This design comes from an exercise in tuning for small area on the open sky130 flow, not from production work. Where RTL was checked, it was by simulation tests only, not by an equivalence proof against the original. Some runs may be left out. An edit can pass the tests and still lose a function that they never use. Only the layout flow was run in run 5; the RTL was not checked for function there.

**Run 1: finished layout with every layer on**

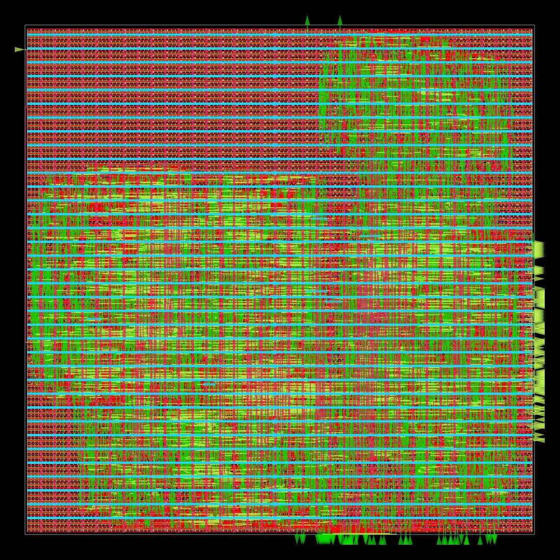
**Run 1: wires after detailed routing**

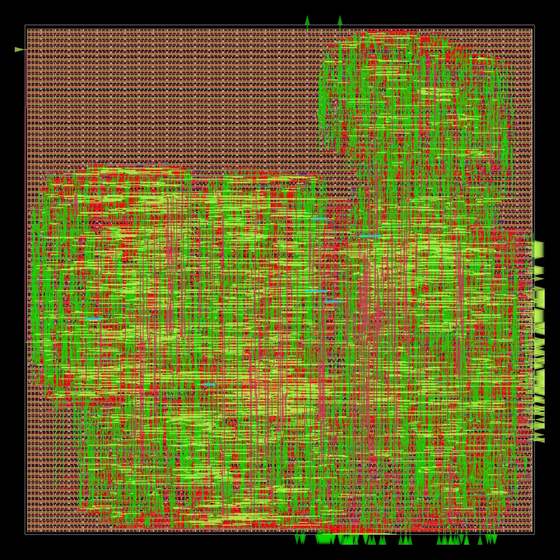
**Run 1: port wiring**

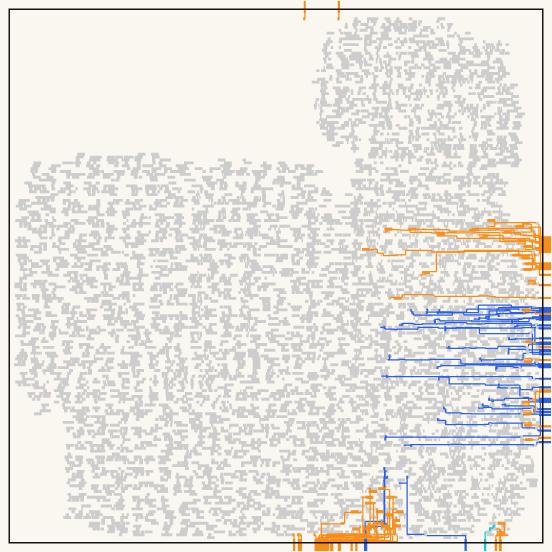
==> flow/design.v <==
module lc_fa(a, b, ci, s, co);
input a, b, ci;
output s, co;
assign s = a ^ b ^ ci;
assign co = (a & b) | (a & ci) | (b & ci);
endmodule
module lc_ha(a, b, s, co);
input a, b;
output s, co;
assign s = a ^ b;
assign co = a & b;
endmodule
module lc_xor2(a, b, y);
input a, b;
output y;
assign y = a ^ b;
endmodule
module lc_xnor2(a, b, y);
input a, b;
output y;
assign y = ~(a ^ b);
endmodule
module lc_xor3(a, b, c, y);
input a, b, c;
output y;
assign y = a ^ b ^ c;
endmodule
module lc_o22ai(a1, a2, b1, b2, y);
input a1, a2, b1, b2;
output y;
assign y = ~((a1 | a2) & (b1 | b2));
endmodule
module lc_o21ai(a1, a2, b1, y);
input a1, a2, b1;
output y;
assign y = ~((a1 | a2) & b1);
endmodule
module lc_a222oi(a1, a2, b1, b2, c1, c2, y);
input a1, a2, b1, b2, c1, c2;
output y;
assign y = ~((a1 & a2) | (b1 & b2) | (c1 & c2));
endmodule
module lc_nand4(a, b, c, d, y);
input a, b, c, d;
output y;
assign y = ~(a & b & c & d);
endmodule
module lc_nand3(a, b, c, y);
input a, b, c;
output y;
assign y = ~(a & b & c);
endmodule
module lc_nand2(a, b, y);
input a, b;
output y;
assign y = ~(a & b);
endmodule
module lc_or3(a, b, c, y);
input a, b, c;
output y;
assign y = a | b | c;
endmodule
module lc_mux2i(s, a, b, y);
input s, a, b;
output y;
assign y = ~(s ? b : a);
endmodule
module lc_mux4(s1, s0, d, y);
input s1, s0;
input [3:0] d;
output y;
assign y = d[{s1, s0}];
endmodule
module lc_nor2(a, b, y);
input a, b;
output y;
assign y = ~(a | b);
endmodule
module lc_a22o(a1, a2, b1, b2, y);
input a1, a2, b1, b2;
output y;
assign y = (a1 & a2) | (b1 & b2);
endmodule
module lc_inv(a, y);
input a;
output y;
assign y = ~a;
endmodule
module lc_or2(a, b, y);
input a, b;
output y;
assign y = a | b;
endmodule
module mul32(an, bn, p);
input [31:0] an, bn;
output [31:0] p;
wire [31:0] b = ~bn;
wire neg0 = b[1];
wire none0 = ~(b[0] ^ 1'b0);
wire ntwo0 = ~((b[1] & ~b[0] & ~1'b0) | (~b[1] & b[0] & 1'b0));
wire pp0_0, pp0_0t; lc_nor2 upp0_0t(.a(none0), .b(an[0]), .y(pp0_0t)); lc_xor2 upp0_0(.a(pp0_0t), .b(neg0), .y(pp0_0));
wire pp0_1, pp0_1t; lc_o22ai upp0_1t(.a1(none0), .a2(an[1]), .b1(ntwo0), .b2(an[0]), .y(pp0_1t)); lc_xor2 upp0_1(.a(pp0_1t), .b(neg0), .y(pp0_1));
wire pp0_2, pp0_2t; lc_o22ai upp0_2t(.a1(none0), .a2(an[2]), .b1(ntwo0), .b2(an[1]), .y(pp0_2t)); lc_xor2 upp0_2(.a(pp0_2t), .b(neg0), .y(pp0_2));
wire pp0_3, pp0_3t; lc_o22ai upp0_3t(.a1(none0), .a2(an[3]), .b1(ntwo0), .b2(an[2]), .y(pp0_3t)); lc_xor2 upp0_3(.a(pp0_3t), .b(neg0), .y(pp0_3));
wire pp0_4, pp0_4t; lc_o22ai upp0_4t(.a1(none0), .a2(an[4]), .b1(ntwo0), .b2(an[3]), .y(pp0_4t)); lc_xor2 upp0_4(.a(pp0_4t), .b(neg0), .y(pp0_4));
wire pp0_5, pp0_5t; lc_o22ai upp0_5t(.a1(none0), .a2(an[5]), .b1(ntwo0), .b2(an[4]), .y(pp0_5t)); lc_xor2 upp0_5(.a(pp0_5t), .b(neg0), .y(pp0_5));
wire pp0_6, pp0_6t; lc_o22ai upp0_6t(.a1(none0), .a2(an[6]), .b1(ntwo0), .b2(an[5]), .y(pp0_6t)); lc_xor2 upp0_6(.a(pp0_6t), .b(neg0), .y(pp0_6));
wire pp0_7, pp0_7t; lc_o22ai upp0_7t(.a1(none0), .a2(an[7]), .b1(ntwo0), .b2(an[6]), .y(pp0_7t)); lc_xor2 upp0_7(.a(pp0_7t), .b(neg0), .y(pp0_7));
wire pp0_8, pp0_8t; lc_o22ai upp0_8t(.a1(none0), .a2(an[8]), .b1(ntwo0), .b2(an[7]), .y(pp0_8t)); lc_xor2 upp0_8(.a(pp0_8t), .b(neg0), .y(pp0_8));
wire pp0_9, pp0_9t; lc_o22ai upp0_9t(.a1(none0), .a2(an[9]), .b1(ntwo0), .b2(an[8]), .y(pp0_9t)); lc_xor2 upp0_9(.a(pp0_9t), .b(neg0), .y(pp0_9));
wire pp0_10, pp0_10t; lc_o22ai upp0_10t(.a1(none0), .a2(an[10]), .b1(ntwo0), .b2(an[9]), .y(pp0_10t)); lc_xor2 upp0_10(.a(pp0_10t), .b(neg0), .y(pp0_10));
wire pp0_11, pp0_11t; lc_o22ai upp0_11t(.a1(none0), .a2(an[11]), .b1(ntwo0), .b2(an[10]), .y(pp0_11t)); lc_xor2 upp0_11(.a(pp0_11t), .b(neg0), .y(pp0_11));
wire pp0_12, pp0_12t; lc_o22ai upp0_12t(.a1(none0), .a2(an[12]), .b1(ntwo0), .b2(an[11]), .y(pp0_12t)); lc_xor2 upp0_12(.a(pp0_12t), .b(neg0), .y(pp0_12));
wire pp0_13, pp0_13t; lc_o22ai upp0_13t(.a1(none0), .a2(an[13]), .b1(ntwo0), .b2(an[12]), .y(pp0_13t)); lc_xor2 upp0_13(.a(pp0_13t), .b(neg0), .y(pp0_13));
wire pp0_14, pp0_14t; lc_o22ai upp0_14t(.a1(none0), .a2(an[14]), .b1(ntwo0), .b2(an[13]), .y(pp0_14t)); lc_xor2 upp0_14(.a(pp0_14t), .b(neg0), .y(pp0_14));
wire pp0_15, pp0_15t; lc_o22ai upp0_15t(.a1(none0), .a2(an[15]), .b1(ntwo0), .b2(an[14]), .y(pp0_15t)); lc_xor2 upp0_15(.a(pp0_15t), .b(neg0), .y(pp0_15));
wire pp0_16, pp0_16t; lc_o22ai upp0_16t(.a1(none0), .a2(an[16]), .b1(ntwo0), .b2(an[15]), .y(pp0_16t)); lc_xor2 upp0_16(.a(pp0_16t), .b(neg0), .y(pp0_16));
wire pp0_17, pp0_17t; lc_o22ai upp0_17t(.a1(none0), .a2(an[17]), .b1(ntwo0), .b2(an[16]), .y(pp0_17t)); lc_xor2 upp0_17(.a(pp0_17t), .b(neg0), .y(pp0_17));
wire pp0_18, pp0_18t; lc_o22ai upp0_18t(.a1(none0), .a2(an[18]), .b1(ntwo0), .b2(an[17]), .y(pp0_18t)); lc_xor2 upp0_18(.a(pp0_18t), .b(neg0), .y(pp0_18));
wire pp0_19, pp0_19t; lc_o22ai upp0_19t(.a1(none0), .a2(an[19]), .b1(ntwo0), .b2(an[18]), .y(pp0_19t)); lc_xor2 upp0_19(.a(pp0_19t), .b(neg0), .y(pp0_19));
wire pp0_20, pp0_20t; lc_o22ai upp0_20t(.a1(none0), .a2(an[20]), .b1(ntwo0), .b2(an[19]), .y(pp0_20t)); lc_xor2 upp0_20(.a(pp0_20t), .b(neg0), .y(pp0_20));
wire pp0_21, pp0_21t; lc_o22ai upp0_21t(.a1(none0), .a2(an[21]), .b1(ntwo0), .b2(an[20]), .y(pp0_21t)); lc_xor2 upp0_21(.a(pp0_21t), .b(neg0), .y(pp0_21));
wire pp0_22, pp0_22t; lc_o22ai upp0_22t(.a1(none0), .a2(an[22]), .b1(ntwo0), .b2(an[21]), .y(pp0_22t)); lc_xor2 upp0_22(.a(pp0_22t), .b(neg0), .y(pp0_22));
wire pp0_23, pp0_23t; lc_o22ai upp0_23t(.a1(none0), .a2(an[23]), .b1(ntwo0), .b2(an[22]), .y(pp0_23t)); lc_xor2 upp0_23(.a(pp0_23t), .b(neg0), .y(pp0_23));
wire pp0_24, pp0_24t; lc_o22ai upp0_24t(.a1(none0), .a2(an[24]), .b1(ntwo0), .b2(an[23]), .y(pp0_24t)); lc_xor2 upp0_24(.a(pp0_24t), .b(neg0), .y(pp0_24));
wire pp0_25, pp0_25t; lc_o22ai upp0_25t(.a1(none0), .a2(an[25]), .b1(ntwo0), .b2(an[24]), .y(pp0_25t)); lc_xor2 upp0_25(.a(pp0_25t), .b(neg0), .y(pp0_25));
wire pp0_26, pp0_26t; lc_o22ai upp0_26t(.a1(none0), .a2(an[26]), .b1(ntwo0), .b2(an[25]), .y(pp0_26t)); lc_xor2 upp0_26(.a(pp0_26t), .b(neg0), .y(pp0_26));
wire pp0_27, pp0_27t; lc_o22ai upp0_27t(.a1(none0), .a2(an[27]), .b1(ntwo0), .b2(an[26]), .y(pp0_27t)); lc_xor2 upp0_27(.a(pp0_27t), .b(neg0), .y(pp0_27));
wire pp0_28, pp0_28t; lc_o22ai upp0_28t(.a1(none0), .a2(an[28]), .b1(ntwo0), .b2(an[27]), .y(pp0_28t)); lc_xor2 upp0_28(.a(pp0_28t), .b(neg0), .y(pp0_28));
wire pp0_29, pp0_29t; lc_o22ai upp0_29t(.a1(none0), .a2(an[29]), .b1(ntwo0), .b2(an[28]), .y(pp0_29t)); lc_xor2 upp0_29(.a(pp0_29t), .b(neg0), .y(pp0_29));
wire pp0_30, pp0_30t; lc_o22ai upp0_30t(.a1(none0), .a2(an[30]), .b1(ntwo0), .b2(an[29]), .y(pp0_30t)); lc_xor2 upp0_30(.a(pp0_30t), .b(neg0), .y(pp0_30));
wire pp0_31, pp0_31t; lc_o22ai upp0_31t(.a1(none0), .a2(an[31]), .b1(ntwo0), .b2(an[30]), .y(pp0_31t)); lc_xor2 upp0_31(.a(pp0_31t), .b(neg0), .y(pp0_31));
wire neg1 = b[3];
wire none1 = ~(b[2] ^ b[1]);
wire ntwo1 = ~((b[3] & ~b[2] & ~b[1]) | (~b[3] & b[2] & b[1]));
wire pp1_0, pp1_0t; lc_nor2 upp1_0t(.a(none1), .b(an[0]), .y(pp1_0t)); lc_xor2 upp1_0(.a(pp1_0t), .b(neg1), .y(pp1_0));
wire pp1_1, pp1_1t; lc_o22ai upp1_1t(.a1(none1), .a2(an[1]), .b1(ntwo1), .b2(an[0]), .y(pp1_1t)); lc_xor2 upp1_1(.a(pp1_1t), .b(neg1), .y(pp1_1));
wire pp1_2, pp1_2t; lc_o22ai upp1_2t(.a1(none1), .a2(an[2]), .b1(ntwo1), .b2(an[1]), .y(pp1_2t)); lc_xor2 upp1_2(.a(pp1_2t), .b(neg1), .y(pp1_2));
wire pp1_3, pp1_3t; lc_o22ai upp1_3t(.a1(none1), .a2(an[3]), .b1(ntwo1), .b2(an[2]), .y(pp1_3t)); lc_xor2 upp1_3(.a(pp1_3t), .b(neg1), .y(pp1_3));
wire pp1_4, pp1_4t; lc_o22ai upp1_4t(.a1(none1), .a2(an[4]), .b1(ntwo1), .b2(an[3]), .y(pp1_4t)); lc_xor2 upp1_4(.a(pp1_4t), .b(neg1), .y(pp1_4));
wire pp1_5, pp1_5t; lc_o22ai upp1_5t(.a1(none1), .a2(an[5]), .b1(ntwo1), .b2(an[4]), .y(pp1_5t)); lc_xor2 upp1_5(.a(pp1_5t), .b(neg1), .y(pp1_5));
wire pp1_6, pp1_6t; lc_o22ai upp1_6t(.a1(none1), .a2(an[6]), .b1(ntwo1), .b2(an[5]), .y(pp1_6t)); lc_xor2 upp1_6(.a(pp1_6t), .b(neg1), .y(pp1_6));
wire pp1_7, pp1_7t; lc_o22ai upp1_7t(.a1(none1), .a2(an[7]), .b1(ntwo1), .b2(an[6]), .y(pp1_7t)); lc_xor2 upp1_7(.a(pp1_7t), .b(neg1), .y(pp1_7));
wire pp1_8, pp1_8t; lc_o22ai upp1_8t(.a1(none1), .a2(an[8]), .b1(ntwo1), .b2(an[7]), .y(pp1_8t)); lc_xor2 upp1_8(.a(pp1_8t), .b(neg1), .y(pp1_8));
wire pp1_9, pp1_9t; lc_o22ai upp1_9t(.a1(none1), .a2(an[9]), .b1(ntwo1), .b2(an[8]), .y(pp1_9t)); lc_xor2 upp1_9(.a(pp1_9t), .b(neg1), .y(pp1_9));
wire pp1_10, pp1_10t; lc_o22ai upp1_10t(.a1(none1), .a2(an[10]), .b1(ntwo1), .b2(an[9]), .y(pp1_10t)); lc_xor2 upp1_10(.a(pp1_10t), .b(neg1), .y(pp1_10));
wire pp1_11, pp1_11t; lc_o22ai upp1_11t(.a1(none1), .a2(an[11]), .b1(ntwo1), .b2(an[10]), .y(pp1_11t)); lc_xor2 upp1_11(.a(pp1_11t), .b(neg1), .y(pp1_11));
wire pp1_12, pp1_12t; lc_o22ai upp1_12t(.a1(none1), .a2(an[12]), .b1(ntwo1), .b2(an[11]), .y(pp1_12t)); lc_xor2 upp1_12(.a(pp1_12t), .b(neg1), .y(pp1_12));
wire pp1_13, pp1_13t; lc_o22ai upp1_13t(.a1(none1), .a2(an[13]), .b1(ntwo1), .b2(an[12]), .y(pp1_13t)); lc_xor2 upp1_13(.a(pp1_13t), .b(neg1), .y(pp1_13));
wire pp1_14, pp1_14t; lc_o22ai upp1_14t(.a1(none1), .a2(an[14]), .b1(ntwo1), .b2(an[13]), .y(pp1_14t)); lc_xor2 upp1_14(.a(pp1_14t), .b(neg1), .y(pp1_14));
wire pp1_15, pp1_15t; lc_o22ai upp1_15t(.a1(none1), .a2(an[15]), .b1(ntwo1), .b2(an[14]), .y(pp1_15t)); lc_xor2 upp1_15(.a(pp1_15t), .b(neg1), .y(pp1_15));
wire pp1_16, pp1_16t; lc_o22ai upp1_16t(.a1(none1), .a2(an[16]), .b1(ntwo1), .b2(an[15]), .y(pp1_16t)); lc_xor2 upp1_16(.a(pp1_16t), .b(neg1), .y(pp1_16));
wire pp1_17, pp1_17t; lc_o22ai upp1_17t(.a1(none1), .a2(an[17]), .b1(ntwo1), .b2(an[16]), .y(pp1_17t)); lc_xor2 upp1_17(.a(pp1_17t), .b(neg1), .y(pp1_17));
wire pp1_18, pp1_18t; lc_o22ai upp1_18t(.a1(none1), .a2(an[18]), .b1(ntwo1), .b2(an[17]), .y(pp1_18t)); lc_xor2 upp1_18(.a(pp1_18t), .b(neg1), .y(pp1_18));
wire pp1_19, pp1_19t; lc_o22ai upp1_19t(.a1(none1), .a2(an[19]), .b1(ntwo1), .b2(an[18]), .y(pp1_19t)); lc_xor2 upp1_19(.a(pp1_19t), .b(neg1), .y(pp1_19));
wire pp1_20, pp1_20t; lc_o22ai upp1_20t(.a1(none1), .a2(an[20]), .b1(ntwo1), .b2(an[19]), .y(pp1_20t)); lc_xor2 upp1_20(.a(pp1_20t), .b(neg1), .y(pp1_20));
wire pp1_21, pp1_21t; lc_o22ai upp1_21t(.a1(none1), .a2(an[21]), .b1(ntwo1), .b2(an[20]), .y(pp1_21t)); lc_xor2 upp1_21(.a(pp1_21t), .b(neg1), .y(pp1_21));
wire pp1_22, pp1_22t; lc_o22ai upp1_22t(.a1(none1), .a2(an[22]), .b1(ntwo1), .b2(an[21]), .y(pp1_22t)); lc_xor2 upp1_22(.a(pp1_22t), .b(neg1), .y(pp1_22));
wire pp1_23, pp1_23t; lc_o22ai upp1_23t(.a1(none1), .a2(an[23]), .b1(ntwo1), .b2(an[22]), .y(pp1_23t)); lc_xor2 upp1_23(.a(pp1_23t), .b(neg1), .y(pp1_23));
wire pp1_24, pp1_24t; lc_o22ai upp1_24t(.a1(none1), .a2(an[24]), .b1(ntwo1), .b2(an[23]), .y(pp1_24t)); lc_xor2 upp1_24(.a(pp1_24t), .b(neg1), .y(pp1_24));
wire pp1_25, pp1_25t; lc_o22ai upp1_25t(.a1(none1), .a2(an[25]), .b1(ntwo1), .b2(an[24]), .y(pp1_25t)); lc_xor2 upp1_25(.a(pp1_25t), .b(neg1), .y(pp1_25));
wire pp1_26, pp1_26t; lc_o22ai upp1_26t(.a1(none1), .a2(an[26]), .b1(ntwo1), .b2(an[25]), .y(pp1_26t)); lc_xor2 upp1_26(.a(pp1_26t), .b(neg1), .y(pp1_26));
wire pp1_27, pp1_27t; lc_o22ai upp1_27t(.a1(none1), .a2(an[27]), .b1(ntwo1), .b2(an[26]), .y(pp1_27t)); lc_xor2 upp1_27(.a(pp1_27t), .b(neg1), .y(pp1_27));
wire pp1_28, pp1_28t; lc_o22ai upp1_28t(.a1(none1), .a2(an[28]), .b1(ntwo1), .b2(an[27]), .y(pp1_28t)); lc_xor2 upp1_28(.a(pp1_28t), .b(neg1), .y(pp1_28));
wire pp1_29, pp1_29t; lc_o22ai upp1_29t(.a1(none1), .a2(an[29]), .b1(ntwo1), .b2(an[28]), .y(pp1_29t)); lc_xor2 upp1_29(.a(pp1_29t), .b(neg1), .y(pp1_29));
wire neg2 = b[5];
wire none2 = ~(b[4] ^ b[3]);
wire ntwo2 = ~((b[5] & ~b[4] & ~b[3]) | (~b[5] & b[4] & b[3]));
wire pp2_0, pp2_0t; lc_nor2 upp2_0t(.a(none2), .b(an[0]), .y(pp2_0t)); lc_xor2 upp2_0(.a(pp2_0t), .b(neg2), .y(pp2_0));
wire pp2_1, pp2_1t; lc_o22ai upp2_1t(.a1(none2), .a2(an[1]), .b1(ntwo2), .b2(an[0]), .y(pp2_1t)); lc_xor2 upp2_1(.a(pp2_1t), .b(neg2), .y(pp2_1));
wire pp2_2, pp2_2t; lc_o22ai upp2_2t(.a1(none2), .a2(an[2]), .b1(ntwo2), .b2(an[1]), .y(pp2_2t)); lc_xor2 upp2_2(.a(pp2_2t), .b(neg2), .y(pp2_2));
wire pp2_3, pp2_3t; lc_o22ai upp2_3t(.a1(none2), .a2(an[3]), .b1(ntwo2), .b2(an[2]), .y(pp2_3t)); lc_xor2 upp2_3(.a(pp2_3t), .b(neg2), .y(pp2_3));
wire pp2_4, pp2_4t; lc_o22ai upp2_4t(.a1(none2), .a2(an[4]), .b1(ntwo2), .b2(an[3]), .y(pp2_4t)); lc_xor2 upp2_4(.a(pp2_4t), .b(neg2), .y(pp2_4));
wire pp2_5, pp2_5t; lc_o22ai upp2_5t(.a1(none2), .a2(an[5]), .b1(ntwo2), .b2(an[4]), .y(pp2_5t)); lc_xor2 upp2_5(.a(pp2_5t), .b(neg2), .y(pp2_5));
wire pp2_6, pp2_6t; lc_o22ai upp2_6t(.a1(none2), .a2(an[6]), .b1(ntwo2), .b2(an[5]), .y(pp2_6t)); lc_xor2 upp2_6(.a(pp2_6t), .b(neg2), .y(pp2_6));
wire pp2_7, pp2_7t; lc_o22ai upp2_7t(.a1(none2), .a2(an[7]), .b1(ntwo2), .b2(an[6]), .y(pp2_7t)); lc_xor2 upp2_7(.a(pp2_7t), .b(neg2), .y(pp2_7));
wire pp2_8, pp2_8t; lc_o22ai upp2_8t(.a1(none2), .a2(an[8]), .b1(ntwo2), .b2(an[7]), .y(pp2_8t)); lc_xor2 upp2_8(.a(pp2_8t), .b(neg2), .y(pp2_8));
wire pp2_9, pp2_9t; lc_o22ai upp2_9t(.a1(none2), .a2(an[9]), .b1(ntwo2), .b2(an[8]), .y(pp2_9t)); lc_xor2 upp2_9(.a(pp2_9t), .b(neg2), .y(pp2_9));
wire pp2_10, pp2_10t; lc_o22ai upp2_10t(.a1(none2), .a2(an[10]), .b1(ntwo2), .b2(an[9]), .y(pp2_10t)); lc_xor2 upp2_10(.a(pp2_10t), .b(neg2), .y(pp2_10));
wire pp2_11, pp2_11t; lc_o22ai upp2_11t(.a1(none2), .a2(an[11]), .b1(ntwo2), .b2(an[10]), .y(pp2_11t)); lc_xor2 upp2_11(.a(pp2_11t), .b(neg2), .y(pp2_11));
wire pp2_12, pp2_12t; lc_o22ai upp2_12t(.a1(none2), .a2(an[12]), .b1(ntwo2), .b2(an[11]), .y(pp2_12t)); lc_xor2 upp2_12(.a(pp2_12t), .b(neg2), .y(pp2_12));
wire pp2_13, pp2_13t; lc_o22ai upp2_13t(.a1(none2), .a2(an[13]), .b1(ntwo2), .b2(an[12]), .y(pp2_13t)); lc_xor2 upp2_13(.a(pp2_13t), .b(neg2), .y(pp2_13));
wire pp2_14, pp2_14t; lc_o22ai upp2_14t(.a1(none2), .a2(an[14]), .b1(ntwo2), .b2(an[13]), .y(pp2_14t)); lc_xor2 upp2_14(.a(pp2_14t), .b(neg2), .y(pp2_14));
wire pp2_15, pp2_15t; lc_o22ai upp2_15t(.a1(none2), .a2(an[15]), .b1(ntwo2), .b2(an[14]), .y(pp2_15t)); lc_xor2 upp2_15(.a(pp2_15t), .b(neg2), .y(pp2_15));
wire pp2_16, pp2_16t; lc_o22ai upp2_16t(.a1(none2), .a2(an[16]), .b1(ntwo2), .b2(an[15]), .y(pp2_16t)); lc_xor2 upp2_16(.a(pp2_16t), .b(neg2), .y(pp2_16));
wire pp2_17, pp2_17t; lc_o22ai upp2_17t(.a1(none2), .a2(an[17]), .b1(ntwo2), .b2(an[16]), .y(pp2_17t)); lc_xor2 upp2_17(.a(pp2_17t), .b(neg2), .y(pp2_17));
wire pp2_18, pp2_18t; lc_o22ai upp2_18t(.a1(none2), .a2(an[18]), .b1(ntwo2), .b2(an[17]), .y(pp2_18t)); lc_xor2 upp2_18(.a(pp2_18t), .b(neg2), .y(pp2_18));
wire pp2_19, pp2_19t; lc_o22ai upp2_19t(.a1(none2), .a2(an[19]), .b1(ntwo2), .b2(an[18]), .y(pp2_19t)); lc_xor2 upp2_19(.a(pp2_19t), .b(neg2), .y(pp2_19));
wire pp2_20, pp2_20t; lc_o22ai upp2_20t(.a1(none2), .a2(an[20]), .b1(ntwo2), .b2(an[19]), .y(pp2_20t)); lc_xor2 upp2_20(.a(pp2_20t), .b(neg2), .y(pp2_20));
wire pp2_21, pp2_21t; lc_o22ai upp2_21t(.a1(none2), .a2(an[21]), .b1(ntwo2), .b2(an[20]), .y(pp2_21t)); lc_xor2 upp2_21(.a(pp2_21t), .b(neg2), .y(pp2_21));
wire pp2_22, pp2_22t; lc_o22ai upp2_22t(.a1(none2), .a2(an[22]), .b1(ntwo2), .b2(an[21]), .y(pp2_22t)); lc_xor2 upp2_22(.a(pp2_22t), .b(neg2), .y(pp2_22));
wire pp2_23, pp2_23t; lc_o22ai upp2_23t(.a1(none2), .a2(an[23]), .b1(ntwo2), .b2(an[22]), .y(pp2_23t)); lc_xor2 upp2_23(.a(pp2_23t), .b(neg2), .y(pp2_23));
wire pp2_24, pp2_24t; lc_o22ai upp2_24t(.a1(none2), .a2(an[24]), .b1(ntwo2), .b2(an[23]), .y(pp2_24t)); lc_xor2 upp2_24(.a(pp2_24t), .b(neg2), .y(pp2_24));
wire pp2_25, pp2_25t; lc_o22ai upp2_25t(.a1(none2), .a2(an[25]), .b1(ntwo2), .b2(an[24]), .y(pp2_25t)); lc_xor2 upp2_25(.a(pp2_25t), .b(neg2), .y(pp2_25));
wire pp2_26, pp2_26t; lc_o22ai upp2_26t(.a1(none2), .a2(an[26]), .b1(ntwo2), .b2(an[25]), .y(pp2_26t)); lc_xor2 upp2_26(.a(pp2_26t), .b(neg2), .y(pp2_26));
wire pp2_27, pp2_27t; lc_o22ai upp2_27t(.a1(none2), .a2(an[27]), .b1(ntwo2), .b2(an[26]), .y(pp2_27t)); lc_xor2 upp2_27(.a(pp2_27t), .b(neg2), .y(pp2_27));
wire neg3 = b[7];
wire none3 = ~(b[6] ^ b[5]);
wire ntwo3 = ~((b[7] & ~b[6] & ~b[5]) | (~b[7] & b[6] & b[5]));
wire pp3_0, pp3_0t; lc_nor2 upp3_0t(.a(none3), .b(an[0]), .y(pp3_0t)); lc_xor2 upp3_0(.a(pp3_0t), .b(neg3), .y(pp3_0));
wire pp3_1, pp3_1t; lc_o22ai upp3_1t(.a1(none3), .a2(an[1]), .b1(ntwo3), .b2(an[0]), .y(pp3_1t)); lc_xor2 upp3_1(.a(pp3_1t), .b(neg3), .y(pp3_1));
wire pp3_2, pp3_2t; lc_o22ai upp3_2t(.a1(none3), .a2(an[2]), .b1(ntwo3), .b2(an[1]), .y(pp3_2t)); lc_xor2 upp3_2(.a(pp3_2t), .b(neg3), .y(pp3_2));
wire pp3_3, pp3_3t; lc_o22ai upp3_3t(.a1(none3), .a2(an[3]), .b1(ntwo3), .b2(an[2]), .y(pp3_3t)); lc_xor2 upp3_3(.a(pp3_3t), .b(neg3), .y(pp3_3));
wire pp3_4, pp3_4t; lc_o22ai upp3_4t(.a1(none3), .a2(an[4]), .b1(ntwo3), .b2(an[3]), .y(pp3_4t)); lc_xor2 upp3_4(.a(pp3_4t), .b(neg3), .y(pp3_4));
wire pp3_5, pp3_5t; lc_o22ai upp3_5t(.a1(none3), .a2(an[5]), .b1(ntwo3), .b2(an[4]), .y(pp3_5t)); lc_xor2 upp3_5(.a(pp3_5t), .b(neg3), .y(pp3_5));
wire pp3_6, pp3_6t; lc_o22ai upp3_6t(.a1(none3), .a2(an[6]), .b1(ntwo3), .b2(an[5]), .y(pp3_6t)); lc_xor2 upp3_6(.a(pp3_6t), .b(neg3), .y(pp3_6));
wire pp3_7, pp3_7t; lc_o22ai upp3_7t(.a1(none3), .a2(an[7]), .b1(ntwo3), .b2(an[6]), .y(pp3_7t)); lc_xor2 upp3_7(.a(pp3_7t), .b(neg3), .y(pp3_7));
wire pp3_8, pp3_8t; lc_o22ai upp3_8t(.a1(none3), .a2(an[8]), .b1(ntwo3), .b2(an[7]), .y(pp3_8t)); lc_xor2 upp3_8(.a(pp3_8t), .b(neg3), .y(pp3_8));
wire pp3_9, pp3_9t; lc_o22ai upp3_9t(.a1(none3), .a2(an[9]), .b1(ntwo3), .b2(an[8]), .y(pp3_9t)); lc_xor2 upp3_9(.a(pp3_9t), .b(neg3), .y(pp3_9));
wire pp3_10, pp3_10t; lc_o22ai upp3_10t(.a1(none3), .a2(an[10]), .b1(ntwo3), .b2(an[9]), .y(pp3_10t)); lc_xor2 upp3_10(.a(pp3_10t), .b(neg3), .y(pp3_10));
wire pp3_11, pp3_11t; lc_o22ai upp3_11t(.a1(none3), .a2(an[11]), .b1(ntwo3), .b2(an[10]), .y(pp3_11t)); lc_xor2 upp3_11(.a(pp3_11t), .b(neg3), .y(pp3_11));
wire pp3_12, pp3_12t; lc_o22ai upp3_12t(.a1(none3), .a2(an[12]), .b1(ntwo3), .b2(an[11]), .y(pp3_12t)); lc_xor2 upp3_12(.a(pp3_12t), .b(neg3), .y(pp3_12));
wire pp3_13, pp3_13t; lc_o22ai upp3_13t(.a1(none3), .a2(an[13]), .b1(ntwo3), .b2(an[12]), .y(pp3_13t)); lc_xor2 upp3_13(.a(pp3_13t), .b(neg3), .y(pp3_13));
wire pp3_14, pp3_14t; lc_o22ai upp3_14t(.a1(none3), .a2(an[14]), .b1(ntwo3), .b2(an[13]), .y(pp3_14t)); lc_xor2 upp3_14(.a(pp3_14t), .b(neg3), .y(pp3_14));
wire pp3_15, pp3_15t; lc_o22ai upp3_15t(.a1(none3), .a2(an[15]), .b1(ntwo3), .b2(an[14]), .y(pp3_15t)); lc_xor2 upp3_15(.a(pp3_15t), .b(neg3), .y(pp3_15));
wire pp3_16, pp3_16t; lc_o22ai upp3_16t(.a1(none3), .a2(an[16]), .b1(ntwo3), .b2(an[15]), .y(pp3_16t)); lc_xor2 upp3_16(.a(pp3_16t), .b(neg3), .y(pp3_16));
wire pp3_17, pp3_17t; lc_o22ai upp3_17t(.a1(none3), .a2(an[17]), .b1(ntwo3), .b2(an[16]), .y(pp3_17t)); lc_xor2 upp3_17(.a(pp3_17t), .b(neg3), .y(pp3_17));
wire pp3_18, pp3_18t; lc_o22ai upp3_18t(.a1(none3), .a2(an[18]), .b1(ntwo3), .b2(an[17]), .y(pp3_18t)); lc_xor2 upp3_18(.a(pp3_18t), .b(neg3), .y(pp3_18));
wire pp3_19, pp3_19t; lc_o22ai upp3_19t(.a1(none3), .a2(an[19]), .b1(ntwo3), .b2(an[18]), .y(pp3_19t)); lc_xor2 upp3_19(.a(pp3_19t), .b(neg3), .y(pp3_19));
wire pp3_20, pp3_20t; lc_o22ai upp3_20t(.a1(none3), .a2(an[20]), .b1(ntwo3), .b2(an[19]), .y(pp3_20t)); lc_xor2 upp3_20(.a(pp3_20t), .b(neg3), .y(pp3_20));
wire pp3_21, pp3_21t; lc_o22ai upp3_21t(.a1(none3), .a2(an[21]), .b1(ntwo3), .b2(an[20]), .y(pp3_21t)); lc_xor2 upp3_21(.a(pp3_21t), .b(neg3), .y(pp3_21));
wire pp3_22, pp3_22t; lc_o22ai upp3_22t(.a1(none3), .a2(an[22]), .b1(ntwo3), .b2(an[21]), .y(pp3_22t)); lc_xor2 upp3_22(.a(pp3_22t), .b(neg3), .y(pp3_22));
wire pp3_23, pp3_23t; lc_o22ai upp3_23t(.a1(none3), .a2(an[23]), .b1(ntwo3), .b2(an[22]), .y(pp3_23t)); lc_xor2 upp3_23(.a(pp3_23t), .b(neg3), .y(pp3_23));
wire pp3_24, pp3_24t; lc_o22ai upp3_24t(.a1(none3), .a2(an[24]), .b1(ntwo3), .b2(an[23]), .y(pp3_24t)); lc_xor2 upp3_24(.a(pp3_24t), .b(neg3), .y(pp3_24));
wire pp3_25, pp3_25t; lc_o22ai upp3_25t(.a1(none3), .a2(an[25]), .b1(ntwo3), .b2(an[24]), .y(pp3_25t)); lc_xor2 upp3_25(.a(pp3_25t), .b(neg3), .y(pp3_25));
wire neg4 = b[9];
wire none4 = ~(b[8] ^ b[7]);
wire ntwo4 = ~((b[9] & ~b[8] & ~b[7]) | (~b[9] & b[8] & b[7]));
wire pp4_0, pp4_0t; lc_nor2 upp4_0t(.a(none4), .b(an[0]), .y(pp4_0t)); lc_xor2 upp4_0(.a(pp4_0t), .b(neg4), .y(pp4_0));
wire pp4_1, pp4_1t; lc_o22ai upp4_1t(.a1(none4), .a2(an[1]), .b1(ntwo4), .b2(an[0]), .y(pp4_1t)); lc_xor2 upp4_1(.a(pp4_1t), .b(neg4), .y(pp4_1));
wire pp4_2, pp4_2t; lc_o22ai upp4_2t(.a1(none4), .a2(an[2]), .b1(ntwo4), .b2(an[1]), .y(pp4_2t)); lc_xor2 upp4_2(.a(pp4_2t), .b(neg4), .y(pp4_2));
wire pp4_3, pp4_3t; lc_o22ai upp4_3t(.a1(none4), .a2(an[3]), .b1(ntwo4), .b2(an[2]), .y(pp4_3t)); lc_xor2 upp4_3(.a(pp4_3t), .b(neg4), .y(pp4_3));
wire pp4_4, pp4_4t; lc_o22ai upp4_4t(.a1(none4), .a2(an[4]), .b1(ntwo4), .b2(an[3]), .y(pp4_4t)); lc_xor2 upp4_4(.a(pp4_4t), .b(neg4), .y(pp4_4));
wire pp4_5, pp4_5t; lc_o22ai upp4_5t(.a1(none4), .a2(an[5]), .b1(ntwo4), .b2(an[4]), .y(pp4_5t)); lc_xor2 upp4_5(.a(pp4_5t), .b(neg4), .y(pp4_5));
wire pp4_6, pp4_6t; lc_o22ai upp4_6t(.a1(none4), .a2(an[6]), .b1(ntwo4), .b2(an[5]), .y(pp4_6t)); lc_xor2 upp4_6(.a(pp4_6t), .b(neg4), .y(pp4_6));
wire pp4_7, pp4_7t; lc_o22ai upp4_7t(.a1(none4), .a2(an[7]), .b1(ntwo4), .b2(an[6]), .y(pp4_7t)); lc_xor2 upp4_7(.a(pp4_7t), .b(neg4), .y(pp4_7));
wire pp4_8, pp4_8t; lc_o22ai upp4_8t(.a1(none4), .a2(an[8]), .b1(ntwo4), .b2(an[7]), .y(pp4_8t)); lc_xor2 upp4_8(.a(pp4_8t), .b(neg4), .y(pp4_8));
wire pp4_9, pp4_9t; lc_o22ai upp4_9t(.a1(none4), .a2(an[9]), .b1(ntwo4), .b2(an[8]), .y(pp4_9t)); lc_xor2 upp4_9(.a(pp4_9t), .b(neg4), .y(pp4_9));
wire pp4_10, pp4_10t; lc_o22ai upp4_10t(.a1(none4), .a2(an[10]), .b1(ntwo4), .b2(an[9]), .y(pp4_10t)); lc_xor2 upp4_10(.a(pp4_10t), .b(neg4), .y(pp4_10));
wire pp4_11, pp4_11t; lc_o22ai upp4_11t(.a1(none4), .a2(an[11]), .b1(ntwo4), .b2(an[10]), .y(pp4_11t)); lc_xor2 upp4_11(.a(pp4_11t), .b(neg4), .y(pp4_11));
wire pp4_12, pp4_12t; lc_o22ai upp4_12t(.a1(none4), .a2(an[12]), .b1(ntwo4), .b2(an[11]), .y(pp4_12t)); lc_xor2 upp4_12(.a(pp4_12t), .b(neg4), .y(pp4_12));
wire pp4_13, pp4_13t; lc_o22ai upp4_13t(.a1(none4), .a2(an[13]), .b1(ntwo4), .b2(an[12]), .y(pp4_13t)); lc_xor2 upp4_13(.a(pp4_13t), .b(neg4), .y(pp4_13));
wire pp4_14, pp4_14t; lc_o22ai upp4_14t(.a1(none4), .a2(an[14]), .b1(ntwo4), .b2(an[13]), .y(pp4_14t)); lc_xor2 upp4_14(.a(pp4_14t), .b(neg4), .y(pp4_14));
wire pp4_15, pp4_15t; lc_o22ai upp4_15t(.a1(none4), .a2(an[15]), .b1(ntwo4), .b2(an[14]), .y(pp4_15t)); lc_xor2 upp4_15(.a(pp4_15t), .b(neg4), .y(pp4_15));
wire pp4_16, pp4_16t; lc_o22ai upp4_16t(.a1(none4), .a2(an[16]), .b1(ntwo4), .b2(an[15]), .y(pp4_16t)); lc_xor2 upp4_16(.a(pp4_16t), .b(neg4), .y(pp4_16));
wire pp4_17, pp4_17t; lc_o22ai upp4_17t(.a1(none4), .a2(an[17]), .b1(ntwo4), .b2(an[16]), .y(pp4_17t)); lc_xor2 upp4_17(.a(pp4_17t), .b(neg4), .y(pp4_17));
wire pp4_18, pp4_18t; lc_o22ai upp4_18t(.a1(none4), .a2(an[18]), .b1(ntwo4), .b2(an[17]), .y(pp4_18t)); lc_xor2 upp4_18(.a(pp4_18t), .b(neg4), .y(pp4_18));
wire pp4_19, pp4_19t; lc_o22ai upp4_19t(.a1(none4), .a2(an[19]), .b1(ntwo4), .b2(an[18]), .y(pp4_19t)); lc_xor2 upp4_19(.a(pp4_19t), .b(neg4), .y(pp4_19));
wire pp4_20, pp4_20t; lc_o22ai upp4_20t(.a1(none4), .a2(an[20]), .b1(ntwo4), .b2(an[19]), .y(pp4_20t)); lc_xor2 upp4_20(.a(pp4_20t), .b(neg4), .y(pp4_20));
wire pp4_21, pp4_21t; lc_o22ai upp4_21t(.a1(none4), .a2(an[21]), .b1(ntwo4), .b2(an[20]), .y(pp4_21t)); lc_xor2 upp4_21(.a(pp4_21t), .b(neg4), .y(pp4_21));
wire pp4_22, pp4_22t; lc_o22ai upp4_22t(.a1(none4), .a2(an[22]), .b1(ntwo4), .b2(an[21]), .y(pp4_22t)); lc_xor2 upp4_22(.a(pp4_22t), .b(neg4), .y(pp4_22));
wire pp4_23, pp4_23t; lc_o22ai upp4_23t(.a1(none4), .a2(an[23]), .b1(ntwo4), .b2(an[22]), .y(pp4_23t)); lc_xor2 upp4_23(.a(pp4_23t), .b(neg4), .y(pp4_23));
wire neg5 = b[11];
wire none5 = ~(b[10] ^ b[9]);
wire ntwo5 = ~((b[11] & ~b[10] & ~b[9]) | (~b[11] & b[10] & b[9]));
wire pp5_0, pp5_0t; lc_nor2 upp5_0t(.a(none5), .b(an[0]), .y(pp5_0t)); lc_xor2 upp5_0(.a(pp5_0t), .b(neg5), .y(pp5_0));
wire pp5_1, pp5_1t; lc_o22ai upp5_1t(.a1(none5), .a2(an[1]), .b1(ntwo5), .b2(an[0]), .y(pp5_1t)); lc_xor2 upp5_1(.a(pp5_1t), .b(neg5), .y(pp5_1));
wire pp5_2, pp5_2t; lc_o22ai upp5_2t(.a1(none5), .a2(an[2]), .b1(ntwo5), .b2(an[1]), .y(pp5_2t)); lc_xor2 upp5_2(.a(pp5_2t), .b(neg5), .y(pp5_2));
wire pp5_3, pp5_3t; lc_o22ai upp5_3t(.a1(none5), .a2(an[3]), .b1(ntwo5), .b2(an[2]), .y(pp5_3t)); lc_xor2 upp5_3(.a(pp5_3t), .b(neg5), .y(pp5_3));
wire pp5_4, pp5_4t; lc_o22ai upp5_4t(.a1(none5), .a2(an[4]), .b1(ntwo5), .b2(an[3]), .y(pp5_4t)); lc_xor2 upp5_4(.a(pp5_4t), .b(neg5), .y(pp5_4));
wire pp5_5, pp5_5t; lc_o22ai upp5_5t(.a1(none5), .a2(an[5]), .b1(ntwo5), .b2(an[4]), .y(pp5_5t)); lc_xor2 upp5_5(.a(pp5_5t), .b(neg5), .y(pp5_5));
wire pp5_6, pp5_6t; lc_o22ai upp5_6t(.a1(none5), .a2(an[6]), .b1(ntwo5), .b2(an[5]), .y(pp5_6t)); lc_xor2 upp5_6(.a(pp5_6t), .b(neg5), .y(pp5_6));
wire pp5_7, pp5_7t; lc_o22ai upp5_7t(.a1(none5), .a2(an[7]), .b1(ntwo5), .b2(an[6]), .y(pp5_7t)); lc_xor2 upp5_7(.a(pp5_7t), .b(neg5), .y(pp5_7));
wire pp5_8, pp5_8t; lc_o22ai upp5_8t(.a1(none5), .a2(an[8]), .b1(ntwo5), .b2(an[7]), .y(pp5_8t)); lc_xor2 upp5_8(.a(pp5_8t), .b(neg5), .y(pp5_8));
wire pp5_9, pp5_9t; lc_o22ai upp5_9t(.a1(none5), .a2(an[9]), .b1(ntwo5), .b2(an[8]), .y(pp5_9t)); lc_xor2 upp5_9(.a(pp5_9t), .b(neg5), .y(pp5_9));
wire pp5_10, pp5_10t; lc_o22ai upp5_10t(.a1(none5), .a2(an[10]), .b1(ntwo5), .b2(an[9]), .y(pp5_10t)); lc_xor2 upp5_10(.a(pp5_10t), .b(neg5), .y(pp5_10));
wire pp5_11, pp5_11t; lc_o22ai upp5_11t(.a1(none5), .a2(an[11]), .b1(ntwo5), .b2(an[10]), .y(pp5_11t)); lc_xor2 upp5_11(.a(pp5_11t), .b(neg5), .y(pp5_11));
wire pp5_12, pp5_12t; lc_o22ai upp5_12t(.a1(none5), .a2(an[12]), .b1(ntwo5), .b2(an[11]), .y(pp5_12t)); lc_xor2 upp5_12(.a(pp5_12t), .b(neg5), .y(pp5_12));
wire pp5_13, pp5_13t; lc_o22ai upp5_13t(.a1(none5), .a2(an[13]), .b1(ntwo5), .b2(an[12]), .y(pp5_13t)); lc_xor2 upp5_13(.a(pp5_13t), .b(neg5), .y(pp5_13));
wire pp5_14, pp5_14t; lc_o22ai upp5_14t(.a1(none5), .a2(an[14]), .b1(ntwo5), .b2(an[13]), .y(pp5_14t)); lc_xor2 upp5_14(.a(pp5_14t), .b(neg5), .y(pp5_14));
wire pp5_15, pp5_15t; lc_o22ai upp5_15t(.a1(none5), .a2(an[15]), .b1(ntwo5), .b2(an[14]), .y(pp5_15t)); lc_xor2 upp5_15(.a(pp5_15t), .b(neg5), .y(pp5_15));
wire pp5_16, pp5_16t; lc_o22ai upp5_16t(.a1(none5), .a2(an[16]), .b1(ntwo5), .b2(an[15]), .y(pp5_16t)); lc_xor2 upp5_16(.a(pp5_16t), .b(neg5), .y(pp5_16));
wire pp5_17, pp5_17t; lc_o22ai upp5_17t(.a1(none5), .a2(an[17]), .b1(ntwo5), .b2(an[16]), .y(pp5_17t)); lc_xor2 upp5_17(.a(pp5_17t), .b(neg5), .y(pp5_17));
wire pp5_18, pp5_18t; lc_o22ai upp5_18t(.a1(none5), .a2(an[18]), .b1(ntwo5), .b2(an[17]), .y(pp5_18t)); lc_xor2 upp5_18(.a(pp5_18t), .b(neg5), .y(pp5_18));
wire pp5_19, pp5_19t; lc_o22ai upp5_19t(.a1(none5), .a2(an[19]), .b1(ntwo5), .b2(an[18]), .y(pp5_19t)); lc_xor2 upp5_19(.a(pp5_19t), .b(neg5), .y(pp5_19));
wire pp5_20, pp5_20t; lc_o22ai upp5_20t(.a1(none5), .a2(an[20]), .b1(ntwo5), .b2(an[19]), .y(pp5_20t)); lc_xor2 upp5_20(.a(pp5_20t), .b(neg5), .y(pp5_20));
wire pp5_21, pp5_21t; lc_o22ai upp5_21t(.a1(none5), .a2(an[21]), .b1(ntwo5), .b2(an[20]), .y(pp5_21t)); lc_xor2 upp5_21(.a(pp5_21t), .b(neg5), .y(pp5_21));
wire neg6 = b[13];
wire none6 = ~(b[12] ^ b[11]);
wire ntwo6 = ~((b[13] & ~b[12] & ~b[11]) | (~b[13] & b[12] & b[11]));
wire pp6_0, pp6_0t; lc_nor2 upp6_0t(.a(none6), .b(an[0]), .y(pp6_0t)); lc_xor2 upp6_0(.a(pp6_0t), .b(neg6), .y(pp6_0));
wire pp6_1, pp6_1t; lc_o22ai upp6_1t(.a1(none6), .a2(an[1]), .b1(ntwo6), .b2(an[0]), .y(pp6_1t)); lc_xor2 upp6_1(.a(pp6_1t), .b(neg6), .y(pp6_1));
wire pp6_2, pp6_2t; lc_o22ai upp6_2t(.a1(none6), .a2(an[2]), .b1(ntwo6), .b2(an[1]), .y(pp6_2t)); lc_xor2 upp6_2(.a(pp6_2t), .b(neg6), .y(pp6_2));
wire pp6_3, pp6_3t; lc_o22ai upp6_3t(.a1(none6), .a2(an[3]), .b1(ntwo6), .b2(an[2]), .y(pp6_3t)); lc_xor2 upp6_3(.a(pp6_3t), .b(neg6), .y(pp6_3));
wire pp6_4, pp6_4t; lc_o22ai upp6_4t(.a1(none6), .a2(an[4]), .b1(ntwo6), .b2(an[3]), .y(pp6_4t)); lc_xor2 upp6_4(.a(pp6_4t), .b(neg6), .y(pp6_4));
wire pp6_5, pp6_5t; lc_o22ai upp6_5t(.a1(none6), .a2(an[5]), .b1(ntwo6), .b2(an[4]), .y(pp6_5t)); lc_xor2 upp6_5(.a(pp6_5t), .b(neg6), .y(pp6_5));
wire pp6_6, pp6_6t; lc_o22ai upp6_6t(.a1(none6), .a2(an[6]), .b1(ntwo6), .b2(an[5]), .y(pp6_6t)); lc_xor2 upp6_6(.a(pp6_6t), .b(neg6), .y(pp6_6));
wire pp6_7, pp6_7t; lc_o22ai upp6_7t(.a1(none6), .a2(an[7]), .b1(ntwo6), .b2(an[6]), .y(pp6_7t)); lc_xor2 upp6_7(.a(pp6_7t), .b(neg6), .y(pp6_7));
wire pp6_8, pp6_8t; lc_o22ai upp6_8t(.a1(none6), .a2(an[8]), .b1(ntwo6), .b2(an[7]), .y(pp6_8t)); lc_xor2 upp6_8(.a(pp6_8t), .b(neg6), .y(pp6_8));
wire pp6_9, pp6_9t; lc_o22ai upp6_9t(.a1(none6), .a2(an[9]), .b1(ntwo6), .b2(an[8]), .y(pp6_9t)); lc_xor2 upp6_9(.a(pp6_9t), .b(neg6), .y(pp6_9));
wire pp6_10, pp6_10t; lc_o22ai upp6_10t(.a1(none6), .a2(an[10]), .b1(ntwo6), .b2(an[9]), .y(pp6_10t)); lc_xor2 upp6_10(.a(pp6_10t), .b(neg6), .y(pp6_10));
wire pp6_11, pp6_11t; lc_o22ai upp6_11t(.a1(none6), .a2(an[11]), .b1(ntwo6), .b2(an[10]), .y(pp6_11t)); lc_xor2 upp6_11(.a(pp6_11t), .b(neg6), .y(pp6_11));
wire pp6_12, pp6_12t; lc_o22ai upp6_12t(.a1(none6), .a2(an[12]), .b1(ntwo6), .b2(an[11]), .y(pp6_12t)); lc_xor2 upp6_12(.a(pp6_12t), .b(neg6), .y(pp6_12));
wire pp6_13, pp6_13t; lc_o22ai upp6_13t(.a1(none6), .a2(an[13]), .b1(ntwo6), .b2(an[12]), .y(pp6_13t)); lc_xor2 upp6_13(.a(pp6_13t), .b(neg6), .y(pp6_13));
wire pp6_14, pp6_14t; lc_o22ai upp6_14t(.a1(none6), .a2(an[14]), .b1(ntwo6), .b2(an[13]), .y(pp6_14t)); lc_xor2 upp6_14(.a(pp6_14t), .b(neg6), .y(pp6_14));
wire pp6_15, pp6_15t; lc_o22ai upp6_15t(.a1(none6), .a2(an[15]), .b1(ntwo6), .b2(an[14]), .y(pp6_15t)); lc_xor2 upp6_15(.a(pp6_15t), .b(neg6), .y(pp6_15));
wire pp6_16, pp6_16t; lc_o22ai upp6_16t(.a1(none6), .a2(an[16]), .b1(ntwo6), .b2(an[15]), .y(pp6_16t)); lc_xor2 upp6_16(.a(pp6_16t), .b(neg6), .y(pp6_16));
wire pp6_17, pp6_17t; lc_o22ai upp6_17t(.a1(none6), .a2(an[17]), .b1(ntwo6), .b2(an[16]), .y(pp6_17t)); lc_xor2 upp6_17(.a(pp6_17t), .b(neg6), .y(pp6_17));
wire pp6_18, pp6_18t; lc_o22ai upp6_18t(.a1(none6), .a2(an[18]), .b1(ntwo6), .b2(an[17]), .y(pp6_18t)); lc_xor2 upp6_18(.a(pp6_18t), .b(neg6), .y(pp6_18));
wire pp6_19, pp6_19t; lc_o22ai upp6_19t(.a1(none6), .a2(an[19]), .b1(ntwo6), .b2(an[18]), .y(pp6_19t)); lc_xor2 upp6_19(.a(pp6_19t), .b(neg6), .y(pp6_19));
wire neg7 = b[15];
wire none7 = ~(b[14] ^ b[13]);
wire ntwo7 = ~((b[15] & ~b[14] & ~b[13]) | (~b[15] & b[14] & b[13]));
wire pp7_0, pp7_0t; lc_nor2 upp7_0t(.a(none7), .b(an[0]), .y(pp7_0t)); lc_xor2 upp7_0(.a(pp7_0t), .b(neg7), .y(pp7_0));
wire pp7_1, pp7_1t; lc_o22ai upp7_1t(.a1(none7), .a2(an[1]), .b1(ntwo7), .b2(an[0]), .y(pp7_1t)); lc_xor2 upp7_1(.a(pp7_1t), .b(neg7), .y(pp7_1));
wire pp7_2, pp7_2t; lc_o22ai upp7_2t(.a1(none7), .a2(an[2]), .b1(ntwo7), .b2(an[1]), .y(pp7_2t)); lc_xor2 upp7_2(.a(pp7_2t), .b(neg7), .y(pp7_2));
wire pp7_3, pp7_3t; lc_o22ai upp7_3t(.a1(none7), .a2(an[3]), .b1(ntwo7), .b2(an[2]), .y(pp7_3t)); lc_xor2 upp7_3(.a(pp7_3t), .b(neg7), .y(pp7_3));
wire pp7_4, pp7_4t; lc_o22ai upp7_4t(.a1(none7), .a2(an[4]), .b1(ntwo7), .b2(an[3]), .y(pp7_4t)); lc_xor2 upp7_4(.a(pp7_4t), .b(neg7), .y(pp7_4));
wire pp7_5, pp7_5t; lc_o22ai upp7_5t(.a1(none7), .a2(an[5]), .b1(ntwo7), .b2(an[4]), .y(pp7_5t)); lc_xor2 upp7_5(.a(pp7_5t), .b(neg7), .y(pp7_5));
wire pp7_6, pp7_6t; lc_o22ai upp7_6t(.a1(none7), .a2(an[6]), .b1(ntwo7), .b2(an[5]), .y(pp7_6t)); lc_xor2 upp7_6(.a(pp7_6t), .b(neg7), .y(pp7_6));
wire pp7_7, pp7_7t; lc_o22ai upp7_7t(.a1(none7), .a2(an[7]), .b1(ntwo7), .b2(an[6]), .y(pp7_7t)); lc_xor2 upp7_7(.a(pp7_7t), .b(neg7), .y(pp7_7));
wire pp7_8, pp7_8t; lc_o22ai upp7_8t(.a1(none7), .a2(an[8]), .b1(ntwo7), .b2(an[7]), .y(pp7_8t)); lc_xor2 upp7_8(.a(pp7_8t), .b(neg7), .y(pp7_8));
wire pp7_9, pp7_9t; lc_o22ai upp7_9t(.a1(none7), .a2(an[9]), .b1(ntwo7), .b2(an[8]), .y(pp7_9t)); lc_xor2 upp7_9(.a(pp7_9t), .b(neg7), .y(pp7_9));
wire pp7_10, pp7_10t; lc_o22ai upp7_10t(.a1(none7), .a2(an[10]), .b1(ntwo7), .b2(an[9]), .y(pp7_10t)); lc_xor2 upp7_10(.a(pp7_10t), .b(neg7), .y(pp7_10));
wire pp7_11, pp7_11t; lc_o22ai upp7_11t(.a1(none7), .a2(an[11]), .b1(ntwo7), .b2(an[10]), .y(pp7_11t)); lc_xor2 upp7_11(.a(pp7_11t), .b(neg7), .y(pp7_11));
wire pp7_12, pp7_12t; lc_o22ai upp7_12t(.a1(none7), .a2(an[12]), .b1(ntwo7), .b2(an[11]), .y(pp7_12t)); lc_xor2 upp7_12(.a(pp7_12t), .b(neg7), .y(pp7_12));
wire pp7_13, pp7_13t; lc_o22ai upp7_13t(.a1(none7), .a2(an[13]), .b1(ntwo7), .b2(an[12]), .y(pp7_13t)); lc_xor2 upp7_13(.a(pp7_13t), .b(neg7), .y(pp7_13));
wire pp7_14, pp7_14t; lc_o22ai upp7_14t(.a1(none7), .a2(an[14]), .b1(ntwo7), .b2(an[13]), .y(pp7_14t)); lc_xor2 upp7_14(.a(pp7_14t), .b(neg7), .y(pp7_14));
wire pp7_15, pp7_15t; lc_o22ai upp7_15t(.a1(none7), .a2(an[15]), .b1(ntwo7), .b2(an[14]), .y(pp7_15t)); lc_xor2 upp7_15(.a(pp7_15t), .b(neg7), .y(pp7_15));
wire pp7_16, pp7_16t; lc_o22ai upp7_16t(.a1(none7), .a2(an[16]), .b1(ntwo7), .b2(an[15]), .y(pp7_16t)); lc_xor2 upp7_16(.a(pp7_16t), .b(neg7), .y(pp7_16));
wire pp7_17, pp7_17t; lc_o22ai upp7_17t(.a1(none7), .a2(an[17]), .b1(ntwo7), .b2(an[16]), .y(pp7_17t)); lc_xor2 upp7_17(.a(pp7_17t), .b(neg7), .y(pp7_17));
wire neg8 = b[17];
wire none8 = ~(b[16] ^ b[15]);
wire ntwo8 = ~((b[17] & ~b[16] & ~b[15]) | (~b[17] & b[16] & b[15]));
wire pp8_0, pp8_0t; lc_nor2 upp8_0t(.a(none8), .b(an[0]), .y(pp8_0t)); lc_xor2 upp8_0(.a(pp8_0t), .b(neg8), .y(pp8_0));
wire pp8_1, pp8_1t; lc_o22ai upp8_1t(.a1(none8), .a2(an[1]), .b1(ntwo8), .b2(an[0]), .y(pp8_1t)); lc_xor2 upp8_1(.a(pp8_1t), .b(neg8), .y(pp8_1));
wire pp8_2, pp8_2t; lc_o22ai upp8_2t(.a1(none8), .a2(an[2]), .b1(ntwo8), .b2(an[1]), .y(pp8_2t)); lc_xor2 upp8_2(.a(pp8_2t), .b(neg8), .y(pp8_2));
wire pp8_3, pp8_3t; lc_o22ai upp8_3t(.a1(none8), .a2(an[3]), .b1(ntwo8), .b2(an[2]), .y(pp8_3t)); lc_xor2 upp8_3(.a(pp8_3t), .b(neg8), .y(pp8_3));
wire pp8_4, pp8_4t; lc_o22ai upp8_4t(.a1(none8), .a2(an[4]), .b1(ntwo8), .b2(an[3]), .y(pp8_4t)); lc_xor2 upp8_4(.a(pp8_4t), .b(neg8), .y(pp8_4));
wire pp8_5, pp8_5t; lc_o22ai upp8_5t(.a1(none8), .a2(an[5]), .b1(ntwo8), .b2(an[4]), .y(pp8_5t)); lc_xor2 upp8_5(.a(pp8_5t), .b(neg8), .y(pp8_5));
wire pp8_6, pp8_6t; lc_o22ai upp8_6t(.a1(none8), .a2(an[6]), .b1(ntwo8), .b2(an[5]), .y(pp8_6t)); lc_xor2 upp8_6(.a(pp8_6t), .b(neg8), .y(pp8_6));
wire pp8_7, pp8_7t; lc_o22ai upp8_7t(.a1(none8), .a2(an[7]), .b1(ntwo8), .b2(an[6]), .y(pp8_7t)); lc_xor2 upp8_7(.a(pp8_7t), .b(neg8), .y(pp8_7));
wire pp8_8, pp8_8t; lc_o22ai upp8_8t(.a1(none8), .a2(an[8]), .b1(ntwo8), .b2(an[7]), .y(pp8_8t)); lc_xor2 upp8_8(.a(pp8_8t), .b(neg8), .y(pp8_8));
wire pp8_9, pp8_9t; lc_o22ai upp8_9t(.a1(none8), .a2(an[9]), .b1(ntwo8), .b2(an[8]), .y(pp8_9t)); lc_xor2 upp8_9(.a(pp8_9t), .b(neg8), .y(pp8_9));
wire pp8_10, pp8_10t; lc_o22ai upp8_10t(.a1(none8), .a2(an[10]), .b1(ntwo8), .b2(an[9]), .y(pp8_10t)); lc_xor2 upp8_10(.a(pp8_10t), .b(neg8), .y(pp8_10));
wire pp8_11, pp8_11t; lc_o22ai upp8_11t(.a1(none8), .a2(an[11]), .b1(ntwo8), .b2(an[10]), .y(pp8_11t)); lc_xor2 upp8_11(.a(pp8_11t), .b(neg8), .y(pp8_11));
wire pp8_12, pp8_12t; lc_o22ai upp8_12t(.a1(none8), .a2(an[12]), .b1(ntwo8), .b2(an[11]), .y(pp8_12t)); lc_xor2 upp8_12(.a(pp8_12t), .b(neg8), .y(pp8_12));
wire pp8_13, pp8_13t; lc_o22ai upp8_13t(.a1(none8), .a2(an[13]), .b1(ntwo8), .b2(an[12]), .y(pp8_13t)); lc_xor2 upp8_13(.a(pp8_13t), .b(neg8), .y(pp8_13));
wire pp8_14, pp8_14t; lc_o22ai upp8_14t(.a1(none8), .a2(an[14]), .b1(ntwo8), .b2(an[13]), .y(pp8_14t)); lc_xor2 upp8_14(.a(pp8_14t), .b(neg8), .y(pp8_14));
wire pp8_15, pp8_15t; lc_o22ai upp8_15t(.a1(none8), .a2(an[15]), .b1(ntwo8), .b2(an[14]), .y(pp8_15t)); lc_xor2 upp8_15(.a(pp8_15t), .b(neg8), .y(pp8_15));
wire neg9 = b[19];
wire none9 = ~(b[18] ^ b[17]);
wire ntwo9 = ~((b[19] & ~b[18] & ~b[17]) | (~b[19] & b[18] & b[17]));
wire pp9_0, pp9_0t; lc_nor2 upp9_0t(.a(none9), .b(an[0]), .y(pp9_0t)); lc_xor2 upp9_0(.a(pp9_0t), .b(neg9), .y(pp9_0));
wire pp9_1, pp9_1t; lc_o22ai upp9_1t(.a1(none9), .a2(an[1]), .b1(ntwo9), .b2(an[0]), .y(pp9_1t)); lc_xor2 upp9_1(.a(pp9_1t), .b(neg9), .y(pp9_1));
wire pp9_2, pp9_2t; lc_o22ai upp9_2t(.a1(none9), .a2(an[2]), .b1(ntwo9), .b2(an[1]), .y(pp9_2t)); lc_xor2 upp9_2(.a(pp9_2t), .b(neg9), .y(pp9_2));
wire pp9_3, pp9_3t; lc_o22ai upp9_3t(.a1(none9), .a2(an[3]), .b1(ntwo9), .b2(an[2]), .y(pp9_3t)); lc_xor2 upp9_3(.a(pp9_3t), .b(neg9), .y(pp9_3));
wire pp9_4, pp9_4t; lc_o22ai upp9_4t(.a1(none9), .a2(an[4]), .b1(ntwo9), .b2(an[3]), .y(pp9_4t)); lc_xor2 upp9_4(.a(pp9_4t), .b(neg9), .y(pp9_4));
wire pp9_5, pp9_5t; lc_o22ai upp9_5t(.a1(none9), .a2(an[5]), .b1(ntwo9), .b2(an[4]), .y(pp9_5t)); lc_xor2 upp9_5(.a(pp9_5t), .b(neg9), .y(pp9_5));
wire pp9_6, pp9_6t; lc_o22ai upp9_6t(.a1(none9), .a2(an[6]), .b1(ntwo9), .b2(an[5]), .y(pp9_6t)); lc_xor2 upp9_6(.a(pp9_6t), .b(neg9), .y(pp9_6));
wire pp9_7, pp9_7t; lc_o22ai upp9_7t(.a1(none9), .a2(an[7]), .b1(ntwo9), .b2(an[6]), .y(pp9_7t)); lc_xor2 upp9_7(.a(pp9_7t), .b(neg9), .y(pp9_7));
wire pp9_8, pp9_8t; lc_o22ai upp9_8t(.a1(none9), .a2(an[8]), .b1(ntwo9), .b2(an[7]), .y(pp9_8t)); lc_xor2 upp9_8(.a(pp9_8t), .b(neg9), .y(pp9_8));
wire pp9_9, pp9_9t; lc_o22ai upp9_9t(.a1(none9), .a2(an[9]), .b1(ntwo9), .b2(an[8]), .y(pp9_9t)); lc_xor2 upp9_9(.a(pp9_9t), .b(neg9), .y(pp9_9));
wire pp9_10, pp9_10t; lc_o22ai upp9_10t(.a1(none9), .a2(an[10]), .b1(ntwo9), .b2(an[9]), .y(pp9_10t)); lc_xor2 upp9_10(.a(pp9_10t), .b(neg9), .y(pp9_10));
wire pp9_11, pp9_11t; lc_o22ai upp9_11t(.a1(none9), .a2(an[11]), .b1(ntwo9), .b2(an[10]), .y(pp9_11t)); lc_xor2 upp9_11(.a(pp9_11t), .b(neg9), .y(pp9_11));
wire pp9_12, pp9_12t; lc_o22ai upp9_12t(.a1(none9), .a2(an[12]), .b1(ntwo9), .b2(an[11]), .y(pp9_12t)); lc_xor2 upp9_12(.a(pp9_12t), .b(neg9), .y(pp9_12));
wire pp9_13, pp9_13t; lc_o22ai upp9_13t(.a1(none9), .a2(an[13]), .b1(ntwo9), .b2(an[12]), .y(pp9_13t)); lc_xor2 upp9_13(.a(pp9_13t), .b(neg9), .y(pp9_13));
wire neg10 = b[21];
wire none10 = ~(b[20] ^ b[19]);
wire ntwo10 = ~((b[21] & ~b[20] & ~b[19]) | (~b[21] & b[20] & b[19]));
wire pp10_0, pp10_0t; lc_nor2 upp10_0t(.a(none10), .b(an[0]), .y(pp10_0t)); lc_xor2 upp10_0(.a(pp10_0t), .b(neg10), .y(pp10_0));
wire pp10_1, pp10_1t; lc_o22ai upp10_1t(.a1(none10), .a2(an[1]), .b1(ntwo10), .b2(an[0]), .y(pp10_1t)); lc_xor2 upp10_1(.a(pp10_1t), .b(neg10), .y(pp10_1));
wire pp10_2, pp10_2t; lc_o22ai upp10_2t(.a1(none10), .a2(an[2]), .b1(ntwo10), .b2(an[1]), .y(pp10_2t)); lc_xor2 upp10_2(.a(pp10_2t), .b(neg10), .y(pp10_2));
wire pp10_3, pp10_3t; lc_o22ai upp10_3t(.a1(none10), .a2(an[3]), .b1(ntwo10), .b2(an[2]), .y(pp10_3t)); lc_xor2 upp10_3(.a(pp10_3t), .b(neg10), .y(pp10_3));
wire pp10_4, pp10_4t; lc_o22ai upp10_4t(.a1(none10), .a2(an[4]), .b1(ntwo10), .b2(an[3]), .y(pp10_4t)); lc_xor2 upp10_4(.a(pp10_4t), .b(neg10), .y(pp10_4));
wire pp10_5, pp10_5t; lc_o22ai upp10_5t(.a1(none10), .a2(an[5]), .b1(ntwo10), .b2(an[4]), .y(pp10_5t)); lc_xor2 upp10_5(.a(pp10_5t), .b(neg10), .y(pp10_5));
wire pp10_6, pp10_6t; lc_o22ai upp10_6t(.a1(none10), .a2(an[6]), .b1(ntwo10), .b2(an[5]), .y(pp10_6t)); lc_xor2 upp10_6(.a(pp10_6t), .b(neg10), .y(pp10_6));
wire pp10_7, pp10_7t; lc_o22ai upp10_7t(.a1(none10), .a2(an[7]), .b1(ntwo10), .b2(an[6]), .y(pp10_7t)); lc_xor2 upp10_7(.a(pp10_7t), .b(neg10), .y(pp10_7));
wire pp10_8, pp10_8t; lc_o22ai upp10_8t(.a1(none10), .a2(an[8]), .b1(ntwo10), .b2(an[7]), .y(pp10_8t)); lc_xor2 upp10_8(.a(pp10_8t), .b(neg10), .y(pp10_8));
wire pp10_9, pp10_9t; lc_o22ai upp10_9t(.a1(none10), .a2(an[9]), .b1(ntwo10), .b2(an[8]), .y(pp10_9t)); lc_xor2 upp10_9(.a(pp10_9t), .b(neg10), .y(pp10_9));
wire pp10_10, pp10_10t; lc_o22ai upp10_10t(.a1(none10), .a2(an[10]), .b1(ntwo10), .b2(an[9]), .y(pp10_10t)); lc_xor2 upp10_10(.a(pp10_10t), .b(neg10), .y(pp10_10));
wire pp10_11, pp10_11t; lc_o22ai upp10_11t(.a1(none10), .a2(an[11]), .b1(ntwo10), .b2(an[10]), .y(pp10_11t)); lc_xor2 upp10_11(.a(pp10_11t), .b(neg10), .y(pp10_11));
wire neg11 = b[23];
wire none11 = ~(b[22] ^ b[21]);
wire ntwo11 = ~((b[23] & ~b[22] & ~b[21]) | (~b[23] & b[22] & b[21]));
wire pp11_0, pp11_0t; lc_nor2 upp11_0t(.a(none11), .b(an[0]), .y(pp11_0t)); lc_xor2 upp11_0(.a(pp11_0t), .b(neg11), .y(pp11_0));
wire pp11_1, pp11_1t; lc_o22ai upp11_1t(.a1(none11), .a2(an[1]), .b1(ntwo11), .b2(an[0]), .y(pp11_1t)); lc_xor2 upp11_1(.a(pp11_1t), .b(neg11), .y(pp11_1));
wire pp11_2, pp11_2t; lc_o22ai upp11_2t(.a1(none11), .a2(an[2]), .b1(ntwo11), .b2(an[1]), .y(pp11_2t)); lc_xor2 upp11_2(.a(pp11_2t), .b(neg11), .y(pp11_2));
wire pp11_3, pp11_3t; lc_o22ai upp11_3t(.a1(none11), .a2(an[3]), .b1(ntwo11), .b2(an[2]), .y(pp11_3t)); lc_xor2 upp11_3(.a(pp11_3t), .b(neg11), .y(pp11_3));
wire pp11_4, pp11_4t; lc_o22ai upp11_4t(.a1(none11), .a2(an[4]), .b1(ntwo11), .b2(an[3]), .y(pp11_4t)); lc_xor2 upp11_4(.a(pp11_4t), .b(neg11), .y(pp11_4));
wire pp11_5, pp11_5t; lc_o22ai upp11_5t(.a1(none11), .a2(an[5]), .b1(ntwo11), .b2(an[4]), .y(pp11_5t)); lc_xor2 upp11_5(.a(pp11_5t), .b(neg11), .y(pp11_5));
wire pp11_6, pp11_6t; lc_o22ai upp11_6t(.a1(none11), .a2(an[6]), .b1(ntwo11), .b2(an[5]), .y(pp11_6t)); lc_xor2 upp11_6(.a(pp11_6t), .b(neg11), .y(pp11_6));
wire pp11_7, pp11_7t; lc_o22ai upp11_7t(.a1(none11), .a2(an[7]), .b1(ntwo11), .b2(an[6]), .y(pp11_7t)); lc_xor2 upp11_7(.a(pp11_7t), .b(neg11), .y(pp11_7));
wire pp11_8, pp11_8t; lc_o22ai upp11_8t(.a1(none11), .a2(an[8]), .b1(ntwo11), .b2(an[7]), .y(pp11_8t)); lc_xor2 upp11_8(.a(pp11_8t), .b(neg11), .y(pp11_8));
wire pp11_9, pp11_9t; lc_o22ai upp11_9t(.a1(none11), .a2(an[9]), .b1(ntwo11), .b2(an[8]), .y(pp11_9t)); lc_xor2 upp11_9(.a(pp11_9t), .b(neg11), .y(pp11_9));
wire neg12 = b[25];
wire none12 = ~(b[24] ^ b[23]);
wire ntwo12 = ~((b[25] & ~b[24] & ~b[23]) | (~b[25] & b[24] & b[23]));
wire pp12_0, pp12_0t; lc_nor2 upp12_0t(.a(none12), .b(an[0]), .y(pp12_0t)); lc_xor2 upp12_0(.a(pp12_0t), .b(neg12), .y(pp12_0));
wire pp12_1, pp12_1t; lc_o22ai upp12_1t(.a1(none12), .a2(an[1]), .b1(ntwo12), .b2(an[0]), .y(pp12_1t)); lc_xor2 upp12_1(.a(pp12_1t), .b(neg12), .y(pp12_1));
wire pp12_2, pp12_2t; lc_o22ai upp12_2t(.a1(none12), .a2(an[2]), .b1(ntwo12), .b2(an[1]), .y(pp12_2t)); lc_xor2 upp12_2(.a(pp12_2t), .b(neg12), .y(pp12_2));
wire pp12_3, pp12_3t; lc_o22ai upp12_3t(.a1(none12), .a2(an[3]), .b1(ntwo12), .b2(an[2]), .y(pp12_3t)); lc_xor2 upp12_3(.a(pp12_3t), .b(neg12), .y(pp12_3));
wire pp12_4, pp12_4t; lc_o22ai upp12_4t(.a1(none12), .a2(an[4]), .b1(ntwo12), .b2(an[3]), .y(pp12_4t)); lc_xor2 upp12_4(.a(pp12_4t), .b(neg12), .y(pp12_4));
wire pp12_5, pp12_5t; lc_o22ai upp12_5t(.a1(none12), .a2(an[5]), .b1(ntwo12), .b2(an[4]), .y(pp12_5t)); lc_xor2 upp12_5(.a(pp12_5t), .b(neg12), .y(pp12_5));
wire pp12_6, pp12_6t; lc_o22ai upp12_6t(.a1(none12), .a2(an[6]), .b1(ntwo12), .b2(an[5]), .y(pp12_6t)); lc_xor2 upp12_6(.a(pp12_6t), .b(neg12), .y(pp12_6));
wire pp12_7, pp12_7t; lc_o22ai upp12_7t(.a1(none12), .a2(an[7]), .b1(ntwo12), .b2(an[6]), .y(pp12_7t)); lc_xor2 upp12_7(.a(pp12_7t), .b(neg12), .y(pp12_7));
wire neg13 = b[27];
wire none13 = ~(b[26] ^ b[25]);
wire ntwo13 = ~((b[27] & ~b[26] & ~b[25]) | (~b[27] & b[26] & b[25]));
wire pp13_0, pp13_0t; lc_nor2 upp13_0t(.a(none13), .b(an[0]), .y(pp13_0t)); lc_xor2 upp13_0(.a(pp13_0t), .b(neg13), .y(pp13_0));
wire pp13_1, pp13_1t; lc_o22ai upp13_1t(.a1(none13), .a2(an[1]), .b1(ntwo13), .b2(an[0]), .y(pp13_1t)); lc_xor2 upp13_1(.a(pp13_1t), .b(neg13), .y(pp13_1));
wire pp13_2, pp13_2t; lc_o22ai upp13_2t(.a1(none13), .a2(an[2]), .b1(ntwo13), .b2(an[1]), .y(pp13_2t)); lc_xor2 upp13_2(.a(pp13_2t), .b(neg13), .y(pp13_2));
wire pp13_3, pp13_3t; lc_o22ai upp13_3t(.a1(none13), .a2(an[3]), .b1(ntwo13), .b2(an[2]), .y(pp13_3t)); lc_xor2 upp13_3(.a(pp13_3t), .b(neg13), .y(pp13_3));
wire pp13_4, pp13_4t; lc_o22ai upp13_4t(.a1(none13), .a2(an[4]), .b1(ntwo13), .b2(an[3]), .y(pp13_4t)); lc_xor2 upp13_4(.a(pp13_4t), .b(neg13), .y(pp13_4));
wire pp13_5, pp13_5t; lc_o22ai upp13_5t(.a1(none13), .a2(an[5]), .b1(ntwo13), .b2(an[4]), .y(pp13_5t)); lc_xor2 upp13_5(.a(pp13_5t), .b(neg13), .y(pp13_5));
wire neg14 = b[29];
wire none14 = ~(b[28] ^ b[27]);
wire ntwo14 = ~((b[29] & ~b[28] & ~b[27]) | (~b[29] & b[28] & b[27]));
wire pp14_0, pp14_0t; lc_nor2 upp14_0t(.a(none14), .b(an[0]), .y(pp14_0t)); lc_xor2 upp14_0(.a(pp14_0t), .b(neg14), .y(pp14_0));
wire pp14_1, pp14_1t; lc_o22ai upp14_1t(.a1(none14), .a2(an[1]), .b1(ntwo14), .b2(an[0]), .y(pp14_1t)); lc_xor2 upp14_1(.a(pp14_1t), .b(neg14), .y(pp14_1));
wire pp14_2, pp14_2t; lc_o22ai upp14_2t(.a1(none14), .a2(an[2]), .b1(ntwo14), .b2(an[1]), .y(pp14_2t)); lc_xor2 upp14_2(.a(pp14_2t), .b(neg14), .y(pp14_2));
wire pp14_3, pp14_3t; lc_o22ai upp14_3t(.a1(none14), .a2(an[3]), .b1(ntwo14), .b2(an[2]), .y(pp14_3t)); lc_xor2 upp14_3(.a(pp14_3t), .b(neg14), .y(pp14_3));
wire neg15 = b[31];
wire none15 = ~(b[30] ^ b[29]);
wire ntwo15 = ~((b[31] & ~b[30] & ~b[29]) | (~b[31] & b[30] & b[29]));
wire pp15_0, pp15_0t; lc_nor2 upp15_0t(.a(none15), .b(an[0]), .y(pp15_0t)); lc_xor2 upp15_0(.a(pp15_0t), .b(neg15), .y(pp15_0));
wire pp15_1, pp15_1t; lc_o22ai upp15_1t(.a1(none15), .a2(an[1]), .b1(ntwo15), .b2(an[0]), .y(pp15_1t)); lc_xor2 upp15_1(.a(pp15_1t), .b(neg15), .y(pp15_1));
wire t1, t2; lc_ha ut1(.a(pp0_24), .b(pp1_22), .s(t1), .co(t2));
wire t3, t4; lc_ha ut3(.a(pp0_25), .b(pp1_23), .s(t3), .co(t4));
wire t5, t6; lc_fa ut5(.a(pp0_26), .b(pp1_24), .ci(pp2_22), .s(t5), .co(t6));
wire t7, t8; lc_ha ut7(.a(pp3_20), .b(pp4_18), .s(t7), .co(t8));
wire t9, t10; lc_fa ut9(.a(pp0_27), .b(pp1_25), .ci(pp2_23), .s(t9), .co(t10));
wire t11, t12; lc_ha ut11(.a(pp3_21), .b(pp4_19), .s(t11), .co(t12));
wire t13, t14; lc_fa ut13(.a(pp0_28), .b(pp1_26), .ci(pp2_24), .s(t13), .co(t14));
wire t15, t16; lc_fa ut15(.a(pp3_22), .b(pp4_20), .ci(pp5_18), .s(t15), .co(t16));
wire t17, t18; lc_ha ut17(.a(pp6_16), .b(pp7_14), .s(t17), .co(t18));
wire t19, t20; lc_fa ut19(.a(pp0_29), .b(pp1_27), .ci(pp2_25), .s(t19), .co(t20));
wire t21, t22; lc_fa ut21(.a(pp3_23), .b(pp4_21), .ci(pp5_19), .s(t21), .co(t22));
wire t23, t24; lc_ha ut23(.a(pp6_17), .b(pp7_15), .s(t23), .co(t24));
wire t25, t26; lc_fa ut25(.a(pp0_30), .b(pp1_28), .ci(pp2_26), .s(t25), .co(t26));
wire t27, t28; lc_fa ut27(.a(pp3_24), .b(pp4_22), .ci(pp5_20), .s(t27), .co(t28));
wire t29, t30; lc_fa ut29(.a(pp6_18), .b(pp7_16), .ci(pp8_14), .s(t29), .co(t30));
wire t31, t32; lc_ha ut31(.a(pp9_12), .b(pp10_10), .s(t31), .co(t32));
wire t33, t34; lc_fa ut33(.a(pp0_31), .b(pp1_29), .ci(pp2_27), .s(t33), .co(t34));
wire t35, t36; lc_fa ut35(.a(pp3_25), .b(pp4_23), .ci(pp5_21), .s(t35), .co(t36));
wire t37, t38; lc_fa ut37(.a(pp6_19), .b(pp7_17), .ci(pp8_15), .s(t37), .co(t38));
wire t39; lc_xor2 ut39(.a(pp9_13), .b(pp10_11), .y(t39));
wire t41, t42; lc_ha ut41(.a(pp0_16), .b(pp1_14), .s(t41), .co(t42));
wire t43, t44; lc_ha ut43(.a(pp0_17), .b(pp1_15), .s(t43), .co(t44));
wire t45, t46; lc_fa ut45(.a(pp0_18), .b(pp1_16), .ci(pp2_14), .s(t45), .co(t46));
wire t47, t48; lc_ha ut47(.a(pp3_12), .b(pp4_10), .s(t47), .co(t48));
wire t49, t50; lc_fa ut49(.a(pp0_19), .b(pp1_17), .ci(pp2_15), .s(t49), .co(t50));
wire t51, t52; lc_ha ut51(.a(pp3_13), .b(pp4_11), .s(t51), .co(t52));
wire t53, t54; lc_fa ut53(.a(pp0_20), .b(pp1_18), .ci(pp2_16), .s(t53), .co(t54));
wire t55, t56; lc_fa ut55(.a(pp3_14), .b(pp4_12), .ci(pp5_10), .s(t55), .co(t56));
wire t57, t58; lc_ha ut57(.a(pp6_8), .b(pp7_6), .s(t57), .co(t58));
wire t59, t60; lc_fa ut59(.a(pp0_21), .b(pp1_19), .ci(pp2_17), .s(t59), .co(t60));
wire t61, t62; lc_fa ut61(.a(pp3_15), .b(pp4_13), .ci(pp5_11), .s(t61), .co(t62));
wire t63, t64; lc_ha ut63(.a(pp6_9), .b(pp7_7), .s(t63), .co(t64));
wire t65, t66; lc_fa ut65(.a(pp0_22), .b(pp1_20), .ci(pp2_18), .s(t65), .co(t66));
wire t67, t68; lc_fa ut67(.a(pp3_16), .b(pp4_14), .ci(pp5_12), .s(t67), .co(t68));
wire t69, t70; lc_fa ut69(.a(pp6_10), .b(pp7_8), .ci(pp8_6), .s(t69), .co(t70));
wire t71, t72; lc_ha ut71(.a(pp9_4), .b(pp10_2), .s(t71), .co(t72));
wire t73, t74; lc_fa ut73(.a(pp0_23), .b(pp1_21), .ci(pp2_19), .s(t73), .co(t74));
wire t75, t76; lc_fa ut75(.a(pp3_17), .b(pp4_15), .ci(pp5_13), .s(t75), .co(t76));
wire t77, t78; lc_fa ut77(.a(pp6_11), .b(pp7_9), .ci(pp8_7), .s(t77), .co(t78));
wire t79, t80; lc_ha ut79(.a(pp9_5), .b(pp10_3), .s(t79), .co(t80));
wire t81, t82; lc_fa ut81(.a(pp2_20), .b(pp3_18), .ci(pp4_16), .s(t81), .co(t82));
wire t83, t84; lc_fa ut83(.a(pp5_14), .b(pp6_12), .ci(pp7_10), .s(t83), .co(t84));
wire t85, t86; lc_fa ut85(.a(pp8_8), .b(pp9_6), .ci(pp10_4), .s(t85), .co(t86));
wire t87, t88; lc_fa ut87(.a(pp11_2), .b(pp12_0), .ci(neg12), .s(t87), .co(t88));
wire t89, t90; lc_fa ut89(.a(pp2_21), .b(pp3_19), .ci(pp4_17), .s(t89), .co(t90));
wire t91, t92; lc_fa ut91(.a(pp5_15), .b(pp6_13), .ci(pp7_11), .s(t91), .co(t92));
wire t93, t94; lc_fa ut93(.a(pp8_9), .b(pp9_7), .ci(pp10_5), .s(t93), .co(t94));
wire t95, t96; lc_fa ut95(.a(pp11_3), .b(pp12_1), .ci(t3), .s(t95), .co(t96));
wire t97, t98; lc_fa ut97(.a(pp5_16), .b(pp6_14), .ci(pp7_12), .s(t97), .co(t98));
wire t99, t100; lc_fa ut99(.a(pp8_10), .b(pp9_8), .ci(pp10_6), .s(t99), .co(t100));
wire t101, t102; lc_fa ut101(.a(pp11_4), .b(pp12_2), .ci(pp13_0), .s(t101), .co(t102));
wire t103, t104; lc_fa ut103(.a(neg13), .b(t5), .ci(t7), .s(t103), .co(t104));
wire t105, t106; lc_fa ut105(.a(pp5_17), .b(pp6_15), .ci(pp7_13), .s(t105), .co(t106));
wire t107, t108; lc_fa ut107(.a(pp8_11), .b(pp9_9), .ci(pp10_7), .s(t107), .co(t108));
wire t109, t110; lc_fa ut109(.a(pp11_5), .b(pp12_3), .ci(pp13_1), .s(t109), .co(t110));
wire t111, t112; lc_fa ut111(.a(t9), .b(t11), .ci(t6), .s(t111), .co(t112));
wire t113, t114; lc_fa ut113(.a(pp8_12), .b(pp9_10), .ci(pp10_8), .s(t113), .co(t114));
wire t115, t116; lc_fa ut115(.a(pp11_6), .b(pp12_4), .ci(pp13_2), .s(t115), .co(t116));
wire t117, t118; lc_fa ut117(.a(pp14_0), .b(neg14), .ci(t13), .s(t117), .co(t118));
wire t119, t120; lc_fa ut119(.a(t15), .b(t17), .ci(t10), .s(t119), .co(t120));
wire t121, t122; lc_fa ut121(.a(pp8_13), .b(pp9_11), .ci(pp10_9), .s(t121), .co(t122));
wire t123, t124; lc_fa ut123(.a(pp11_7), .b(pp12_5), .ci(pp13_3), .s(t123), .co(t124));
wire t125, t126; lc_fa ut125(.a(pp14_1), .b(t19), .ci(t21), .s(t125), .co(t126));
wire t127, t128; lc_fa ut127(.a(t23), .b(t14), .ci(t16), .s(t127), .co(t128));
wire t129, t130; lc_fa ut129(.a(pp11_8), .b(pp12_6), .ci(pp13_4), .s(t129), .co(t130));
wire t131, t132; lc_fa ut131(.a(pp14_2), .b(pp15_0), .ci(neg15), .s(t131), .co(t132));
wire t133, t134; lc_fa ut133(.a(t25), .b(t27), .ci(t29), .s(t133), .co(t134));
wire t135, t136; lc_fa ut135(.a(t31), .b(t20), .ci(t22), .s(t135), .co(t136));
wire t137, t138; lc_fa ut137(.a(pp11_9), .b(pp12_7), .ci(pp13_5), .s(t137), .co(t138));
wire t139, t140; lc_fa ut139(.a(pp14_3), .b(pp15_1), .ci(t33), .s(t139), .co(t140));
wire t141, t142; lc_fa ut141(.a(t35), .b(t37), .ci(t39), .s(t141), .co(t142));
wire t143, t144; lc_fa ut143(.a(t26), .b(t28), .ci(t30), .s(t143), .co(t144));
wire t145, t146; lc_ha ut145(.a(pp0_10), .b(pp1_8), .s(t145), .co(t146));
wire t147, t148; lc_ha ut147(.a(pp0_11), .b(pp1_9), .s(t147), .co(t148));
wire t149, t150; lc_fa ut149(.a(pp0_12), .b(pp1_10), .ci(pp2_8), .s(t149), .co(t150));
wire t151, t152; lc_ha ut151(.a(pp3_6), .b(pp4_4), .s(t151), .co(t152));
wire t153, t154; lc_fa ut153(.a(pp0_13), .b(pp1_11), .ci(pp2_9), .s(t153), .co(t154));
wire t155, t156; lc_ha ut155(.a(pp3_7), .b(pp4_5), .s(t155), .co(t156));
wire t157, t158; lc_fa ut157(.a(pp0_14), .b(pp1_12), .ci(pp2_10), .s(t157), .co(t158));
wire t159, t160; lc_fa ut159(.a(pp3_8), .b(pp4_6), .ci(pp5_4), .s(t159), .co(t160));
wire t161, t162; lc_ha ut161(.a(pp6_2), .b(pp7_0), .s(t161), .co(t162));
wire t163, t164; lc_fa ut163(.a(pp0_15), .b(pp1_13), .ci(pp2_11), .s(t163), .co(t164));
wire t165, t166; lc_fa ut165(.a(pp3_9), .b(pp4_7), .ci(pp5_5), .s(t165), .co(t166));
wire t167, t168; lc_ha ut167(.a(pp6_3), .b(pp7_1), .s(t167), .co(t168));
wire t169, t170; lc_fa ut169(.a(pp2_12), .b(pp3_10), .ci(pp4_8), .s(t169), .co(t170));
wire t171, t172; lc_fa ut171(.a(pp5_6), .b(pp6_4), .ci(pp7_2), .s(t171), .co(t172));
wire t173, t174; lc_fa ut173(.a(pp8_0), .b(neg8), .ci(t41), .s(t173), .co(t174));
wire t175, t176; lc_fa ut175(.a(pp2_13), .b(pp3_11), .ci(pp4_9), .s(t175), .co(t176));
wire t177, t178; lc_fa ut177(.a(pp5_7), .b(pp6_5), .ci(pp7_3), .s(t177), .co(t178));
wire t179, t180; lc_fa ut179(.a(pp8_1), .b(t43), .ci(t42), .s(t179), .co(t180));
wire t181, t182; lc_fa ut181(.a(pp5_8), .b(pp6_6), .ci(pp7_4), .s(t181), .co(t182));
wire t183, t184; lc_fa ut183(.a(pp8_2), .b(pp9_0), .ci(neg9), .s(t183), .co(t184));
wire t185, t186; lc_fa ut185(.a(t45), .b(t47), .ci(t44), .s(t185), .co(t186));
wire t187, t188; lc_fa ut187(.a(pp5_9), .b(pp6_7), .ci(pp7_5), .s(t187), .co(t188));
wire t189, t190; lc_fa ut189(.a(pp8_3), .b(pp9_1), .ci(t49), .s(t189), .co(t190));
wire t191, t192; lc_fa ut191(.a(t51), .b(t46), .ci(t48), .s(t191), .co(t192));
wire t193, t194; lc_fa ut193(.a(pp8_4), .b(pp9_2), .ci(pp10_0), .s(t193), .co(t194));
wire t195, t196; lc_fa ut195(.a(neg10), .b(t53), .ci(t55), .s(t195), .co(t196));
wire t197, t198; lc_fa ut197(.a(t57), .b(t50), .ci(t52), .s(t197), .co(t198));
wire t199, t200; lc_fa ut199(.a(pp8_5), .b(pp9_3), .ci(pp10_1), .s(t199), .co(t200));
wire t201, t202; lc_fa ut201(.a(t59), .b(t61), .ci(t63), .s(t201), .co(t202));
wire t203, t204; lc_fa ut203(.a(t54), .b(t56), .ci(t58), .s(t203), .co(t204));
wire t205, t206; lc_fa ut205(.a(pp11_0), .b(neg11), .ci(t65), .s(t205), .co(t206));
wire t207, t208; lc_fa ut207(.a(t67), .b(t69), .ci(t71), .s(t207), .co(t208));
wire t209, t210; lc_fa ut209(.a(t60), .b(t62), .ci(t64), .s(t209), .co(t210));
wire t211, t212; lc_fa ut211(.a(pp11_1), .b(t73), .ci(t75), .s(t211), .co(t212));
wire t213, t214; lc_fa ut213(.a(t77), .b(t79), .ci(t66), .s(t213), .co(t214));
wire t215, t216; lc_fa ut215(.a(t68), .b(t70), .ci(t72), .s(t215), .co(t216));
wire t217, t218; lc_fa ut217(.a(t1), .b(t81), .ci(t83), .s(t217), .co(t218));
wire t219, t220; lc_fa ut219(.a(t85), .b(t87), .ci(t74), .s(t219), .co(t220));
wire t221, t222; lc_fa ut221(.a(t76), .b(t78), .ci(t80), .s(t221), .co(t222));
wire t223, t224; lc_fa ut223(.a(t2), .b(t89), .ci(t91), .s(t223), .co(t224));
wire t225, t226; lc_fa ut225(.a(t93), .b(t95), .ci(t82), .s(t225), .co(t226));
wire t227, t228; lc_fa ut227(.a(t84), .b(t86), .ci(t88), .s(t227), .co(t228));
wire t229, t230; lc_fa ut229(.a(t4), .b(t97), .ci(t99), .s(t229), .co(t230));
wire t231, t232; lc_fa ut231(.a(t101), .b(t103), .ci(t90), .s(t231), .co(t232));
wire t233, t234; lc_fa ut233(.a(t92), .b(t94), .ci(t96), .s(t233), .co(t234));
wire t235, t236; lc_fa ut235(.a(t8), .b(t105), .ci(t107), .s(t235), .co(t236));
wire t237, t238; lc_fa ut237(.a(t109), .b(t111), .ci(t98), .s(t237), .co(t238));
wire t239, t240; lc_fa ut239(.a(t100), .b(t102), .ci(t104), .s(t239), .co(t240));
wire t241, t242; lc_fa ut241(.a(t12), .b(t113), .ci(t115), .s(t241), .co(t242));
wire t243, t244; lc_fa ut243(.a(t117), .b(t119), .ci(t106), .s(t243), .co(t244));
wire t245, t246; lc_fa ut245(.a(t108), .b(t110), .ci(t112), .s(t245), .co(t246));
wire t247, t248; lc_fa ut247(.a(t18), .b(t121), .ci(t123), .s(t247), .co(t248));
wire t249, t250; lc_fa ut249(.a(t125), .b(t127), .ci(t114), .s(t249), .co(t250));
wire t251, t252; lc_fa ut251(.a(t116), .b(t118), .ci(t120), .s(t251), .co(t252));
wire t253, t254; lc_fa ut253(.a(t24), .b(t129), .ci(t131), .s(t253), .co(t254));
wire t255, t256; lc_fa ut255(.a(t133), .b(t135), .ci(t122), .s(t255), .co(t256));
wire t257, t258; lc_fa ut257(.a(t124), .b(t126), .ci(t128), .s(t257), .co(t258));
wire t259, t260; lc_fa ut259(.a(t32), .b(t137), .ci(t139), .s(t259), .co(t260));
wire t261, t262; lc_fa ut261(.a(t141), .b(t143), .ci(t130), .s(t261), .co(t262));
wire t263, t264; lc_fa ut263(.a(t132), .b(t134), .ci(t136), .s(t263), .co(t264));
wire t265, t266; lc_ha ut265(.a(pp0_6), .b(pp1_4), .s(t265), .co(t266));
wire t267, t268; lc_ha ut267(.a(pp0_7), .b(pp1_5), .s(t267), .co(t268));
wire t269, t270; lc_fa ut269(.a(pp0_8), .b(pp1_6), .ci(pp2_4), .s(t269), .co(t270));
wire t271, t272; lc_ha ut271(.a(pp3_2), .b(pp4_0), .s(t271), .co(t272));
wire t273, t274; lc_fa ut273(.a(pp0_9), .b(pp1_7), .ci(pp2_5), .s(t273), .co(t274));
wire t275, t276; lc_ha ut275(.a(pp3_3), .b(pp4_1), .s(t275), .co(t276));
wire t277, t278; lc_fa ut277(.a(pp2_6), .b(pp3_4), .ci(pp4_2), .s(t277), .co(t278));
wire t279, t280; lc_fa ut279(.a(pp5_0), .b(neg5), .ci(t145), .s(t279), .co(t280));
wire t281, t282; lc_fa ut281(.a(pp2_7), .b(pp3_5), .ci(pp4_3), .s(t281), .co(t282));
wire t283, t284; lc_fa ut283(.a(pp5_1), .b(t147), .ci(t146), .s(t283), .co(t284));
wire t285, t286; lc_fa ut285(.a(pp5_2), .b(pp6_0), .ci(neg6), .s(t285), .co(t286));
wire t287, t288; lc_fa ut287(.a(t149), .b(t151), .ci(t148), .s(t287), .co(t288));
wire t289, t290; lc_fa ut289(.a(pp5_3), .b(pp6_1), .ci(t153), .s(t289), .co(t290));
wire t291, t292; lc_fa ut291(.a(t155), .b(t150), .ci(t152), .s(t291), .co(t292));
wire t293, t294; lc_fa ut293(.a(neg7), .b(t157), .ci(t159), .s(t293), .co(t294));
wire t295, t296; lc_fa ut295(.a(t161), .b(t154), .ci(t156), .s(t295), .co(t296));
wire t297, t298; lc_fa ut297(.a(t163), .b(t165), .ci(t167), .s(t297), .co(t298));
wire t299, t300; lc_fa ut299(.a(t158), .b(t160), .ci(t162), .s(t299), .co(t300));
wire t301, t302; lc_fa ut301(.a(t169), .b(t171), .ci(t173), .s(t301), .co(t302));
wire t303, t304; lc_fa ut303(.a(t164), .b(t166), .ci(t168), .s(t303), .co(t304));
wire t305, t306; lc_fa ut305(.a(t175), .b(t177), .ci(t179), .s(t305), .co(t306));
wire t307, t308; lc_fa ut307(.a(t170), .b(t172), .ci(t174), .s(t307), .co(t308));
wire t309, t310; lc_fa ut309(.a(t181), .b(t183), .ci(t185), .s(t309), .co(t310));
wire t311, t312; lc_fa ut311(.a(t176), .b(t178), .ci(t180), .s(t311), .co(t312));
wire t313, t314; lc_fa ut313(.a(t187), .b(t189), .ci(t191), .s(t313), .co(t314));
wire t315, t316; lc_fa ut315(.a(t182), .b(t184), .ci(t186), .s(t315), .co(t316));
wire t317, t318; lc_fa ut317(.a(t193), .b(t195), .ci(t197), .s(t317), .co(t318));
wire t319, t320; lc_fa ut319(.a(t188), .b(t190), .ci(t192), .s(t319), .co(t320));
wire t321, t322; lc_fa ut321(.a(t199), .b(t201), .ci(t203), .s(t321), .co(t322));
wire t323, t324; lc_fa ut323(.a(t194), .b(t196), .ci(t198), .s(t323), .co(t324));
wire t325, t326; lc_fa ut325(.a(t205), .b(t207), .ci(t209), .s(t325), .co(t326));
wire t327, t328; lc_fa ut327(.a(t200), .b(t202), .ci(t204), .s(t327), .co(t328));
wire t329, t330; lc_fa ut329(.a(t211), .b(t213), .ci(t215), .s(t329), .co(t330));
wire t331, t332; lc_fa ut331(.a(t206), .b(t208), .ci(t210), .s(t331), .co(t332));
wire t333, t334; lc_fa ut333(.a(t217), .b(t219), .ci(t221), .s(t333), .co(t334));
wire t335, t336; lc_fa ut335(.a(t212), .b(t214), .ci(t216), .s(t335), .co(t336));
wire t337, t338; lc_fa ut337(.a(t223), .b(t225), .ci(t227), .s(t337), .co(t338));
wire t339, t340; lc_fa ut339(.a(t218), .b(t220), .ci(t222), .s(t339), .co(t340));
wire t341, t342; lc_fa ut341(.a(t229), .b(t231), .ci(t233), .s(t341), .co(t342));
wire t343, t344; lc_fa ut343(.a(t224), .b(t226), .ci(t228), .s(t343), .co(t344));
wire t345, t346; lc_fa ut345(.a(t235), .b(t237), .ci(t239), .s(t345), .co(t346));
wire t347, t348; lc_fa ut347(.a(t230), .b(t232), .ci(t234), .s(t347), .co(t348));
wire t349, t350; lc_fa ut349(.a(t241), .b(t243), .ci(t245), .s(t349), .co(t350));
wire t351, t352; lc_fa ut351(.a(t236), .b(t238), .ci(t240), .s(t351), .co(t352));
wire t353, t354; lc_fa ut353(.a(t247), .b(t249), .ci(t251), .s(t353), .co(t354));
wire t355, t356; lc_fa ut355(.a(t242), .b(t244), .ci(t246), .s(t355), .co(t356));
wire t357, t358; lc_fa ut357(.a(t253), .b(t255), .ci(t257), .s(t357), .co(t358));
wire t359, t360; lc_fa ut359(.a(t248), .b(t250), .ci(t252), .s(t359), .co(t360));
wire t361, t362; lc_fa ut361(.a(t259), .b(t261), .ci(t263), .s(t361), .co(t362));
wire t363, t364; lc_fa ut363(.a(t254), .b(t256), .ci(t258), .s(t363), .co(t364));
wire t365, t366; lc_ha ut365(.a(pp0_4), .b(pp1_2), .s(t365), .co(t366));
wire t367, t368; lc_ha ut367(.a(pp0_5), .b(pp1_3), .s(t367), .co(t368));
wire t369, t370; lc_fa ut369(.a(pp2_2), .b(pp3_0), .ci(neg3), .s(t369), .co(t370));
wire t371, t372; lc_fa ut371(.a(pp2_3), .b(pp3_1), .ci(t267), .s(t371), .co(t372));
wire t373, t374; lc_fa ut373(.a(neg4), .b(t269), .ci(t271), .s(t373), .co(t374));
wire t375, t376; lc_fa ut375(.a(t273), .b(t275), .ci(t270), .s(t375), .co(t376));
wire t377, t378; lc_fa ut377(.a(t277), .b(t279), .ci(t274), .s(t377), .co(t378));
wire t379, t380; lc_fa ut379(.a(t281), .b(t283), .ci(t278), .s(t379), .co(t380));
wire t381, t382; lc_fa ut381(.a(t285), .b(t287), .ci(t282), .s(t381), .co(t382));
wire t383, t384; lc_fa ut383(.a(t289), .b(t291), .ci(t286), .s(t383), .co(t384));
wire t385, t386; lc_fa ut385(.a(t293), .b(t295), .ci(t290), .s(t385), .co(t386));
wire t387, t388; lc_fa ut387(.a(t297), .b(t299), .ci(t294), .s(t387), .co(t388));
wire t389, t390; lc_fa ut389(.a(t301), .b(t303), .ci(t298), .s(t389), .co(t390));
wire t391, t392; lc_fa ut391(.a(t305), .b(t307), .ci(t302), .s(t391), .co(t392));
wire t393, t394; lc_fa ut393(.a(t309), .b(t311), .ci(t306), .s(t393), .co(t394));
wire t395, t396; lc_fa ut395(.a(t313), .b(t315), .ci(t310), .s(t395), .co(t396));
wire t397, t398; lc_fa ut397(.a(t317), .b(t319), .ci(t314), .s(t397), .co(t398));
wire t399, t400; lc_fa ut399(.a(t321), .b(t323), .ci(t318), .s(t399), .co(t400));
wire t401, t402; lc_fa ut401(.a(t325), .b(t327), .ci(t322), .s(t401), .co(t402));
wire t403, t404; lc_fa ut403(.a(t329), .b(t331), .ci(t326), .s(t403), .co(t404));
wire t405, t406; lc_fa ut405(.a(t333), .b(t335), .ci(t330), .s(t405), .co(t406));
wire t407, t408; lc_fa ut407(.a(t337), .b(t339), .ci(t334), .s(t407), .co(t408));
wire t409, t410; lc_fa ut409(.a(t341), .b(t343), .ci(t338), .s(t409), .co(t410));
wire t411, t412; lc_fa ut411(.a(t345), .b(t347), .ci(t342), .s(t411), .co(t412));
wire t413, t414; lc_fa ut413(.a(t349), .b(t351), .ci(t346), .s(t413), .co(t414));
wire t415, t416; lc_fa ut415(.a(t353), .b(t355), .ci(t350), .s(t415), .co(t416));
wire t417, t418; lc_fa ut417(.a(t357), .b(t359), .ci(t354), .s(t417), .co(t418));
wire t419, t420; lc_fa ut419(.a(t361), .b(t363), .ci(t358), .s(t419), .co(t420));
wire t421, t422; lc_ha ut421(.a(pp0_2), .b(pp1_0), .s(t421), .co(t422));
wire t423, t424; lc_ha ut423(.a(pp0_3), .b(pp1_1), .s(t423), .co(t424));
wire t425, t426; lc_fa ut425(.a(pp2_0), .b(neg2), .ci(t365), .s(t425), .co(t426));
wire t427, t428; lc_fa ut427(.a(pp2_1), .b(t367), .ci(t366), .s(t427), .co(t428));
wire t429, t430; lc_fa ut429(.a(t265), .b(t369), .ci(t368), .s(t429), .co(t430));
wire t431, t432; lc_fa ut431(.a(t266), .b(t371), .ci(t370), .s(t431), .co(t432));
wire t433, t434; lc_fa ut433(.a(t268), .b(t373), .ci(t372), .s(t433), .co(t434));
wire t435, t436; lc_fa ut435(.a(t272), .b(t375), .ci(t374), .s(t435), .co(t436));
wire t437, t438; lc_fa ut437(.a(t276), .b(t377), .ci(t376), .s(t437), .co(t438));
wire t439, t440; lc_fa ut439(.a(t280), .b(t379), .ci(t378), .s(t439), .co(t440));
wire t441, t442; lc_fa ut441(.a(t284), .b(t381), .ci(t380), .s(t441), .co(t442));
wire t443, t444; lc_fa ut443(.a(t288), .b(t383), .ci(t382), .s(t443), .co(t444));
wire t445, t446; lc_fa ut445(.a(t292), .b(t385), .ci(t384), .s(t445), .co(t446));
wire t447, t448; lc_fa ut447(.a(t296), .b(t387), .ci(t386), .s(t447), .co(t448));
wire t449, t450; lc_fa ut449(.a(t300), .b(t389), .ci(t388), .s(t449), .co(t450));
wire t451, t452; lc_fa ut451(.a(t304), .b(t391), .ci(t390), .s(t451), .co(t452));
wire t453, t454; lc_fa ut453(.a(t308), .b(t393), .ci(t392), .s(t453), .co(t454));
wire t455, t456; lc_fa ut455(.a(t312), .b(t395), .ci(t394), .s(t455), .co(t456));
wire t457, t458; lc_fa ut457(.a(t316), .b(t397), .ci(t396), .s(t457), .co(t458));
wire t459, t460; lc_fa ut459(.a(t320), .b(t399), .ci(t398), .s(t459), .co(t460));
wire t461, t462; lc_fa ut461(.a(t324), .b(t401), .ci(t400), .s(t461), .co(t462));
wire t463, t464; lc_fa ut463(.a(t328), .b(t403), .ci(t402), .s(t463), .co(t464));
wire t465, t466; lc_fa ut465(.a(t332), .b(t405), .ci(t404), .s(t465), .co(t466));
wire t467, t468; lc_fa ut467(.a(t336), .b(t407), .ci(t406), .s(t467), .co(t468));
wire t469, t470; lc_fa ut469(.a(t340), .b(t409), .ci(t408), .s(t469), .co(t470));
wire t471, t472; lc_fa ut471(.a(t344), .b(t411), .ci(t410), .s(t471), .co(t472));
wire t473, t474; lc_fa ut473(.a(t348), .b(t413), .ci(t412), .s(t473), .co(t474));
wire t475, t476; lc_fa ut475(.a(t352), .b(t415), .ci(t414), .s(t475), .co(t476));
wire t477, t478; lc_fa ut477(.a(t356), .b(t417), .ci(t416), .s(t477), .co(t478));
wire t479, t480; lc_fa ut479(.a(t360), .b(t419), .ci(t418), .s(t479), .co(t480));
wire t482; lc_ha ut481(.a(pp0_0), .b(neg0), .s(p[0]), .co(t482));
wire t484; lc_ha ut483(.a(pp0_1), .b(t482), .s(p[1]), .co(t484));
wire t486; lc_fa ut485(.a(neg1), .b(t421), .ci(t484), .s(p[2]), .co(t486));
wire t488; lc_fa ut487(.a(t423), .b(t422), .ci(t486), .s(p[3]), .co(t488));
wire t490; lc_fa ut489(.a(t425), .b(t424), .ci(t488), .s(p[4]), .co(t490));
wire t492; lc_fa ut491(.a(t427), .b(t426), .ci(t490), .s(p[5]), .co(t492));
wire t494; lc_fa ut493(.a(t429), .b(t428), .ci(t492), .s(p[6]), .co(t494));
wire t496; lc_fa ut495(.a(t431), .b(t430), .ci(t494), .s(p[7]), .co(t496));
wire t498; lc_fa ut497(.a(t433), .b(t432), .ci(t496), .s(p[8]), .co(t498));
wire t500; lc_fa ut499(.a(t435), .b(t434), .ci(t498), .s(p[9]), .co(t500));
wire t502; lc_fa ut501(.a(t437), .b(t436), .ci(t500), .s(p[10]), .co(t502));
wire t504; lc_fa ut503(.a(t439), .b(t438), .ci(t502), .s(p[11]), .co(t504));
wire t506; lc_fa ut505(.a(t441), .b(t440), .ci(t504), .s(p[12]), .co(t506));
wire t508; lc_fa ut507(.a(t443), .b(t442), .ci(t506), .s(p[13]), .co(t508));
wire t510; lc_fa ut509(.a(t445), .b(t444), .ci(t508), .s(p[14]), .co(t510));
wire t512; lc_fa ut511(.a(t447), .b(t446), .ci(t510), .s(p[15]), .co(t512));
wire t514; lc_fa ut513(.a(t449), .b(t448), .ci(t512), .s(p[16]), .co(t514));
wire t516; lc_fa ut515(.a(t451), .b(t450), .ci(t514), .s(p[17]), .co(t516));
wire t518; lc_fa ut517(.a(t453), .b(t452), .ci(t516), .s(p[18]), .co(t518));
wire t520; lc_fa ut519(.a(t455), .b(t454), .ci(t518), .s(p[19]), .co(t520));
wire nsel; lc_inv usel(.a(t520), .y(nsel));
wire t521, t523; lc_ha ut521(.a(t457), .b(t456), .s(t521), .co(t523));
wire t522, t524; lc_xnor2 ut522(.a(t457), .b(t456), .y(t522)); lc_or2 ut524(.a(t457), .b(t456), .y(t524));
lc_a22o um20(.a1(t522), .a2(t520), .b1(t521), .b2(nsel), .y(p[20]));
wire t525, t527; lc_fa ut525(.a(t459), .b(t458), .ci(t523), .s(t525), .co(t527));
wire t526, t528; lc_fa ut526(.a(t459), .b(t458), .ci(t524), .s(t526), .co(t528));
lc_a22o um21(.a1(t526), .a2(t520), .b1(t525), .b2(nsel), .y(p[21]));
wire t529, t531; lc_fa ut529(.a(t461), .b(t460), .ci(t527), .s(t529), .co(t531));
wire t530, t532; lc_fa ut530(.a(t461), .b(t460), .ci(t528), .s(t530), .co(t532));
lc_a22o um22(.a1(t530), .a2(t520), .b1(t529), .b2(nsel), .y(p[22]));
wire t533, t535; lc_fa ut533(.a(t463), .b(t462), .ci(t531), .s(t533), .co(t535));
wire t534, t536; lc_fa ut534(.a(t463), .b(t462), .ci(t532), .s(t534), .co(t536));
lc_a22o um23(.a1(t534), .a2(t520), .b1(t533), .b2(nsel), .y(p[23]));
wire t537, t539; lc_fa ut537(.a(t465), .b(t464), .ci(t535), .s(t537), .co(t539));
wire t538, t540; lc_fa ut538(.a(t465), .b(t464), .ci(t536), .s(t538), .co(t540));
lc_a22o um24(.a1(t538), .a2(t520), .b1(t537), .b2(nsel), .y(p[24]));
wire t541, t543; lc_fa ut541(.a(t467), .b(t466), .ci(t539), .s(t541), .co(t543));
wire t542, t544; lc_fa ut542(.a(t467), .b(t466), .ci(t540), .s(t542), .co(t544));
lc_a22o um25(.a1(t542), .a2(t520), .b1(t541), .b2(nsel), .y(p[25]));
wire t545, t547; lc_fa ut545(.a(t469), .b(t468), .ci(t543), .s(t545), .co(t547));
wire t546, t548; lc_fa ut546(.a(t469), .b(t468), .ci(t544), .s(t546), .co(t548));
lc_a22o um26(.a1(t546), .a2(t520), .b1(t545), .b2(nsel), .y(p[26]));
wire t549, t551; lc_fa ut549(.a(t471), .b(t470), .ci(t547), .s(t549), .co(t551));
wire t550, t552; lc_fa ut550(.a(t471), .b(t470), .ci(t548), .s(t550), .co(t552));
lc_a22o um27(.a1(t550), .a2(t520), .b1(t549), .b2(nsel), .y(p[27]));
wire t553, t555; lc_fa ut553(.a(t473), .b(t472), .ci(t551), .s(t553), .co(t555));
wire t554, t556; lc_fa ut554(.a(t473), .b(t472), .ci(t552), .s(t554), .co(t556));
lc_a22o um28(.a1(t554), .a2(t520), .b1(t553), .b2(nsel), .y(p[28]));
wire t557, t559; lc_fa ut557(.a(t475), .b(t474), .ci(t555), .s(t557), .co(t559));
wire t558, t560; lc_fa ut558(.a(t475), .b(t474), .ci(t556), .s(t558), .co(t560));
lc_a22o um29(.a1(t558), .a2(t520), .b1(t557), .b2(nsel), .y(p[29]));
wire t561, t563; lc_fa ut561(.a(t477), .b(t476), .ci(t559), .s(t561), .co(t563));
wire t562, t564; lc_fa ut562(.a(t477), .b(t476), .ci(t560), .s(t562), .co(t564));
lc_a22o um30(.a1(t562), .a2(t520), .b1(t561), .b2(nsel), .y(p[30]));
wire t565, t567; lc_fa ut565(.a(t479), .b(t478), .ci(t563), .s(t565), .co(t567));
wire t566, t568; lc_fa ut566(.a(t479), .b(t478), .ci(t564), .s(t566), .co(t568));
lc_a22o um31(.a1(t566), .a2(t520), .b1(t565), .b2(nsel), .y(p[31]));
endmodule
module alu_unit(a, b, op, z);
input [31:0] a, b;
input [3:0] op;
output [31:0] z;
wire sub   = (op == 4'd1) || (op == 4'd5) || (op == 4'd6);
wire rs    = (op == 4'd0) || (op == 4'd1) || (op >= 4'd13);
wire full  = (op == 4'd10) || (op == 4'd11);
wire tl    = full && (b[31:5] != 27'b0);
wire rm    = ((op == 4'd8) || (op == 4'd9) || (op == 4'd10)) && !tl;
wire rev   = (op == 4'd7) || (op == 4'd11);
wire rr    = rev && !tl;
wire shift = (op == 4'd7) || (op == 4'd8) || (op == 4'd10) || (op == 4'd11);
reg [3:0] nlut;
always @(*) begin
  case (op)
    4'd2: nlut = ~4'b1000;    
    4'd3: nlut = ~4'b1110;    
    4'd4: nlut = ~4'b0110;    
    4'd12: nlut = ~4'b1010;   
    default: nlut = 4'b1111;
  endcase
end
wire [31:0] bx, sum;
wire [16:0] c;
assign c[0] = sub;
genvar j;
generate for (j = 0; j < 32; j = j + 1) begin : add
  lc_xor2 ux(.a(b[j]), .b(sub), .y(bx[j]));
end endgenerate
generate for (j = 0; j < 16; j = j + 1) begin : addl
  lc_fa ua(.a(a[j]), .b(bx[j]), .ci(c[j]), .s(sum[j]), .co(c[j+1]));
end endgenerate
wire [32:16] c0, c1;
wire [31:16] s0, s1;
lc_ha  uh0(.a(a[16]), .b(bx[16]), .s(s0[16]), .co(c0[17]));
lc_xnor2 uh1(.a(a[16]), .b(bx[16]), .y(s1[16]));
lc_or2 uh1c(.a(a[16]), .b(bx[16]), .y(c1[17]));
generate for (j = 17; j < 32; j = j + 1) begin : addh
  lc_fa ua0(.a(a[j]), .b(bx[j]), .ci(c0[j]), .s(s0[j]), .co(c0[j+1]));
  lc_fa ua1(.a(a[j]), .b(bx[j]), .ci(c1[j]), .s(s1[j]), .co(c1[j+1]));
end endgenerate
wire nc16;
lc_inv uc16(.a(c[16]), .y(nc16));
generate for (j = 16; j < 32; j = j + 1) begin : addm
  lc_a22o um(.a1(s1[j]), .a2(c[16]), .b1(s0[j]), .b2(nc16), .y(sum[j]));
end endgenerate
wire cout = c[16] ? c1[32] : c0[32];
wire slt  = (a[31] ^ b[31]) ? a[31] : sum[31];
wire sltu = !cout;
wire [31:0] oh = 32'b1 << b[4:0];
wire [31:0] an, bn, p;
generate for (j = 0; j < 32; j = j + 1) begin : mop
  lc_mux2i ua(.s(rev), .a(a[j]), .b(a[31-j]), .y(an[j]));
  lc_mux2i ub(.s(shift), .a(b[j]), .b(oh[j]), .y(bn[j]));
end endgenerate
mul32 mul(.an(an), .bn(bn), .p(p));
wire [31:0] nl, y;
generate for (j = 1; j < 32; j = j + 1) begin : res
  lc_mux4    ul(.s1(a[j]), .s0(b[j]), .d(nlut), .y(nl[j]));
  lc_a222oi  uy(.a1(sum[j]), .a2(rs), .b1(p[j]), .b2(rm), .c1(p[31-j]), .c2(rr), .y(y[j]));
  lc_nand2   uz(.a(y[j]), .b(nl[j]), .y(z[j]));
end endgenerate
assign z[0] = (sum[0] & rs) | (p[0] & rm) | (p[31] & rr) | !nlut[{a[0], b[0]}] |
              (slt & (op == 4'd5)) | (sltu & (op == 4'd6));
endmodule
module rf_unit(clk, reset, ra1, ra2, wa, wd, we, r1, r2);
input clk, reset;
input [4:0] ra1, ra2, wa;
input [31:0] wd;
input we;
output reg [31:0] r1, r2;
wire [31:0] dec = we ? (32'b1 << wa) : 32'b0;
wire [31:0] ld = dec | {32{reset}};
wire [31:0] hd = ~ld;
wire [31:0] wdr = reset ? 32'b0 : wd;
wire [31:0] s1 = 32'b1 << ra1;
wire [31:0] s2 = 32'b1 << ra2;
wire [31:0] o1, o2;
wire [31:0] col [0:31];
genvar g, h;
generate for (h = 0; h < 32; h = h + 1) begin : w
  reg [31:0] q;
  wire [31:0] d;
  for (g = 0; g < 32; g = g + 1) begin : b
    lc_a22o u(.a1(q[g]), .a2(hd[h]), .b1(wdr[g]), .b2(ld[h]), .y(d[g]));
  end
  always @(posedge clk) q <= d;
end endgenerate
generate for (g = 0; g < 32; g = g + 1) begin : rd
  wire [31:0] c;
  for (h = 0; h < 32; h = h + 1) begin : r
    assign c[h] = w[h].q[g];
  end
  rdmux m1(.s(s1), .d(c), .y(o1[g]));
  rdmux m2(.s(s2), .d(c), .y(o2[g]));
end endgenerate
always @(posedge clk) begin
  r1 <= o1;
  r2 <= o2;
end
endmodule
module rdmux(s, d, y);
input [31:0] s, d;
output y;
wire [11:0] t;
genvar g;
generate for (g = 0; g < 10; g = g + 1) begin : l1
  lc_a222oi u(.a1(s[3*g]), .a2(d[3*g]), .b1(s[3*g+1]), .b2(d[3*g+1]), .c1(s[3*g+2]), .c2(d[3*g+2]), .y(t[g]));
end endgenerate
lc_nand2 u30(.a(s[30]), .b(d[30]), .y(t[10]));
lc_nand2 u31(.a(s[31]), .b(d[31]), .y(t[11]));
wire z0, z1, z2;
lc_nand4 n0(.a(t[0]), .b(t[1]), .c(t[2]), .d(t[3]), .y(z0));
lc_nand4 n1(.a(t[4]), .b(t[5]), .c(t[6]), .d(t[7]), .y(z1));
lc_nand4 n2(.a(t[8]), .b(t[9]), .c(t[10]), .d(t[11]), .y(z2));
lc_or3 o(.a(z0), .b(z1), .c(z2), .y(y));
endmodule
module processor(clk,reset,pc,instruction,backpressureslave,d_valid,d_data,a_valid,a_channel);
input clk, reset;
input [31:0] instruction;
output [31:0] pc;
input backpressureslave;
input d_valid;
input [31:0] d_data;
output a_valid;
output [52:0] a_channel;
localparam OP_R = 7'b0110011, OP_I = 7'b0010011, OP_L = 7'b0000011, OP_S = 7'b0100011,
           OP_B = 7'b1100011, OP_JALR = 7'b1100111, OP_JAL = 7'b1101111,
           OP_LUI = 7'b0110111, OP_AUIPC = 7'b0010111;
wire bp = backpressureslave;
reg [31:0] pcd;                  
reg [31:0] ir2, pc2;             
wire [31:0] r1_value, r2_value;  
reg [24:0] ir3;                  
reg        hi3;
reg [31:0] pc3, x3, y3, md3, bra3;
reg [3:0]  aluc3;                
reg [14:0] ir4;                  
reg        hi4;
reg [31:0] pc4, z4, md4, bra4;
reg        bco;                  
reg [14:0] ir5;
reg        hi5;
reg [31:0] z5;
reg        a_valid_r, mstate;
reg        ach_load, ach_size;
reg [9:0]  ach_addr;
reg [31:0] ach_data;
wire [6:0] op2 = ir2[6:0], op3 = ir3[6:0], op4 = ir4[6:0], op5 = ir5[6:0];
wire [2:0] f3_2 = ir2[14:12], f3_3 = ir3[14:12], f3_5 = ir5[14:12];
wire [4:0] rs1_2 = ir2[19:15], rs2_2 = ir2[24:20];
wire [4:0] rd3 = ir3[11:7], rs1_3 = ir3[19:15], rs2_3 = ir3[24:20];
wire [4:0] rd4 = ir4[11:7];
wire [4:0] rd5 = ir5[11:7];
wire lw3 = (op3 == OP_L) && (f3_3 == 3'b010);
wire lw5 = (op5 == OP_L) && (f3_5 == 3'b010);
wire jump4  = (op4 == OP_JALR) || (op4 == OP_JAL);
wire takebr = (op4 == OP_B) && bco;
wire c1 = (rs1_2 == rd3) && lw3 && (op2 == OP_JALR) && (f3_2 == 3'b000);
wire c3 = ((rd3 == rs2_2) || (rd3 == rs1_2)) && (op2 == OP_R) && lw3;
wire c4 = (rd3 == rs1_2) && (op2 == OP_I) && lw3;
wire c5 = lw3 && (op2 == OP_B) && ((rd3 == rs2_2) || (rd3 == rs1_2));
wire c6 = lw3 && (op2 == OP_S) && (f3_2 == 3'b010) && (rd3 == rs1_2);
wire stall = c1 | c3 | c4 | c5 | c6;
wire spc_z4  = !reset && !bp && jump4;
wire spc_br  = !reset && !bp && !jump4 && takebr;
wire spc_hld = reset || bp || (!jump4 && !takebr && stall);
wire spc_inc = !spc_z4 && !spc_br && !spc_hld;
wire hold2  = !reset && (bp || (!jump4 && !takebr && stall));    
wire nop2   = !reset && !bp && (jump4 || takebr);                
wire hold3  = !reset && bp;                                      
wire nop3   = !reset && !bp && (jump4 || takebr || stall);       
wire ld2    = !reset && !hold2 && !nop2;
wire ld3    = !reset && !hold3 && !nop3;
wire ir5_fwd = (op5 == OP_L) || (op5 == OP_R) || (op5 == OP_I);
reg [1:0] select_x3;
always @(*) begin
  if (bp) select_x3 = 2'd2;
  else if ((op2 == OP_AUIPC) || (op2 == OP_JAL)) select_x3 = 2'd1;
  else if (ir5_fwd && ((op2 == OP_B) || (op2 == OP_I) || (op2 == OP_R)) && (rd5 == rs1_2)) select_x3 = 2'd3;
  else if (lw5 && (op2 == OP_S) && (f3_2 == 3'b010) && (rd5 == rs1_2)) select_x3 = 2'd3;
  else select_x3 = 2'd0;
end
reg [1:0] select_y3;
always @(*) begin
  if (bp) select_y3 = 2'd2;
  else if ((op2 == OP_I) || (op2 == OP_JALR) || (op2 == OP_LUI) || (op2 == OP_AUIPC) || (op2 == OP_L)) select_y3 = 2'd1;
  else if (ir5_fwd && ((op2 == OP_R) || (op2 == OP_S) || (ir2 == 32'h63)) && (rs2_2 == rd5)) select_y3 = 2'd3;
  else select_y3 = 2'd0;
end
reg [1:0] select_md3;
always @(*) begin
  if (bp) select_md3 = 2'd2;
  else if ((rs2_2 == rd5) && (op2 == OP_S) && (op5 == OP_L)) select_md3 = 2'd1;
  else select_md3 = 2'd0;
end
function [1:0] f_sel_op1(input [24:0] i3, input h3, input [14:0] i4, input [14:0] i5, input h5);
  reg i3_63, i3_13, i5_13, l5;
  begin
    i3_63 = h3 && (i3[24:7] == 18'b0) && (i3[6:0] == 7'h63);
    i3_13 = h3 && (i3[24:7] == 18'b0) && (i3[6:0] == 7'h13);
    i5_13 = h5 && (i5[14:7] == 8'b0) && (i5[6:0] == 7'h13);
    l5 = (i5[6:0] == OP_L) && (i5[14:12] == 3'b010);
    if (l5 && (i3_63 || (i3[6:0] == OP_JALR) || (i3[6:0] == OP_R) || (i3[6:0] == OP_I)) && (i5[11:7] == i3[19:15])) f_sel_op1 = 2'd1;
    else if (l5 && (i3[6:0] == OP_S) && (i3[14:12] == 3'b010) && (i5[11:7] == i3[19:15])) f_sel_op1 = 2'd1;
    else if (((i5[6:0] == OP_R) || i5_13) && ((i3[6:0] == OP_R) || i3_13) && (i5[11:7] == i3[19:15])) f_sel_op1 = 2'd0;
    else if (((i4[6:0] == OP_R) || (i4[6:0] == OP_I) || (i4[6:0] == OP_LUI) || (i4[6:0] == OP_AUIPC)) &&
             ((i3[6:0] == OP_S) || (i3[6:0] == OP_JALR) || (i3[6:0] == OP_I) || (i3[6:0] == OP_R)) && (i4[11:7] == i3[19:15])) f_sel_op1 = 2'd2;
    else f_sel_op1 = 2'd0;
  end
endfunction
function [1:0] f_sel_op2(input [24:0] i3, input [14:0] i4, input [14:0] i5);
  reg f5;
  begin
    f5 = (i5[6:0] == OP_L) || (i5[6:0] == OP_R) || (i5[6:0] == OP_I);
    if (f5 && ((i3[6:0] == OP_B) || (i3[6:0] == OP_R)) && (i5[11:7] == i3[24:20])) f_sel_op2 = 2'd1;
    else if ((i4[6:0] == OP_R) && (i3[6:0] == OP_B) && (i4[11:7] == i3[24:20])) f_sel_op2 = 2'd2;
    else if (((i4[6:0] == OP_R) || (i4[6:0] == OP_LUI)) && (i3[6:0] == OP_R) && (i4[11:7] == i3[24:20])) f_sel_op2 = 2'd2;
    else f_sel_op2 = 2'd0;
  end
endfunction
reg [1:0] select_md4;
always @(*) begin
  if (bp) select_md4 = 2'd3;
  else if ((op5 == OP_L) || (op5 == OP_R) || ((op5 == OP_I) && (op3 == OP_S) && (rd5 == rs2_3))) select_md4 = 2'd1;
  else if (((op4 == OP_R) || (op4 == OP_I)) && (op3 == OP_S) && (rd4 == rs2_3)) select_md4 = 2'd2;
  else select_md4 = 2'd0;
end
reg [1:0] select_z5;
always @(*) begin
  if (op4 == OP_L) select_z5 = 2'd0;
  else if ((op4 == OP_R) || (op4 == OP_I) || (op4 == OP_LUI) || (op4 == OP_AUIPC)) select_z5 = 2'd1;
  else if (jump4 && (rd4 != 5'd0)) select_z5 = 2'd2;
  else select_z5 = 2'd1;
end
wire reg_we = (op5 == OP_R) || (op5 == OP_I) || (op5 == OP_JAL) || (op5 == OP_L) || (op5 == OP_LUI) || (op5 == OP_AUIPC);
wire nop4  = !reset && takebr;
wire hold4 = !reset && !takebr && bp;
wire [14:0] ir4_in = nop4 ? 15'b0 : (hold4 ? ir4 : ir3[14:0]);
wire        hi4_in = nop4 ? 1'b1 : (hold4 ? hi4 : (hi3 && ir3[24:15] == 10'b0));
wire [24:0] ir3n;
wire        hi3n = reset ? 1'b1 : (hold3 ? hi3 : (nop3 ? 1'b1 : (ir2[31:25] == 7'b0)));
wire [14:0] ir4n = reset ? 15'b0 : ir4_in;
wire        hi4n = reset ? 1'b1 : hi4_in;
wire [14:0] ir5n = (reset || bp) ? 15'b0 : ir4;
wire        hi5n = (reset || bp) ? 1'b1 : hi4;
wire [1:0]  sel_op1n = f_sel_op1(ir3n, hi3n, ir4n, ir5n, hi5n);
wire [1:0]  sel_op2n = f_sel_op2(ir3n, ir4n, ir5n);
reg s1_x, s1_5, s1_4, s2_y, s2_5, s2_4;
wire memop = (ir4_in[6:0] == OP_L) || (ir4_in[6:0] == OP_S);
wire req = memop && !bp && (!mstate || d_valid);
wire ach_ld = req && !reset;
wire ach_hd = !req && !reset;
reg [31:0] imm2;
always @(*) begin
  case (op2)
    OP_B: imm2 = {{20{ir2[31]}}, ir2[7], ir2[30:25], ir2[11:8], 1'b0};
    OP_LUI, OP_AUIPC: imm2 = {ir2[31:12], 12'b0};
    OP_JAL: imm2 = {{12{ir2[31]}}, ir2[19:12], ir2[20], ir2[30:21], 1'b0};
    default: imm2 = {{21{ir2[31]}}, ir2[30:20]};
  endcase
end
localparam A_ADD = 4'd0, A_SUB = 4'd1, A_AND = 4'd2, A_OR = 4'd3, A_XOR = 4'd4, A_SLT = 4'd5,
           A_SLTU = 4'd6, A_SRL = 4'd7, A_SLL = 4'd8, A_MUL = 4'd9, A_SLLW = 4'd10,
           A_SRLW = 4'd11, A_LUI = 4'd12;
reg [3:0] aluc2;
wire [6:0] f7_2 = ir2[31:25];
always @(*) begin
  aluc2 = A_ADD;
  if (op2 == OP_R) begin
    case ({f7_2, f3_2})
      {7'b0100000, 3'b000}: aluc2 = A_ADD;
      {7'b0000000, 3'b000}: aluc2 = A_SUB;
      {7'b0000000, 3'b111}: aluc2 = A_AND;
      {7'b0000000, 3'b110}: aluc2 = A_OR;
      {7'b0000000, 3'b100}: aluc2 = A_XOR;
      {7'b0000000, 3'b010}: aluc2 = A_SLT;
      {7'b0000000, 3'b011}: aluc2 = A_SLTU;
      {7'b0100000, 3'b101}: aluc2 = A_SRL;
      {7'b0000000, 3'b101}: aluc2 = A_SRL;
      {7'b0000000, 3'b001}: aluc2 = A_SLL;
      {7'b0000001, 3'b000}: aluc2 = A_MUL;
      default: aluc2 = A_ADD;
    endcase
  end else if (op2 == OP_I) begin
    case (f3_2)
      3'b000: aluc2 = A_ADD;
      3'b001: aluc2 = A_SUB;
      3'b111: aluc2 = A_AND;
      3'b110: aluc2 = A_OR;
      3'b100: aluc2 = A_XOR;
      3'b010: aluc2 = A_SLLW;
      3'b011: aluc2 = A_SLTU;
      3'b101: aluc2 = (f7_2 == 7'b0100000 || f7_2 == 7'b0000000) ? A_SRLW :
                      (f7_2 == 7'b0000001) ? A_SLLW : A_ADD;
      default: aluc2 = A_ADD;
    endcase
  end else if (op2 == OP_LUI) aluc2 = A_LUI;
  else if (op2 == OP_B) aluc2 = (f3_2 == 3'b010 || f3_2 == 3'b011) ? A_ADD : A_SUB;
  else aluc2 = A_ADD;
end
wire sx_r = (select_x3 == 2'd0), sx_p = (select_x3 == 2'd1), sx_h = (select_x3 == 2'd2), sx_z = (select_x3 == 2'd3);
wire sy_r = (select_y3 == 2'd0), sy_i = (select_y3 == 2'd1), sy_h = (select_y3 == 2'd2), sy_z = (select_y3 == 2'd3);
wire sm_r = (select_md3 == 2'd0), sm_z = (select_md3 == 2'd1), sm_h = (select_md3 == 2'd2);
wire s4_m = (select_md4 == 2'd0), s4_5 = (select_md4 == 2'd1), s4_4 = (select_md4 == 2'd2), s4_h = (select_md4 == 2'd3);
wire s5_d = (select_z5 == 2'd0), s5_4 = (select_z5 == 2'd1), s5_p = select_z5[1];
wire nhold2 = !hold2, nhold3 = !hold3, nrst = !reset;
wire [31:0] pc_n, pcinc, ir2_d, pc2_d, x3_d, y3_d, md3_d, bra3_d, pc3_d;
wire [31:0] operand1, operand2, md4_d, z5_d, ach_data_d;
wire [9:0]  ach_addr_d;
wire [31:0] z4_in;
wire [32:0] bc;
assign bc[0] = 1'b0;
lc_inv inc0(.a(pcd[0]), .y(pcinc[0]));
wire [31:0] ic;
assign ic[1] = pcd[0];
genvar j;
generate for (j = 1; j < 31; j = j + 1) begin : inc
  lc_ha u(.a(pcd[j]), .b(ic[j]), .s(pcinc[j]), .co(ic[j+1]));
end endgenerate
lc_xor2 inc31(.a(pcd[31]), .b(ic[31]), .y(pcinc[31]));
generate for (j = 0; j < 32; j = j + 1) begin : dp
  wire t1, t2, t3, t4, t5, t6, t7, t8, t9, t10, t11, t12;
  lc_a222oi upc(.a1(z4[j]), .a2(spc_z4), .b1(pcinc[j]), .b2(spc_inc), .c1(pcd[j]), .c2(spc_hld), .y(t1));
  lc_nand2 upb(.a(bra4[j]), .b(spc_br), .y(t2));
  lc_nand2 upo(.a(t1), .b(t2), .y(pc_n[j]));
  lc_a22o uir2(.a1(ir2[j]), .a2(hold2), .b1(instruction[j]), .b2(ld2), .y(ir2_d[j]));
  lc_a22o upc2(.a1(pc2[j]), .a2(hold2), .b1(pcinc[j]), .b2(nhold2), .y(pc2_d[j]));
  lc_a222oi ux3(.a1(r1_value[j]), .a2(sx_r), .b1(pc2[j]), .b2(sx_p), .c1(x3[j]), .c2(sx_h), .y(t3));
  lc_nand2 ux3z(.a(z5[j]), .b(sx_z), .y(t4));
  lc_nand2 ux3o(.a(t3), .b(t4), .y(x3_d[j]));
  lc_a222oi uy3(.a1(r2_value[j]), .a2(sy_r), .b1(imm2[j]), .b2(sy_i), .c1(y3[j]), .c2(sy_h), .y(t5));
  lc_nand2 uy3z(.a(z5[j]), .b(sy_z), .y(t6));
  lc_nand2 uy3o(.a(t5), .b(t6), .y(y3_d[j]));
  lc_a222oi umd3(.a1(r2_value[j]), .a2(sm_r), .b1(z5[j]), .b2(sm_z), .c1(md3[j]), .c2(sm_h), .y(t7));
  lc_inv umd3o(.a(t7), .y(md3_d[j]));
  lc_fa uba(.a(pc2[j]), .b(imm2[j]), .ci(bc[j]), .s(bra3_d[j]), .co(bc[j+1]));
  lc_a22o upc3(.a1(pc3[j]), .a2(hold3), .b1(pc2[j]), .b2(nhold3), .y(pc3_d[j]));
  lc_a222oi uo1(.a1(x3[j]), .a2(s1_x), .b1(z5[j]), .b2(s1_5), .c1(z4[j]), .c2(s1_4), .y(t8));
  lc_inv uo1o(.a(t8), .y(operand1[j]));
  lc_a222oi uo2(.a1(y3[j]), .a2(s2_y), .b1(z5[j]), .b2(s2_5), .c1(z4[j]), .c2(s2_4), .y(t9));
  lc_inv uo2o(.a(t9), .y(operand2[j]));
  lc_a222oi um4(.a1(md3[j]), .a2(s4_m), .b1(z5[j]), .b2(s4_5), .c1(z4[j]), .c2(s4_4), .y(t10));
  lc_nand2 um4h(.a(md4[j]), .b(s4_h), .y(t11));
  lc_nand2 um4o(.a(t10), .b(t11), .y(md4_d[j]));
  lc_a222oi uz5(.a1(d_data[j]), .a2(s5_d), .b1(z4[j]), .b2(s5_4), .c1(pc4[j]), .c2(s5_p), .y(t12));
  lc_inv uz5o(.a(t12), .y(z5_d[j]));
  lc_a22o uad(.a1(ach_data[j]), .a2(ach_hd), .b1(md4_d[j]), .b2(ach_ld), .y(ach_data_d[j]));
end endgenerate
generate for (j = 0; j < 25; j = j + 1) begin : dp3
  lc_a22o uir3(.a1(ir3[j]), .a2(hold3), .b1(ir2[j]), .b2(ld3), .y(ir3n[j]));
end endgenerate
generate for (j = 0; j < 10; j = j + 1) begin : dpa
  lc_a22o uaa(.a1(ach_addr[j]), .a2(ach_hd), .b1(z4_in[j]), .b2(ach_ld), .y(ach_addr_d[j]));
end endgenerate
assign pc = pc_n;
rf_unit rf(.clk(clk), .reset(reset), .ra1(ir2_d[19:15]), .ra2(ir2_d[24:20]), .wa(rd5), .wd(z5), .we(reg_we),
           .r1(r1_value), .r2(r2_value));
alu_unit alu(.a(operand1), .b(operand2), .op(aluc3), .z(z4_in));
reg bci;
always @(*) begin
  bci = 1'b0;
  if (op3 == OP_B) begin
    case (f3_3)
      3'b000: bci = (z4_in == 32'b0);
      3'b001: bci = (z4_in != 32'b0);
      3'b100, 3'b110: bci = z4_in[31];
      3'b101, 3'b111: bci = !z4_in[31];
      default: bci = 1'b0;
    endcase
  end
end
assign a_valid = a_valid_r;
assign a_channel = {ach_load, 2'b00, 3'b000, ach_size, 1'b0, ach_size, 2'b00, ach_addr, ach_data};
always @(posedge clk) begin
  pcd <= pc_n & {32{nrst}};
  ir2 <= ir2_d;
  ir3 <= ir3n; hi3 <= hi3n;
  ir4 <= ir4n; hi4 <= hi4n;
  ir5 <= ir5n; hi5 <= hi5n;
  s1_x <= (sel_op1n == 2'd0); s1_5 <= (sel_op1n == 2'd1); s1_4 <= sel_op1n[1];
  s2_y <= (sel_op2n == 2'd0); s2_5 <= (sel_op2n == 2'd1); s2_4 <= sel_op2n[1];
  ach_data <= ach_data_d;
  ach_addr <= ach_addr_d;
  if (reset) begin
    a_valid_r <= 1'b0; mstate <= 1'b0;
    ach_load <= 1'b0; ach_size <= 1'b0;
  end else begin
    a_valid_r <= req | (a_valid_r & !d_valid & !bp);
    mstate <= req | (mstate & !d_valid);
    if (req) begin
      ach_load <= (ir4_in[6:0] == OP_L);
      ach_size <= 1'b1;
    end
  end
end
always @(posedge clk) begin
  pc2 <= pc2_d;
  pc3 <= pc3_d;
  x3 <= x3_d;
  y3 <= y3_d;
  md3 <= md3_d;
  bra3 <= bra3_d;
  aluc3 <= aluc2;
  pc4 <= pc3;
  z4 <= z4_in;
  md4 <= md4_d;
  bra4 <= bra3;
  bco <= bci;
  z5 <= z5_d;
end
endmodule
==> flow/run.sh <==
#!/bin/bash
# synth_recipe.tcl (not shown) runs the flow's synth.tcl, then flattens the netlist and writes it again
# the make line also repeats each setting of config.mk as NAME=value (left out here)
make -C /OpenROAD-flow-scripts/flow DESIGN_CONFIG=/design/flow/config.mk WORK_HOME=/design/flow/orfs CLKGATE_MAP_FILE= SYNTH_SCRIPT=/design/flow/synth_recipe.tcl finish
==> flow/config.mk <==
export PLATFORM = sky130hd
export DESIGN_NAME = processor
export DESIGN_NICKNAME = processor
export VERILOG_FILES = /design/flow/design.v
export SDC_FILE = /design/flow/constraint.sdc
export NUM_CORES = 8
export LEC_CHECK = 0
export CAP_MARGIN = 20
export CORE_MARGIN = 2
export CORE_UTILIZATION = 30
export PLACE_DENSITY = 0.45
export SLEW_MARGIN = 20
export SYNTH_HIERARCHICAL = 1
==> flow/constraint.sdc <==
create_clock -name core_clock -period 15.0 [get_ports {clk}]
set_input_delay 3.0000 -clock core_clock [delete_from_list [all_inputs] [get_ports {clk}]]
set_output_delay 3.0000 -clock core_clock [all_outputs]
set_load 0.01 [all_outputs]
==> qor.yml, run 1 <==
floorplan:
  rows: 182
  die_area_um2: 252000
  die_h_um: 502
  start_util_pct: 30.2
  dieWidth_um: 502
  core_um2: 246000
cts:
  post-cts-setup-buffers: 0
  cts_tree: "built"
  clk_transition_reported_paths_ns: 0.07
  h-tree-depth: 4
  cts_root_buf: "clkbuf_16"
  numClockSinks: 1618
  postCtsHoldBufs: 0
  cts.path.max_buffers: 3
  post_cts_resized: 0
  cts_buffers: 169
  clkLatencyLatePin_ns: 0.83
synth:
  synth.distinct_cells: 86
  yosys_warnings: 9
  yosysMostFrequentCell: "dfxtp_1"
  synth_edf_count: 0
  syn_inst: 6514
  yosysTopAreaCell: "dfxtp_1"
  synthTopCellsByArea: "dfxtp_1 44%, a22o_1 14%, a222oi_1 12%"
  synth_common_cells: "1,618 x dfxtp_1, 1,216 x a22o_1, 927 x a222oi_1, 460 x nand2_1, 330 x xor2_1"
  async_flop_share_pct: 0
  yosysSeqAreaShare_pct: 43.6
  ys.flop_type: "dfxtp_1"
  synth_area_per_cell_um2: 11.4
  synth-seq-cells: 1618
  yosys.area.top_type_share_pct: 43.6
  syn_area_um2: 74400
timing:
  finalCritPeriodShare_pct: 95.5
  fin_crit_ns: 14.33
  holdWs_ns: 0.319
  max_slew.worst_pin.slew_ns: 1.19
  slew_headroom_pct: 20.3
  hold_violations: 0
  rsz0062_at_grt: "false"
  setup_viol_count_final: 0
  clock_skew_ns: 0.0428
  timing.setup.tns_ns: 0
  slew_violations: 0
  fmax_ghz: 0.0698
route:
  drc: 0
  drtIter0Drc: 15000
  routed.top_layer: "met5"
  viasPerCell: 6.61
  wl_met2_um: 168000
  ant_nets: 0
  via_count: 69600
  dr.pass1.iters: 14
  drt-met1-wl_um: 154000
global_routing:
  grt_pass1_vias: 65800
  grt_antenna_before_repair: 34
  grt_util_all_layers_pct: 29.1
  grt_pass1_wl_um: 528000
  overflow: 0
  grt_max_degree: 93
layout:
  utilization_pct: 36.2
  drive_above_1_share_pct: 10.9
  nFillCells: 24300
  layout.nets: 7540
  syn_to_final_growth_pct: 19.8
placed_design:
  place.gp.congestion: 0.942
  hpwl_um: 240000
  io_buffers: 145
setup_path:
  slowest_stage: "fa_1"
  criticalPathCategory: "register to register"
  critPathMaxStageDelay_ns: 0.45
  arrival_ns: 15.03
  path_buf_inv: 1
  start_kind: "register"
  cpLargestDelayFamily: "adder cells"
  path_max_fanout: 7
  end_kind: "register"
  crit_path_frequent_cell: "fa_1"
  cp_data_required_time_ns: 15.70
run_status:
  status: "no timing/DRC/antenna violations"
job:
  cap_violations: 0
worst_hold_path:
  hold_class: "register to register"
-- 'finished layout with every layer on' (at the start) --
total wire length: 383,000 µm
I/O Pins: 154

-- 'wires after detailed routing' (at the start) --
drt wl/cell: 36.3 µm
met3 wire len: 42,200 µm

-- 'port wiring' (at the start) --
pc -> blue  # direction output, end cells 32, buffers 32, wire 2,930 µm
d_valid -> cyan  # direction input, end cells 2, buffers 1, wire 17.6 µm
a_channel -> orange  # direction output, end cells 52, buffers 45, wire 3,030 µm

run 1: per-module statistics from Yosys, one instance, submodules excluded, excerpt:
module     times used  cells inside  area (µm²)  flip-flops and latches
rf_unit             1          1315       23100                    1088
mul32               1            77         474                       0
lc_mux2i           64             1        10.0                       0
lc_a222oi         927             1        10.0                       0
lc_xor2           306             1        8.76                       0
lc_o22ai          256             1        6.26                       0
lc_or2              2             1        6.26                       0
lc_or3             64             1        6.26                       0
lc_nand2          415             1        3.75                       0
run 1: per-stage QoR:
stage	instances	setup slack [ns]	cell area (µm²)
6_report	10500	0.672	89100
5_1_grt	10500	0.245	89000
4_1_cts	10500	0.710	88800
3_5_place_dp	10200	0.758	83300
3_3_place_gp	10200	0.806	83200
2_1_floorplan	6552	0.557	74500
run 1: flip-flops by register name, indices dropped and copies added, names as in the netlist, 15 cells and up:
signal / count
md4: 32
rf.w.q: 1024
ach_data: 32
z4: 32
bra4: 32
x3: 32
pcd: 32
md3: 32
bra3: 32
ir2: 32
ir5: 15
pc4: 32
z5: 32
ir4: 15
pc2: 32
rf.r1: 32
ir3: 25
y3: 32
rf.r2: 32
pc3: 32
run 1: metal layers:
layer	up-vias	track usage (%)
met2	4632	44.5
li1	28600	-
met3	778	7.07
met1	35600	38.5
met5	-	0
met4	12	13.4
run 1: path summary, 6_finish.rpt:
kind / slack, ns / to / start / cells after the start
worst min register to register: 0.32 / bra4[24] / bra3[24] / 0
worst max-delay path: 0.67 / bra3[31] / ir2[4] / 37
worst min-delay path: 0.32 / bra4[24] / bra3[24] / 0
worst max register to register: 0.67 / bra3[31] / ir2[4] / 37
run 1: cells in the final DEF, fill, tap and decap left out, types with 157 or more instances in the layout:
cell,count
a222oi_1,927
a22o_1,1216
buf_4,276
clkbuf_16,173
xor2_1,330
nand4_1,210
fa_1,328
nand2_1,459
o22ai_1,257
dfxtp_1,1618
inv_1,157
run 1: kinds of logic after synthesis:
| kind of cell | after synthesis | share of synthesized area (%) |
|---|---|---|
| AOI/OAI and AO/OA | 2588 | 30.7 |
| DFF | 1618 | 43.6 |
| and+or+nand+nor | 1193 | 8.14 |
| adders and majority gates | 391 | 9.89 |
| xor gates and xnor gates | 375 | 4.42 |
| buffers and inverters | 239 | 1.36 |
| muxes | 108 | 1.98 |
| other | 2 | 0.0101 |
run 1: area by class of cell:
class,instances,area [µm²],share of cell area (%)
Sequential cell,1618,32400,36.4
Tap cell,3312,4140,4.65
Antenna cell,17,42.5,0.0478
Inverter,161,604,0.678
Clock inverter,43,526,0.590
Multi-Input combinational cell,4695,42500,47.7
Timing Repair Buffer,436,3810,4.28
Clock buffer,252,5030,5.64
**Run 1: clock network drawn from the DEF**

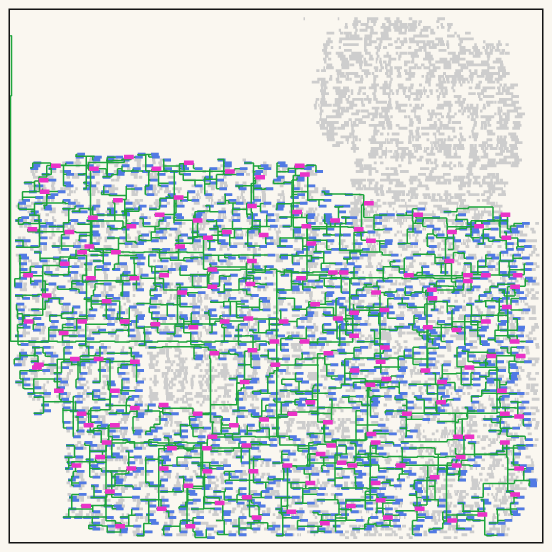

==> run 2: changes to the inputs <==
--- a/flow/config.mk
+++ b/flow/config.mk
@@ -8,6 +8,8 @@
 export CAP_MARGIN = 20
 export CORE_MARGIN = 2
 export CORE_UTILIZATION = 30
+export CTS_CLUSTER_DIAMETER = 150
+export CTS_CLUSTER_SIZE = 20
 export PLACE_DENSITY = 0.45
 export SLEW_MARGIN = 20
 export SYNTH_HIERARCHICAL = 1
**Run 2: clock network drawn from the DEF**

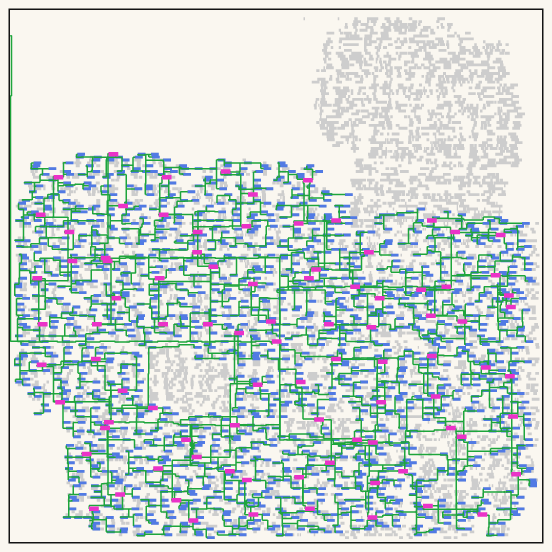
flip-flops -> blue  # count 1,618
clock wires -> green  # length 20.2 mm
clock-net drivers -> magenta  # count 90
routed clock nets = 91
clock skew: 0.0482 ns
later-pin clock latency in the skew report: 0.79 ns

**Run 2: port wiring**

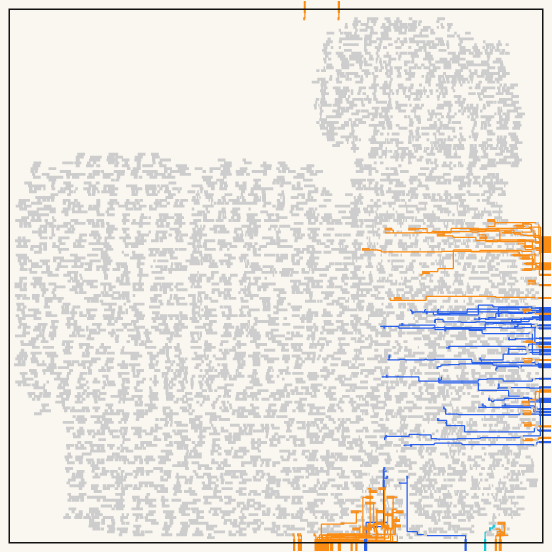
pc -> blue  # direction output, end cells 32, buffers 32, wire 2,930 µm
a_channel -> orange  # direction output, end cells 52, buffers 45, wire 3,020 µm
d_valid -> cyan  # direction input, end cells 2, buffers 1, wire 17.6 µm

==> run 2 against run 1 <==
- critical path depth is the same
- global-route usage shrank 0.20 points
- count of clock-buffer cells in the layout shrank 160
- clock skew grew 0.0054 ns
- non-clock buffer count grew 1
- still clean on timing, DRC and antenna
==> qor.yml, run 2 <==
route:
  drt_wl_total_um: 381000  # -0.53%
  routedWlPerCell_um: 36.8  # +1.4%
  drc: 0  # unchanged
  viasPerCell: 6.65  # +0.72%
  drtIter0Drc: 15000  # +0.040%
  ant_nets: 0  # unchanged
  dr.pass1.iters: 19  # +5
  via_count: 68800  # -1.2%
global_routing:
  grt_util_all_layers_pct: 28.9  # -0.20 points
  grt_pass1_vias: 64700  # -1.6%
  grt_max_degree: 93  # unchanged
  overflow: 0  # unchanged
  grt_antenna_before_repair: 35  # +2.9%
timing:
  fmax_ghz: 0.0697  # about the same
  fin_crit_ns: 14.34  # +0.0121 ns
  max_slew.worst_pin.slew_ns: 1.20  # +0.00239 ns
  setup_viol_count_final: 0  # unchanged
  fin_ws_ns: 0.660  # -0.0121 ns
  finalCritPeriodShare_pct: 95.6  # about the same
  slew_violations: 0  # unchanged
  slew_headroom_pct: 20.1  # -0.16 points
  rsz0062_at_grt: "false"
  hold_violations: 0  # unchanged
  timing.setup.tns_ns: 0  # unchanged
floorplan:
  dieWidth_um: 502  # unchanged
  die_h_um: 502  # unchanged
  ios: 154  # unchanged
  start_util_pct: 30.2  # unchanged
  rows: 182  # unchanged
  core_um2: 246000  # unchanged
layout:
  top_register: "rf.w.q"
  drive_above_1_share_pct: 8.98  # -1.9 points
  final_common_cell: "dfxtp_1"
  layout_common_cells: "1,618 x dfxtp_1, 1,216 x a22o_1, 927 x a222oi_1"
  layout.nets: 7462  # -1.0%
  largest_reg_flops: 1024  # unchanged
  syn_to_final_growth_pct: 15.5
cts:
  numClockSinks: 1618  # unchanged
  clk_transition_reported_paths_ns: 0.10  # +0.03 ns
  h-tree-depth: 3  # -1
  cts_root_buf: "clkbuf_16"
  post-cts-setup-buffers: 0  # unchanged
  cts_buffers: 90  # -47%
  cts_tree: "built"
  postCtsHoldBufs: 0  # unchanged
setup_path:
  cp_data_required_time_ns: 15.66  # -0.04 ns
  criticalPathCategory: "register to register"
  arrival_ns: 15.00  # -0.03 ns
  slowest_stage: "dfxtp_1"
  path_max_fanout: 7  # unchanged
  end_kind: "register"
  critPathMaxStageDelay_ns: 0.45  # about the same
  start_kind: "register"
synth:
  async_flop_share_pct: 0  # unchanged
  yosysSeqAreaShare_pct: 43.6  # unchanged
  syn_area_um2: 74400  # unchanged
  syn_inst: 6514  # unchanged
  synth-seq-cells: 1618  # unchanged
  yosys_warnings: 9  # unchanged
  yosysTopAreaCell: "dfxtp_1"
  yosysMostFrequentCell: "dfxtp_1"
  synth_area_per_cell_um2: 11.4  # unchanged
  synth.distinct_cells: 86  # unchanged
  ys.flop_type: "dfxtp_1"
  synth_common_cells: "1,618 x dfxtp_1, 1,216 x a22o_1, 927 x a222oi_1, 460 x nand2_1, 330 x xor2_1"
  yosys.area.top_type_share_pct: 43.6  # unchanged
worst_hold_path:
  hold_class: "register to register"
placed_design:
  pre_cts_slack_ns: 0.758  # unchanged
  hpwl_um: 240000  # unchanged
  place.gp.congestion: 0.942  # unchanged
  io_buffers: 145  # unchanged
job:
  cap_violations: 0  # unchanged
run_status:
  status: "no timing/DRC/antenna violations"
**Run 2: finished layout with every layer on**

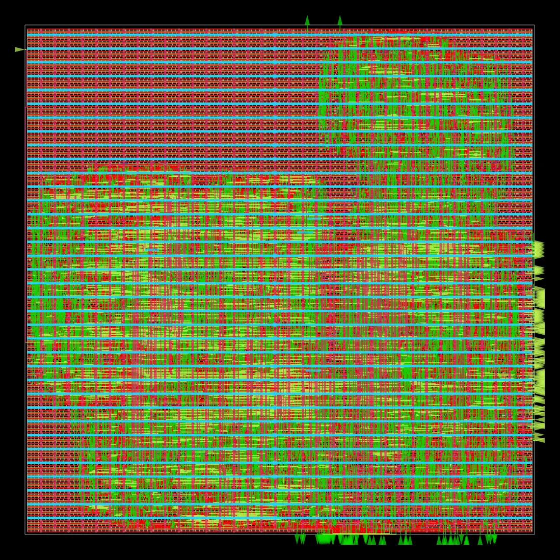
Die ar.: 252,000 µm²
Finished Cell Area: 85,900 µm²

run 2: cell counts after synthesis:
Identical to the previous run, type by type.
run 2: final timing paths:
path            start       end  slack, ns  cells after the start
max            ir2[4]  bra3[31]       0.66                     37
min          bra3[27]  bra4[27]       0.32                      0
max reg2reg    ir2[4]  bra3[31]       0.66                     37
min reg2reg  bra3[27]  bra4[27]       0.32                      0
run 2: modules after synthesis (local to each module, per instance), a selection:
module / flops+latches / times used
alu_unit: 0 / 1
lc_fa: 0 / 328
lc_ha: 0 / 63
lc_mux2i: 0 / 64
lc_a22o: 0 / 1215
lc_nand4: 0 / 192
lc_o22ai: 0 / 256
lc_nand2: 0 / 415
run 2: metrics by stage:
stage | std cells | hold WS (ns) | cell area [µm²] | utilization, %
2_1_floorplan | 6552 | 0.310 | 74500 | -
3_3_place_gp | 10200 | 0.310 | 83200 | 33.8
3_5_place_dp | 10200 | 0.312 | 83300 | 33.8
4_1_cts | 10300 | 0.312 | 85600 | 34.8
5_1_grt | 10300 | 0.318 | 85900 | 34.9
6_report | 10300 | 0.317 | 85900 | 34.9
run 2: kinds of logic (layout without fill, tap and decap cells):
logic type,Yosys count,after routing,share of synthesized area (%)
AOI/OAI and AO/OA,2588,2588,30.7
xor gates and xnor gates,375,375,4.42
adders and majority gates,391,391,9.89
buffers and inverters,239,695,1.36
DFF,1618,1618,43.6
muxes,108,108,1.98
other,2,54,0.0101
and+or+nand+nor,1193,1193,8.14
run 2: layout make-up:
| type | count | area (µm²) |
|---|---|---|
| Timing Repair Buffer | 437 | 3830 |
| Antenna cell | 14 | 35.0 |
| Inverter | 161 | 604 |
| Fill cell | 24400 | 160000 |
| Multi-Input combinational cell | 4695 | 42500 |
| Clock buffer | 92 | 2290 |
| Tap cell | 3312 | 4140 |
| Sequential cell | 1618 | 32400 |
| Clock inverter | 5 | 73.8 |
run 2: critical path, delay by kind of cell, from the launching register on:
family	cells	cell delay (ns)
and+or+nand+nor	4	0.74
adders and majority gates	32	12.83
DFF	1	0.45
buffers and inverters	1	0.19
run 2: layer usage:
metal / routed length [µm] / global-route usage [%]
met4: 19800 / 13.1
met3: 40500 / 6.48
met2: 167000 / 44.5
met5: 49 / 0
met1: 153000 / 38.4
**Run 2: cells colored by class**

Fill, decap, tap and diode cells in gray.
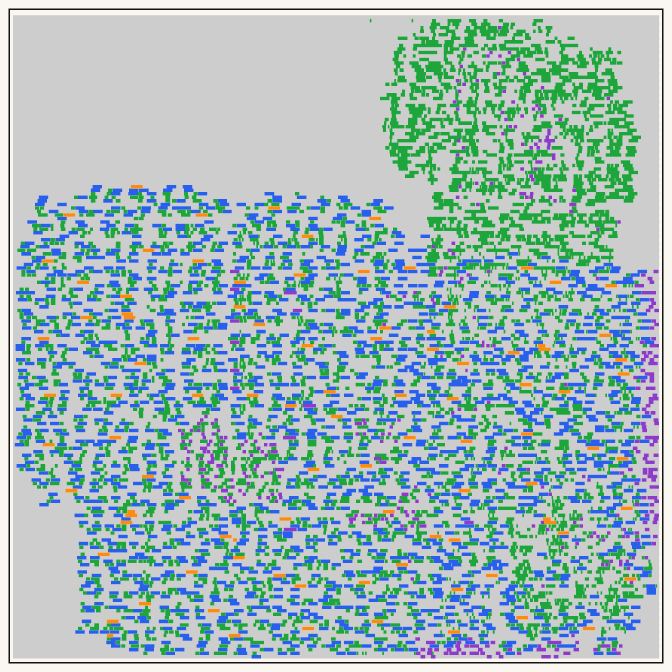

==> run 3: changes to the inputs <==
--- a/flow/design.v
+++ b/flow/design.v
@@ -783,15 +783,21 @@
 input [4:0] ra1, ra2, wa;
 input [31:0] wd;
 input we;
-output reg [31:0] r1, r2;
-wire [31:0] dec = we ? (32'b1 << wa) : 32'b0;
+output [31:0] r1, r2;
+reg [4:0]  wb_a;
+reg [31:0] wb_d;
+reg        wb_e;
+always @(posedge clk) begin
+  wb_a <= wa;
+  wb_d <= wd;
+  wb_e <= we && !reset;
+end
+wire [31:0] dec = wb_e ? (32'b1 << wb_a) : 32'b0;
 wire [31:0] ld = dec | {32{reset}};
 wire [31:0] hd = ~ld;
-wire [31:0] wdr = reset ? 32'b0 : wd;
+wire [31:0] wdr = reset ? 32'b0 : wb_d;
 wire [31:0] s1 = 32'b1 << ra1;
 wire [31:0] s2 = 32'b1 << ra2;
-wire [31:0] o1, o2;
-wire [31:0] col [0:31];
 genvar g, h;
 generate for (h = 0; h < 32; h = h + 1) begin : w
   reg [31:0] q;
@@ -806,13 +812,9 @@
   for (h = 0; h < 32; h = h + 1) begin : r
     assign c[h] = w[h].q[g];
   end
-  rdmux m1(.s(s1), .d(c), .y(o1[g]));
-  rdmux m2(.s(s2), .d(c), .y(o2[g]));
+  rdmux m1(.s(s1), .d(c), .y(r1[g]));
+  rdmux m2(.s(s2), .d(c), .y(r2[g]));
 end endgenerate
-always @(posedge clk) begin
-  r1 <= o1;
-  r2 <= o2;
-end
 endmodule
 module rdmux(s, d, y);
 input [31:0] s, d;
@@ -844,7 +846,7 @@
            OP_LUI = 7'b0110111, OP_AUIPC = 7'b0010111;
 wire bp = backpressureslave;
 reg [31:0] pcd;                  
-reg [31:0] ir2, pc2;             
+reg [31:0] ir2;                  
 wire [31:0] r1_value, r2_value;  
 reg [24:0] ir3;                  
 reg        hi3;
@@ -852,7 +854,7 @@
 reg [3:0]  aluc3;                
 reg [14:0] ir4;                  
 reg        hi4;
-reg [31:0] pc4, z4, md4, bra4;
+reg [31:0] pc4, z4, bra4;
 reg        bco;                  
 reg [14:0] ir5;
 reg        hi5;
@@ -936,8 +938,7 @@
 endfunction
 reg [1:0] select_md4;
 always @(*) begin
-  if (bp) select_md4 = 2'd3;
-  else if ((op5 == OP_L) || (op5 == OP_R) || ((op5 == OP_I) && (op3 == OP_S) && (rd5 == rs2_3))) select_md4 = 2'd1;
+  if ((op5 == OP_L) || (op5 == OP_R) || ((op5 == OP_I) && (op3 == OP_S) && (rd5 == rs2_3))) select_md4 = 2'd1;
   else if (((op4 == OP_R) || (op4 == OP_I)) && (op3 == OP_S) && (rd4 == rs2_3)) select_md4 = 2'd2;
   else select_md4 = 2'd0;
 end
@@ -1017,10 +1018,10 @@
 wire sx_r = (select_x3 == 2'd0), sx_p = (select_x3 == 2'd1), sx_h = (select_x3 == 2'd2), sx_z = (select_x3 == 2'd3);
 wire sy_r = (select_y3 == 2'd0), sy_i = (select_y3 == 2'd1), sy_h = (select_y3 == 2'd2), sy_z = (select_y3 == 2'd3);
 wire sm_r = (select_md3 == 2'd0), sm_z = (select_md3 == 2'd1), sm_h = (select_md3 == 2'd2);
-wire s4_m = (select_md4 == 2'd0), s4_5 = (select_md4 == 2'd1), s4_4 = (select_md4 == 2'd2), s4_h = (select_md4 == 2'd3);
+wire s4_m = (select_md4 == 2'd0), s4_5 = (select_md4 == 2'd1), s4_4 = (select_md4 == 2'd2);
 wire s5_d = (select_z5 == 2'd0), s5_4 = (select_z5 == 2'd1), s5_p = select_z5[1];
 wire nhold2 = !hold2, nhold3 = !hold3, nrst = !reset;
-wire [31:0] pc_n, pcinc, ir2_d, pc2_d, x3_d, y3_d, md3_d, bra3_d, pc3_d;
+wire [31:0] pc_n, pcinc, ir2_d, x3_d, y3_d, md3_d, bra3_d, pc3_d;
 wire [31:0] operand1, operand2, md4_d, z5_d, ach_data_d;
 wire [9:0]  ach_addr_d;
 wire [31:0] z4_in;
@@ -1040,8 +1041,7 @@
   lc_nand2 upb(.a(bra4[j]), .b(spc_br), .y(t2));
   lc_nand2 upo(.a(t1), .b(t2), .y(pc_n[j]));
   lc_a22o uir2(.a1(ir2[j]), .a2(hold2), .b1(instruction[j]), .b2(ld2), .y(ir2_d[j]));
-  lc_a22o upc2(.a1(pc2[j]), .a2(hold2), .b1(pcinc[j]), .b2(nhold2), .y(pc2_d[j]));
-  lc_a222oi ux3(.a1(r1_value[j]), .a2(sx_r), .b1(pc2[j]), .b2(sx_p), .c1(x3[j]), .c2(sx_h), .y(t3));
+  lc_a222oi ux3(.a1(r1_value[j]), .a2(sx_r), .b1(pcd[j]), .b2(sx_p), .c1(x3[j]), .c2(sx_h), .y(t3));
   lc_nand2 ux3z(.a(z5[j]), .b(sx_z), .y(t4));
   lc_nand2 ux3o(.a(t3), .b(t4), .y(x3_d[j]));
   lc_a222oi uy3(.a1(r2_value[j]), .a2(sy_r), .b1(imm2[j]), .b2(sy_i), .c1(y3[j]), .c2(sy_h), .y(t5));
@@ -1049,15 +1049,14 @@
   lc_nand2 uy3o(.a(t5), .b(t6), .y(y3_d[j]));
   lc_a222oi umd3(.a1(r2_value[j]), .a2(sm_r), .b1(z5[j]), .b2(sm_z), .c1(md3[j]), .c2(sm_h), .y(t7));
   lc_inv umd3o(.a(t7), .y(md3_d[j]));
-  lc_fa uba(.a(pc2[j]), .b(imm2[j]), .ci(bc[j]), .s(bra3_d[j]), .co(bc[j+1]));
-  lc_a22o upc3(.a1(pc3[j]), .a2(hold3), .b1(pc2[j]), .b2(nhold3), .y(pc3_d[j]));
+  lc_fa uba(.a(pcd[j]), .b(imm2[j]), .ci(bc[j]), .s(bra3_d[j]), .co(bc[j+1]));
+  lc_a22o upc3(.a1(pc3[j]), .a2(hold3), .b1(pcd[j]), .b2(nhold3), .y(pc3_d[j]));
   lc_a222oi uo1(.a1(x3[j]), .a2(s1_x), .b1(z5[j]), .b2(s1_5), .c1(z4[j]), .c2(s1_4), .y(t8));
   lc_inv uo1o(.a(t8), .y(operand1[j]));
   lc_a222oi uo2(.a1(y3[j]), .a2(s2_y), .b1(z5[j]), .b2(s2_5), .c1(z4[j]), .c2(s2_4), .y(t9));
   lc_inv uo2o(.a(t9), .y(operand2[j]));
   lc_a222oi um4(.a1(md3[j]), .a2(s4_m), .b1(z5[j]), .b2(s4_5), .c1(z4[j]), .c2(s4_4), .y(t10));
-  lc_nand2 um4h(.a(md4[j]), .b(s4_h), .y(t11));
-  lc_nand2 um4o(.a(t10), .b(t11), .y(md4_d[j]));
+  lc_inv um4o(.a(t10), .y(md4_d[j]));
   lc_a222oi uz5(.a1(d_data[j]), .a2(s5_d), .b1(z4[j]), .b2(s5_4), .c1(pc4[j]), .c2(s5_p), .y(t12));
   lc_inv uz5o(.a(t12), .y(z5_d[j]));
   lc_a22o uad(.a1(ach_data[j]), .a2(ach_hd), .b1(md4_d[j]), .b2(ach_ld), .y(ach_data_d[j]));
@@ -1069,7 +1068,7 @@
   lc_a22o uaa(.a1(ach_addr[j]), .a2(ach_hd), .b1(z4_in[j]), .b2(ach_ld), .y(ach_addr_d[j]));
 end endgenerate
 assign pc = pc_n;
-rf_unit rf(.clk(clk), .reset(reset), .ra1(ir2_d[19:15]), .ra2(ir2_d[24:20]), .wa(rd5), .wd(z5), .we(reg_we),
+rf_unit rf(.clk(clk), .reset(reset), .ra1(ir2[19:15]), .ra2(ir2[24:20]), .wa(rd5), .wd(z5), .we(reg_we),
            .r1(r1_value), .r2(r2_value));
 alu_unit alu(.a(operand1), .b(operand2), .op(aluc3), .z(z4_in));
 reg bci;
@@ -1110,7 +1109,6 @@
   end
 end
 always @(posedge clk) begin
-  pc2 <= pc2_d;
   pc3 <= pc3_d;
   x3 <= x3_d;
   y3 <= y3_d;
@@ -1119,7 +1117,6 @@
   aluc3 <= aluc2;
   pc4 <= pc3;
   z4 <= z4_in;
-  md4 <= md4_d;
   bra4 <= bra3;
   bco <= bci;
   z5 <= z5_d;
**Run 3: cells colored by class**

Fill, decap, tap and diode cells in gray.
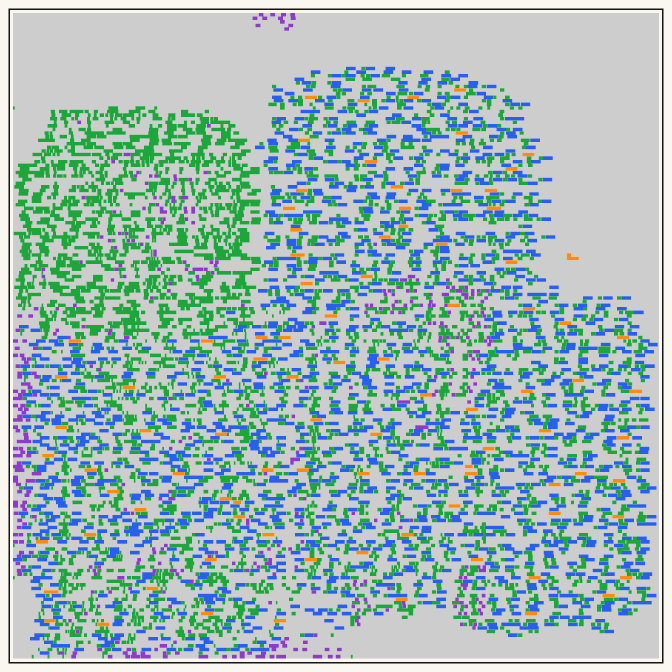
clock drivers and dummy loads -> orange  # cells 94
remaining logic cells -> green  # cells 4,786
sequential cells -> blue  # cells 1,528
remaining buffers and delay cells -> purple  # cells 447
core area: 240,000 µm²
register fraction of the total cell area: 36.7%
Finished Cell Area: 83,400 µm²

**Run 3: clock network drawn from the DEF**

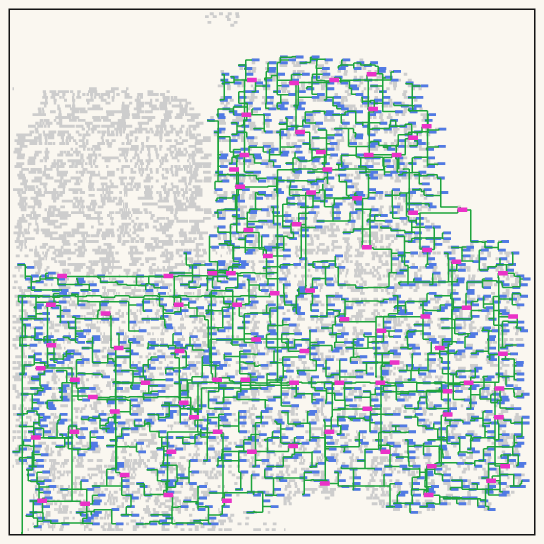
flip-flops -> blue  # count 1,528
clock-net drivers -> magenta  # count 86
clock wires -> green  # length 19,600 µm
routed clock nets = 87
clock skew: 0.0866 ns

**Run 3: wires after detailed routing**

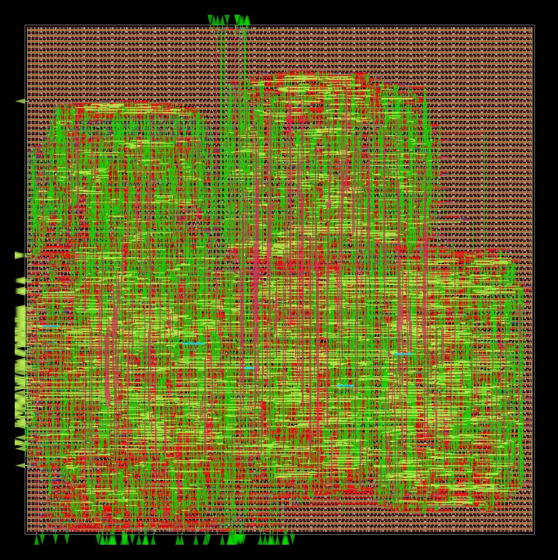
Met2 Routed Length: 164,000 µm
vias: 67,300
Overall Global Routing Usage: 29.2%
met3 wire len: 37,400 µm
drt wl/cell: 37.1 µm

==> run 3 against run 2 <==
- area after synthesis is 2.9% lower
- largest cell class unchanged
- flip-flop and latch count is 90 lower
- register-to-register slack better by 0.08 ns
- first-iteration DRC count is 7.1% lower
- clock skew is 0.038 ns higher
- still clean
==> qor.yml, run 3 <==
worst_hold_path:
  hold_class: "register to register"
  worstHoldStart: "bra3[2]"
  worstHoldPathCells: 0  # unchanged
cts:
  cts.path.max_buffers: 3
  post-cts-setup-buffers: 0  # unchanged
  h-tree-depth: 3  # unchanged
  clkLatencyLatePin_ns: 0.79  # about the same
  cts_root_buf: "clkbuf_16"
  cts_tree: "built"
  clk_transition_reported_paths_ns: 0.09  # about the same
  post_cts_resized: 0
  cts_buffers: 86  # -4.4%
  postCtsHoldBufs: 0  # unchanged
  numClockSinks: 1528  # -5.6%
synth:
  async_flop_share_pct: 0  # unchanged
  synth.distinct_cells: 84  # -2.3%
  synthTopCellsByArea: "dfxtp_1 42%, a22o_1 14%, a222oi_1 13%"
  synth_edf_count: 0
  yosysTopAreaCell: "dfxtp_1"
  syn_area_um2: 72200  # -2.9%
  ys.flop_type: "dfxtp_1"
  yosysSeqAreaShare_pct: 42.4  # -1.2 points
  yosysMostFrequentCell: "dfxtp_1"
  yosys.area.top_type_share_pct: 42.4  # -1.2 points
  yosys_warnings: 9  # unchanged
  syn_inst: 6361  # -2.3%
  synth-seq-cells: 1528  # -5.6%
  synth_common_cells: "1,528 x dfxtp_1, 1,188 x a22o_1, 927 x a222oi_1, 393 x nand2_1, 328 x fa_1"
  synth_area_per_cell_um2: 11.3  # -0.60%
layout:
  top_register: "rf.w.q"
  final_common_cell: "dfxtp_1"
  layout.nets: 7308  # -2.1%
  drive_above_1_share_pct: 9.25  # +0.27 points
  largest_reg_flops: 1024  # unchanged
  syn_to_final_growth_pct: 15.5  # about the same
  final_cells: 10100  # -2.7%
  layout_common_cells: "1,528 x dfxtp_1, 1,188 x a22o_1, 927 x a222oi_1"
setup_path:
  cp_data_required_time_ns: 15.66  # about the same
  end_kind: "register"
  slowest_stage: "dfxtp_1"
  criticalPathCategory: "register to register"
  r2r_cells: 35  # -5.4%
  setup.worst_path.start: "ir2[6]"
  arrival_ns: 14.93  # -0.07 ns
  start_kind: "register"
  path_max_fanout: 8  # +1
  rr_startpoint: "ir2[6]"
  crit_path_frequent_cell: "fa_1"
  critPathMaxStageDelay_ns: 0.48  # +0.03 ns
global_routing:
  overflow: 0  # unchanged
  grt_max_degree: 87  # -6.5%
  grt_pass1_wl_um: 514000
  grt_antenna_before_repair: 28  # -20%
  grt_pass1_vias: 64000  # -1.2%
route:
  dr.pass1.iters: 19  # unchanged
  ant_nets: 0  # unchanged
  drtIter0Drc: 14000  # -7.1%
  drc: 0  # unchanged
  drt_wl_total_um: 374000  # -1.9%
  viasPerCell: 6.69  # +0.58%
timing:
  slew_violations: 0  # unchanged
  timing.setup.tns_ns: 0  # unchanged
  slew_headroom_pct: 19.5  # -0.67 points
  fmax_ghz: 0.0701  # +0.53%
  finalCritPeriodShare_pct: 95.1  # -0.50 points
  setup_viol_count_final: 0  # unchanged
  max_slew.worst_pin.slew_ns: 1.21  # +0.0126 ns
  rsz0062_at_grt: "false"
  fin_crit_ns: 14.27  # -0.0751 ns
  hold_violations: 0  # unchanged
floorplan:
  dieWidth_um: 495  # -1.5%
  die_area_um2: 245000  # -2.9%
  die_h_um: 495  # -1.5%
  ios: 154  # unchanged
  rows: 180  # -1.1%
  start_util_pct: 30.1  # -0.12 points
placed_design:
  placed_cells: 9943  # -2.6%
  io_buffers: 145  # unchanged
  place_area_um2: 80900  # -2.8%
  hpwl_um: 236000  # -1.7%
  place.gp.congestion: 0.955  # +1.4%
run_status:
  status: "no timing/DRC/antenna violations"
job:
  cap_violations: 0  # unchanged
==> run 3: changes by cell type after synthesis, moves of 5 or more <==
cell | previous run | this run
a211oi_1 | 3 | 8
a21o_1 | 55 | 44
a22o_1 | 1216 | 1188
clkbuf_1 | 39 | 45
dfxtp_1 | 1618 | 1528
inv_1 | 161 | 189
nand2_1 | 460 | 393
nand2b_1 | 12 | 17
nor2_1 | 170 | 160
xnor2_1 | 45 | 55
xor2_1 | 330 | 319
==> run 3: logic make-up (layout without fill, tap and decap cells) <==
| family | Yosys count | count (layout) | synth area share, % |
|---|---|---|---|
| compound gates | 2563 | 2563 | 31.2 |
| xor+xnor | 374 | 374 | 4.54 |
| fa+ha+maj | 391 | 391 | 10.2 |
| buf+inv | 275 | 731 | 1.59 |
| flops | 1528 | 1528 | 42.4 |
| mux | 108 | 108 | 2.04 |
| other cells | 2 | 56 | 0.0104 |
| simple gates | 1120 | 1120 | 8.04 |
==> run 3: routing by layer <==
metal | share of wire, % | track usage (%) | wire length [µm] | vias up
li1 | - | - | - | 27700
met1 | 40 | 38.6 | 149000 | 34300
met2 | 44 | 44.3 | 164000 | 4523
met3 | 10 | 5.94 | 37400 | 758
met4 | 6.1 | 16.2 | 22800 | 10
met5 | 0.018 | 0 | 69 | -
==> run 3: worst max-delay path: cells and delay by family, from the launching register on <==
kind	cells	cell delay, ns
adders and majority gates	32	13.03
and+or+nand+nor	3	0.62
DFF	1	0.48
==> run 3: worst paths after layout <==
kind               to  slack (ns)
max          bra3[31]        0.73
min           bra4[2]        0.33
max reg2reg  bra3[31]        0.73
min reg2reg   bra4[2]        0.33
==> run 3: per-module statistics from Yosys, one instance, submodules excluded, excerpt <==
module     times used  area (µm²)  flip-flops and latches
lc_nor2            16        3.75                       0
lc_fa             328        20.0                       0
lc_nand2          351        3.75                       0
mul32               1         474                       0
lc_xnor2            2        8.76                       0
lc_mux2i           64        10.0                       0
lc_mux4            31        22.5                       0
lc_o22ai          256        6.26                       0
lc_nand4          192        6.26                       0
alu_unit            1         537                       0
processor           1       12400                     466
==> run 3: final cells by class <==
type,instances,area [µm²]
multi-input cells,4596,41900
well taps,3185,3990
inverters,190,713
clock inverters,8,181
flip-flops and latches,1528,30600
diodes,16,40.0
repair buffers,447,3780
fillers,23800,157000
clock buffers,86,2150
==> run 3: metrics by stage <==
step / worst slack (ns) / utilization, % / hold slack, ns
2_1_floorplan: 0.341 / - / 0.310
3_3_place_gp: 0.935 / 33.7 / 0.311
3_5_place_dp: 0.763 / 33.7 / 0.312
4_1_cts: 0.764 / 34.7 / 0.326
5_1_grt: 0.344 / 34.7 / 0.336
6_report: 0.735 / 34.8 / 0.326
**Run 3: port wiring**

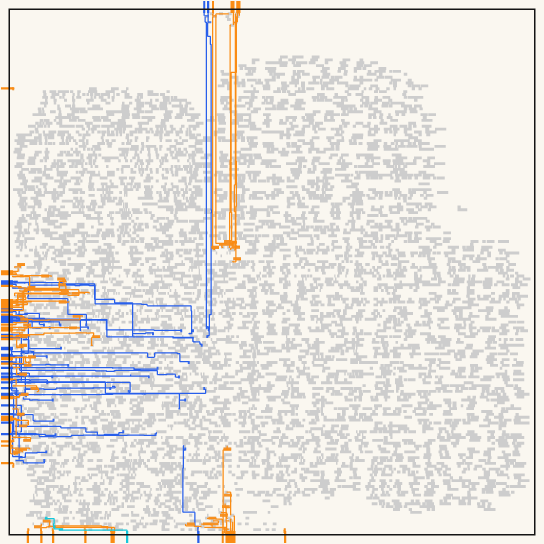

==> run 4: changes to the inputs <==
==> flow/flow/run.sh (new file) <==
#!/bin/bash
# The standard layout (standard.sh, unchanged synthesis and steps) with two settings
# changed through ORFS variables: the port buffers are the small sky130_fd_sc_hd__buf_2 instead of
# the delay cell buffer_ports picks by default, and clock tree synthesis clusters at most 20 sinks
# within 150 um per leaf buffer. Each make run's full output goes to its own log file here.
set -euo pipefail
export BUFFER_PORTS_ARGS="-buffer_cell sky130_fd_sc_hd__buf_2"
export CTS_ARGS="-sink_clustering_enable -repair_clock_nets -sink_clustering_size 20 -sink_clustering_max_diameter 150"
bash standard.sh synth > synth.log 2>&1
bash standard.sh > layout.log 2>&1
==> flow/standard.sh (new file) <==
#!/bin/bash
# synth_recipe.tcl (not shown) runs the flow's synth.tcl, then flattens the netlist and writes it again
# the make line also repeats each setting of config.mk as NAME=value (left out here)
make -C /OpenROAD-flow-scripts/flow DESIGN_CONFIG=/design/flow/config.mk WORK_HOME=/design/flow/orfs CLKGATE_MAP_FILE= SYNTH_SCRIPT=/design/flow/synth_recipe.tcl "${@:-finish}"
removed: flow/run.sh
**Run 4: port wiring**

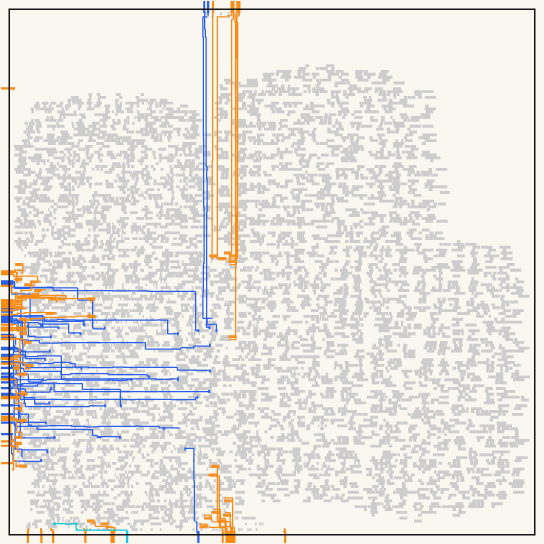
a_channel -> orange  # direction output, end cells 52, buffers 45, wire 3,020 µm
pc -> blue  # direction output, end cells 32, buffers 32, wire 4,200 µm
d_valid -> cyan  # direction input, end cells 2, buffers 1, wire 80.1 µm
PortBufs: 145

**Run 4: clock network drawn from the DEF**

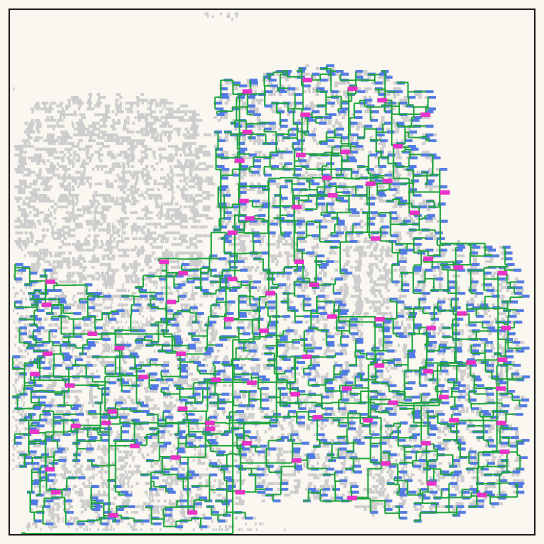
clock wires -> green  # length 19,600 µm
flip-flops -> blue  # count 1,528
clock-net drivers -> magenta  # count 86
flops lie = widely spread

==> run 4 against run 3 <==
- still clean
- worst setup slack worse by 0.14 ns
- clock skew decreased by 0.024 ns
- synthesized cell count unchanged
==> qor.yml, run 4 <==
run_status:
  status: "no timing/DRC/antenna violations"
global_routing:
  grt_util_all_layers_pct: 29.1  # -0.044 points
  grt_antenna_before_repair: 36  # +29%
  met2_usage_pct: 45.2  # +0.87 points
  grt_max_degree: 62  # -29%
  grt_pass1_vias: 64300  # +0.51%
  met1_usage_pct: 38.2  # -0.45 points
  overflow: 0  # unchanged
  busiest_layer: "met2"
  grtUsageMet3_pct: 6.06  # +0.13 points
  grt_pass1_wl_um: 515000  # +0.19%
layout:
  layout.nets: 7310  # +0.027%
  layout_common_cells: "1,528 x dfxtp_1, 1,188 x a22o_1, 927 x a222oi_1"
  syn_to_final_growth_pct: 14.5
  top_register: "rf.w.q"
  nFillCells: 23900  # +0.22%
  seqCellArea_um2: 30600  # unchanged
  drive_above_1_share_pct: 11.4  # +2.2 points
  final_common_cell: "dfxtp_1"
  largest_reg_flops: 1024  # unchanged
  multi_input_area_um2: 41900  # about the same
synth:
  synth-seq-cells: 1528  # unchanged
  yosys_warnings: 9  # unchanged
  yosysTopAreaCell: "dfxtp_1"
  yosys.area.top_type_share_pct: 42.4  # unchanged
  yosysMostFrequentCell: "dfxtp_1"
  synthTopCellsByArea: "dfxtp_1 42%, a22o_1 14%, a222oi_1 13%"
  synth_common_cells: "1,528 x dfxtp_1, 1,188 x a22o_1, 927 x a222oi_1, 393 x nand2_1, 328 x fa_1"
  async_flop_share_pct: 0  # unchanged
  synth_edf_count: 0  # unchanged
  syn_inst: 6361  # unchanged
  yosysSeqAreaShare_pct: 42.4  # unchanged
  syn_area_um2: 72200  # unchanged
  ys.flop_type: "dfxtp_1"
  synth.distinct_cells: 84  # unchanged
  synth_area_per_cell_um2: 11.3  # unchanged
setup_path:
  path_max_fanout: 8  # unchanged
  start_kind: "register"
  criticalPathCategory: "register to register"
  end_kind: "register"
  critPathMaxStageDelay_ns: 0.50  # +0.02 ns
  setup.worst_path.start: "ir2[6]"
  arrival_ns: 15.07  # +0.14 ns
  rr_startpoint: "ir2[6]"
  slowest_stage: "dfxtp_1"
  crit_path_frequent_cell: "fa_1"
  cp_data_required_time_ns: 15.66  # about the same
route:
  viasPerCell: 6.71  # +0.21%
  via_count: 67400  # +0.18%
  dr.pass1.iters: 14  # -5
  drtIter0Drc: 14200  # +1.8%
  routedWlPerCell_um: 37.1  # -0.21%
  drc: 0  # unchanged
  ant_nets: 0  # unchanged
timing:
  rsz0062_at_grt: "false"
  slew_headroom_pct: 15.1  # -4.4 points
  fin_crit_ns: 14.41  # +0.145 ns
  hold_violations: 0  # unchanged
  setup_viol_count_final: 0  # unchanged
  finalCritPeriodShare_pct: 96.1  # +0.97 points
  fmax_ghz: 0.0694  # -1.0%
  slew_violations: 0  # unchanged
  clock_skew_ns: 0.0622  # -0.0244 ns
  timing.setup.tns_ns: 0  # unchanged
  max_slew.worst_pin.slew_ns: 1.27  # +0.0624 ns
cts:
  cts_tree: "built"
  cts.path.max_buffers: 3  # unchanged
  h-tree-depth: 3  # unchanged
  post-cts-setup-buffers: 0  # unchanged
  numClockSinks: 1528  # unchanged
  clkLatencyLatePin_ns: 0.79  # about the same
  cts_root_buf: "clkbuf_16"
  post_cts_resized: 0  # unchanged
  postCtsHoldBufs: 0  # unchanged
  cts_buffers: 86  # unchanged
  clk_transition_reported_paths_ns: 0.10  # about the same
placed_design:
  place.gp.congestion: 0.912  # -4.5%
  placed_cells: 9946  # +0.030%
  hpwl_um: 234000  # -0.93%
floorplan:
  ios: 154  # unchanged
  core_um2: 240000  # unchanged
  start_util_pct: 30.1  # unchanged
worst_hold_path:
  worstHoldStart: "pc3[11]"
  hold_class: "register to register"
job:
  cap_violations: 0  # unchanged
**Run 4: finished layout with every layer on**

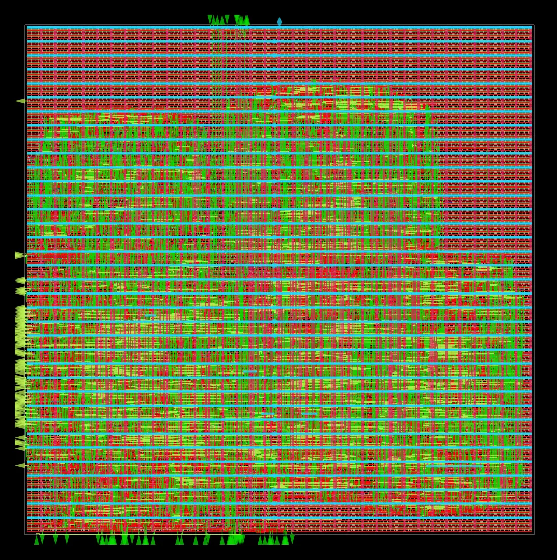
Rows: 180
fin cells: 10,100
die width: 495 µm
Die ar.: 245,000 µm²
total wire length: 373,000 µm

-- run 4: cell counts after synthesis --
No cell type changed its count.
-- run 4: cell families (layout without fill, tap and decap cells) --
kind of cell | after synthesis | in the layout | share of synthesized area [%]
buffers and inverters | 275 | 734 | 1.59
muxes | 108 | 108 | 2.04
adders and majority gates | 391 | 391 | 10.2
AOI/OAI and AO/OA | 2563 | 2563 | 31.2
other | 2 | 50 | 0.0104
DFF | 1528 | 1528 | 42.4
xor gates and xnor gates | 374 | 374 | 4.54
and+or+nand+nor | 1120 | 1120 | 8.04
-- run 4: stage by stage --
stage               setup slack, ns  hold WS, ns  util, %  instance area (µm²)
finish                        0.590        0.307     34.5                82600
global placement              0.787        0.311     33.4                80200
global route                  0.240        0.324     34.5                82600
floorplan                     0.341        0.310        -                72300
detailed placement            0.690        0.312     33.5                80300
CTS                           0.648        0.298     34.4                82600
-- run 4: final cells by class --
class / count / area share (%)
Antenna cell: 10 / 0.0303
Inverter: 190 / 0.863
Clock inverter: 8 / 0.174
Multi-Input combinational cell: 4596 / 50.7
Timing Repair Buffer: 449 / 3.74
Tap cell: 3185 / 4.82
Sequential cell: 1528 / 37.0
Clock buffer: 87 / 2.63
-- run 4: path summary, 6_finish.rpt --
| kind | to | slack (ns) | cells after the start |
|---|---|---|---|
| setup / recovery | bra3[31] | 0.59 | 35 |
| hold / removal | pc4[11] | 0.31 | 0 |
| hold reg to reg | pc4[11] | 0.31 | 0 |
| setup reg to reg | bra3[31] | 0.59 | 35 |
-- run 4: critical path: cells and delay by family (launching register included) --
family	cells	cell delay [ns]
flops	1	0.50
simple gates	3	0.63
fa+ha+maj	32	13.15
-- run 4: per-layer routing --
layer,vias up,share of wire (%)
met5,-,0.026
met4,10,5.8
met3,693,10
met2,4566,44
met1,34400,40
li1,27700,-
-- run 4: Yosys stat by module (local to each module, per instance), a selection --
module	area, µm²	flops+latches	copies in the design	cells inside
lc_a222oi	10.0	0	927	1
lc_a22o	8.76	0	1183	1
lc_mux2i	10.0	0	64	1
lc_fa	20.0	0	328	1
lc_nand4	6.26	0	192	1
lc_mux4	22.5	0	31	1
rf_unit	22500	1062	1	1290
lc_nand2	3.75	0	351	1
lc_xnor2	8.76	0	2	1
lc_o22ai	6.26	0	256	1
lc_or3	6.26	0	64	1
**Run 4: wires after detailed routing**

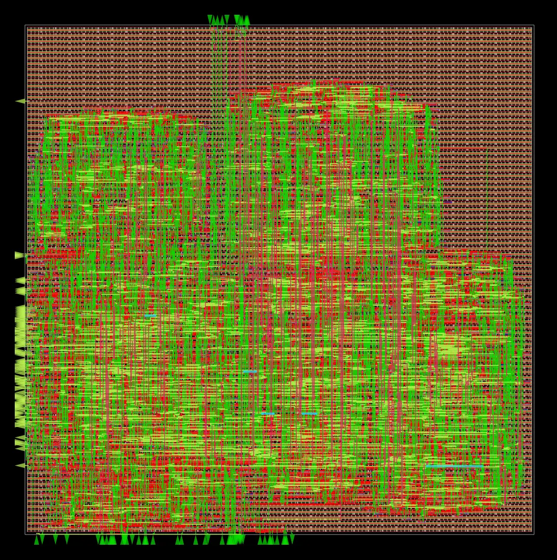

==> run 5: changes to the inputs <==
--- a/flow/design.v
+++ b/flow/design.v
@@ -86,11 +86,6 @@
 output y;
 assign y = ~a;
 endmodule
-module lc_or2(a, b, y);
-input a, b;
-output y;
-assign y = a | b;
-endmodule
 module mul32(an, bn, p);
 input [31:0] an, bn;
 output [31:0] p;
@@ -675,43 +670,18 @@
 wire t516; lc_fa ut515(.a(t451), .b(t450), .ci(t514), .s(p[17]), .co(t516));
 wire t518; lc_fa ut517(.a(t453), .b(t452), .ci(t516), .s(p[18]), .co(t518));
 wire t520; lc_fa ut519(.a(t455), .b(t454), .ci(t518), .s(p[19]), .co(t520));
-wire nsel; lc_inv usel(.a(t520), .y(nsel));
-wire t521, t523; lc_ha ut521(.a(t457), .b(t456), .s(t521), .co(t523));
-wire t522, t524; lc_xnor2 ut522(.a(t457), .b(t456), .y(t522)); lc_or2 ut524(.a(t457), .b(t456), .y(t524));
-lc_a22o um20(.a1(t522), .a2(t520), .b1(t521), .b2(nsel), .y(p[20]));
-wire t525, t527; lc_fa ut525(.a(t459), .b(t458), .ci(t523), .s(t525), .co(t527));
-wire t526, t528; lc_fa ut526(.a(t459), .b(t458), .ci(t524), .s(t526), .co(t528));
-lc_a22o um21(.a1(t526), .a2(t520), .b1(t525), .b2(nsel), .y(p[21]));
-wire t529, t531; lc_fa ut529(.a(t461), .b(t460), .ci(t527), .s(t529), .co(t531));
-wire t530, t532; lc_fa ut530(.a(t461), .b(t460), .ci(t528), .s(t530), .co(t532));
-lc_a22o um22(.a1(t530), .a2(t520), .b1(t529), .b2(nsel), .y(p[22]));
-wire t533, t535; lc_fa ut533(.a(t463), .b(t462), .ci(t531), .s(t533), .co(t535));
-wire t534, t536; lc_fa ut534(.a(t463), .b(t462), .ci(t532), .s(t534), .co(t536));
-lc_a22o um23(.a1(t534), .a2(t520), .b1(t533), .b2(nsel), .y(p[23]));
-wire t537, t539; lc_fa ut537(.a(t465), .b(t464), .ci(t535), .s(t537), .co(t539));
-wire t538, t540; lc_fa ut538(.a(t465), .b(t464), .ci(t536), .s(t538), .co(t540));
-lc_a22o um24(.a1(t538), .a2(t520), .b1(t537), .b2(nsel), .y(p[24]));
-wire t541, t543; lc_fa ut541(.a(t467), .b(t466), .ci(t539), .s(t541), .co(t543));
-wire t542, t544; lc_fa ut542(.a(t467), .b(t466), .ci(t540), .s(t542), .co(t544));
-lc_a22o um25(.a1(t542), .a2(t520), .b1(t541), .b2(nsel), .y(p[25]));
-wire t545, t547; lc_fa ut545(.a(t469), .b(t468), .ci(t543), .s(t545), .co(t547));
-wire t546, t548; lc_fa ut546(.a(t469), .b(t468), .ci(t544), .s(t546), .co(t548));
-lc_a22o um26(.a1(t546), .a2(t520), .b1(t545), .b2(nsel), .y(p[26]));
-wire t549, t551; lc_fa ut549(.a(t471), .b(t470), .ci(t547), .s(t549), .co(t551));
-wire t550, t552; lc_fa ut550(.a(t471), .b(t470), .ci(t548), .s(t550), .co(t552));
-lc_a22o um27(.a1(t550), .a2(t520), .b1(t549), .b2(nsel), .y(p[27]));
-wire t553, t555; lc_fa ut553(.a(t473), .b(t472), .ci(t551), .s(t553), .co(t555));
-wire t554, t556; lc_fa ut554(.a(t473), .b(t472), .ci(t552), .s(t554), .co(t556));
-lc_a22o um28(.a1(t554), .a2(t520), .b1(t553), .b2(nsel), .y(p[28]));
-wire t557, t559; lc_fa ut557(.a(t475), .b(t474), .ci(t555), .s(t557), .co(t559));
-wire t558, t560; lc_fa ut558(.a(t475), .b(t474), .ci(t556), .s(t558), .co(t560));
-lc_a22o um29(.a1(t558), .a2(t520), .b1(t557), .b2(nsel), .y(p[29]));
-wire t561, t563; lc_fa ut561(.a(t477), .b(t476), .ci(t559), .s(t561), .co(t563));
-wire t562, t564; lc_fa ut562(.a(t477), .b(t476), .ci(t560), .s(t562), .co(t564));
-lc_a22o um30(.a1(t562), .a2(t520), .b1(t561), .b2(nsel), .y(p[30]));
-wire t565, t567; lc_fa ut565(.a(t479), .b(t478), .ci(t563), .s(t565), .co(t567));
-wire t566, t568; lc_fa ut566(.a(t479), .b(t478), .ci(t564), .s(t566), .co(t568));
-lc_a22o um31(.a1(t566), .a2(t520), .b1(t565), .b2(nsel), .y(p[31]));
+wire t522; lc_fa ut521(.a(t457), .b(t456), .ci(t520), .s(p[20]), .co(t522));
+wire t524; lc_fa ut523(.a(t459), .b(t458), .ci(t522), .s(p[21]), .co(t524));
+wire t526; lc_fa ut525(.a(t461), .b(t460), .ci(t524), .s(p[22]), .co(t526));
+wire t528; lc_fa ut527(.a(t463), .b(t462), .ci(t526), .s(p[23]), .co(t528));
+wire t530; lc_fa ut529(.a(t465), .b(t464), .ci(t528), .s(p[24]), .co(t530));
+wire t532; lc_fa ut531(.a(t467), .b(t466), .ci(t530), .s(p[25]), .co(t532));
+wire t534; lc_fa ut533(.a(t469), .b(t468), .ci(t532), .s(p[26]), .co(t534));
+wire t536; lc_fa ut535(.a(t471), .b(t470), .ci(t534), .s(p[27]), .co(t536));
+wire t538; lc_fa ut537(.a(t473), .b(t472), .ci(t536), .s(p[28]), .co(t538));
+wire t540; lc_fa ut539(.a(t475), .b(t474), .ci(t538), .s(p[29]), .co(t540));
+wire t542; lc_fa ut541(.a(t477), .b(t476), .ci(t540), .s(p[30]), .co(t542));
+wire t544; lc_fa ut543(.a(t479), .b(t478), .ci(t542), .s(p[31]), .co(t544));
 endmodule
 module alu_unit(a, b, op, z);
 input [31:0] a, b;
@@ -719,12 +689,10 @@
 output [31:0] z;
 wire sub   = (op == 4'd1) || (op == 4'd5) || (op == 4'd6);
 wire rs    = (op == 4'd0) || (op == 4'd1) || (op >= 4'd13);
-wire full  = (op == 4'd10) || (op == 4'd11);
-wire tl    = full && (b[31:5] != 27'b0);
-wire rm    = ((op == 4'd8) || (op == 4'd9) || (op == 4'd10)) && !tl;
-wire rev   = (op == 4'd7) || (op == 4'd11);
-wire rr    = rev && !tl;
+wire rm    = (op == 4'd8) || (op == 4'd9) || (op == 4'd10);
+wire rr    = (op == 4'd7) || (op == 4'd11);
 wire shift = (op == 4'd7) || (op == 4'd8) || (op == 4'd10) || (op == 4'd11);
+wire full  = (op == 4'd10) || (op == 4'd11);
 reg [3:0] nlut;
 always @(*) begin
   case (op)
@@ -736,36 +704,19 @@
   endcase
 end
 wire [31:0] bx, sum;
-wire [16:0] c;
+wire [32:0] c;
 assign c[0] = sub;
 genvar j;
 generate for (j = 0; j < 32; j = j + 1) begin : add
   lc_xor2 ux(.a(b[j]), .b(sub), .y(bx[j]));
+  lc_fa   ua(.a(a[j]), .b(bx[j]), .ci(c[j]), .s(sum[j]), .co(c[j+1]));
 end endgenerate
-generate for (j = 0; j < 16; j = j + 1) begin : addl
-  lc_fa ua(.a(a[j]), .b(bx[j]), .ci(c[j]), .s(sum[j]), .co(c[j+1]));
-end endgenerate
-wire [32:16] c0, c1;
-wire [31:16] s0, s1;
-lc_ha  uh0(.a(a[16]), .b(bx[16]), .s(s0[16]), .co(c0[17]));
-lc_xnor2 uh1(.a(a[16]), .b(bx[16]), .y(s1[16]));
-lc_or2 uh1c(.a(a[16]), .b(bx[16]), .y(c1[17]));
-generate for (j = 17; j < 32; j = j + 1) begin : addh
-  lc_fa ua0(.a(a[j]), .b(bx[j]), .ci(c0[j]), .s(s0[j]), .co(c0[j+1]));
-  lc_fa ua1(.a(a[j]), .b(bx[j]), .ci(c1[j]), .s(s1[j]), .co(c1[j+1]));
-end endgenerate
-wire nc16;
-lc_inv uc16(.a(c[16]), .y(nc16));
-generate for (j = 16; j < 32; j = j + 1) begin : addm
-  lc_a22o um(.a1(s1[j]), .a2(c[16]), .b1(s0[j]), .b2(nc16), .y(sum[j]));
-end endgenerate
-wire cout = c[16] ? c1[32] : c0[32];
 wire slt  = (a[31] ^ b[31]) ? a[31] : sum[31];
-wire sltu = !cout;
-wire [31:0] oh = 32'b1 << b[4:0];
+wire sltu = !c[32];
+wire [31:0] oh = (32'b1 << b[4:0]) & {32{!(full && (b[31:5] != 27'b0))}};
 wire [31:0] an, bn, p;
 generate for (j = 0; j < 32; j = j + 1) begin : mop
-  lc_mux2i ua(.s(rev), .a(a[j]), .b(a[31-j]), .y(an[j]));
+  lc_mux2i ua(.s(rr), .a(a[j]), .b(a[31-j]), .y(an[j]));
   lc_mux2i ub(.s(shift), .a(b[j]), .b(oh[j]), .y(bn[j]));
 end endgenerate
 mul32 mul(.an(an), .bn(bn), .p(p));
@@ -783,21 +734,15 @@
 input [4:0] ra1, ra2, wa;
 input [31:0] wd;
 input we;
-output [31:0] r1, r2;
-reg [4:0]  wb_a;
-reg [31:0] wb_d;
-reg        wb_e;
-always @(posedge clk) begin
-  wb_a <= wa;
-  wb_d <= wd;
-  wb_e <= we && !reset;
-end
-wire [31:0] dec = wb_e ? (32'b1 << wb_a) : 32'b0;
+output reg [31:0] r1, r2;
+wire [31:0] dec = we ? (32'b1 << wa) : 32'b0;
 wire [31:0] ld = dec | {32{reset}};
 wire [31:0] hd = ~ld;
-wire [31:0] wdr = reset ? 32'b0 : wb_d;
+wire [31:0] wdr = reset ? 32'b0 : wd;
 wire [31:0] s1 = 32'b1 << ra1;
 wire [31:0] s2 = 32'b1 << ra2;
+wire [31:0] o1, o2;
+wire [31:0] col [0:31];
 genvar g, h;
 generate for (h = 0; h < 32; h = h + 1) begin : w
   reg [31:0] q;
@@ -812,9 +757,13 @@
   for (h = 0; h < 32; h = h + 1) begin : r
     assign c[h] = w[h].q[g];
   end
-  rdmux m1(.s(s1), .d(c), .y(r1[g]));
-  rdmux m2(.s(s2), .d(c), .y(r2[g]));
+  rdmux m1(.s(s1), .d(c), .y(o1[g]));
+  rdmux m2(.s(s2), .d(c), .y(o2[g]));
 end endgenerate
+always @(posedge clk) begin
+  r1 <= o1;
+  r2 <= o2;
+end
 endmodule
 module rdmux(s, d, y);
 input [31:0] s, d;
@@ -846,7 +795,7 @@
            OP_LUI = 7'b0110111, OP_AUIPC = 7'b0010111;
 wire bp = backpressureslave;
 reg [31:0] pcd;                  
-reg [31:0] ir2;                  
+reg [31:0] ir2, pc2;             
 wire [31:0] r1_value, r2_value;  
 reg [24:0] ir3;                  
 reg        hi3;
@@ -854,7 +803,7 @@
 reg [3:0]  aluc3;                
 reg [14:0] ir4;                  
 reg        hi4;
-reg [31:0] pc4, z4, bra4;
+reg [31:0] pc4, z4, md4, bra4;
 reg        bco;                  
 reg [14:0] ir5;
 reg        hi5;
@@ -911,34 +860,29 @@
   else if ((rs2_2 == rd5) && (op2 == OP_S) && (op5 == OP_L)) select_md3 = 2'd1;
   else select_md3 = 2'd0;
 end
-function [1:0] f_sel_op1(input [24:0] i3, input h3, input [14:0] i4, input [14:0] i5, input h5);
-  reg i3_63, i3_13, i5_13, l5;
-  begin
-    i3_63 = h3 && (i3[24:7] == 18'b0) && (i3[6:0] == 7'h63);
-    i3_13 = h3 && (i3[24:7] == 18'b0) && (i3[6:0] == 7'h13);
-    i5_13 = h5 && (i5[14:7] == 8'b0) && (i5[6:0] == 7'h13);
-    l5 = (i5[6:0] == OP_L) && (i5[14:12] == 3'b010);
-    if (l5 && (i3_63 || (i3[6:0] == OP_JALR) || (i3[6:0] == OP_R) || (i3[6:0] == OP_I)) && (i5[11:7] == i3[19:15])) f_sel_op1 = 2'd1;
-    else if (l5 && (i3[6:0] == OP_S) && (i3[14:12] == 3'b010) && (i5[11:7] == i3[19:15])) f_sel_op1 = 2'd1;
-    else if (((i5[6:0] == OP_R) || i5_13) && ((i3[6:0] == OP_R) || i3_13) && (i5[11:7] == i3[19:15])) f_sel_op1 = 2'd0;
-    else if (((i4[6:0] == OP_R) || (i4[6:0] == OP_I) || (i4[6:0] == OP_LUI) || (i4[6:0] == OP_AUIPC)) &&
-             ((i3[6:0] == OP_S) || (i3[6:0] == OP_JALR) || (i3[6:0] == OP_I) || (i3[6:0] == OP_R)) && (i4[11:7] == i3[19:15])) f_sel_op1 = 2'd2;
-    else f_sel_op1 = 2'd0;
-  end
-endfunction
-function [1:0] f_sel_op2(input [24:0] i3, input [14:0] i4, input [14:0] i5);
-  reg f5;
-  begin
-    f5 = (i5[6:0] == OP_L) || (i5[6:0] == OP_R) || (i5[6:0] == OP_I);
-    if (f5 && ((i3[6:0] == OP_B) || (i3[6:0] == OP_R)) && (i5[11:7] == i3[24:20])) f_sel_op2 = 2'd1;
-    else if ((i4[6:0] == OP_R) && (i3[6:0] == OP_B) && (i4[11:7] == i3[24:20])) f_sel_op2 = 2'd2;
-    else if (((i4[6:0] == OP_R) || (i4[6:0] == OP_LUI)) && (i3[6:0] == OP_R) && (i4[11:7] == i3[24:20])) f_sel_op2 = 2'd2;
-    else f_sel_op2 = 2'd0;
-  end
-endfunction
+wire ir3_63 = hi3 && (ir3[24:7] == 18'b0) && (op3 == 7'h63);
+wire ir3_13 = hi3 && (ir3[24:7] == 18'b0) && (op3 == 7'h13);
+wire ir5_13 = hi5 && (ir5[14:7] == 8'b0) && (op5 == 7'h13);
+reg [1:0] select_op1;
+always @(*) begin
+  if (lw5 && (ir3_63 || (op3 == OP_JALR) || (op3 == OP_R) || (op3 == OP_I)) && (rd5 == rs1_3)) select_op1 = 2'd1;
+  else if (lw5 && (op3 == OP_S) && (f3_3 == 3'b010) && (rd5 == rs1_3)) select_op1 = 2'd1;
+  else if (((op5 == OP_R) || ir5_13) && ((op3 == OP_R) || ir3_13) && (rd5 == rs1_3)) select_op1 = 2'd0;
+  else if (((op4 == OP_R) || (op4 == OP_I) || (op4 == OP_LUI) || (op4 == OP_AUIPC)) &&
+           ((op3 == OP_S) || (op3 == OP_JALR) || (op3 == OP_I) || (op3 == OP_R)) && (rd4 == rs1_3)) select_op1 = 2'd2;
+  else select_op1 = 2'd0;
+end
+reg [1:0] select_op2;
+always @(*) begin
+  if (ir5_fwd && ((op3 == OP_B) || (op3 == OP_R)) && (rd5 == rs2_3)) select_op2 = 2'd1;
+  else if ((op4 == OP_R) && (op3 == OP_B) && (rd4 == rs2_3)) select_op2 = 2'd2;
+  else if (((op4 == OP_R) || (op4 == OP_LUI)) && (op3 == OP_R) && (rd4 == rs2_3)) select_op2 = 2'd2;
+  else select_op2 = 2'd0;
+end
 reg [1:0] select_md4;
 always @(*) begin
-  if ((op5 == OP_L) || (op5 == OP_R) || ((op5 == OP_I) && (op3 == OP_S) && (rd5 == rs2_3))) select_md4 = 2'd1;
+  if (bp) select_md4 = 2'd3;
+  else if ((op5 == OP_L) || (op5 == OP_R) || ((op5 == OP_I) && (op3 == OP_S) && (rd5 == rs2_3))) select_md4 = 2'd1;
   else if (((op4 == OP_R) || (op4 == OP_I)) && (op3 == OP_S) && (rd4 == rs2_3)) select_md4 = 2'd2;
   else select_md4 = 2'd0;
 end
@@ -954,15 +898,6 @@
 wire hold4 = !reset && !takebr && bp;
 wire [14:0] ir4_in = nop4 ? 15'b0 : (hold4 ? ir4 : ir3[14:0]);
 wire        hi4_in = nop4 ? 1'b1 : (hold4 ? hi4 : (hi3 && ir3[24:15] == 10'b0));
-wire [24:0] ir3n;
-wire        hi3n = reset ? 1'b1 : (hold3 ? hi3 : (nop3 ? 1'b1 : (ir2[31:25] == 7'b0)));
-wire [14:0] ir4n = reset ? 15'b0 : ir4_in;
-wire        hi4n = reset ? 1'b1 : hi4_in;
-wire [14:0] ir5n = (reset || bp) ? 15'b0 : ir4;
-wire        hi5n = (reset || bp) ? 1'b1 : hi4;
-wire [1:0]  sel_op1n = f_sel_op1(ir3n, hi3n, ir4n, ir5n, hi5n);
-wire [1:0]  sel_op2n = f_sel_op2(ir3n, ir4n, ir5n);
-reg s1_x, s1_5, s1_4, s2_y, s2_5, s2_4;
 wire memop = (ir4_in[6:0] == OP_L) || (ir4_in[6:0] == OP_S);
 wire req = memop && !bp && (!mstate || d_valid);
 wire ach_ld = req && !reset;
@@ -1018,10 +953,12 @@
 wire sx_r = (select_x3 == 2'd0), sx_p = (select_x3 == 2'd1), sx_h = (select_x3 == 2'd2), sx_z = (select_x3 == 2'd3);
 wire sy_r = (select_y3 == 2'd0), sy_i = (select_y3 == 2'd1), sy_h = (select_y3 == 2'd2), sy_z = (select_y3 == 2'd3);
 wire sm_r = (select_md3 == 2'd0), sm_z = (select_md3 == 2'd1), sm_h = (select_md3 == 2'd2);
-wire s4_m = (select_md4 == 2'd0), s4_5 = (select_md4 == 2'd1), s4_4 = (select_md4 == 2'd2);
+wire s1_x = (select_op1 == 2'd0), s1_5 = (select_op1 == 2'd1), s1_4 = select_op1[1];
+wire s2_y = (select_op2 == 2'd0), s2_5 = (select_op2 == 2'd1), s2_4 = select_op2[1];
+wire s4_m = (select_md4 == 2'd0), s4_5 = (select_md4 == 2'd1), s4_4 = (select_md4 == 2'd2), s4_h = (select_md4 == 2'd3);
 wire s5_d = (select_z5 == 2'd0), s5_4 = (select_z5 == 2'd1), s5_p = select_z5[1];
 wire nhold2 = !hold2, nhold3 = !hold3, nrst = !reset;
-wire [31:0] pc_n, pcinc, ir2_d, x3_d, y3_d, md3_d, bra3_d, pc3_d;
+wire [31:0] pc_n, pcinc, ir2_d, pc2_d, x3_d, y3_d, md3_d, bra3_d, ir3_d, pc3_d;
 wire [31:0] operand1, operand2, md4_d, z5_d, ach_data_d;
 wire [9:0]  ach_addr_d;
 wire [31:0] z4_in;
@@ -1041,7 +978,8 @@
   lc_nand2 upb(.a(bra4[j]), .b(spc_br), .y(t2));
   lc_nand2 upo(.a(t1), .b(t2), .y(pc_n[j]));
   lc_a22o uir2(.a1(ir2[j]), .a2(hold2), .b1(instruction[j]), .b2(ld2), .y(ir2_d[j]));
-  lc_a222oi ux3(.a1(r1_value[j]), .a2(sx_r), .b1(pcd[j]), .b2(sx_p), .c1(x3[j]), .c2(sx_h), .y(t3));
+  lc_a22o upc2(.a1(pc2[j]), .a2(hold2), .b1(pcinc[j]), .b2(nhold2), .y(pc2_d[j]));
+  lc_a222oi ux3(.a1(r1_value[j]), .a2(sx_r), .b1(pc2[j]), .b2(sx_p), .c1(x3[j]), .c2(sx_h), .y(t3));
   lc_nand2 ux3z(.a(z5[j]), .b(sx_z), .y(t4));
   lc_nand2 ux3o(.a(t3), .b(t4), .y(x3_d[j]));
   lc_a222oi uy3(.a1(r2_value[j]), .a2(sy_r), .b1(imm2[j]), .b2(sy_i), .c1(y3[j]), .c2(sy_h), .y(t5));
@@ -1049,26 +987,27 @@
   lc_nand2 uy3o(.a(t5), .b(t6), .y(y3_d[j]));
   lc_a222oi umd3(.a1(r2_value[j]), .a2(sm_r), .b1(z5[j]), .b2(sm_z), .c1(md3[j]), .c2(sm_h), .y(t7));
   lc_inv umd3o(.a(t7), .y(md3_d[j]));
-  lc_fa uba(.a(pcd[j]), .b(imm2[j]), .ci(bc[j]), .s(bra3_d[j]), .co(bc[j+1]));
-  lc_a22o upc3(.a1(pc3[j]), .a2(hold3), .b1(pcd[j]), .b2(nhold3), .y(pc3_d[j]));
+  lc_fa uba(.a(pc2[j]), .b(imm2[j]), .ci(bc[j]), .s(bra3_d[j]), .co(bc[j+1]));
+  lc_a22o upc3(.a1(pc3[j]), .a2(hold3), .b1(pc2[j]), .b2(nhold3), .y(pc3_d[j]));
   lc_a222oi uo1(.a1(x3[j]), .a2(s1_x), .b1(z5[j]), .b2(s1_5), .c1(z4[j]), .c2(s1_4), .y(t8));
   lc_inv uo1o(.a(t8), .y(operand1[j]));
   lc_a222oi uo2(.a1(y3[j]), .a2(s2_y), .b1(z5[j]), .b2(s2_5), .c1(z4[j]), .c2(s2_4), .y(t9));
   lc_inv uo2o(.a(t9), .y(operand2[j]));
   lc_a222oi um4(.a1(md3[j]), .a2(s4_m), .b1(z5[j]), .b2(s4_5), .c1(z4[j]), .c2(s4_4), .y(t10));
-  lc_inv um4o(.a(t10), .y(md4_d[j]));
+  lc_nand2 um4h(.a(md4[j]), .b(s4_h), .y(t11));
+  lc_nand2 um4o(.a(t10), .b(t11), .y(md4_d[j]));
   lc_a222oi uz5(.a1(d_data[j]), .a2(s5_d), .b1(z4[j]), .b2(s5_4), .c1(pc4[j]), .c2(s5_p), .y(t12));
   lc_inv uz5o(.a(t12), .y(z5_d[j]));
   lc_a22o uad(.a1(ach_data[j]), .a2(ach_hd), .b1(md4_d[j]), .b2(ach_ld), .y(ach_data_d[j]));
 end endgenerate
 generate for (j = 0; j < 25; j = j + 1) begin : dp3
-  lc_a22o uir3(.a1(ir3[j]), .a2(hold3), .b1(ir2[j]), .b2(ld3), .y(ir3n[j]));
+  lc_a22o uir3(.a1(ir3[j]), .a2(hold3), .b1(ir2[j]), .b2(ld3), .y(ir3_d[j]));
 end endgenerate
 generate for (j = 0; j < 10; j = j + 1) begin : dpa
   lc_a22o uaa(.a1(ach_addr[j]), .a2(ach_hd), .b1(z4_in[j]), .b2(ach_ld), .y(ach_addr_d[j]));
 end endgenerate
 assign pc = pc_n;
-rf_unit rf(.clk(clk), .reset(reset), .ra1(ir2[19:15]), .ra2(ir2[24:20]), .wa(rd5), .wd(z5), .we(reg_we),
+rf_unit rf(.clk(clk), .reset(reset), .ra1(ir2_d[19:15]), .ra2(ir2_d[24:20]), .wa(rd5), .wd(z5), .we(reg_we),
            .r1(r1_value), .r2(r2_value));
 alu_unit alu(.a(operand1), .b(operand2), .op(aluc3), .z(z4_in));
 reg bci;
@@ -1089,17 +1028,20 @@
 always @(posedge clk) begin
   pcd <= pc_n & {32{nrst}};
   ir2 <= ir2_d;
-  ir3 <= ir3n; hi3 <= hi3n;
-  ir4 <= ir4n; hi4 <= hi4n;
-  ir5 <= ir5n; hi5 <= hi5n;
-  s1_x <= (sel_op1n == 2'd0); s1_5 <= (sel_op1n == 2'd1); s1_4 <= sel_op1n[1];
-  s2_y <= (sel_op2n == 2'd0); s2_5 <= (sel_op2n == 2'd1); s2_4 <= sel_op2n[1];
+  ir3 <= ir3_d;
   ach_data <= ach_data_d;
   ach_addr <= ach_addr_d;
   if (reset) begin
+    hi3 <= 1'b1;
+    ir4 <= 15'b0; hi4 <= 1'b1;
+    ir5 <= 15'b0; hi5 <= 1'b1;
     a_valid_r <= 1'b0; mstate <= 1'b0;
     ach_load <= 1'b0; ach_size <= 1'b0;
   end else begin
+    if (!hold3) hi3 <= nop3 ? 1'b1 : (ir2[31:25] == 7'b0);
+    ir4 <= ir4_in; hi4 <= hi4_in;
+    ir5 <= bp ? 15'b0 : ir4;
+    hi5 <= bp ? 1'b1 : hi4;
     a_valid_r <= req | (a_valid_r & !d_valid & !bp);
     mstate <= req | (mstate & !d_valid);
     if (req) begin
@@ -1109,6 +1051,7 @@
   end
 end
 always @(posedge clk) begin
+  pc2 <= pc2_d;
   pc3 <= pc3_d;
   x3 <= x3_d;
   y3 <= y3_d;
@@ -1117,6 +1060,7 @@
   aluc3 <= aluc2;
   pc4 <= pc3;
   z4 <= z4_in;
+  md4 <= md4_d;
   bra4 <= bra3;
   bco <= bci;
   z5 <= z5_d;
==> flow/run.sh (new file) <==
#!/bin/bash
# synth_recipe.tcl (not shown) runs the flow's synth.tcl, then flattens the netlist and writes it again
# the make line also repeats each setting of config.mk as NAME=value (left out here)
make -C /OpenROAD-flow-scripts/flow DESIGN_CONFIG=/design/flow/config.mk WORK_HOME=/design/flow/orfs CLKGATE_MAP_FILE= SYNTH_SCRIPT=/design/flow/synth_recipe.tcl finish
--- a/flow/config.mk
+++ b/flow/config.mk
@@ -8,8 +8,6 @@
 export CAP_MARGIN = 20
 export CORE_MARGIN = 2
 export CORE_UTILIZATION = 30
-export CTS_CLUSTER_DIAMETER = 150
-export CTS_CLUSTER_SIZE = 20
 export PLACE_DENSITY = 0.45
 export SLEW_MARGIN = 20
 export SYNTH_HIERARCHICAL = 1
removed: flow/flow/run.sh
removed: flow/standard.sh
**Run 5: wires after detailed routing**

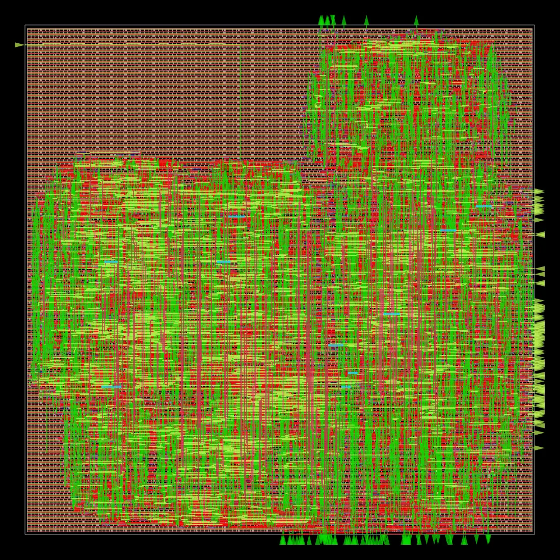
Met2 Routed Length: 170,000 µm
Overall Global Routing Usage: 29.7%
total wire length: 387,000 µm
drt wl/cell: 36.2 µm

**Run 5: cells colored by class**

Fill, decap, tap and diode cells in gray.
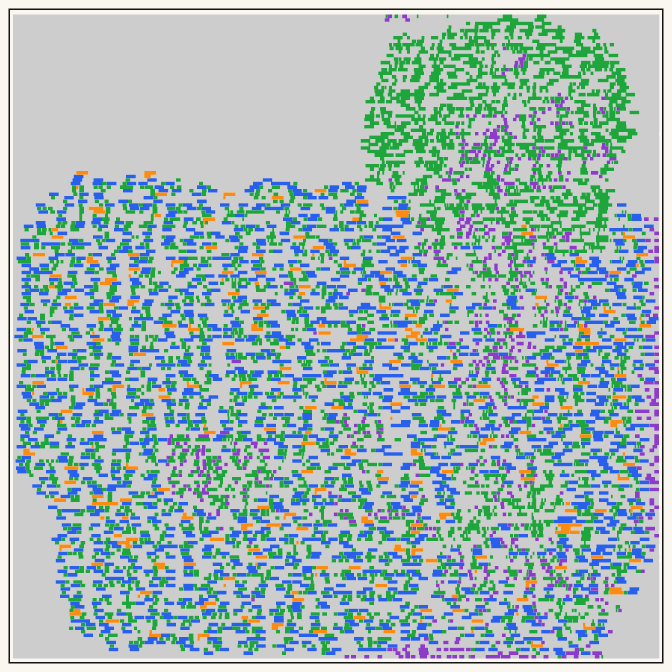
remaining logic cells -> green  # cells 4,767
remaining buffers and delay cells -> purple  # cells 789
sequential cells -> blue  # cells 1,613
clock drivers and dummy loads -> orange  # cells 304
final core occ: 37.4%
register fraction of the total cell area: 35.5%

==> run 5 against run 4 <==
- now fails the layout checks on setup timing
- fmax shrank 14%
- die area up 1.6%
- flip-flop and latch count is 85 higher
==> qor.yml, run 5 <==
layout:
  drive_above_1_share_pct: 16.4  # +4.9 points
  final_common_cell: "dfxtp_1"
  seqCellArea_um2: 32300  # +5.6%
  layout_common_cells: "1,612 x dfxtp_1, 1,191 x a22o_1, 927 x a222oi_1"
  final_cells: 10700  # +6.3%
  layout.nets: 7772  # +6.3%
  nFillCells: 23900  # -0.11%
  syn_to_final_growth_pct: 24.0
setup_path:
  cp_data_required_time_ns: 15.80  # +0.14 ns
  arrival_ns: 17.57  # +2.50 ns
  end_kind: "register"
  r2r_slack_ns: -1.77  # -2.36 ns
  slowest_stage: "or4_4"
  critPathMaxStageDelay_ns: 0.53  # +0.03 ns
  path_max_fanout: 19  # +11
  r2r-end: "bco"
  r2r_cells: 58  # +66%
  crit_path_frequent_cell: "fa_2"
global_routing:
  grt_max_degree: 81  # +31%
  overflow: 0  # unchanged
  grt_pass1_wl_um: 535000  # +4.0%
  grt_antenna_before_repair: 34  # -5.6%
  grt_pass1_vias: 66400  # +3.3%
cts:
  cts_root_buf: "clkbuf_16"
  clkLatencyLatePin_ns: 0.86  # +0.07 ns
  postCtsHoldBufs: 0  # unchanged
  numClockSinks: 1613  # +5.6%
  h-tree-depth: 4  # +1
  cts_buffers: 168  # +95%
  cts_tree: "built"
synth:
  yosys_warnings: 9  # unchanged
  syn_area_um2: 73400  # +1.7%
  yosysMostFrequentCell: "dfxtp_1"
  syn_inst: 6424  # +0.99%
  yosysSeqAreaShare_pct: 44.0  # +1.6 points
  synth-seq-cells: 1613  # +5.6%
  yosysTopAreaCell: "dfxtp_1"
  async_flop_share_pct: 0  # unchanged
  yosys.area.top_type_share_pct: 44.0  # +1.6 points
  synthTopCellsByArea: "dfxtp_1 44%, a22o_1 14%, a222oi_1 13%"
  synth_edf_count: 0  # unchanged
floorplan:
  core_um2: 243000  # +1.4%
  dieWidth_um: 499  # +0.82%
  ios: 154  # unchanged
  die_area_um2: 249000  # +1.6%
  start_util_pct: 30.2  # +0.074 points
run_status:
  status: "failed layout checks"
  violations: "setup timing"
placed_design:
  hpwl_um: 250000  # +7.0%
  placed_cells: 10400  # +4.1%
worst_hold_path:
  worstHoldPathCells: 0  # unchanged
  worstHoldStart: "bra3[18]"
  hold_end: "bra4[18]"
timing:
  slew_violations: 0  # unchanged
  clock_skew_ns: 0.0468  # -0.0154 ns
  rsz0062_at_grt: "true"
  fin_ws_ns: -1.77  # -2.36 ns
  setup_viol_count_final: 10  # +10
  fmax_ghz: 0.0596  # -14%
  fin_crit_ns: 16.77  # +2.36 ns
route:
  drc: 0  # unchanged
  via_count: 70000  # +3.9%
job:
  cap_violations: 0  # unchanged
**Run 5: finished layout with every layer on**

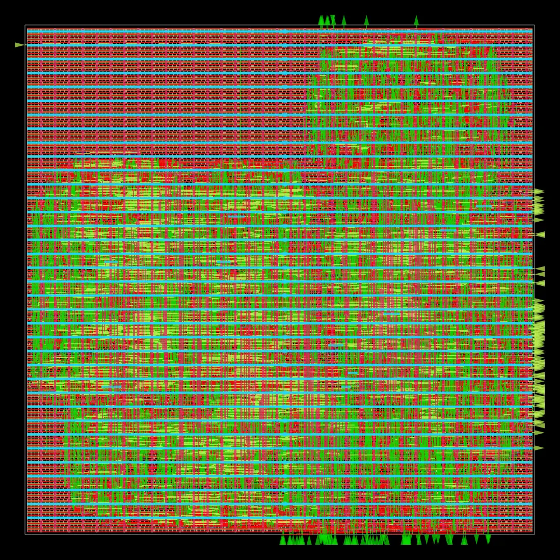
Rows: 181
Die Y: 499 µm

## run 5: changes by cell type after synthesis, sizes merged, moves of 15 or more
cell,change
xnor2,-24
nand2,+68
xor2,+15
inv,-37
o21ai,-16
fa,-24
dfxtp,+85
## run 5: routing by layer
layer	routed length (µm)	global-route usage, %	vias to the layer above
met4	19100	12.8	20
met5	122	0	-
li1	-	-	28900
met2	170000	45.5	4561
met1	157000	40.0	35800
met3	40400	6.61	708
## run 5: what timing repair did
| item | 4_1_cts | 5_1_grt |
|---|---|---|
| gates resized for setup | 34 | 26 |
| setup buffers | 12 | 10 |
| setup endpoints to repair | 13 | 15 |
| pin swaps | 26 | 23 |
| cloned | 0 | 1 |
## run 5: per-module statistics from Yosys (local to each module, per instance), a selection
| module | cells | cell area [µm²] | copies in the design |
|---|---|---|---|
| lc_a222oi | 1 | 10.0 | 927 |
| lc_a22o | 1 | 8.76 | 1187 |
| lc_mux2i | 1 | 10.0 | 64 |
| lc_mux4 | 1 | 22.5 | 31 |
| lc_nor2 | 1 | 3.75 | 16 |
| mul32 | 77 | 474 | 1 |
| processor | 972 | 13300 | 1 |
## run 5: cell type report
class / instances / area share (%)
Sequential cell: 1613 / 35.5
Timing Repair Buffer: 789 / 7.10
Clock inverter: 53 / 0.737
Tap cell: 3202 / 4.40
Clock buffer: 251 / 5.50
Antenna cell: 12 / 0.0330
Inverter: 153 / 0.636
Multi-Input combinational cell: 4614 / 46.1
## run 5: worst max-delay path by stage
stage                start  end  slack [ns]  cells after the start
floorplan           ir5[6]  bco       -2.71                     54
global placement    ir5[6]  bco       -2.30                     50
detailed placement  ir5[6]  bco       -2.37                     50
CTS                 ir3[3]  bco       -1.88                     60
global route        ir3[3]  bco       -2.24                     61
finish              ir5[6]  bco       -1.77                     58
## run 5: critical path, delay by kind of cell, from the launching register on
family / cells / cell delay (ns)
xor+xnor: 1 / 0.15
flops: 1 / 0.31
mux: 1 / 0.12
compound gates: 8 / 1.58
simple gates: 11 / 2.62
buf+inv: 7 / 0.95
fa+ha+maj: 30 / 10.95
## run 5: cell families (layout without fill, tap and decap cells)
logic type,after synthesis,after routing,share of synthesized area [%]
compound gates,2563,2563,30.8
xor+xnor,365,365,4.36
fa+ha+maj,365,365,9.33
buf+inv,235,1246,1.32
flops,1613,1613,44.0
mux,98,98,1.87
other cells,2,52,0.0102
simple gates,1183,1183,8.29
## run 5: metrics by stage
stage | area [µm²] | setup TNS (ns) | setup WS [ns]
detailed placement | 84900 | -10.58 | -2.37
global placement | 84800 | -9.60 | -2.30
global route | 90900 | -10.81 | -2.24
finish | 91000 | -6.61 | -1.77
CTS | 90700 | -7.30 | -1.88
floorplan | 73600 | -18.87 | -2.71
**Run 5: port wiring**

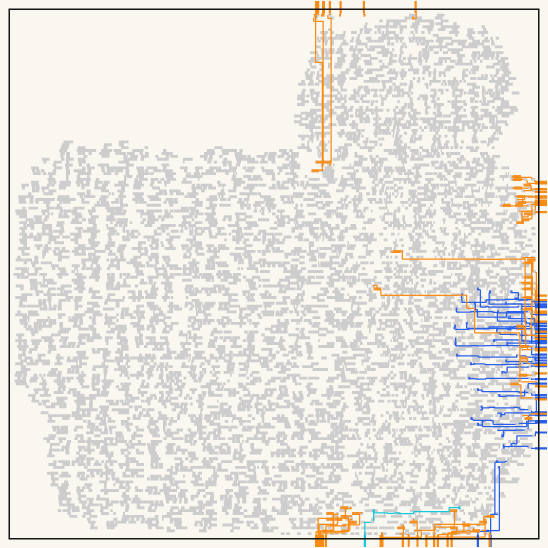

--- run 6: outline of the changes from run 5 ---
flow/design.v: 1068 -> 1180 lines; modules unchanged: 18
  lc_or2: new, 5 lines
  lc_a21o: new, 5 lines
  lc_and2: new, 5 lines
  mul32: edited, 597 -> 689 lines
  alu_unit: edited, 46 -> 44 lines
  rf_unit: edited, 36 -> 38 lines
  processor: edited, 285 -> 290 lines
==> module lc_or2 as of run 6 <==
module lc_or2(a, b, y);
input a, b;
output y;
assign y = a | b;
endmodule
==> module lc_a21o as of run 6 <==
module lc_a21o(a1, a2, b1, y);
input a1, a2, b1;
output y;
assign y = (a1 & a2) | b1;
endmodule
==> module lc_and2 as of run 6 <==
module lc_and2(a, b, y);
input a, b;
output y;
assign y = a & b;
endmodule
==> module alu_unit as of run 6 <==
module alu_unit(a, b, op, z);
input [31:0] a, b;
input [3:0] op;
output [31:0] z;
wire sub   = (op == 4'd1) || (op == 4'd5) || (op == 4'd6);
wire ad    = (op == 4'd0) || sub || (op >= 4'd13);
wire rs    = (op == 4'd0) || (op == 4'd1) || (op >= 4'd13);
wire full  = (op == 4'd10) || (op == 4'd11);
wire tl    = full && (b[31:5] != 27'b0);
wire rm    = (((op == 4'd8) || (op == 4'd9) || (op == 4'd10)) && !tl) || rs;
wire rev   = (op == 4'd7) || (op == 4'd11);
wire rr    = rev && !tl;
wire shift = (op == 4'd7) || (op == 4'd8) || (op == 4'd10) || (op == 4'd11);
reg [3:0] nlut;
always @(*) begin
  case (op)
    4'd2: nlut = ~4'b1000;    
    4'd3: nlut = ~4'b1110;    
    4'd4: nlut = ~4'b0110;    
    4'd12: nlut = ~4'b1010;   
    default: nlut = 4'b1111;
  endcase
end
wire [31:0] oh = 32'b1 << b[4:0];
wire [31:0] an, bn, bx, p;
wire cout;
genvar j;
generate for (j = 0; j < 32; j = j + 1) begin : mop
  lc_mux2i ua(.s(rev), .a(a[j]), .b(a[31-j]), .y(an[j]));
  lc_mux2i ub(.s(shift), .a(b[j]), .b(oh[j]), .y(bn[j]));
  lc_xor2  ux(.a(b[j]), .b(sub), .y(bx[j]));
end endgenerate
mul32 mul(.an(an), .bn(bn), .ad(ad), .ga(a), .gb(bx), .ci(sub), .p(p), .co(cout));
wire slt  = (a[31] ^ b[31]) ? a[31] : p[31];
wire sltu = !cout;
wire [31:0] nl, y;
generate for (j = 1; j < 32; j = j + 1) begin : res
  lc_mux4    ul(.s1(a[j]), .s0(b[j]), .d(nlut), .y(nl[j]));
  lc_a222oi  uy(.a1(p[j]), .a2(rm), .b1(p[31-j]), .b2(rr), .c1(p[j]), .c2(rm), .y(y[j]));
  lc_nand2   uz(.a(y[j]), .b(nl[j]), .y(z[j]));
end endgenerate
assign z[0] = (p[0] & rm) | (p[31] & rr) | !nlut[{a[0], b[0]}] |
              (slt & (op == 4'd5)) | (sltu & (op == 4'd6));
endmodule
==> module rf_unit as of run 6 <==
module rf_unit(clk, reset, ra1, ra2, wa, wd, we, r1, r2);
input clk, reset;
input [4:0] ra1, ra2, wa;
input [31:0] wd;
input we;
output [31:0] r1, r2;
reg [4:0]  wb_a;
reg [31:0] wb_d;
reg        wb_e;
always @(posedge clk) begin
  wb_a <= wa;
  wb_d <= wd;
  wb_e <= we && !reset;
end
wire [31:0] dec = wb_e ? (32'b1 << wb_a) : 32'b0;
wire [31:0] ld = dec | {32{reset}};
wire [31:0] hd = ~ld;
wire [31:0] wdr = reset ? 32'b0 : wb_d;
wire [31:0] s1 = 32'b1 << ra1;
wire [31:0] s2 = 32'b1 << ra2;
genvar g, h;
generate for (h = 0; h < 32; h = h + 1) begin : w
  reg [31:0] q;
  wire [31:0] d;
  for (g = 0; g < 32; g = g + 1) begin : b
    lc_a22o u(.a1(q[g]), .a2(hd[h]), .b1(wdr[g]), .b2(ld[h]), .y(d[g]));
  end
  always @(posedge clk) q <= d;
end endgenerate
generate for (g = 0; g < 32; g = g + 1) begin : rd
  wire [31:0] c;
  for (h = 0; h < 32; h = h + 1) begin : r
    assign c[h] = w[h].q[g];
  end
  rdmux m1(.s(s1), .d(c), .y(r1[g]));
  rdmux m2(.s(s2), .d(c), .y(r2[g]));
end endgenerate
endmodule
==> flow/flow/run.sh (new file) <==
#!/bin/bash
# The standard layout (standard.sh, unchanged synthesis and steps) with two settings
# changed through ORFS variables: the port buffers are the small sky130_fd_sc_hd__buf_2 instead of
# the delay cell buffer_ports picks by default, and clock tree synthesis clusters at most 20 sinks
# within 150 um per leaf buffer. Each make run's full output goes to its own log file here.
set -euo pipefail
export BUFFER_PORTS_ARGS="-buffer_cell sky130_fd_sc_hd__buf_2"
export CTS_ARGS="-sink_clustering_enable -repair_clock_nets -sink_clustering_size 20 -sink_clustering_max_diameter 150"
bash standard.sh synth > synth.log 2>&1
bash standard.sh > layout.log 2>&1
==> flow/standard.sh (new file) <==
#!/bin/bash
# synth_recipe.tcl (not shown) runs the flow's synth.tcl, then flattens the netlist and writes it again
# the make line also repeats each setting of config.mk as NAME=value (left out here)
make -C /OpenROAD-flow-scripts/flow DESIGN_CONFIG=/design/flow/config.mk WORK_HOME=/design/flow/orfs CLKGATE_MAP_FILE= SYNTH_SCRIPT=/design/flow/synth_recipe.tcl "${@:-finish}"
--- a/flow/config.mk
+++ b/flow/config.mk
@@ -9,4 +9,6 @@
 export CORE_MARGIN = 2
 export CORE_UTILIZATION = 30
+export CTS_CLUSTER_DIAMETER = 150
+export CTS_CLUSTER_SIZE = 20
 export PLACE_DENSITY = 0.45
 export SLEW_MARGIN = 20
removed: flow/run.sh
**Run 6: port wiring**

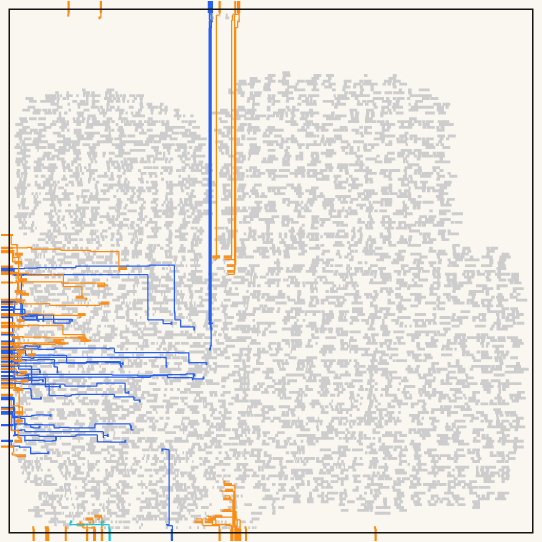
a_channel -> orange  # direction output, end cells 52, buffers 45, wire 2,790 µm
d_valid -> cyan  # direction input, end cells 2, buffers 1, wire 51.3 µm
pc -> blue  # direction output, end cells 32, buffers 32, wire 4,050 µm

**Run 6: clock network drawn from the DEF**

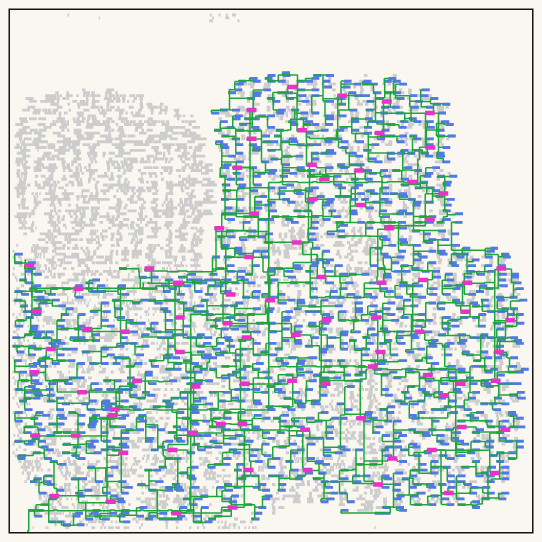
clock-net drivers -> magenta  # count 86
flip-flops -> blue  # count 1,528
clock wires -> green  # length 19,600 µm
routed clock nets = 87
flops lie = widely spread

**Run 6: wires after detailed routing**

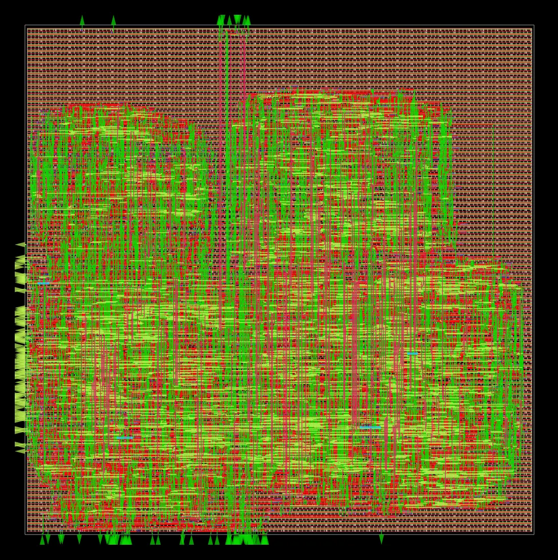
drt wl/cell: 36.8 µm
met3 wire len: 40,600 µm
DR top layer: met5
Overall Global Routing Usage: 29.1%
Met2 Routed Length: 159,000 µm

==> run 6 against run 5 <==
- now clean on timing, DRC and antenna
- clock skew rose by 0.0061 ns
- count of clock-buffer cells in the layout shrank 164
- worst setup slack gained 2.4 ns
- first-iteration DRC count decreased by 4.6%
- core utilization shrank 2.8 points
- synthesized cell count shrank 0.62%
- critical endpoint is now bra3[31]
==> qor.yml, run 6 <==
floorplan:
  ios: 154  # unchanged
  dieWidth_um: 493  # -1.1%
  die_h_um: 493  # -1.1%
  start_util_pct: 30.2  # about the same
  core_um2: 238000  # -2.2%
  rows: 179  # -1.1%
  die_area_um2: 243000  # -2.2%
layout:
  final_cells: 10100  # -5.9%
  syn_to_final_growth_pct: 14.6
  layout_common_cells: "1,528 x dfxtp_1, 1,173 x a22o_1, 927 x a222oi_1"
  final_common_cell: "dfxtp_1"
  drive_above_1_share_pct: 11.4  # -5.0 points
  nFillCells: 23800  # -0.17%
  top_register: "rf.w.q"
  layout.nets: 7284  # -6.3%
  largest_reg_flops: 1024
timing:
  slew_headroom_pct: 19.5
  fin_ws_ns: 0.632  # +2.40 ns
  setup_viol_count_final: 0  # -10
  holdWs_ns: 0.329
  timing.setup.tns_ns: 0  # +6.61 ns
  slew_violations: 0  # unchanged
  fmax_ghz: 0.0696  # +17%
  fin_crit_ns: 14.37  # -2.40 ns
  clock_skew_ns: 0.0529  # +0.00613 ns
  rsz0062_at_grt: "false"
  max_slew.worst_pin.slew_ns: 1.21
  hold_violations: 0
global_routing:
  grt_pass1_vias: 63800  # -3.9%
  overflow: 0  # unchanged
  grt_antenna_before_repair: 32  # -5.9%
  grt_max_degree: 111  # +37%
  grt_pass1_wl_um: 512000  # -4.4%
route:
  via_count: 67400  # -3.8%
  ant_nets: 0
  drt_wl_total_um: 370000  # -4.2%
  drc: 0  # unchanged
  drtIter0Drc: 14100
synth:
  yosys.area.top_type_share_pct: 42.6  # -1.4 points
  syn_inst: 6384  # -0.62%
  ys.flop_type: "dfxtp_1"
  syn_area_um2: 71700  # -2.2%
  synthTopCellsByArea: "dfxtp_1 43%, a22o_1 14%, a222oi_1 13%"
  yosysTopAreaCell: "dfxtp_1"
  async_flop_share_pct: 0  # unchanged
  yosysMostFrequentCell: "dfxtp_1"
  synth_area_per_cell_um2: 11.2
  synth-seq-cells: 1528  # -5.3%
  synth_edf_count: 0  # unchanged
  synth_common_cells: "1,528 x dfxtp_1, 1,173 x a22o_1, 927 x a222oi_1, 393 x nand2_1, 334 x xor2_1"
  yosysSeqAreaShare_pct: 42.6  # -1.4 points
  yosys_warnings: 9  # unchanged
cts:
  cts_root_buf: "clkbuf_16"
  postCtsHoldBufs: 0  # unchanged
  cts.path.max_buffers: 3
  post_cts_resized: 0  # -100%
  cts_tree: "built"
  h-tree-depth: 3  # -1
  clkLatencyLatePin_ns: 0.80  # -0.06 ns
  clk_transition_reported_paths_ns: 0.09
  post-cts-setup-buffers: 0  # -12
  numClockSinks: 1528  # -5.3%
  cts_buffers: 86  # -49%
setup_path:
  setup.worst_path.start: "ir2[6]"
  r2r_cells: 36  # -38%
  path_max_fanout: 11  # -8
  slowest_stage: "dfxtp_1"
  critPathMaxStageDelay_ns: 0.50  # -0.03 ns
  start_kind: "register"
  r2r_slack_ns: 0.63  # +2.40 ns
  rr_startpoint: "ir2[6]"
  end_kind: "register"
  crit_path_frequent_cell: "fa_1"
  cp_data_required_time_ns: 15.64  # -0.16 ns
  arrival_ns: 15.01  # -2.56 ns
  crit_end: "bra3[31]"
  r2r-end: "bra3[31]"
placed_design:
  io_buffers: 145
  hpwl_um: 234000  # -6.4%
  place.gp.congestion: 0.910
  pre_cts_slack_ns: 0.645  # +3.02 ns
  placed_cells: 9948  # -3.9%
run_status:
  status: "no timing/DRC/antenna violations"
worst_hold_path:
  hold_class: "register to register"
  worstHoldStart: "bra3[14]"
job:
  cap_violations: 0  # unchanged
## run 6: cell types whose count changed in the layout (fill, tap and decap cells not counted), sizes merged, moves of 15 or more
cell / delta
a21o: +55
a22o: -18
nor4bb: +15
o21ai: +19
inv: +26
a21oi: -25
buf: -194
fa: -20
clkdlybuf4s50: -143
clkinv: -26
dfxtp: -85
nand2b: +22
clkbuf: -165
nand2: -68
## run 6: how the worst min path moves through the flow
stage,to,depth (start not counted)
final,bra4[14],0
after CTS,bra4[19],0
after global routing,bra4[14],0
after global placement,bra4[20],0
after detailed placement,bra4[21],0
after floorplan,bra4[0],0
## run 6: cell type report
| class | instances | area (µm²) | area share, % |
|---|---|---|---|
| clock inverters | 7 | 163 | 0.198 |
| diodes | 15 | 37.5 | 0.0457 |
| well taps | 3167 | 3960 | 4.82 |
| inverters | 185 | 694 | 0.845 |
| flip-flops and latches | 1528 | 30600 | 37.2 |
| clock buffers | 87 | 2180 | 2.65 |
| repair buffers | 451 | 3110 | 3.78 |
| multi-input cells | 4620 | 41500 | 50.4 |
## run 6: per-stage QoR
| stage | area, µm² | util (%) |
|---|---|---|
| 4_1_cts | 82100 | 34.5 |
| 2_1_floorplan | 71900 | - |
| 3_3_place_gp | 79700 | 33.5 |
| 3_5_place_dp | 79800 | 33.5 |
| 6_report | 82200 | 34.6 |
| 5_1_grt | 82200 | 34.5 |
## run 6: per-module statistics from Yosys, one instance, submodules excluded, excerpt
| module | copies in the design | cell area (µm²) |
|---|---|---|
| lc_xnor2 | 1 | 8.76 |
| lc_or2 | 1 | 6.26 |
| lc_o22ai | 256 | 6.26 |
| lc_xor2 | 306 | 8.76 |
| lc_inv | 162 | 3.75 |
| lc_mux4 | 31 | 22.5 |
| lc_nand4 | 192 | 6.26 |
| lc_nand2 | 351 | 3.75 |
| lc_or3 | 64 | 6.26 |
| lc_ha | 60 | 12.5 |
| alu_unit | 1 | 519 |
| lc_fa | 284 | 20.0 |
| lc_a222oi | 927 | 10.0 |
| mul32 | 1 | 629 |
| lc_nor2 | 16 | 3.75 |
| lc_a22o | 1168 | 8.76 |
## run 6: cells by family (layout without fill, tap and decap cells)
group	Yosys count	count (layout)	share of synthesized area [%]
AOI/OAI and AO/OA	2612	2612	31.9
xor gates and xnor gates	373	373	4.55
adders and majority gates	344	344	8.97
buffers and inverters	274	730	1.60
DFF	1528	1528	42.6
muxes	106	106	2.02
other	2	55	0.0105
and+or+nand+nor	1145	1145	8.29
## run 6: worst max-delay path: cells and delay by family (launching register included)
| kind | cells | cell delay (ns) |
|---|---|---|
| DFF | 1 | 0.50 |
| buffers and inverters | 1 | 0.18 |
| and+or+nand+nor | 3 | 0.55 |
| adders and majority gates | 32 | 13.00 |
## run 6: per-layer routing
layer  track usage [%]  vias to the layer above  part of all wire, %
met2              43.5                     4644                   43
met5            0.0783                        -                0.013
li1                  -                    27800                    -
met1              38.9                    34100                   40
met4              15.2                        8                  6.1
met3              6.61                      750                   11
**Run 6: finished layout with every layer on**

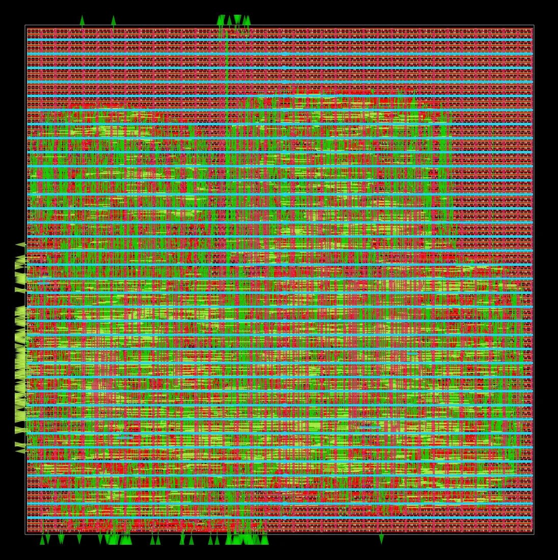

==> run 7: changes to the inputs <==
--- a/flow/config.mk
+++ b/flow/config.mk
@@ -5,11 +5,11 @@
 export SDC_FILE = /design/flow/constraint.sdc
 export NUM_CORES = 8
 export LEC_CHECK = 0
-export CAP_MARGIN = 20
+export CAP_MARGIN = 0
 export CORE_MARGIN = 2
 export CORE_UTILIZATION = 30
 export CTS_CLUSTER_DIAMETER = 150
 export CTS_CLUSTER_SIZE = 20
 export PLACE_DENSITY = 0.45
-export SLEW_MARGIN = 20
+export SLEW_MARGIN = 0
 export SYNTH_HIERARCHICAL = 1
**Run 7: finished layout with every layer on**

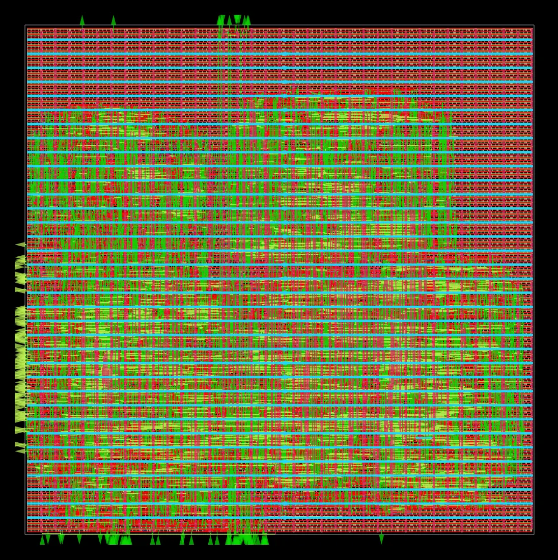
Die Y: 493 µm
die width: 493 µm
Die ar.: 243,000 µm²
fin cells: 10,100
Finished Cell Area: 82,100 µm²

**Run 7: wires after detailed routing**

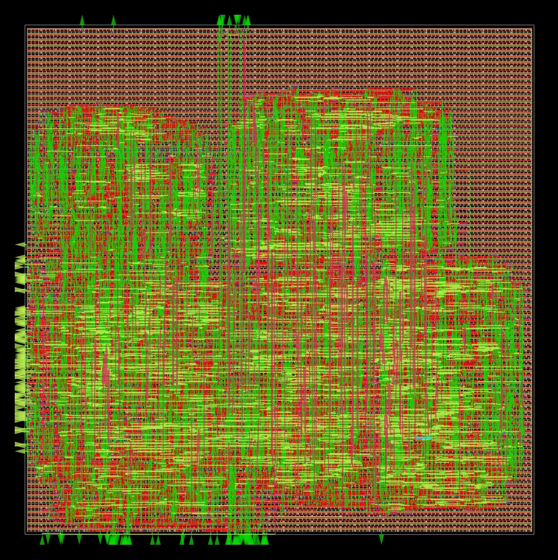
vias: 67,400
Overall Global Routing Usage: 29.1%
met3 wire len: 39,100 µm
Met2 Routed Length: 160,000 µm
total wire length: 372,000 µm

==> run 7 against run 6 <==
- still clean
- non-clock buffer count is 5 lower
- global-route usage is essentially flat
- via count about the same
- die area stayed put
- final cell count hardly changed
- area after synthesis is the same
- first-iteration DRC count down 0.17%
- largest cell class unchanged
==> qor.yml, run 7 <==
floorplan:
  core_um2: 238000  # unchanged
  ios: 154  # unchanged
  start_util_pct: 30.2  # unchanged
  rows: 179  # unchanged
setup_path:
  slowest_stage: "dfxtp_1"
  critPathMaxStageDelay_ns: 0.59  # +0.09 ns
  path_max_fanout: 11  # unchanged
  cp_data_required_time_ns: 15.67  # +0.03 ns
  arrival_ns: 15.01  # about the same
  crit_path_frequent_cell: "fa_1"
  r2r_cells: 36  # unchanged
  end_kind: "register"
  start_kind: "register"
  criticalPathCategory: "register to register"
cts:
  cts_tree: "built"
  clkLatencyLatePin_ns: 0.80  # about the same
  postCtsHoldBufs: 0  # unchanged
  cts_buffers: 86  # unchanged
  h-tree-depth: 3  # unchanged
  post-cts-setup-buffers: 0  # unchanged
  clk_transition_reported_paths_ns: 0.09  # about the same
  numClockSinks: 1528  # unchanged
  post_cts_resized: 0  # unchanged
  cts_root_buf: "clkbuf_16"
  cts.path.max_buffers: 3  # unchanged
synth:
  async_flop_share_pct: 0  # unchanged
  synth_area_per_cell_um2: 11.2  # unchanged
  synth.distinct_cells: 81
  yosys_warnings: 9  # unchanged
  synth_edf_count: 0  # unchanged
  yosysMostFrequentCell: "dfxtp_1"
  yosysSeqAreaShare_pct: 42.6  # unchanged
  yosys.area.top_type_share_pct: 42.6  # unchanged
  yosysTopAreaCell: "dfxtp_1"
  syn_area_um2: 71700  # unchanged
  syn_inst: 6384  # unchanged
  synth-seq-cells: 1528  # unchanged
  ys.flop_type: "dfxtp_1"
  synthTopCellsByArea: "dfxtp_1 43%, a22o_1 14%, a222oi_1 13%"
  synth_common_cells: "1,528 x dfxtp_1, 1,173 x a22o_1, 927 x a222oi_1, 393 x nand2_1, 334 x xor2_1"
timing:
  rsz0062_at_grt: "false"
  clock_skew_ns: 0.0394  # -0.0135 ns
  slew_headroom_pct: 7.46  # -12 points
  fin_crit_ns: 14.34  # -0.0252 ns
  fmax_ghz: 0.0697  # +0.18%
  slew_violations: 0  # unchanged
  setup_viol_count_final: 0  # unchanged
  holdWs_ns: 0.315  # -0.0139 ns
  timing.setup.tns_ns: 0  # unchanged
  max_slew.worst_pin.slew_ns: 1.39  # +0.181 ns
  hold_violations: 0  # unchanged
layout:
  drive_above_1_share_pct: 11.3  # -0.066 points
  top_register: "rf.w.q"
  final_common_cell: "dfxtp_1"
  syn_to_final_growth_pct: 14.4
  layout_common_cells: "1,528 x dfxtp_1, 1,173 x a22o_1, 927 x a222oi_1"
  largest_reg_flops: 1024  # unchanged
  layout.nets: 7279  # -0.069%
route:
  drc: 0  # unchanged
  routedWlPerCell_um: 37.0  # +0.41%
  ant_nets: 0  # unchanged
  dr.pass1.iters: 17
  drtIter0Drc: 14100  # -0.17%
global_routing:
  grt_antenna_before_repair: 32  # unchanged
  overflow: 0  # unchanged
  grt_max_degree: 111  # unchanged
  grt_pass1_vias: 63800  # +0.0078%
  grt_pass1_wl_um: 513000  # +0.21%
placed_design:
  hpwl_um: 234000  # -0.11%
  place.gp.congestion: 0.910  # unchanged
  io_buffers: 145  # unchanged
  place_area_um2: 79700  # about the same
run_status:
  status: "no timing/DRC/antenna violations"
job:
  cap_violations: 0  # unchanged
worst_hold_path:
  hold_class: "register to register"
  worstHoldPathCells: 0  # unchanged
**Run 7: port wiring**

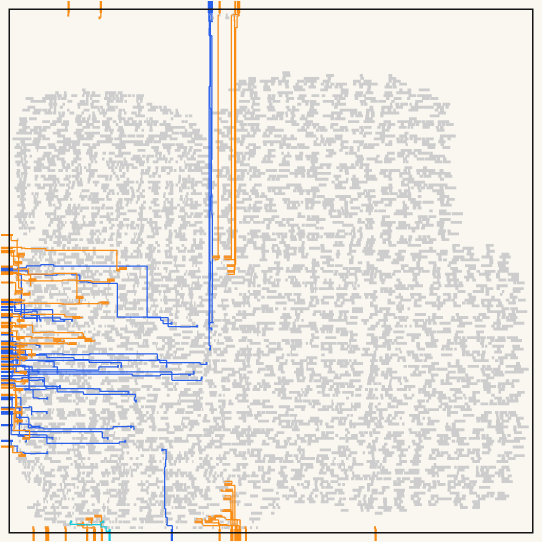
pc -> blue  # direction output, end cells 32, buffers 32, wire 4,030 µm
d_valid -> cyan  # direction input, end cells 2, buffers 1, wire 51.1 µm
a_channel -> orange  # direction output, end cells 52, buffers 45, wire 2,840 µm

==> run 7: changes by cell type in the layout (fill, tap and decap cells not counted) <==
cell	delta
inv_6	+2
clkbuf_1	+1
buf_12	-2
buf_2	-1
diode_2	-1
clkinv_8	-1
buf_16	-2
clkbuf_16	-1
==> run 7: cells by family (layout without fill, tap and decap cells) <==
family                     after synthesis  in the layout  synth area share [%]
buffers and inverters                  274            726                  1.60
AOI/OAI and AO/OA                     2612           2612                  31.9
xor gates and xnor gates               373            373                  4.55
other                                    2             54                0.0105
muxes                                  106            106                  2.02
DFF                                   1528           1528                  42.6
adders and majority gates              344            344                  8.97
and+or+nand+nor                       1145           1145                  8.29
==> run 7: routing by layer <==
| layer | vias to the layer above | global-route usage, % | wire, µm |
|---|---|---|---|
| li1 | 27800 | - | - |
| met1 | 34300 | 39.2 | 150000 |
| met2 | 4556 | 44.1 | 160000 |
| met3 | 765 | 5.96 | 39100 |
| met4 | 2 | 14.8 | 22000 |
| met5 | - | 0 | 13 |
==> run 7: modules after synthesis, one instance, submodules excluded, a selection <==
module	area [µm²]	flip-flops and latches	copies in the design
lc_and2	6.26	0	1
mul32	629	0	1
lc_a222oi	10.0	0	927
lc_or2	6.26	0	1
lc_ha	12.5	0	60
lc_inv	3.75	0	162
alu_unit	519	0	1
rf_unit	22500	1062	1
==> run 7: final timing paths <==
check	slack, ns	start	end
worst min-delay path	0.31	bra3[18]	bra4[18]
worst min register to register	0.31	bra3[18]	bra4[18]
worst max register to register	0.66	ir2[2]	bra3[31]
worst max-delay path	0.66	ir2[2]	bra3[31]
==> run 7: layout make-up <==
| type | instances | area [µm²] |
|---|---|---|
| Fill cell | 23800 | 156000 |
| Multi-Input combinational cell | 4620 | 41500 |
| Sequential cell | 1528 | 30600 |
| Tap cell | 3167 | 3960 |
| Timing Repair Buffer | 446 | 3010 |
| Clock buffer | 87 | 2160 |
| Inverter | 185 | 694 |
| Clock inverter | 8 | 164 |
| Antenna cell | 14 | 35.0 |
==> run 7: critical path, delay by kind of cell (launching register included) <==
family	cells	cell delay, ns
DFF	1	0.59
and+or+nand+nor	3	0.45
buffers and inverters	1	0.18
adders and majority gates	32	12.97
==> run 7: stage by stage <==
step	cells	util, %	setup WS, ns
3_5_place_dp	9946	33.5	0.652
2_1_floorplan	6422	-	0.173
6_report	10100	34.5	0.657
3_3_place_gp	9946	33.5	0.726
5_1_grt	10000	34.5	0.309
4_1_cts	10000	34.5	0.664
**Run 7: cells colored by class**

Fill, decap, tap and diode cells in gray.
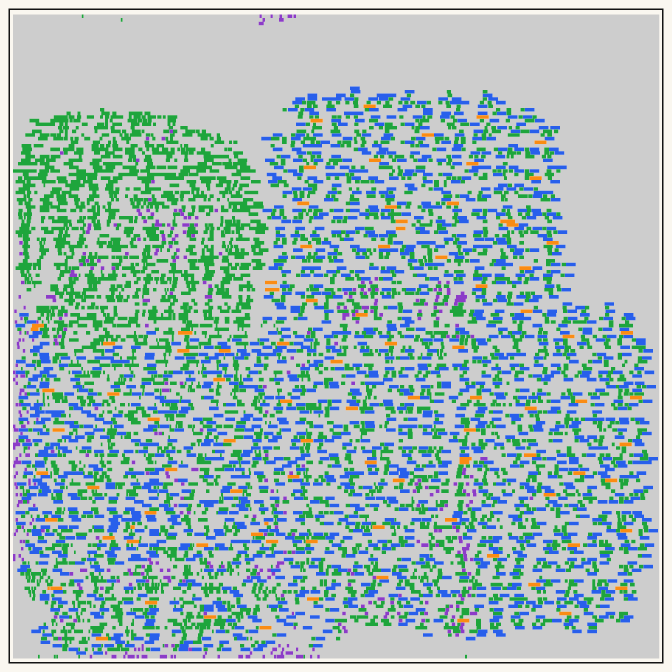

==> run 8: changes to the inputs <==
==> flow/flow/run.sh (replaced) <==
#!/bin/bash
# The standard layout (standard.sh: unchanged synthesis and steps) with these changes,
# made through ORFS variables:
#  - the port buffers are sky130_fd_sc_hd__buf_2 instead of the delay cell buffer_ports picks;
#  - clock tree synthesis clusters at most 20 sinks within 150 um per leaf buffer, without
#    dummy loads.
# Each make run's full output goes to its own log file in this folder.
set -euo pipefail
export BUFFER_PORTS_ARGS="-buffer_cell sky130_fd_sc_hd__buf_2"
export CTS_ARGS="-sink_clustering_enable -repair_clock_nets -sink_clustering_size 20 -sink_clustering_max_diameter 150 -dont_use_dummy_load"
bash standard.sh synth > synth.log 2>&1
bash standard.sh > layout.log 2>&1
--- a/flow/config.mk
+++ b/flow/config.mk
@@ -7,9 +7,7 @@
 export LEC_CHECK = 0
 export CAP_MARGIN = 0
 export CORE_MARGIN = 2
-export CORE_UTILIZATION = 30
-export CTS_CLUSTER_DIAMETER = 150
-export CTS_CLUSTER_SIZE = 20
-export PLACE_DENSITY = 0.45
+export CORE_UTILIZATION = 45
+export PLACE_DENSITY = 0.6
 export SLEW_MARGIN = 0
 export SYNTH_HIERARCHICAL = 1
**Run 8: cells colored by class**

Fill, decap, tap and diode cells in gray.
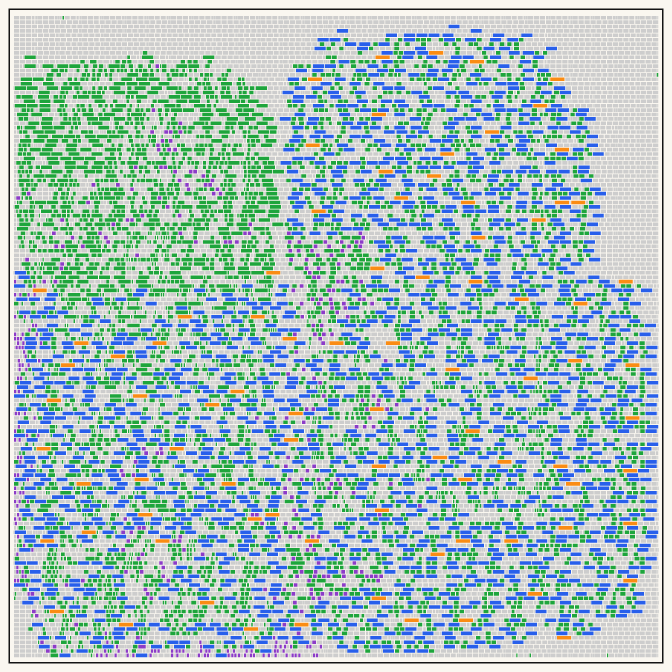
remaining logic cells -> green  # cells 4,805
remaining buffers and delay cells -> purple  # cells 408
sequential cells -> blue  # cells 1,528
clock-net drivers -> orange  # cells 86

**Run 8: clock network drawn from the DEF**

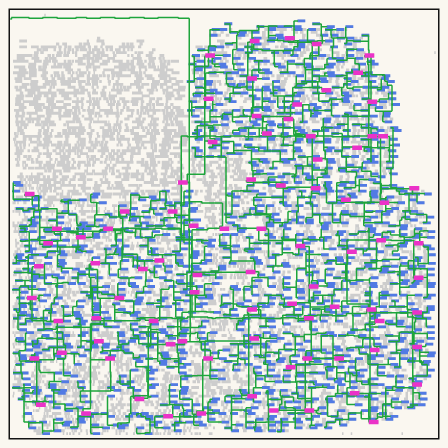
clock-net drivers -> magenta  # count 86
clock wires -> green  # length 17,400 µm
flip-flops -> blue  # count 1,528
flops lie = widely spread
clock skew: 0.101 ns
later-pin clock latency in the skew report: 0.76 ns

**Run 8: logic cells by family**

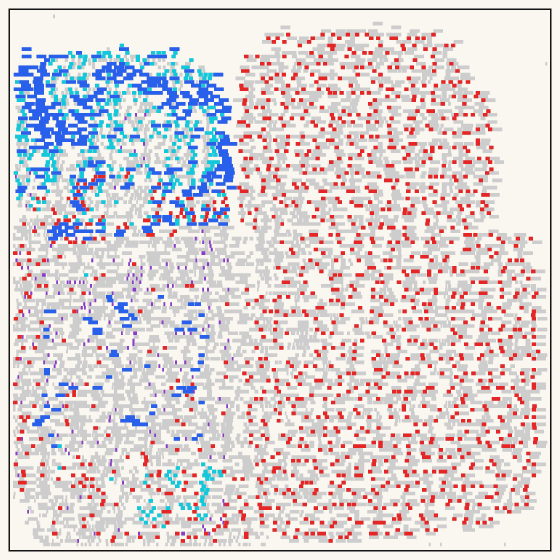
xor and xnor cells -> cyan  # cells 373, most used xor2_1
non-inverting ao/oa cells -> red  # cells 1,299, most used a22o_1, where widely spread
fa/ha/maj cells -> blue  # cells 344, most used fa_1
inv cells -> purple  # cells 185, most used inv_1
fin cells: 8,908
commonest non-fill, non-tap cell in the layout: dfxtp_1
fraction of area in multi-input gates: 51.6%

==> run 8 against run 7 <==
- routed wire length down 9.8%
- via count up 0.75%
- critical path depth down 1
- clock skew up 0.062 ns
- hold slack worse by 0.050 ns
- register-to-register slack worse by 0.23 ns
- area after synthesis unchanged
- first-iteration DRC count up 20%
- critical endpoint unchanged
- non-clock buffer count down 38
- synthesized cell count unchanged
- fmax down 1.6%
==> qor.yml, run 8 <==
run_status:
  status: "no timing/DRC/antenna violations"
floorplan:
  die_h_um: 403  # -18%
  die_area_um2: 163000  # -33%
  dieWidth_um: 403  # -18%
  rows: 146  # -18%
  ios: 154  # unchanged
  core_um2: 158000  # -33%
  start_util_pct: 45.3  # +15 points
synth:
  synth-seq-cells: 1528  # unchanged
  syn_inst: 6384  # unchanged
  synth_edf_count: 0  # unchanged
  yosys_warnings: 9  # unchanged
  synth_common_cells: "1,528 x dfxtp_1, 1,173 x a22o_1, 927 x a222oi_1, 393 x nand2_1, 334 x xor2_1"
  yosysTopAreaCell: "dfxtp_1"
  synthTopCellsByArea: "dfxtp_1 43%, a22o_1 14%, a222oi_1 13%"
  synth_area_per_cell_um2: 11.2  # unchanged
  async_flop_share_pct: 0  # unchanged
  yosys.area.top_type_share_pct: 42.6  # unchanged
  synth.distinct_cells: 81  # unchanged
  yosysSeqAreaShare_pct: 42.6  # unchanged
  yosysMostFrequentCell: "dfxtp_1"
  ys.flop_type: "dfxtp_1"
  syn_area_um2: 71700  # unchanged
setup_path:
  cp_data_required_time_ns: 15.63  # -0.04 ns
  slowest_stage: "dfxtp_1"
  crit_path_frequent_cell: "fa_1"
  arrival_ns: 15.21  # +0.20 ns
  cpLargestDelayFamily: "adder cells"
  criticalPathCategory: "register to register"
  path_max_fanout: 10  # -1
  critPathMaxStageDelay_ns: 0.50  # -0.09 ns
  start_kind: "register"
  end_kind: "register"
  path_buf_inv: 0  # -1
global_routing:
  busiest_layer: "met2"
  grt_pass1_vias: 64000  # +0.28%
  overflow: 0  # unchanged
  met1_usage_pct: 51.0  # +12 points
  grt_antenna_before_repair: 12  # -63%
  grtUsageMet3_pct: 11.5  # +5.5 points
  met2_usage_pct: 57.2  # +13 points
  grt_util_all_layers_pct: 39.4  # +10 points
  grt_max_degree: 84  # -24%
  grt_pass1_wl_um: 471000  # -8.1%
timing:
  fin_crit_ns: 14.58  # +0.234 ns
  holdWs_ns: 0.265  # -0.0495 ns
  fmax_ghz: 0.0686  # -1.6%
  timing.setup.tns_ns: 0  # unchanged
  slew_headroom_pct: 11.9  # +4.5 points
  rsz0062_at_grt: "false"
  hold_violations: 0  # unchanged
  max_slew.worst_pin.slew_ns: 1.32  # -0.0703 ns
  slew_violations: 0  # unchanged
  setup_viol_count_final: 0  # unchanged
  fin_ws_ns: 0.423  # -0.234 ns
placed_design:
  pre_cts_slack_ns: 0.562  # -0.0906 ns
  hpwl_um: 208000  # -11%
  io_buffers: 145  # unchanged
  place.gp.congestion: 1.04  # +14%
route:
  via_count: 67900  # +0.75%
  drtIter0Drc: 16900  # +20%
  routedWlPerCell_um: 37.6  # +1.8%
  dr.pass1.iters: 17  # unchanged
  drc: 0  # unchanged
  ant_nets: 0  # unchanged
  drt_wl_total_um: 335000  # -9.8%
layout:
  largest_reg_flops: 1024  # unchanged
  drive_above_1_share_pct: 10.7  # -0.61 points
  syn_to_final_growth_pct: 11.6
  top_register: "rf.w.q"
  layout.nets: 7241  # -0.52%
  layout_common_cells: "1,528 x dfxtp_1, 1,173 x a22o_1, 927 x a222oi_1"
  nFillCells: 14300  # -40%
cts:
  cts.path.max_buffers: 3  # unchanged
  cts_tree: "built"
  clk_transition_reported_paths_ns: 0.09  # about the same
  numClockSinks: 1528  # unchanged
  post-cts-setup-buffers: 0  # unchanged
  cts_buffers: 86  # unchanged
  h-tree-depth: 3  # unchanged
  post_cts_resized: 0  # unchanged
  postCtsHoldBufs: 0  # unchanged
  cts_root_buf: "clkbuf_16"
job:
  cap_violations: 0  # unchanged
worst_hold_path:
  hold_class: "register to register"
[run 8: changes by cell type in the layout (fill, tap and decap cells not counted), sizes merged]
cell | before | now
buf | 446 | 407
clkinv | 4 | 0
diode | 14 | 9
inv | 189 | 185
[run 8: final timing paths]
kind	start	to	slack [ns]	cells past startpoint
hold reg to reg	bra3[18]	bra4[18]	0.27	0
setup / recovery	ir2[6]	bra3[31]	0.42	35
setup reg to reg	ir2[6]	bra3[31]	0.42	35
hold / removal	bra3[18]	bra4[18]	0.27	0
[run 8: per-stage QoR]
| step | cell area, µm² | utilization, % | instances |
|---|---|---|---|
| final | 80100 | 50.6 | 8908 |
| after global placement | 77900 | 49.2 | 8813 |
| after global routing | 80100 | 50.6 | 8899 |
| after detailed placement | 77900 | 49.2 | 8813 |
| after floorplan | 71900 | - | 6422 |
| after CTS | 80100 | 50.6 | 8899 |
[run 8: cells by family after synthesis]
logic type	synth area share, %
buf+inv	1.60
fa+ha+maj	8.97
compound gates	31.9
flops	42.6
xor+xnor	4.55
mux	2.02
other cells	0.0105
simple gates	8.29
[run 8: Yosys stat by module (local to each module, per instance), excerpt]
module,flops+latches,cells inside,copies in the design
lc_nor2,0,1,16
lc_xor2,0,1,306
lc_ha,0,1,60
lc_mux4,0,1,31
lc_nand4,0,1,192
lc_a21o,0,1,63
lc_or2,0,1,1
lc_fa,0,1,284
alu_unit,0,100,1
rf_unit,1062,1290,1
lc_xnor2,0,1,1
lc_o22ai,0,1,256
mul32,0,96,1
[run 8: final cells by class]
type / count / area (µm²) / share of cell area (%)
Multi-Input combinational cell: 4620 / 41300 / 51.6
Sequential cell: 1528 / 30600 / 38.2
Timing Repair Buffer: 408 / 2710 / 3.39
Tap cell: 2072 / 2590 / 3.24
Clock buffer: 86 / 2150 / 2.69
Inverter: 185 / 694 / 0.867
Antenna cell: 9 / 22.5 / 0.0281
[run 8: worst reg2reg max path: cells and delay by family, from the launching register on]
kind | cells | cell delay [ns]
adders and majority gates | 32 | 13.10
DFF | 1 | 0.50
and+or+nand+nor | 3 | 0.88
[run 8: routing by layer]
metal | up-vias | part of all wire (%)
met1 | 33500 | 37
li1 | 27700 | -
met5 | - | 0.031
met3 | 1062 | 14
met4 | 14 | 8.0
met2 | 5604 | 41
**Run 8: wires after detailed routing**

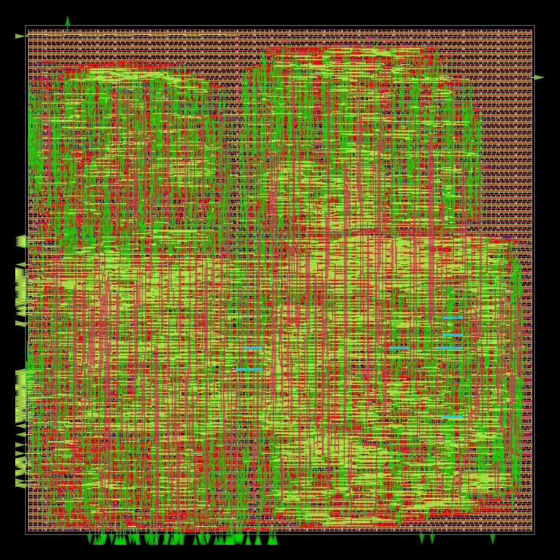

==> run 9: changes to the inputs <==
==> flow/flow/run.sh (replaced) <==
#!/bin/bash
# The standard layout (standard.sh: unchanged synthesis and steps) with these changes,
# made through ORFS variables:
#  - the port buffers are sky130_fd_sc_hd__buf_1 instead of the delay cell buffer_ports picks;
#  - clock tree synthesis clusters at most 22 sinks within 120 um per leaf buffer, without
#    dummy loads.
# Each make run's full output goes to its own log file in this folder.
set -euo pipefail
export BUFFER_PORTS_ARGS="-buffer_cell sky130_fd_sc_hd__buf_1"
export CTS_ARGS="-sink_clustering_enable -repair_clock_nets -sink_clustering_size 22 -sink_clustering_max_diameter 120 -dont_use_dummy_load"
bash standard.sh synth > synth.log 2>&1
bash standard.sh > layout.log 2>&1
**Run 9: wires after detailed routing**

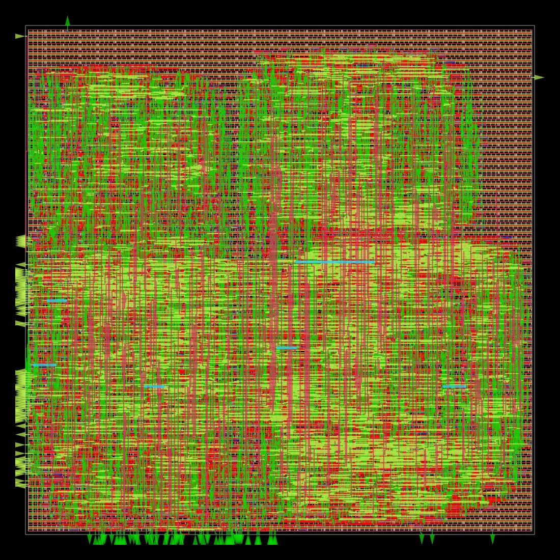
total wire length: 337,000 µm
Met1 Routed Length: 123,000 µm

**Run 9: logic cells by family**

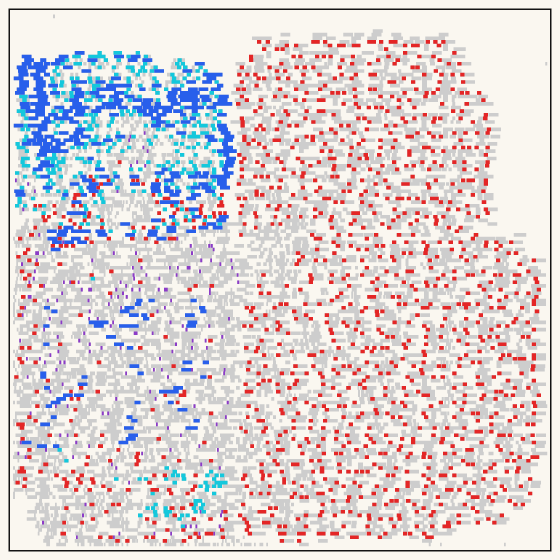
inv cells -> purple  # cells 185, most used inv_1
xor and xnor cells -> cyan  # cells 373, most used xor2_1
non-inverting ao/oa cells -> red  # cells 1,299, most used a22o_1, where widely spread
fa/ha/maj cells -> blue  # cells 344, most used fa_1

==> run 9 against run 8 <==
- still clean
- hold slack improved by 0.016 ns
- final cell count hardly changed
- sequential share of layout area rose by 0.15 points
- flip-flop and latch count unchanged
- non-clock buffer count is 1 higher
- worst setup slack got worse by 0.0068 ns
- register-to-register slack barely moved
- core utilization fell by 0.20 points
- via count is 0.16% higher
==> qor.yml, run 9 <==
global_routing:
  grt_antenna_before_repair: 18  # +6
  grt_max_degree: 123  # +46%
  overflow: 0  # unchanged
  grt_util_all_layers_pct: 39.5  # +0.11 points
  grt_pass1_wl_um: 471000  # about the same
  grt_pass1_vias: 63600  # -0.60%
synth:
  synth_common_cells: "1,528 x dfxtp_1, 1,173 x a22o_1, 927 x a222oi_1, 393 x nand2_1, 334 x xor2_1"
  yosys.area.top_type_share_pct: 42.6  # unchanged
  synth-xor-area-share_pct: 4.55  # unchanged
  yosysMostFrequentCell: "dfxtp_1"
  ys.flop_type: "dfxtp_1"
  syn_inst: 6384  # unchanged
  synth.area.mux_share_pct: 2.02  # unchanged
  synth_area_per_cell_um2: 11.2  # unchanged
  synthTopCellsByArea: "dfxtp_1 43%, a22o_1 14%, a222oi_1 13%"
  yosysTopAreaCell: "dfxtp_1"
  synth_top_family_by_area: "compound AO/OA/AOI/OAI gates"
  yosysSeqAreaShare_pct: 42.6  # unchanged
  synthSimpleGateAreaFrac_pct: 8.29  # unchanged
  synth.distinct_cells: 81  # unchanged
  async_flop_share_pct: 0  # unchanged
  synth-seq-cells: 1528  # unchanged
  yosys_warnings: 9  # unchanged
  synth_fa_ha_area_share_pct: 8.97  # unchanged
  syn_area_um2: 71700  # unchanged
  synth-compound-area-share_pct: 31.9  # unchanged
  synth_edf_count: 0  # unchanged
setup_path:
  arrival_ns: 15.23  # +0.02 ns
  path_buf_inv: 0  # unchanged
  cpLargestDelayFamily: "adder cells"
  cp_data_required_time_ns: 15.65  # +0.02 ns
  crit_path_frequent_cell: "fa_1"
  path_max_fanout: 10  # unchanged
  cp_num_cells: 35  # unchanged
  r2r_cells: 35  # unchanged
  end_kind: "register"
  slowest_stage: "dfxtp_1"
  crit_end: "bra3[31]"
  criticalPathCategory: "register to register"
  setup.worst_path.start: "ir2[5]"
  start_kind: "register"
  critPathMaxStageDelay_ns: 0.54  # +0.04 ns
  r2r_slack_ns: 0.42  # about the same
  r2r-end: "bra3[31]"
  rr_startpoint: "ir2[5]"
cts:
  cts.path.max_buffers: 3  # unchanged
  post_cts_resized: 0  # unchanged
  clk_transition_reported_paths_ns: 0.10  # about the same
  cts_root_buf: "clkbuf_16"
  h-tree-depth: 3  # unchanged
  cts_tree: "built"
  postCtsHoldBufs: 0  # unchanged
  clkLatencyLatePin_ns: 0.77  # about the same
  post-cts-setup-buffers: 0  # unchanged
  numClockSinks: 1528  # unchanged
  cts_buffers: 80  # -7.0%
route:
  routedWlPerCell_um: 37.8  # +0.47%
  drc: 0  # unchanged
  viasPerCell: 7.64
  dr.pass1.iters: 17  # unchanged
  via_count: 68000  # +0.16%
  ant_nets: 0  # unchanged
  drtIter0Drc: 16400  # -2.9%
placed_design:
  pre_cts_slack_ns: 0.496  # -0.0659 ns
  place.gp.congestion: 1.01  # -2.0%
  hpwl_um: 208000  # about the same
  io_buffers: 145  # unchanged
timing:
  rsz0062_at_grt: "false"
  max_slew.worst_pin.slew_ns: 1.31  # -0.00985 ns
  hold_violations: 0  # unchanged
  fin_crit_ns: 14.58  # +0.00685 ns
  setup_viol_count_final: 0  # unchanged
  finalCritPeriodShare_pct: 97.2
  slew_violations: 0  # unchanged
  slew_headroom_pct: 12.6  # +0.66 points
  fmax_ghz: 0.0686  # about the same
  fin_ws_ns: 0.416  # -0.00685 ns
  timing.setup.tns_ns: 0  # unchanged
  clock_skew_ns: 0.0968  # -0.00419 ns
layout:
  layout.nets: 7236  # -0.069%
  layout_common_cells: "1,528 x dfxtp_1, 1,173 x a22o_1, 927 x a222oi_1"
  seqCellArea_um2: 30600  # unchanged
  final_common_cell: "dfxtp_1"
  largest_reg_flops: 1024  # unchanged
  multi_input_area_um2: 41300  # about the same
  nFillCells: 14300  # +0.21%
  top_register: "rf.w.q"
  drive_above_1_share_pct: 8.50  # -2.2 points
  syn_to_final_growth_pct: 11.2
worst_hold_path:
  worstHoldStart: "bra3[10]"
  hold_class: "register to register"
floorplan:
  die_h_um: 403  # unchanged
  start_util_pct: 45.3  # unchanged
  ios: 154  # unchanged
  rows: 146  # unchanged
  dieWidth_um: 403  # unchanged
  die_area_um2: 163000  # unchanged
run_status:
  status: "no timing/DRC/antenna violations"
job:
  cap_violations: 0  # unchanged
**Run 9: cells colored by class**

Fill, decap, tap and diode cells in gray.
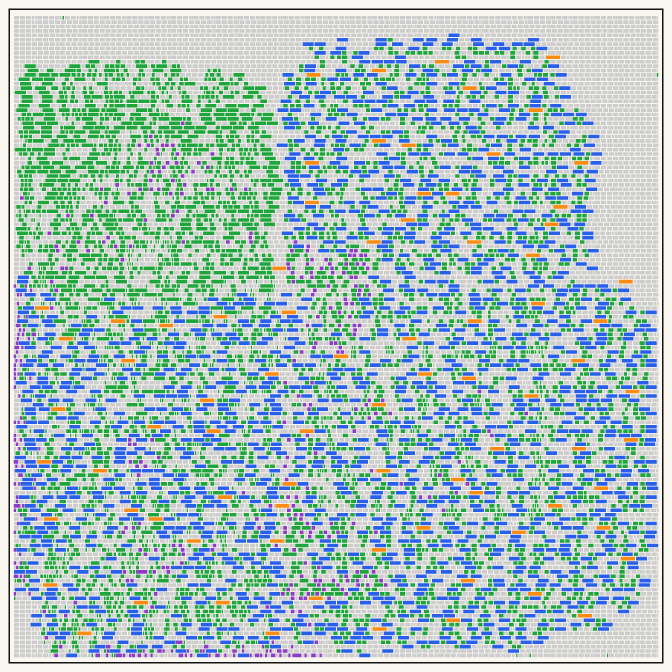
sequential cells -> blue  # cells 1,528
remaining logic cells -> green  # cells 4,805
remaining buffers and delay cells -> purple  # cells 409
clock-net drivers -> orange  # cells 80
Finished Cell Area: 79,800 µm²
core area: 158,000 µm²
register fraction of the total cell area: 38.3%

==> run 9: cell count changes in the layout (fill, tap and decap cells not counted) <==
cell | before | now
a31oi_2 | 6 | 5
clkbuf_4 | 0 | 2
diode_2 | 9 | 10
buf_4 | 264 | 263
a31oi_1 | 16 | 17
buf_12 | 0 | 1
clkbuf_16 | 86 | 80
buf_1 | 0 | 143
clkbuf_8 | 1 | 0
buf_2 | 143 | 0
==> run 9: final cells by class <==
type | count | area share [%]
multi-input combinational | 4620 | 51.8
sequential | 1528 | 38.3
tap | 2072 | 3.25
timing repair buffer | 409 | 3.19
clock buffer | 80 | 2.51
inverter | 185 | 0.871
antenna | 10 | 0.0314
==> run 9: how the worst min path moves through the flow <==
stage / to / cells past startpoint
floorplan: bra4[0] / 0
global placement: bra4[4] / 0
detailed placement: bra4[11] / 0
CTS: bra4[10] / 0
global route: bra4[10] / 0
finish: bra4[10] / 0
==> run 9: cells by family (layout without fill, tap and decap cells) <==
kind of cell,count (synthesis),count (layout)
flip-flops,1528,1528
other,2,50
buffers and inverters,274,674
AO/OA/AOI/OAI,2612,2612
XOR/XNOR,373,373
AND/OR/NAND/NOR,1145,1145
multiplexers,106,106
adder cells (fa/ha/maj),344,344
==> run 9: Yosys stat by module, one instance, submodules excluded, a selection <==
module / flip-flops and latches / times used / cells
lc_mux2i: 0 / 64 / 1
lc_ha: 0 / 60 / 1
lc_xnor2: 0 / 1 / 1
mul32: 0 / 1 / 96
lc_inv: 0 / 162 / 1
lc_a22o: 0 / 1168 / 1
processor: 466 / 1 / 951
lc_or3: 0 / 64 / 1
lc_xor2: 0 / 306 / 1
lc_nand2: 0 / 351 / 1
==> run 9: routing by layer <==
metal  routed length, µm  vias up  GRT usage [%]
li1                    -    27700              -
met1              123000    33600           50.5
met2              139000     5644           57.1
met3               47600     1100           12.7
met4               27300       12           26.2
met5                 135        -              0
==> run 9: metrics by stage <==
stage	instances	instance area (µm²)	utilization, %	hold WS, ns
2_1_floorplan	6422	71900	-	0.310
3_3_place_gp	8814	77700	49.1	0.310
3_5_place_dp	8814	77700	49.1	0.312
4_1_cts	8894	79700	50.3	0.262
5_1_grt	8894	79700	50.3	0.289
6_report	8904	79800	50.4	0.282

what the ideal ports hide:
The flow's constraints put no driver on any port. The routed layouts listed below were extracted and timed again, unchanged, in two steps.
Step 1 sets driving cells, clkbuf_16 on the clock port and buf_2 on the other inputs (assumed; they add their load-dependent delay and slew).
Step 2 times the ports against the registers' clock, not the clock port: input delays grow and output delays shrink by t, the midpoint of the rising clock arrivals with the driver on.
Three values: no drivers, after step 1, after step 2; two values: the first two.
| run | shift t [ns] | setup slack, ns | clock arrival spread, ns | pins driven straight from the clock port |
|---|---|---|---|---|
| run 1 | 0.899 | 0.672 / 0.672 / 0.672 | 0.048 / 0.049 | 1 |
| run 2 | 0.863 | 0.660 / 0.660 / 0.660 | 0.051 / 0.052 | 1 |
| run 3 | 0.851 | 0.735 / 0.735 / 0.735 | 0.088 / 0.088 | 1 |
| run 4 | 0.850 | 0.590 / 0.590 / 0.590 | 0.064 / 0.064 | 1 |
| run 5 | 0.926 | -1.765 / -1.765 / -1.765 | 0.046 / 0.047 | 1 |
| run 6 | 0.874 | 0.632 / 0.632 / 0.632 | 0.058 / 0.058 | 1 |
| run 7 | 0.864 | 0.657 / 0.657 / 0.657 | 0.052 / 0.052 | 1 |
| run 8 | 0.792 | 0.423 / 0.423 / 0.423 | 0.112 / 0.112 | 1 |
| run 9 | 0.808 | 0.416 / 0.416 / 0.416 | 0.098 / 0.098 | 1 |
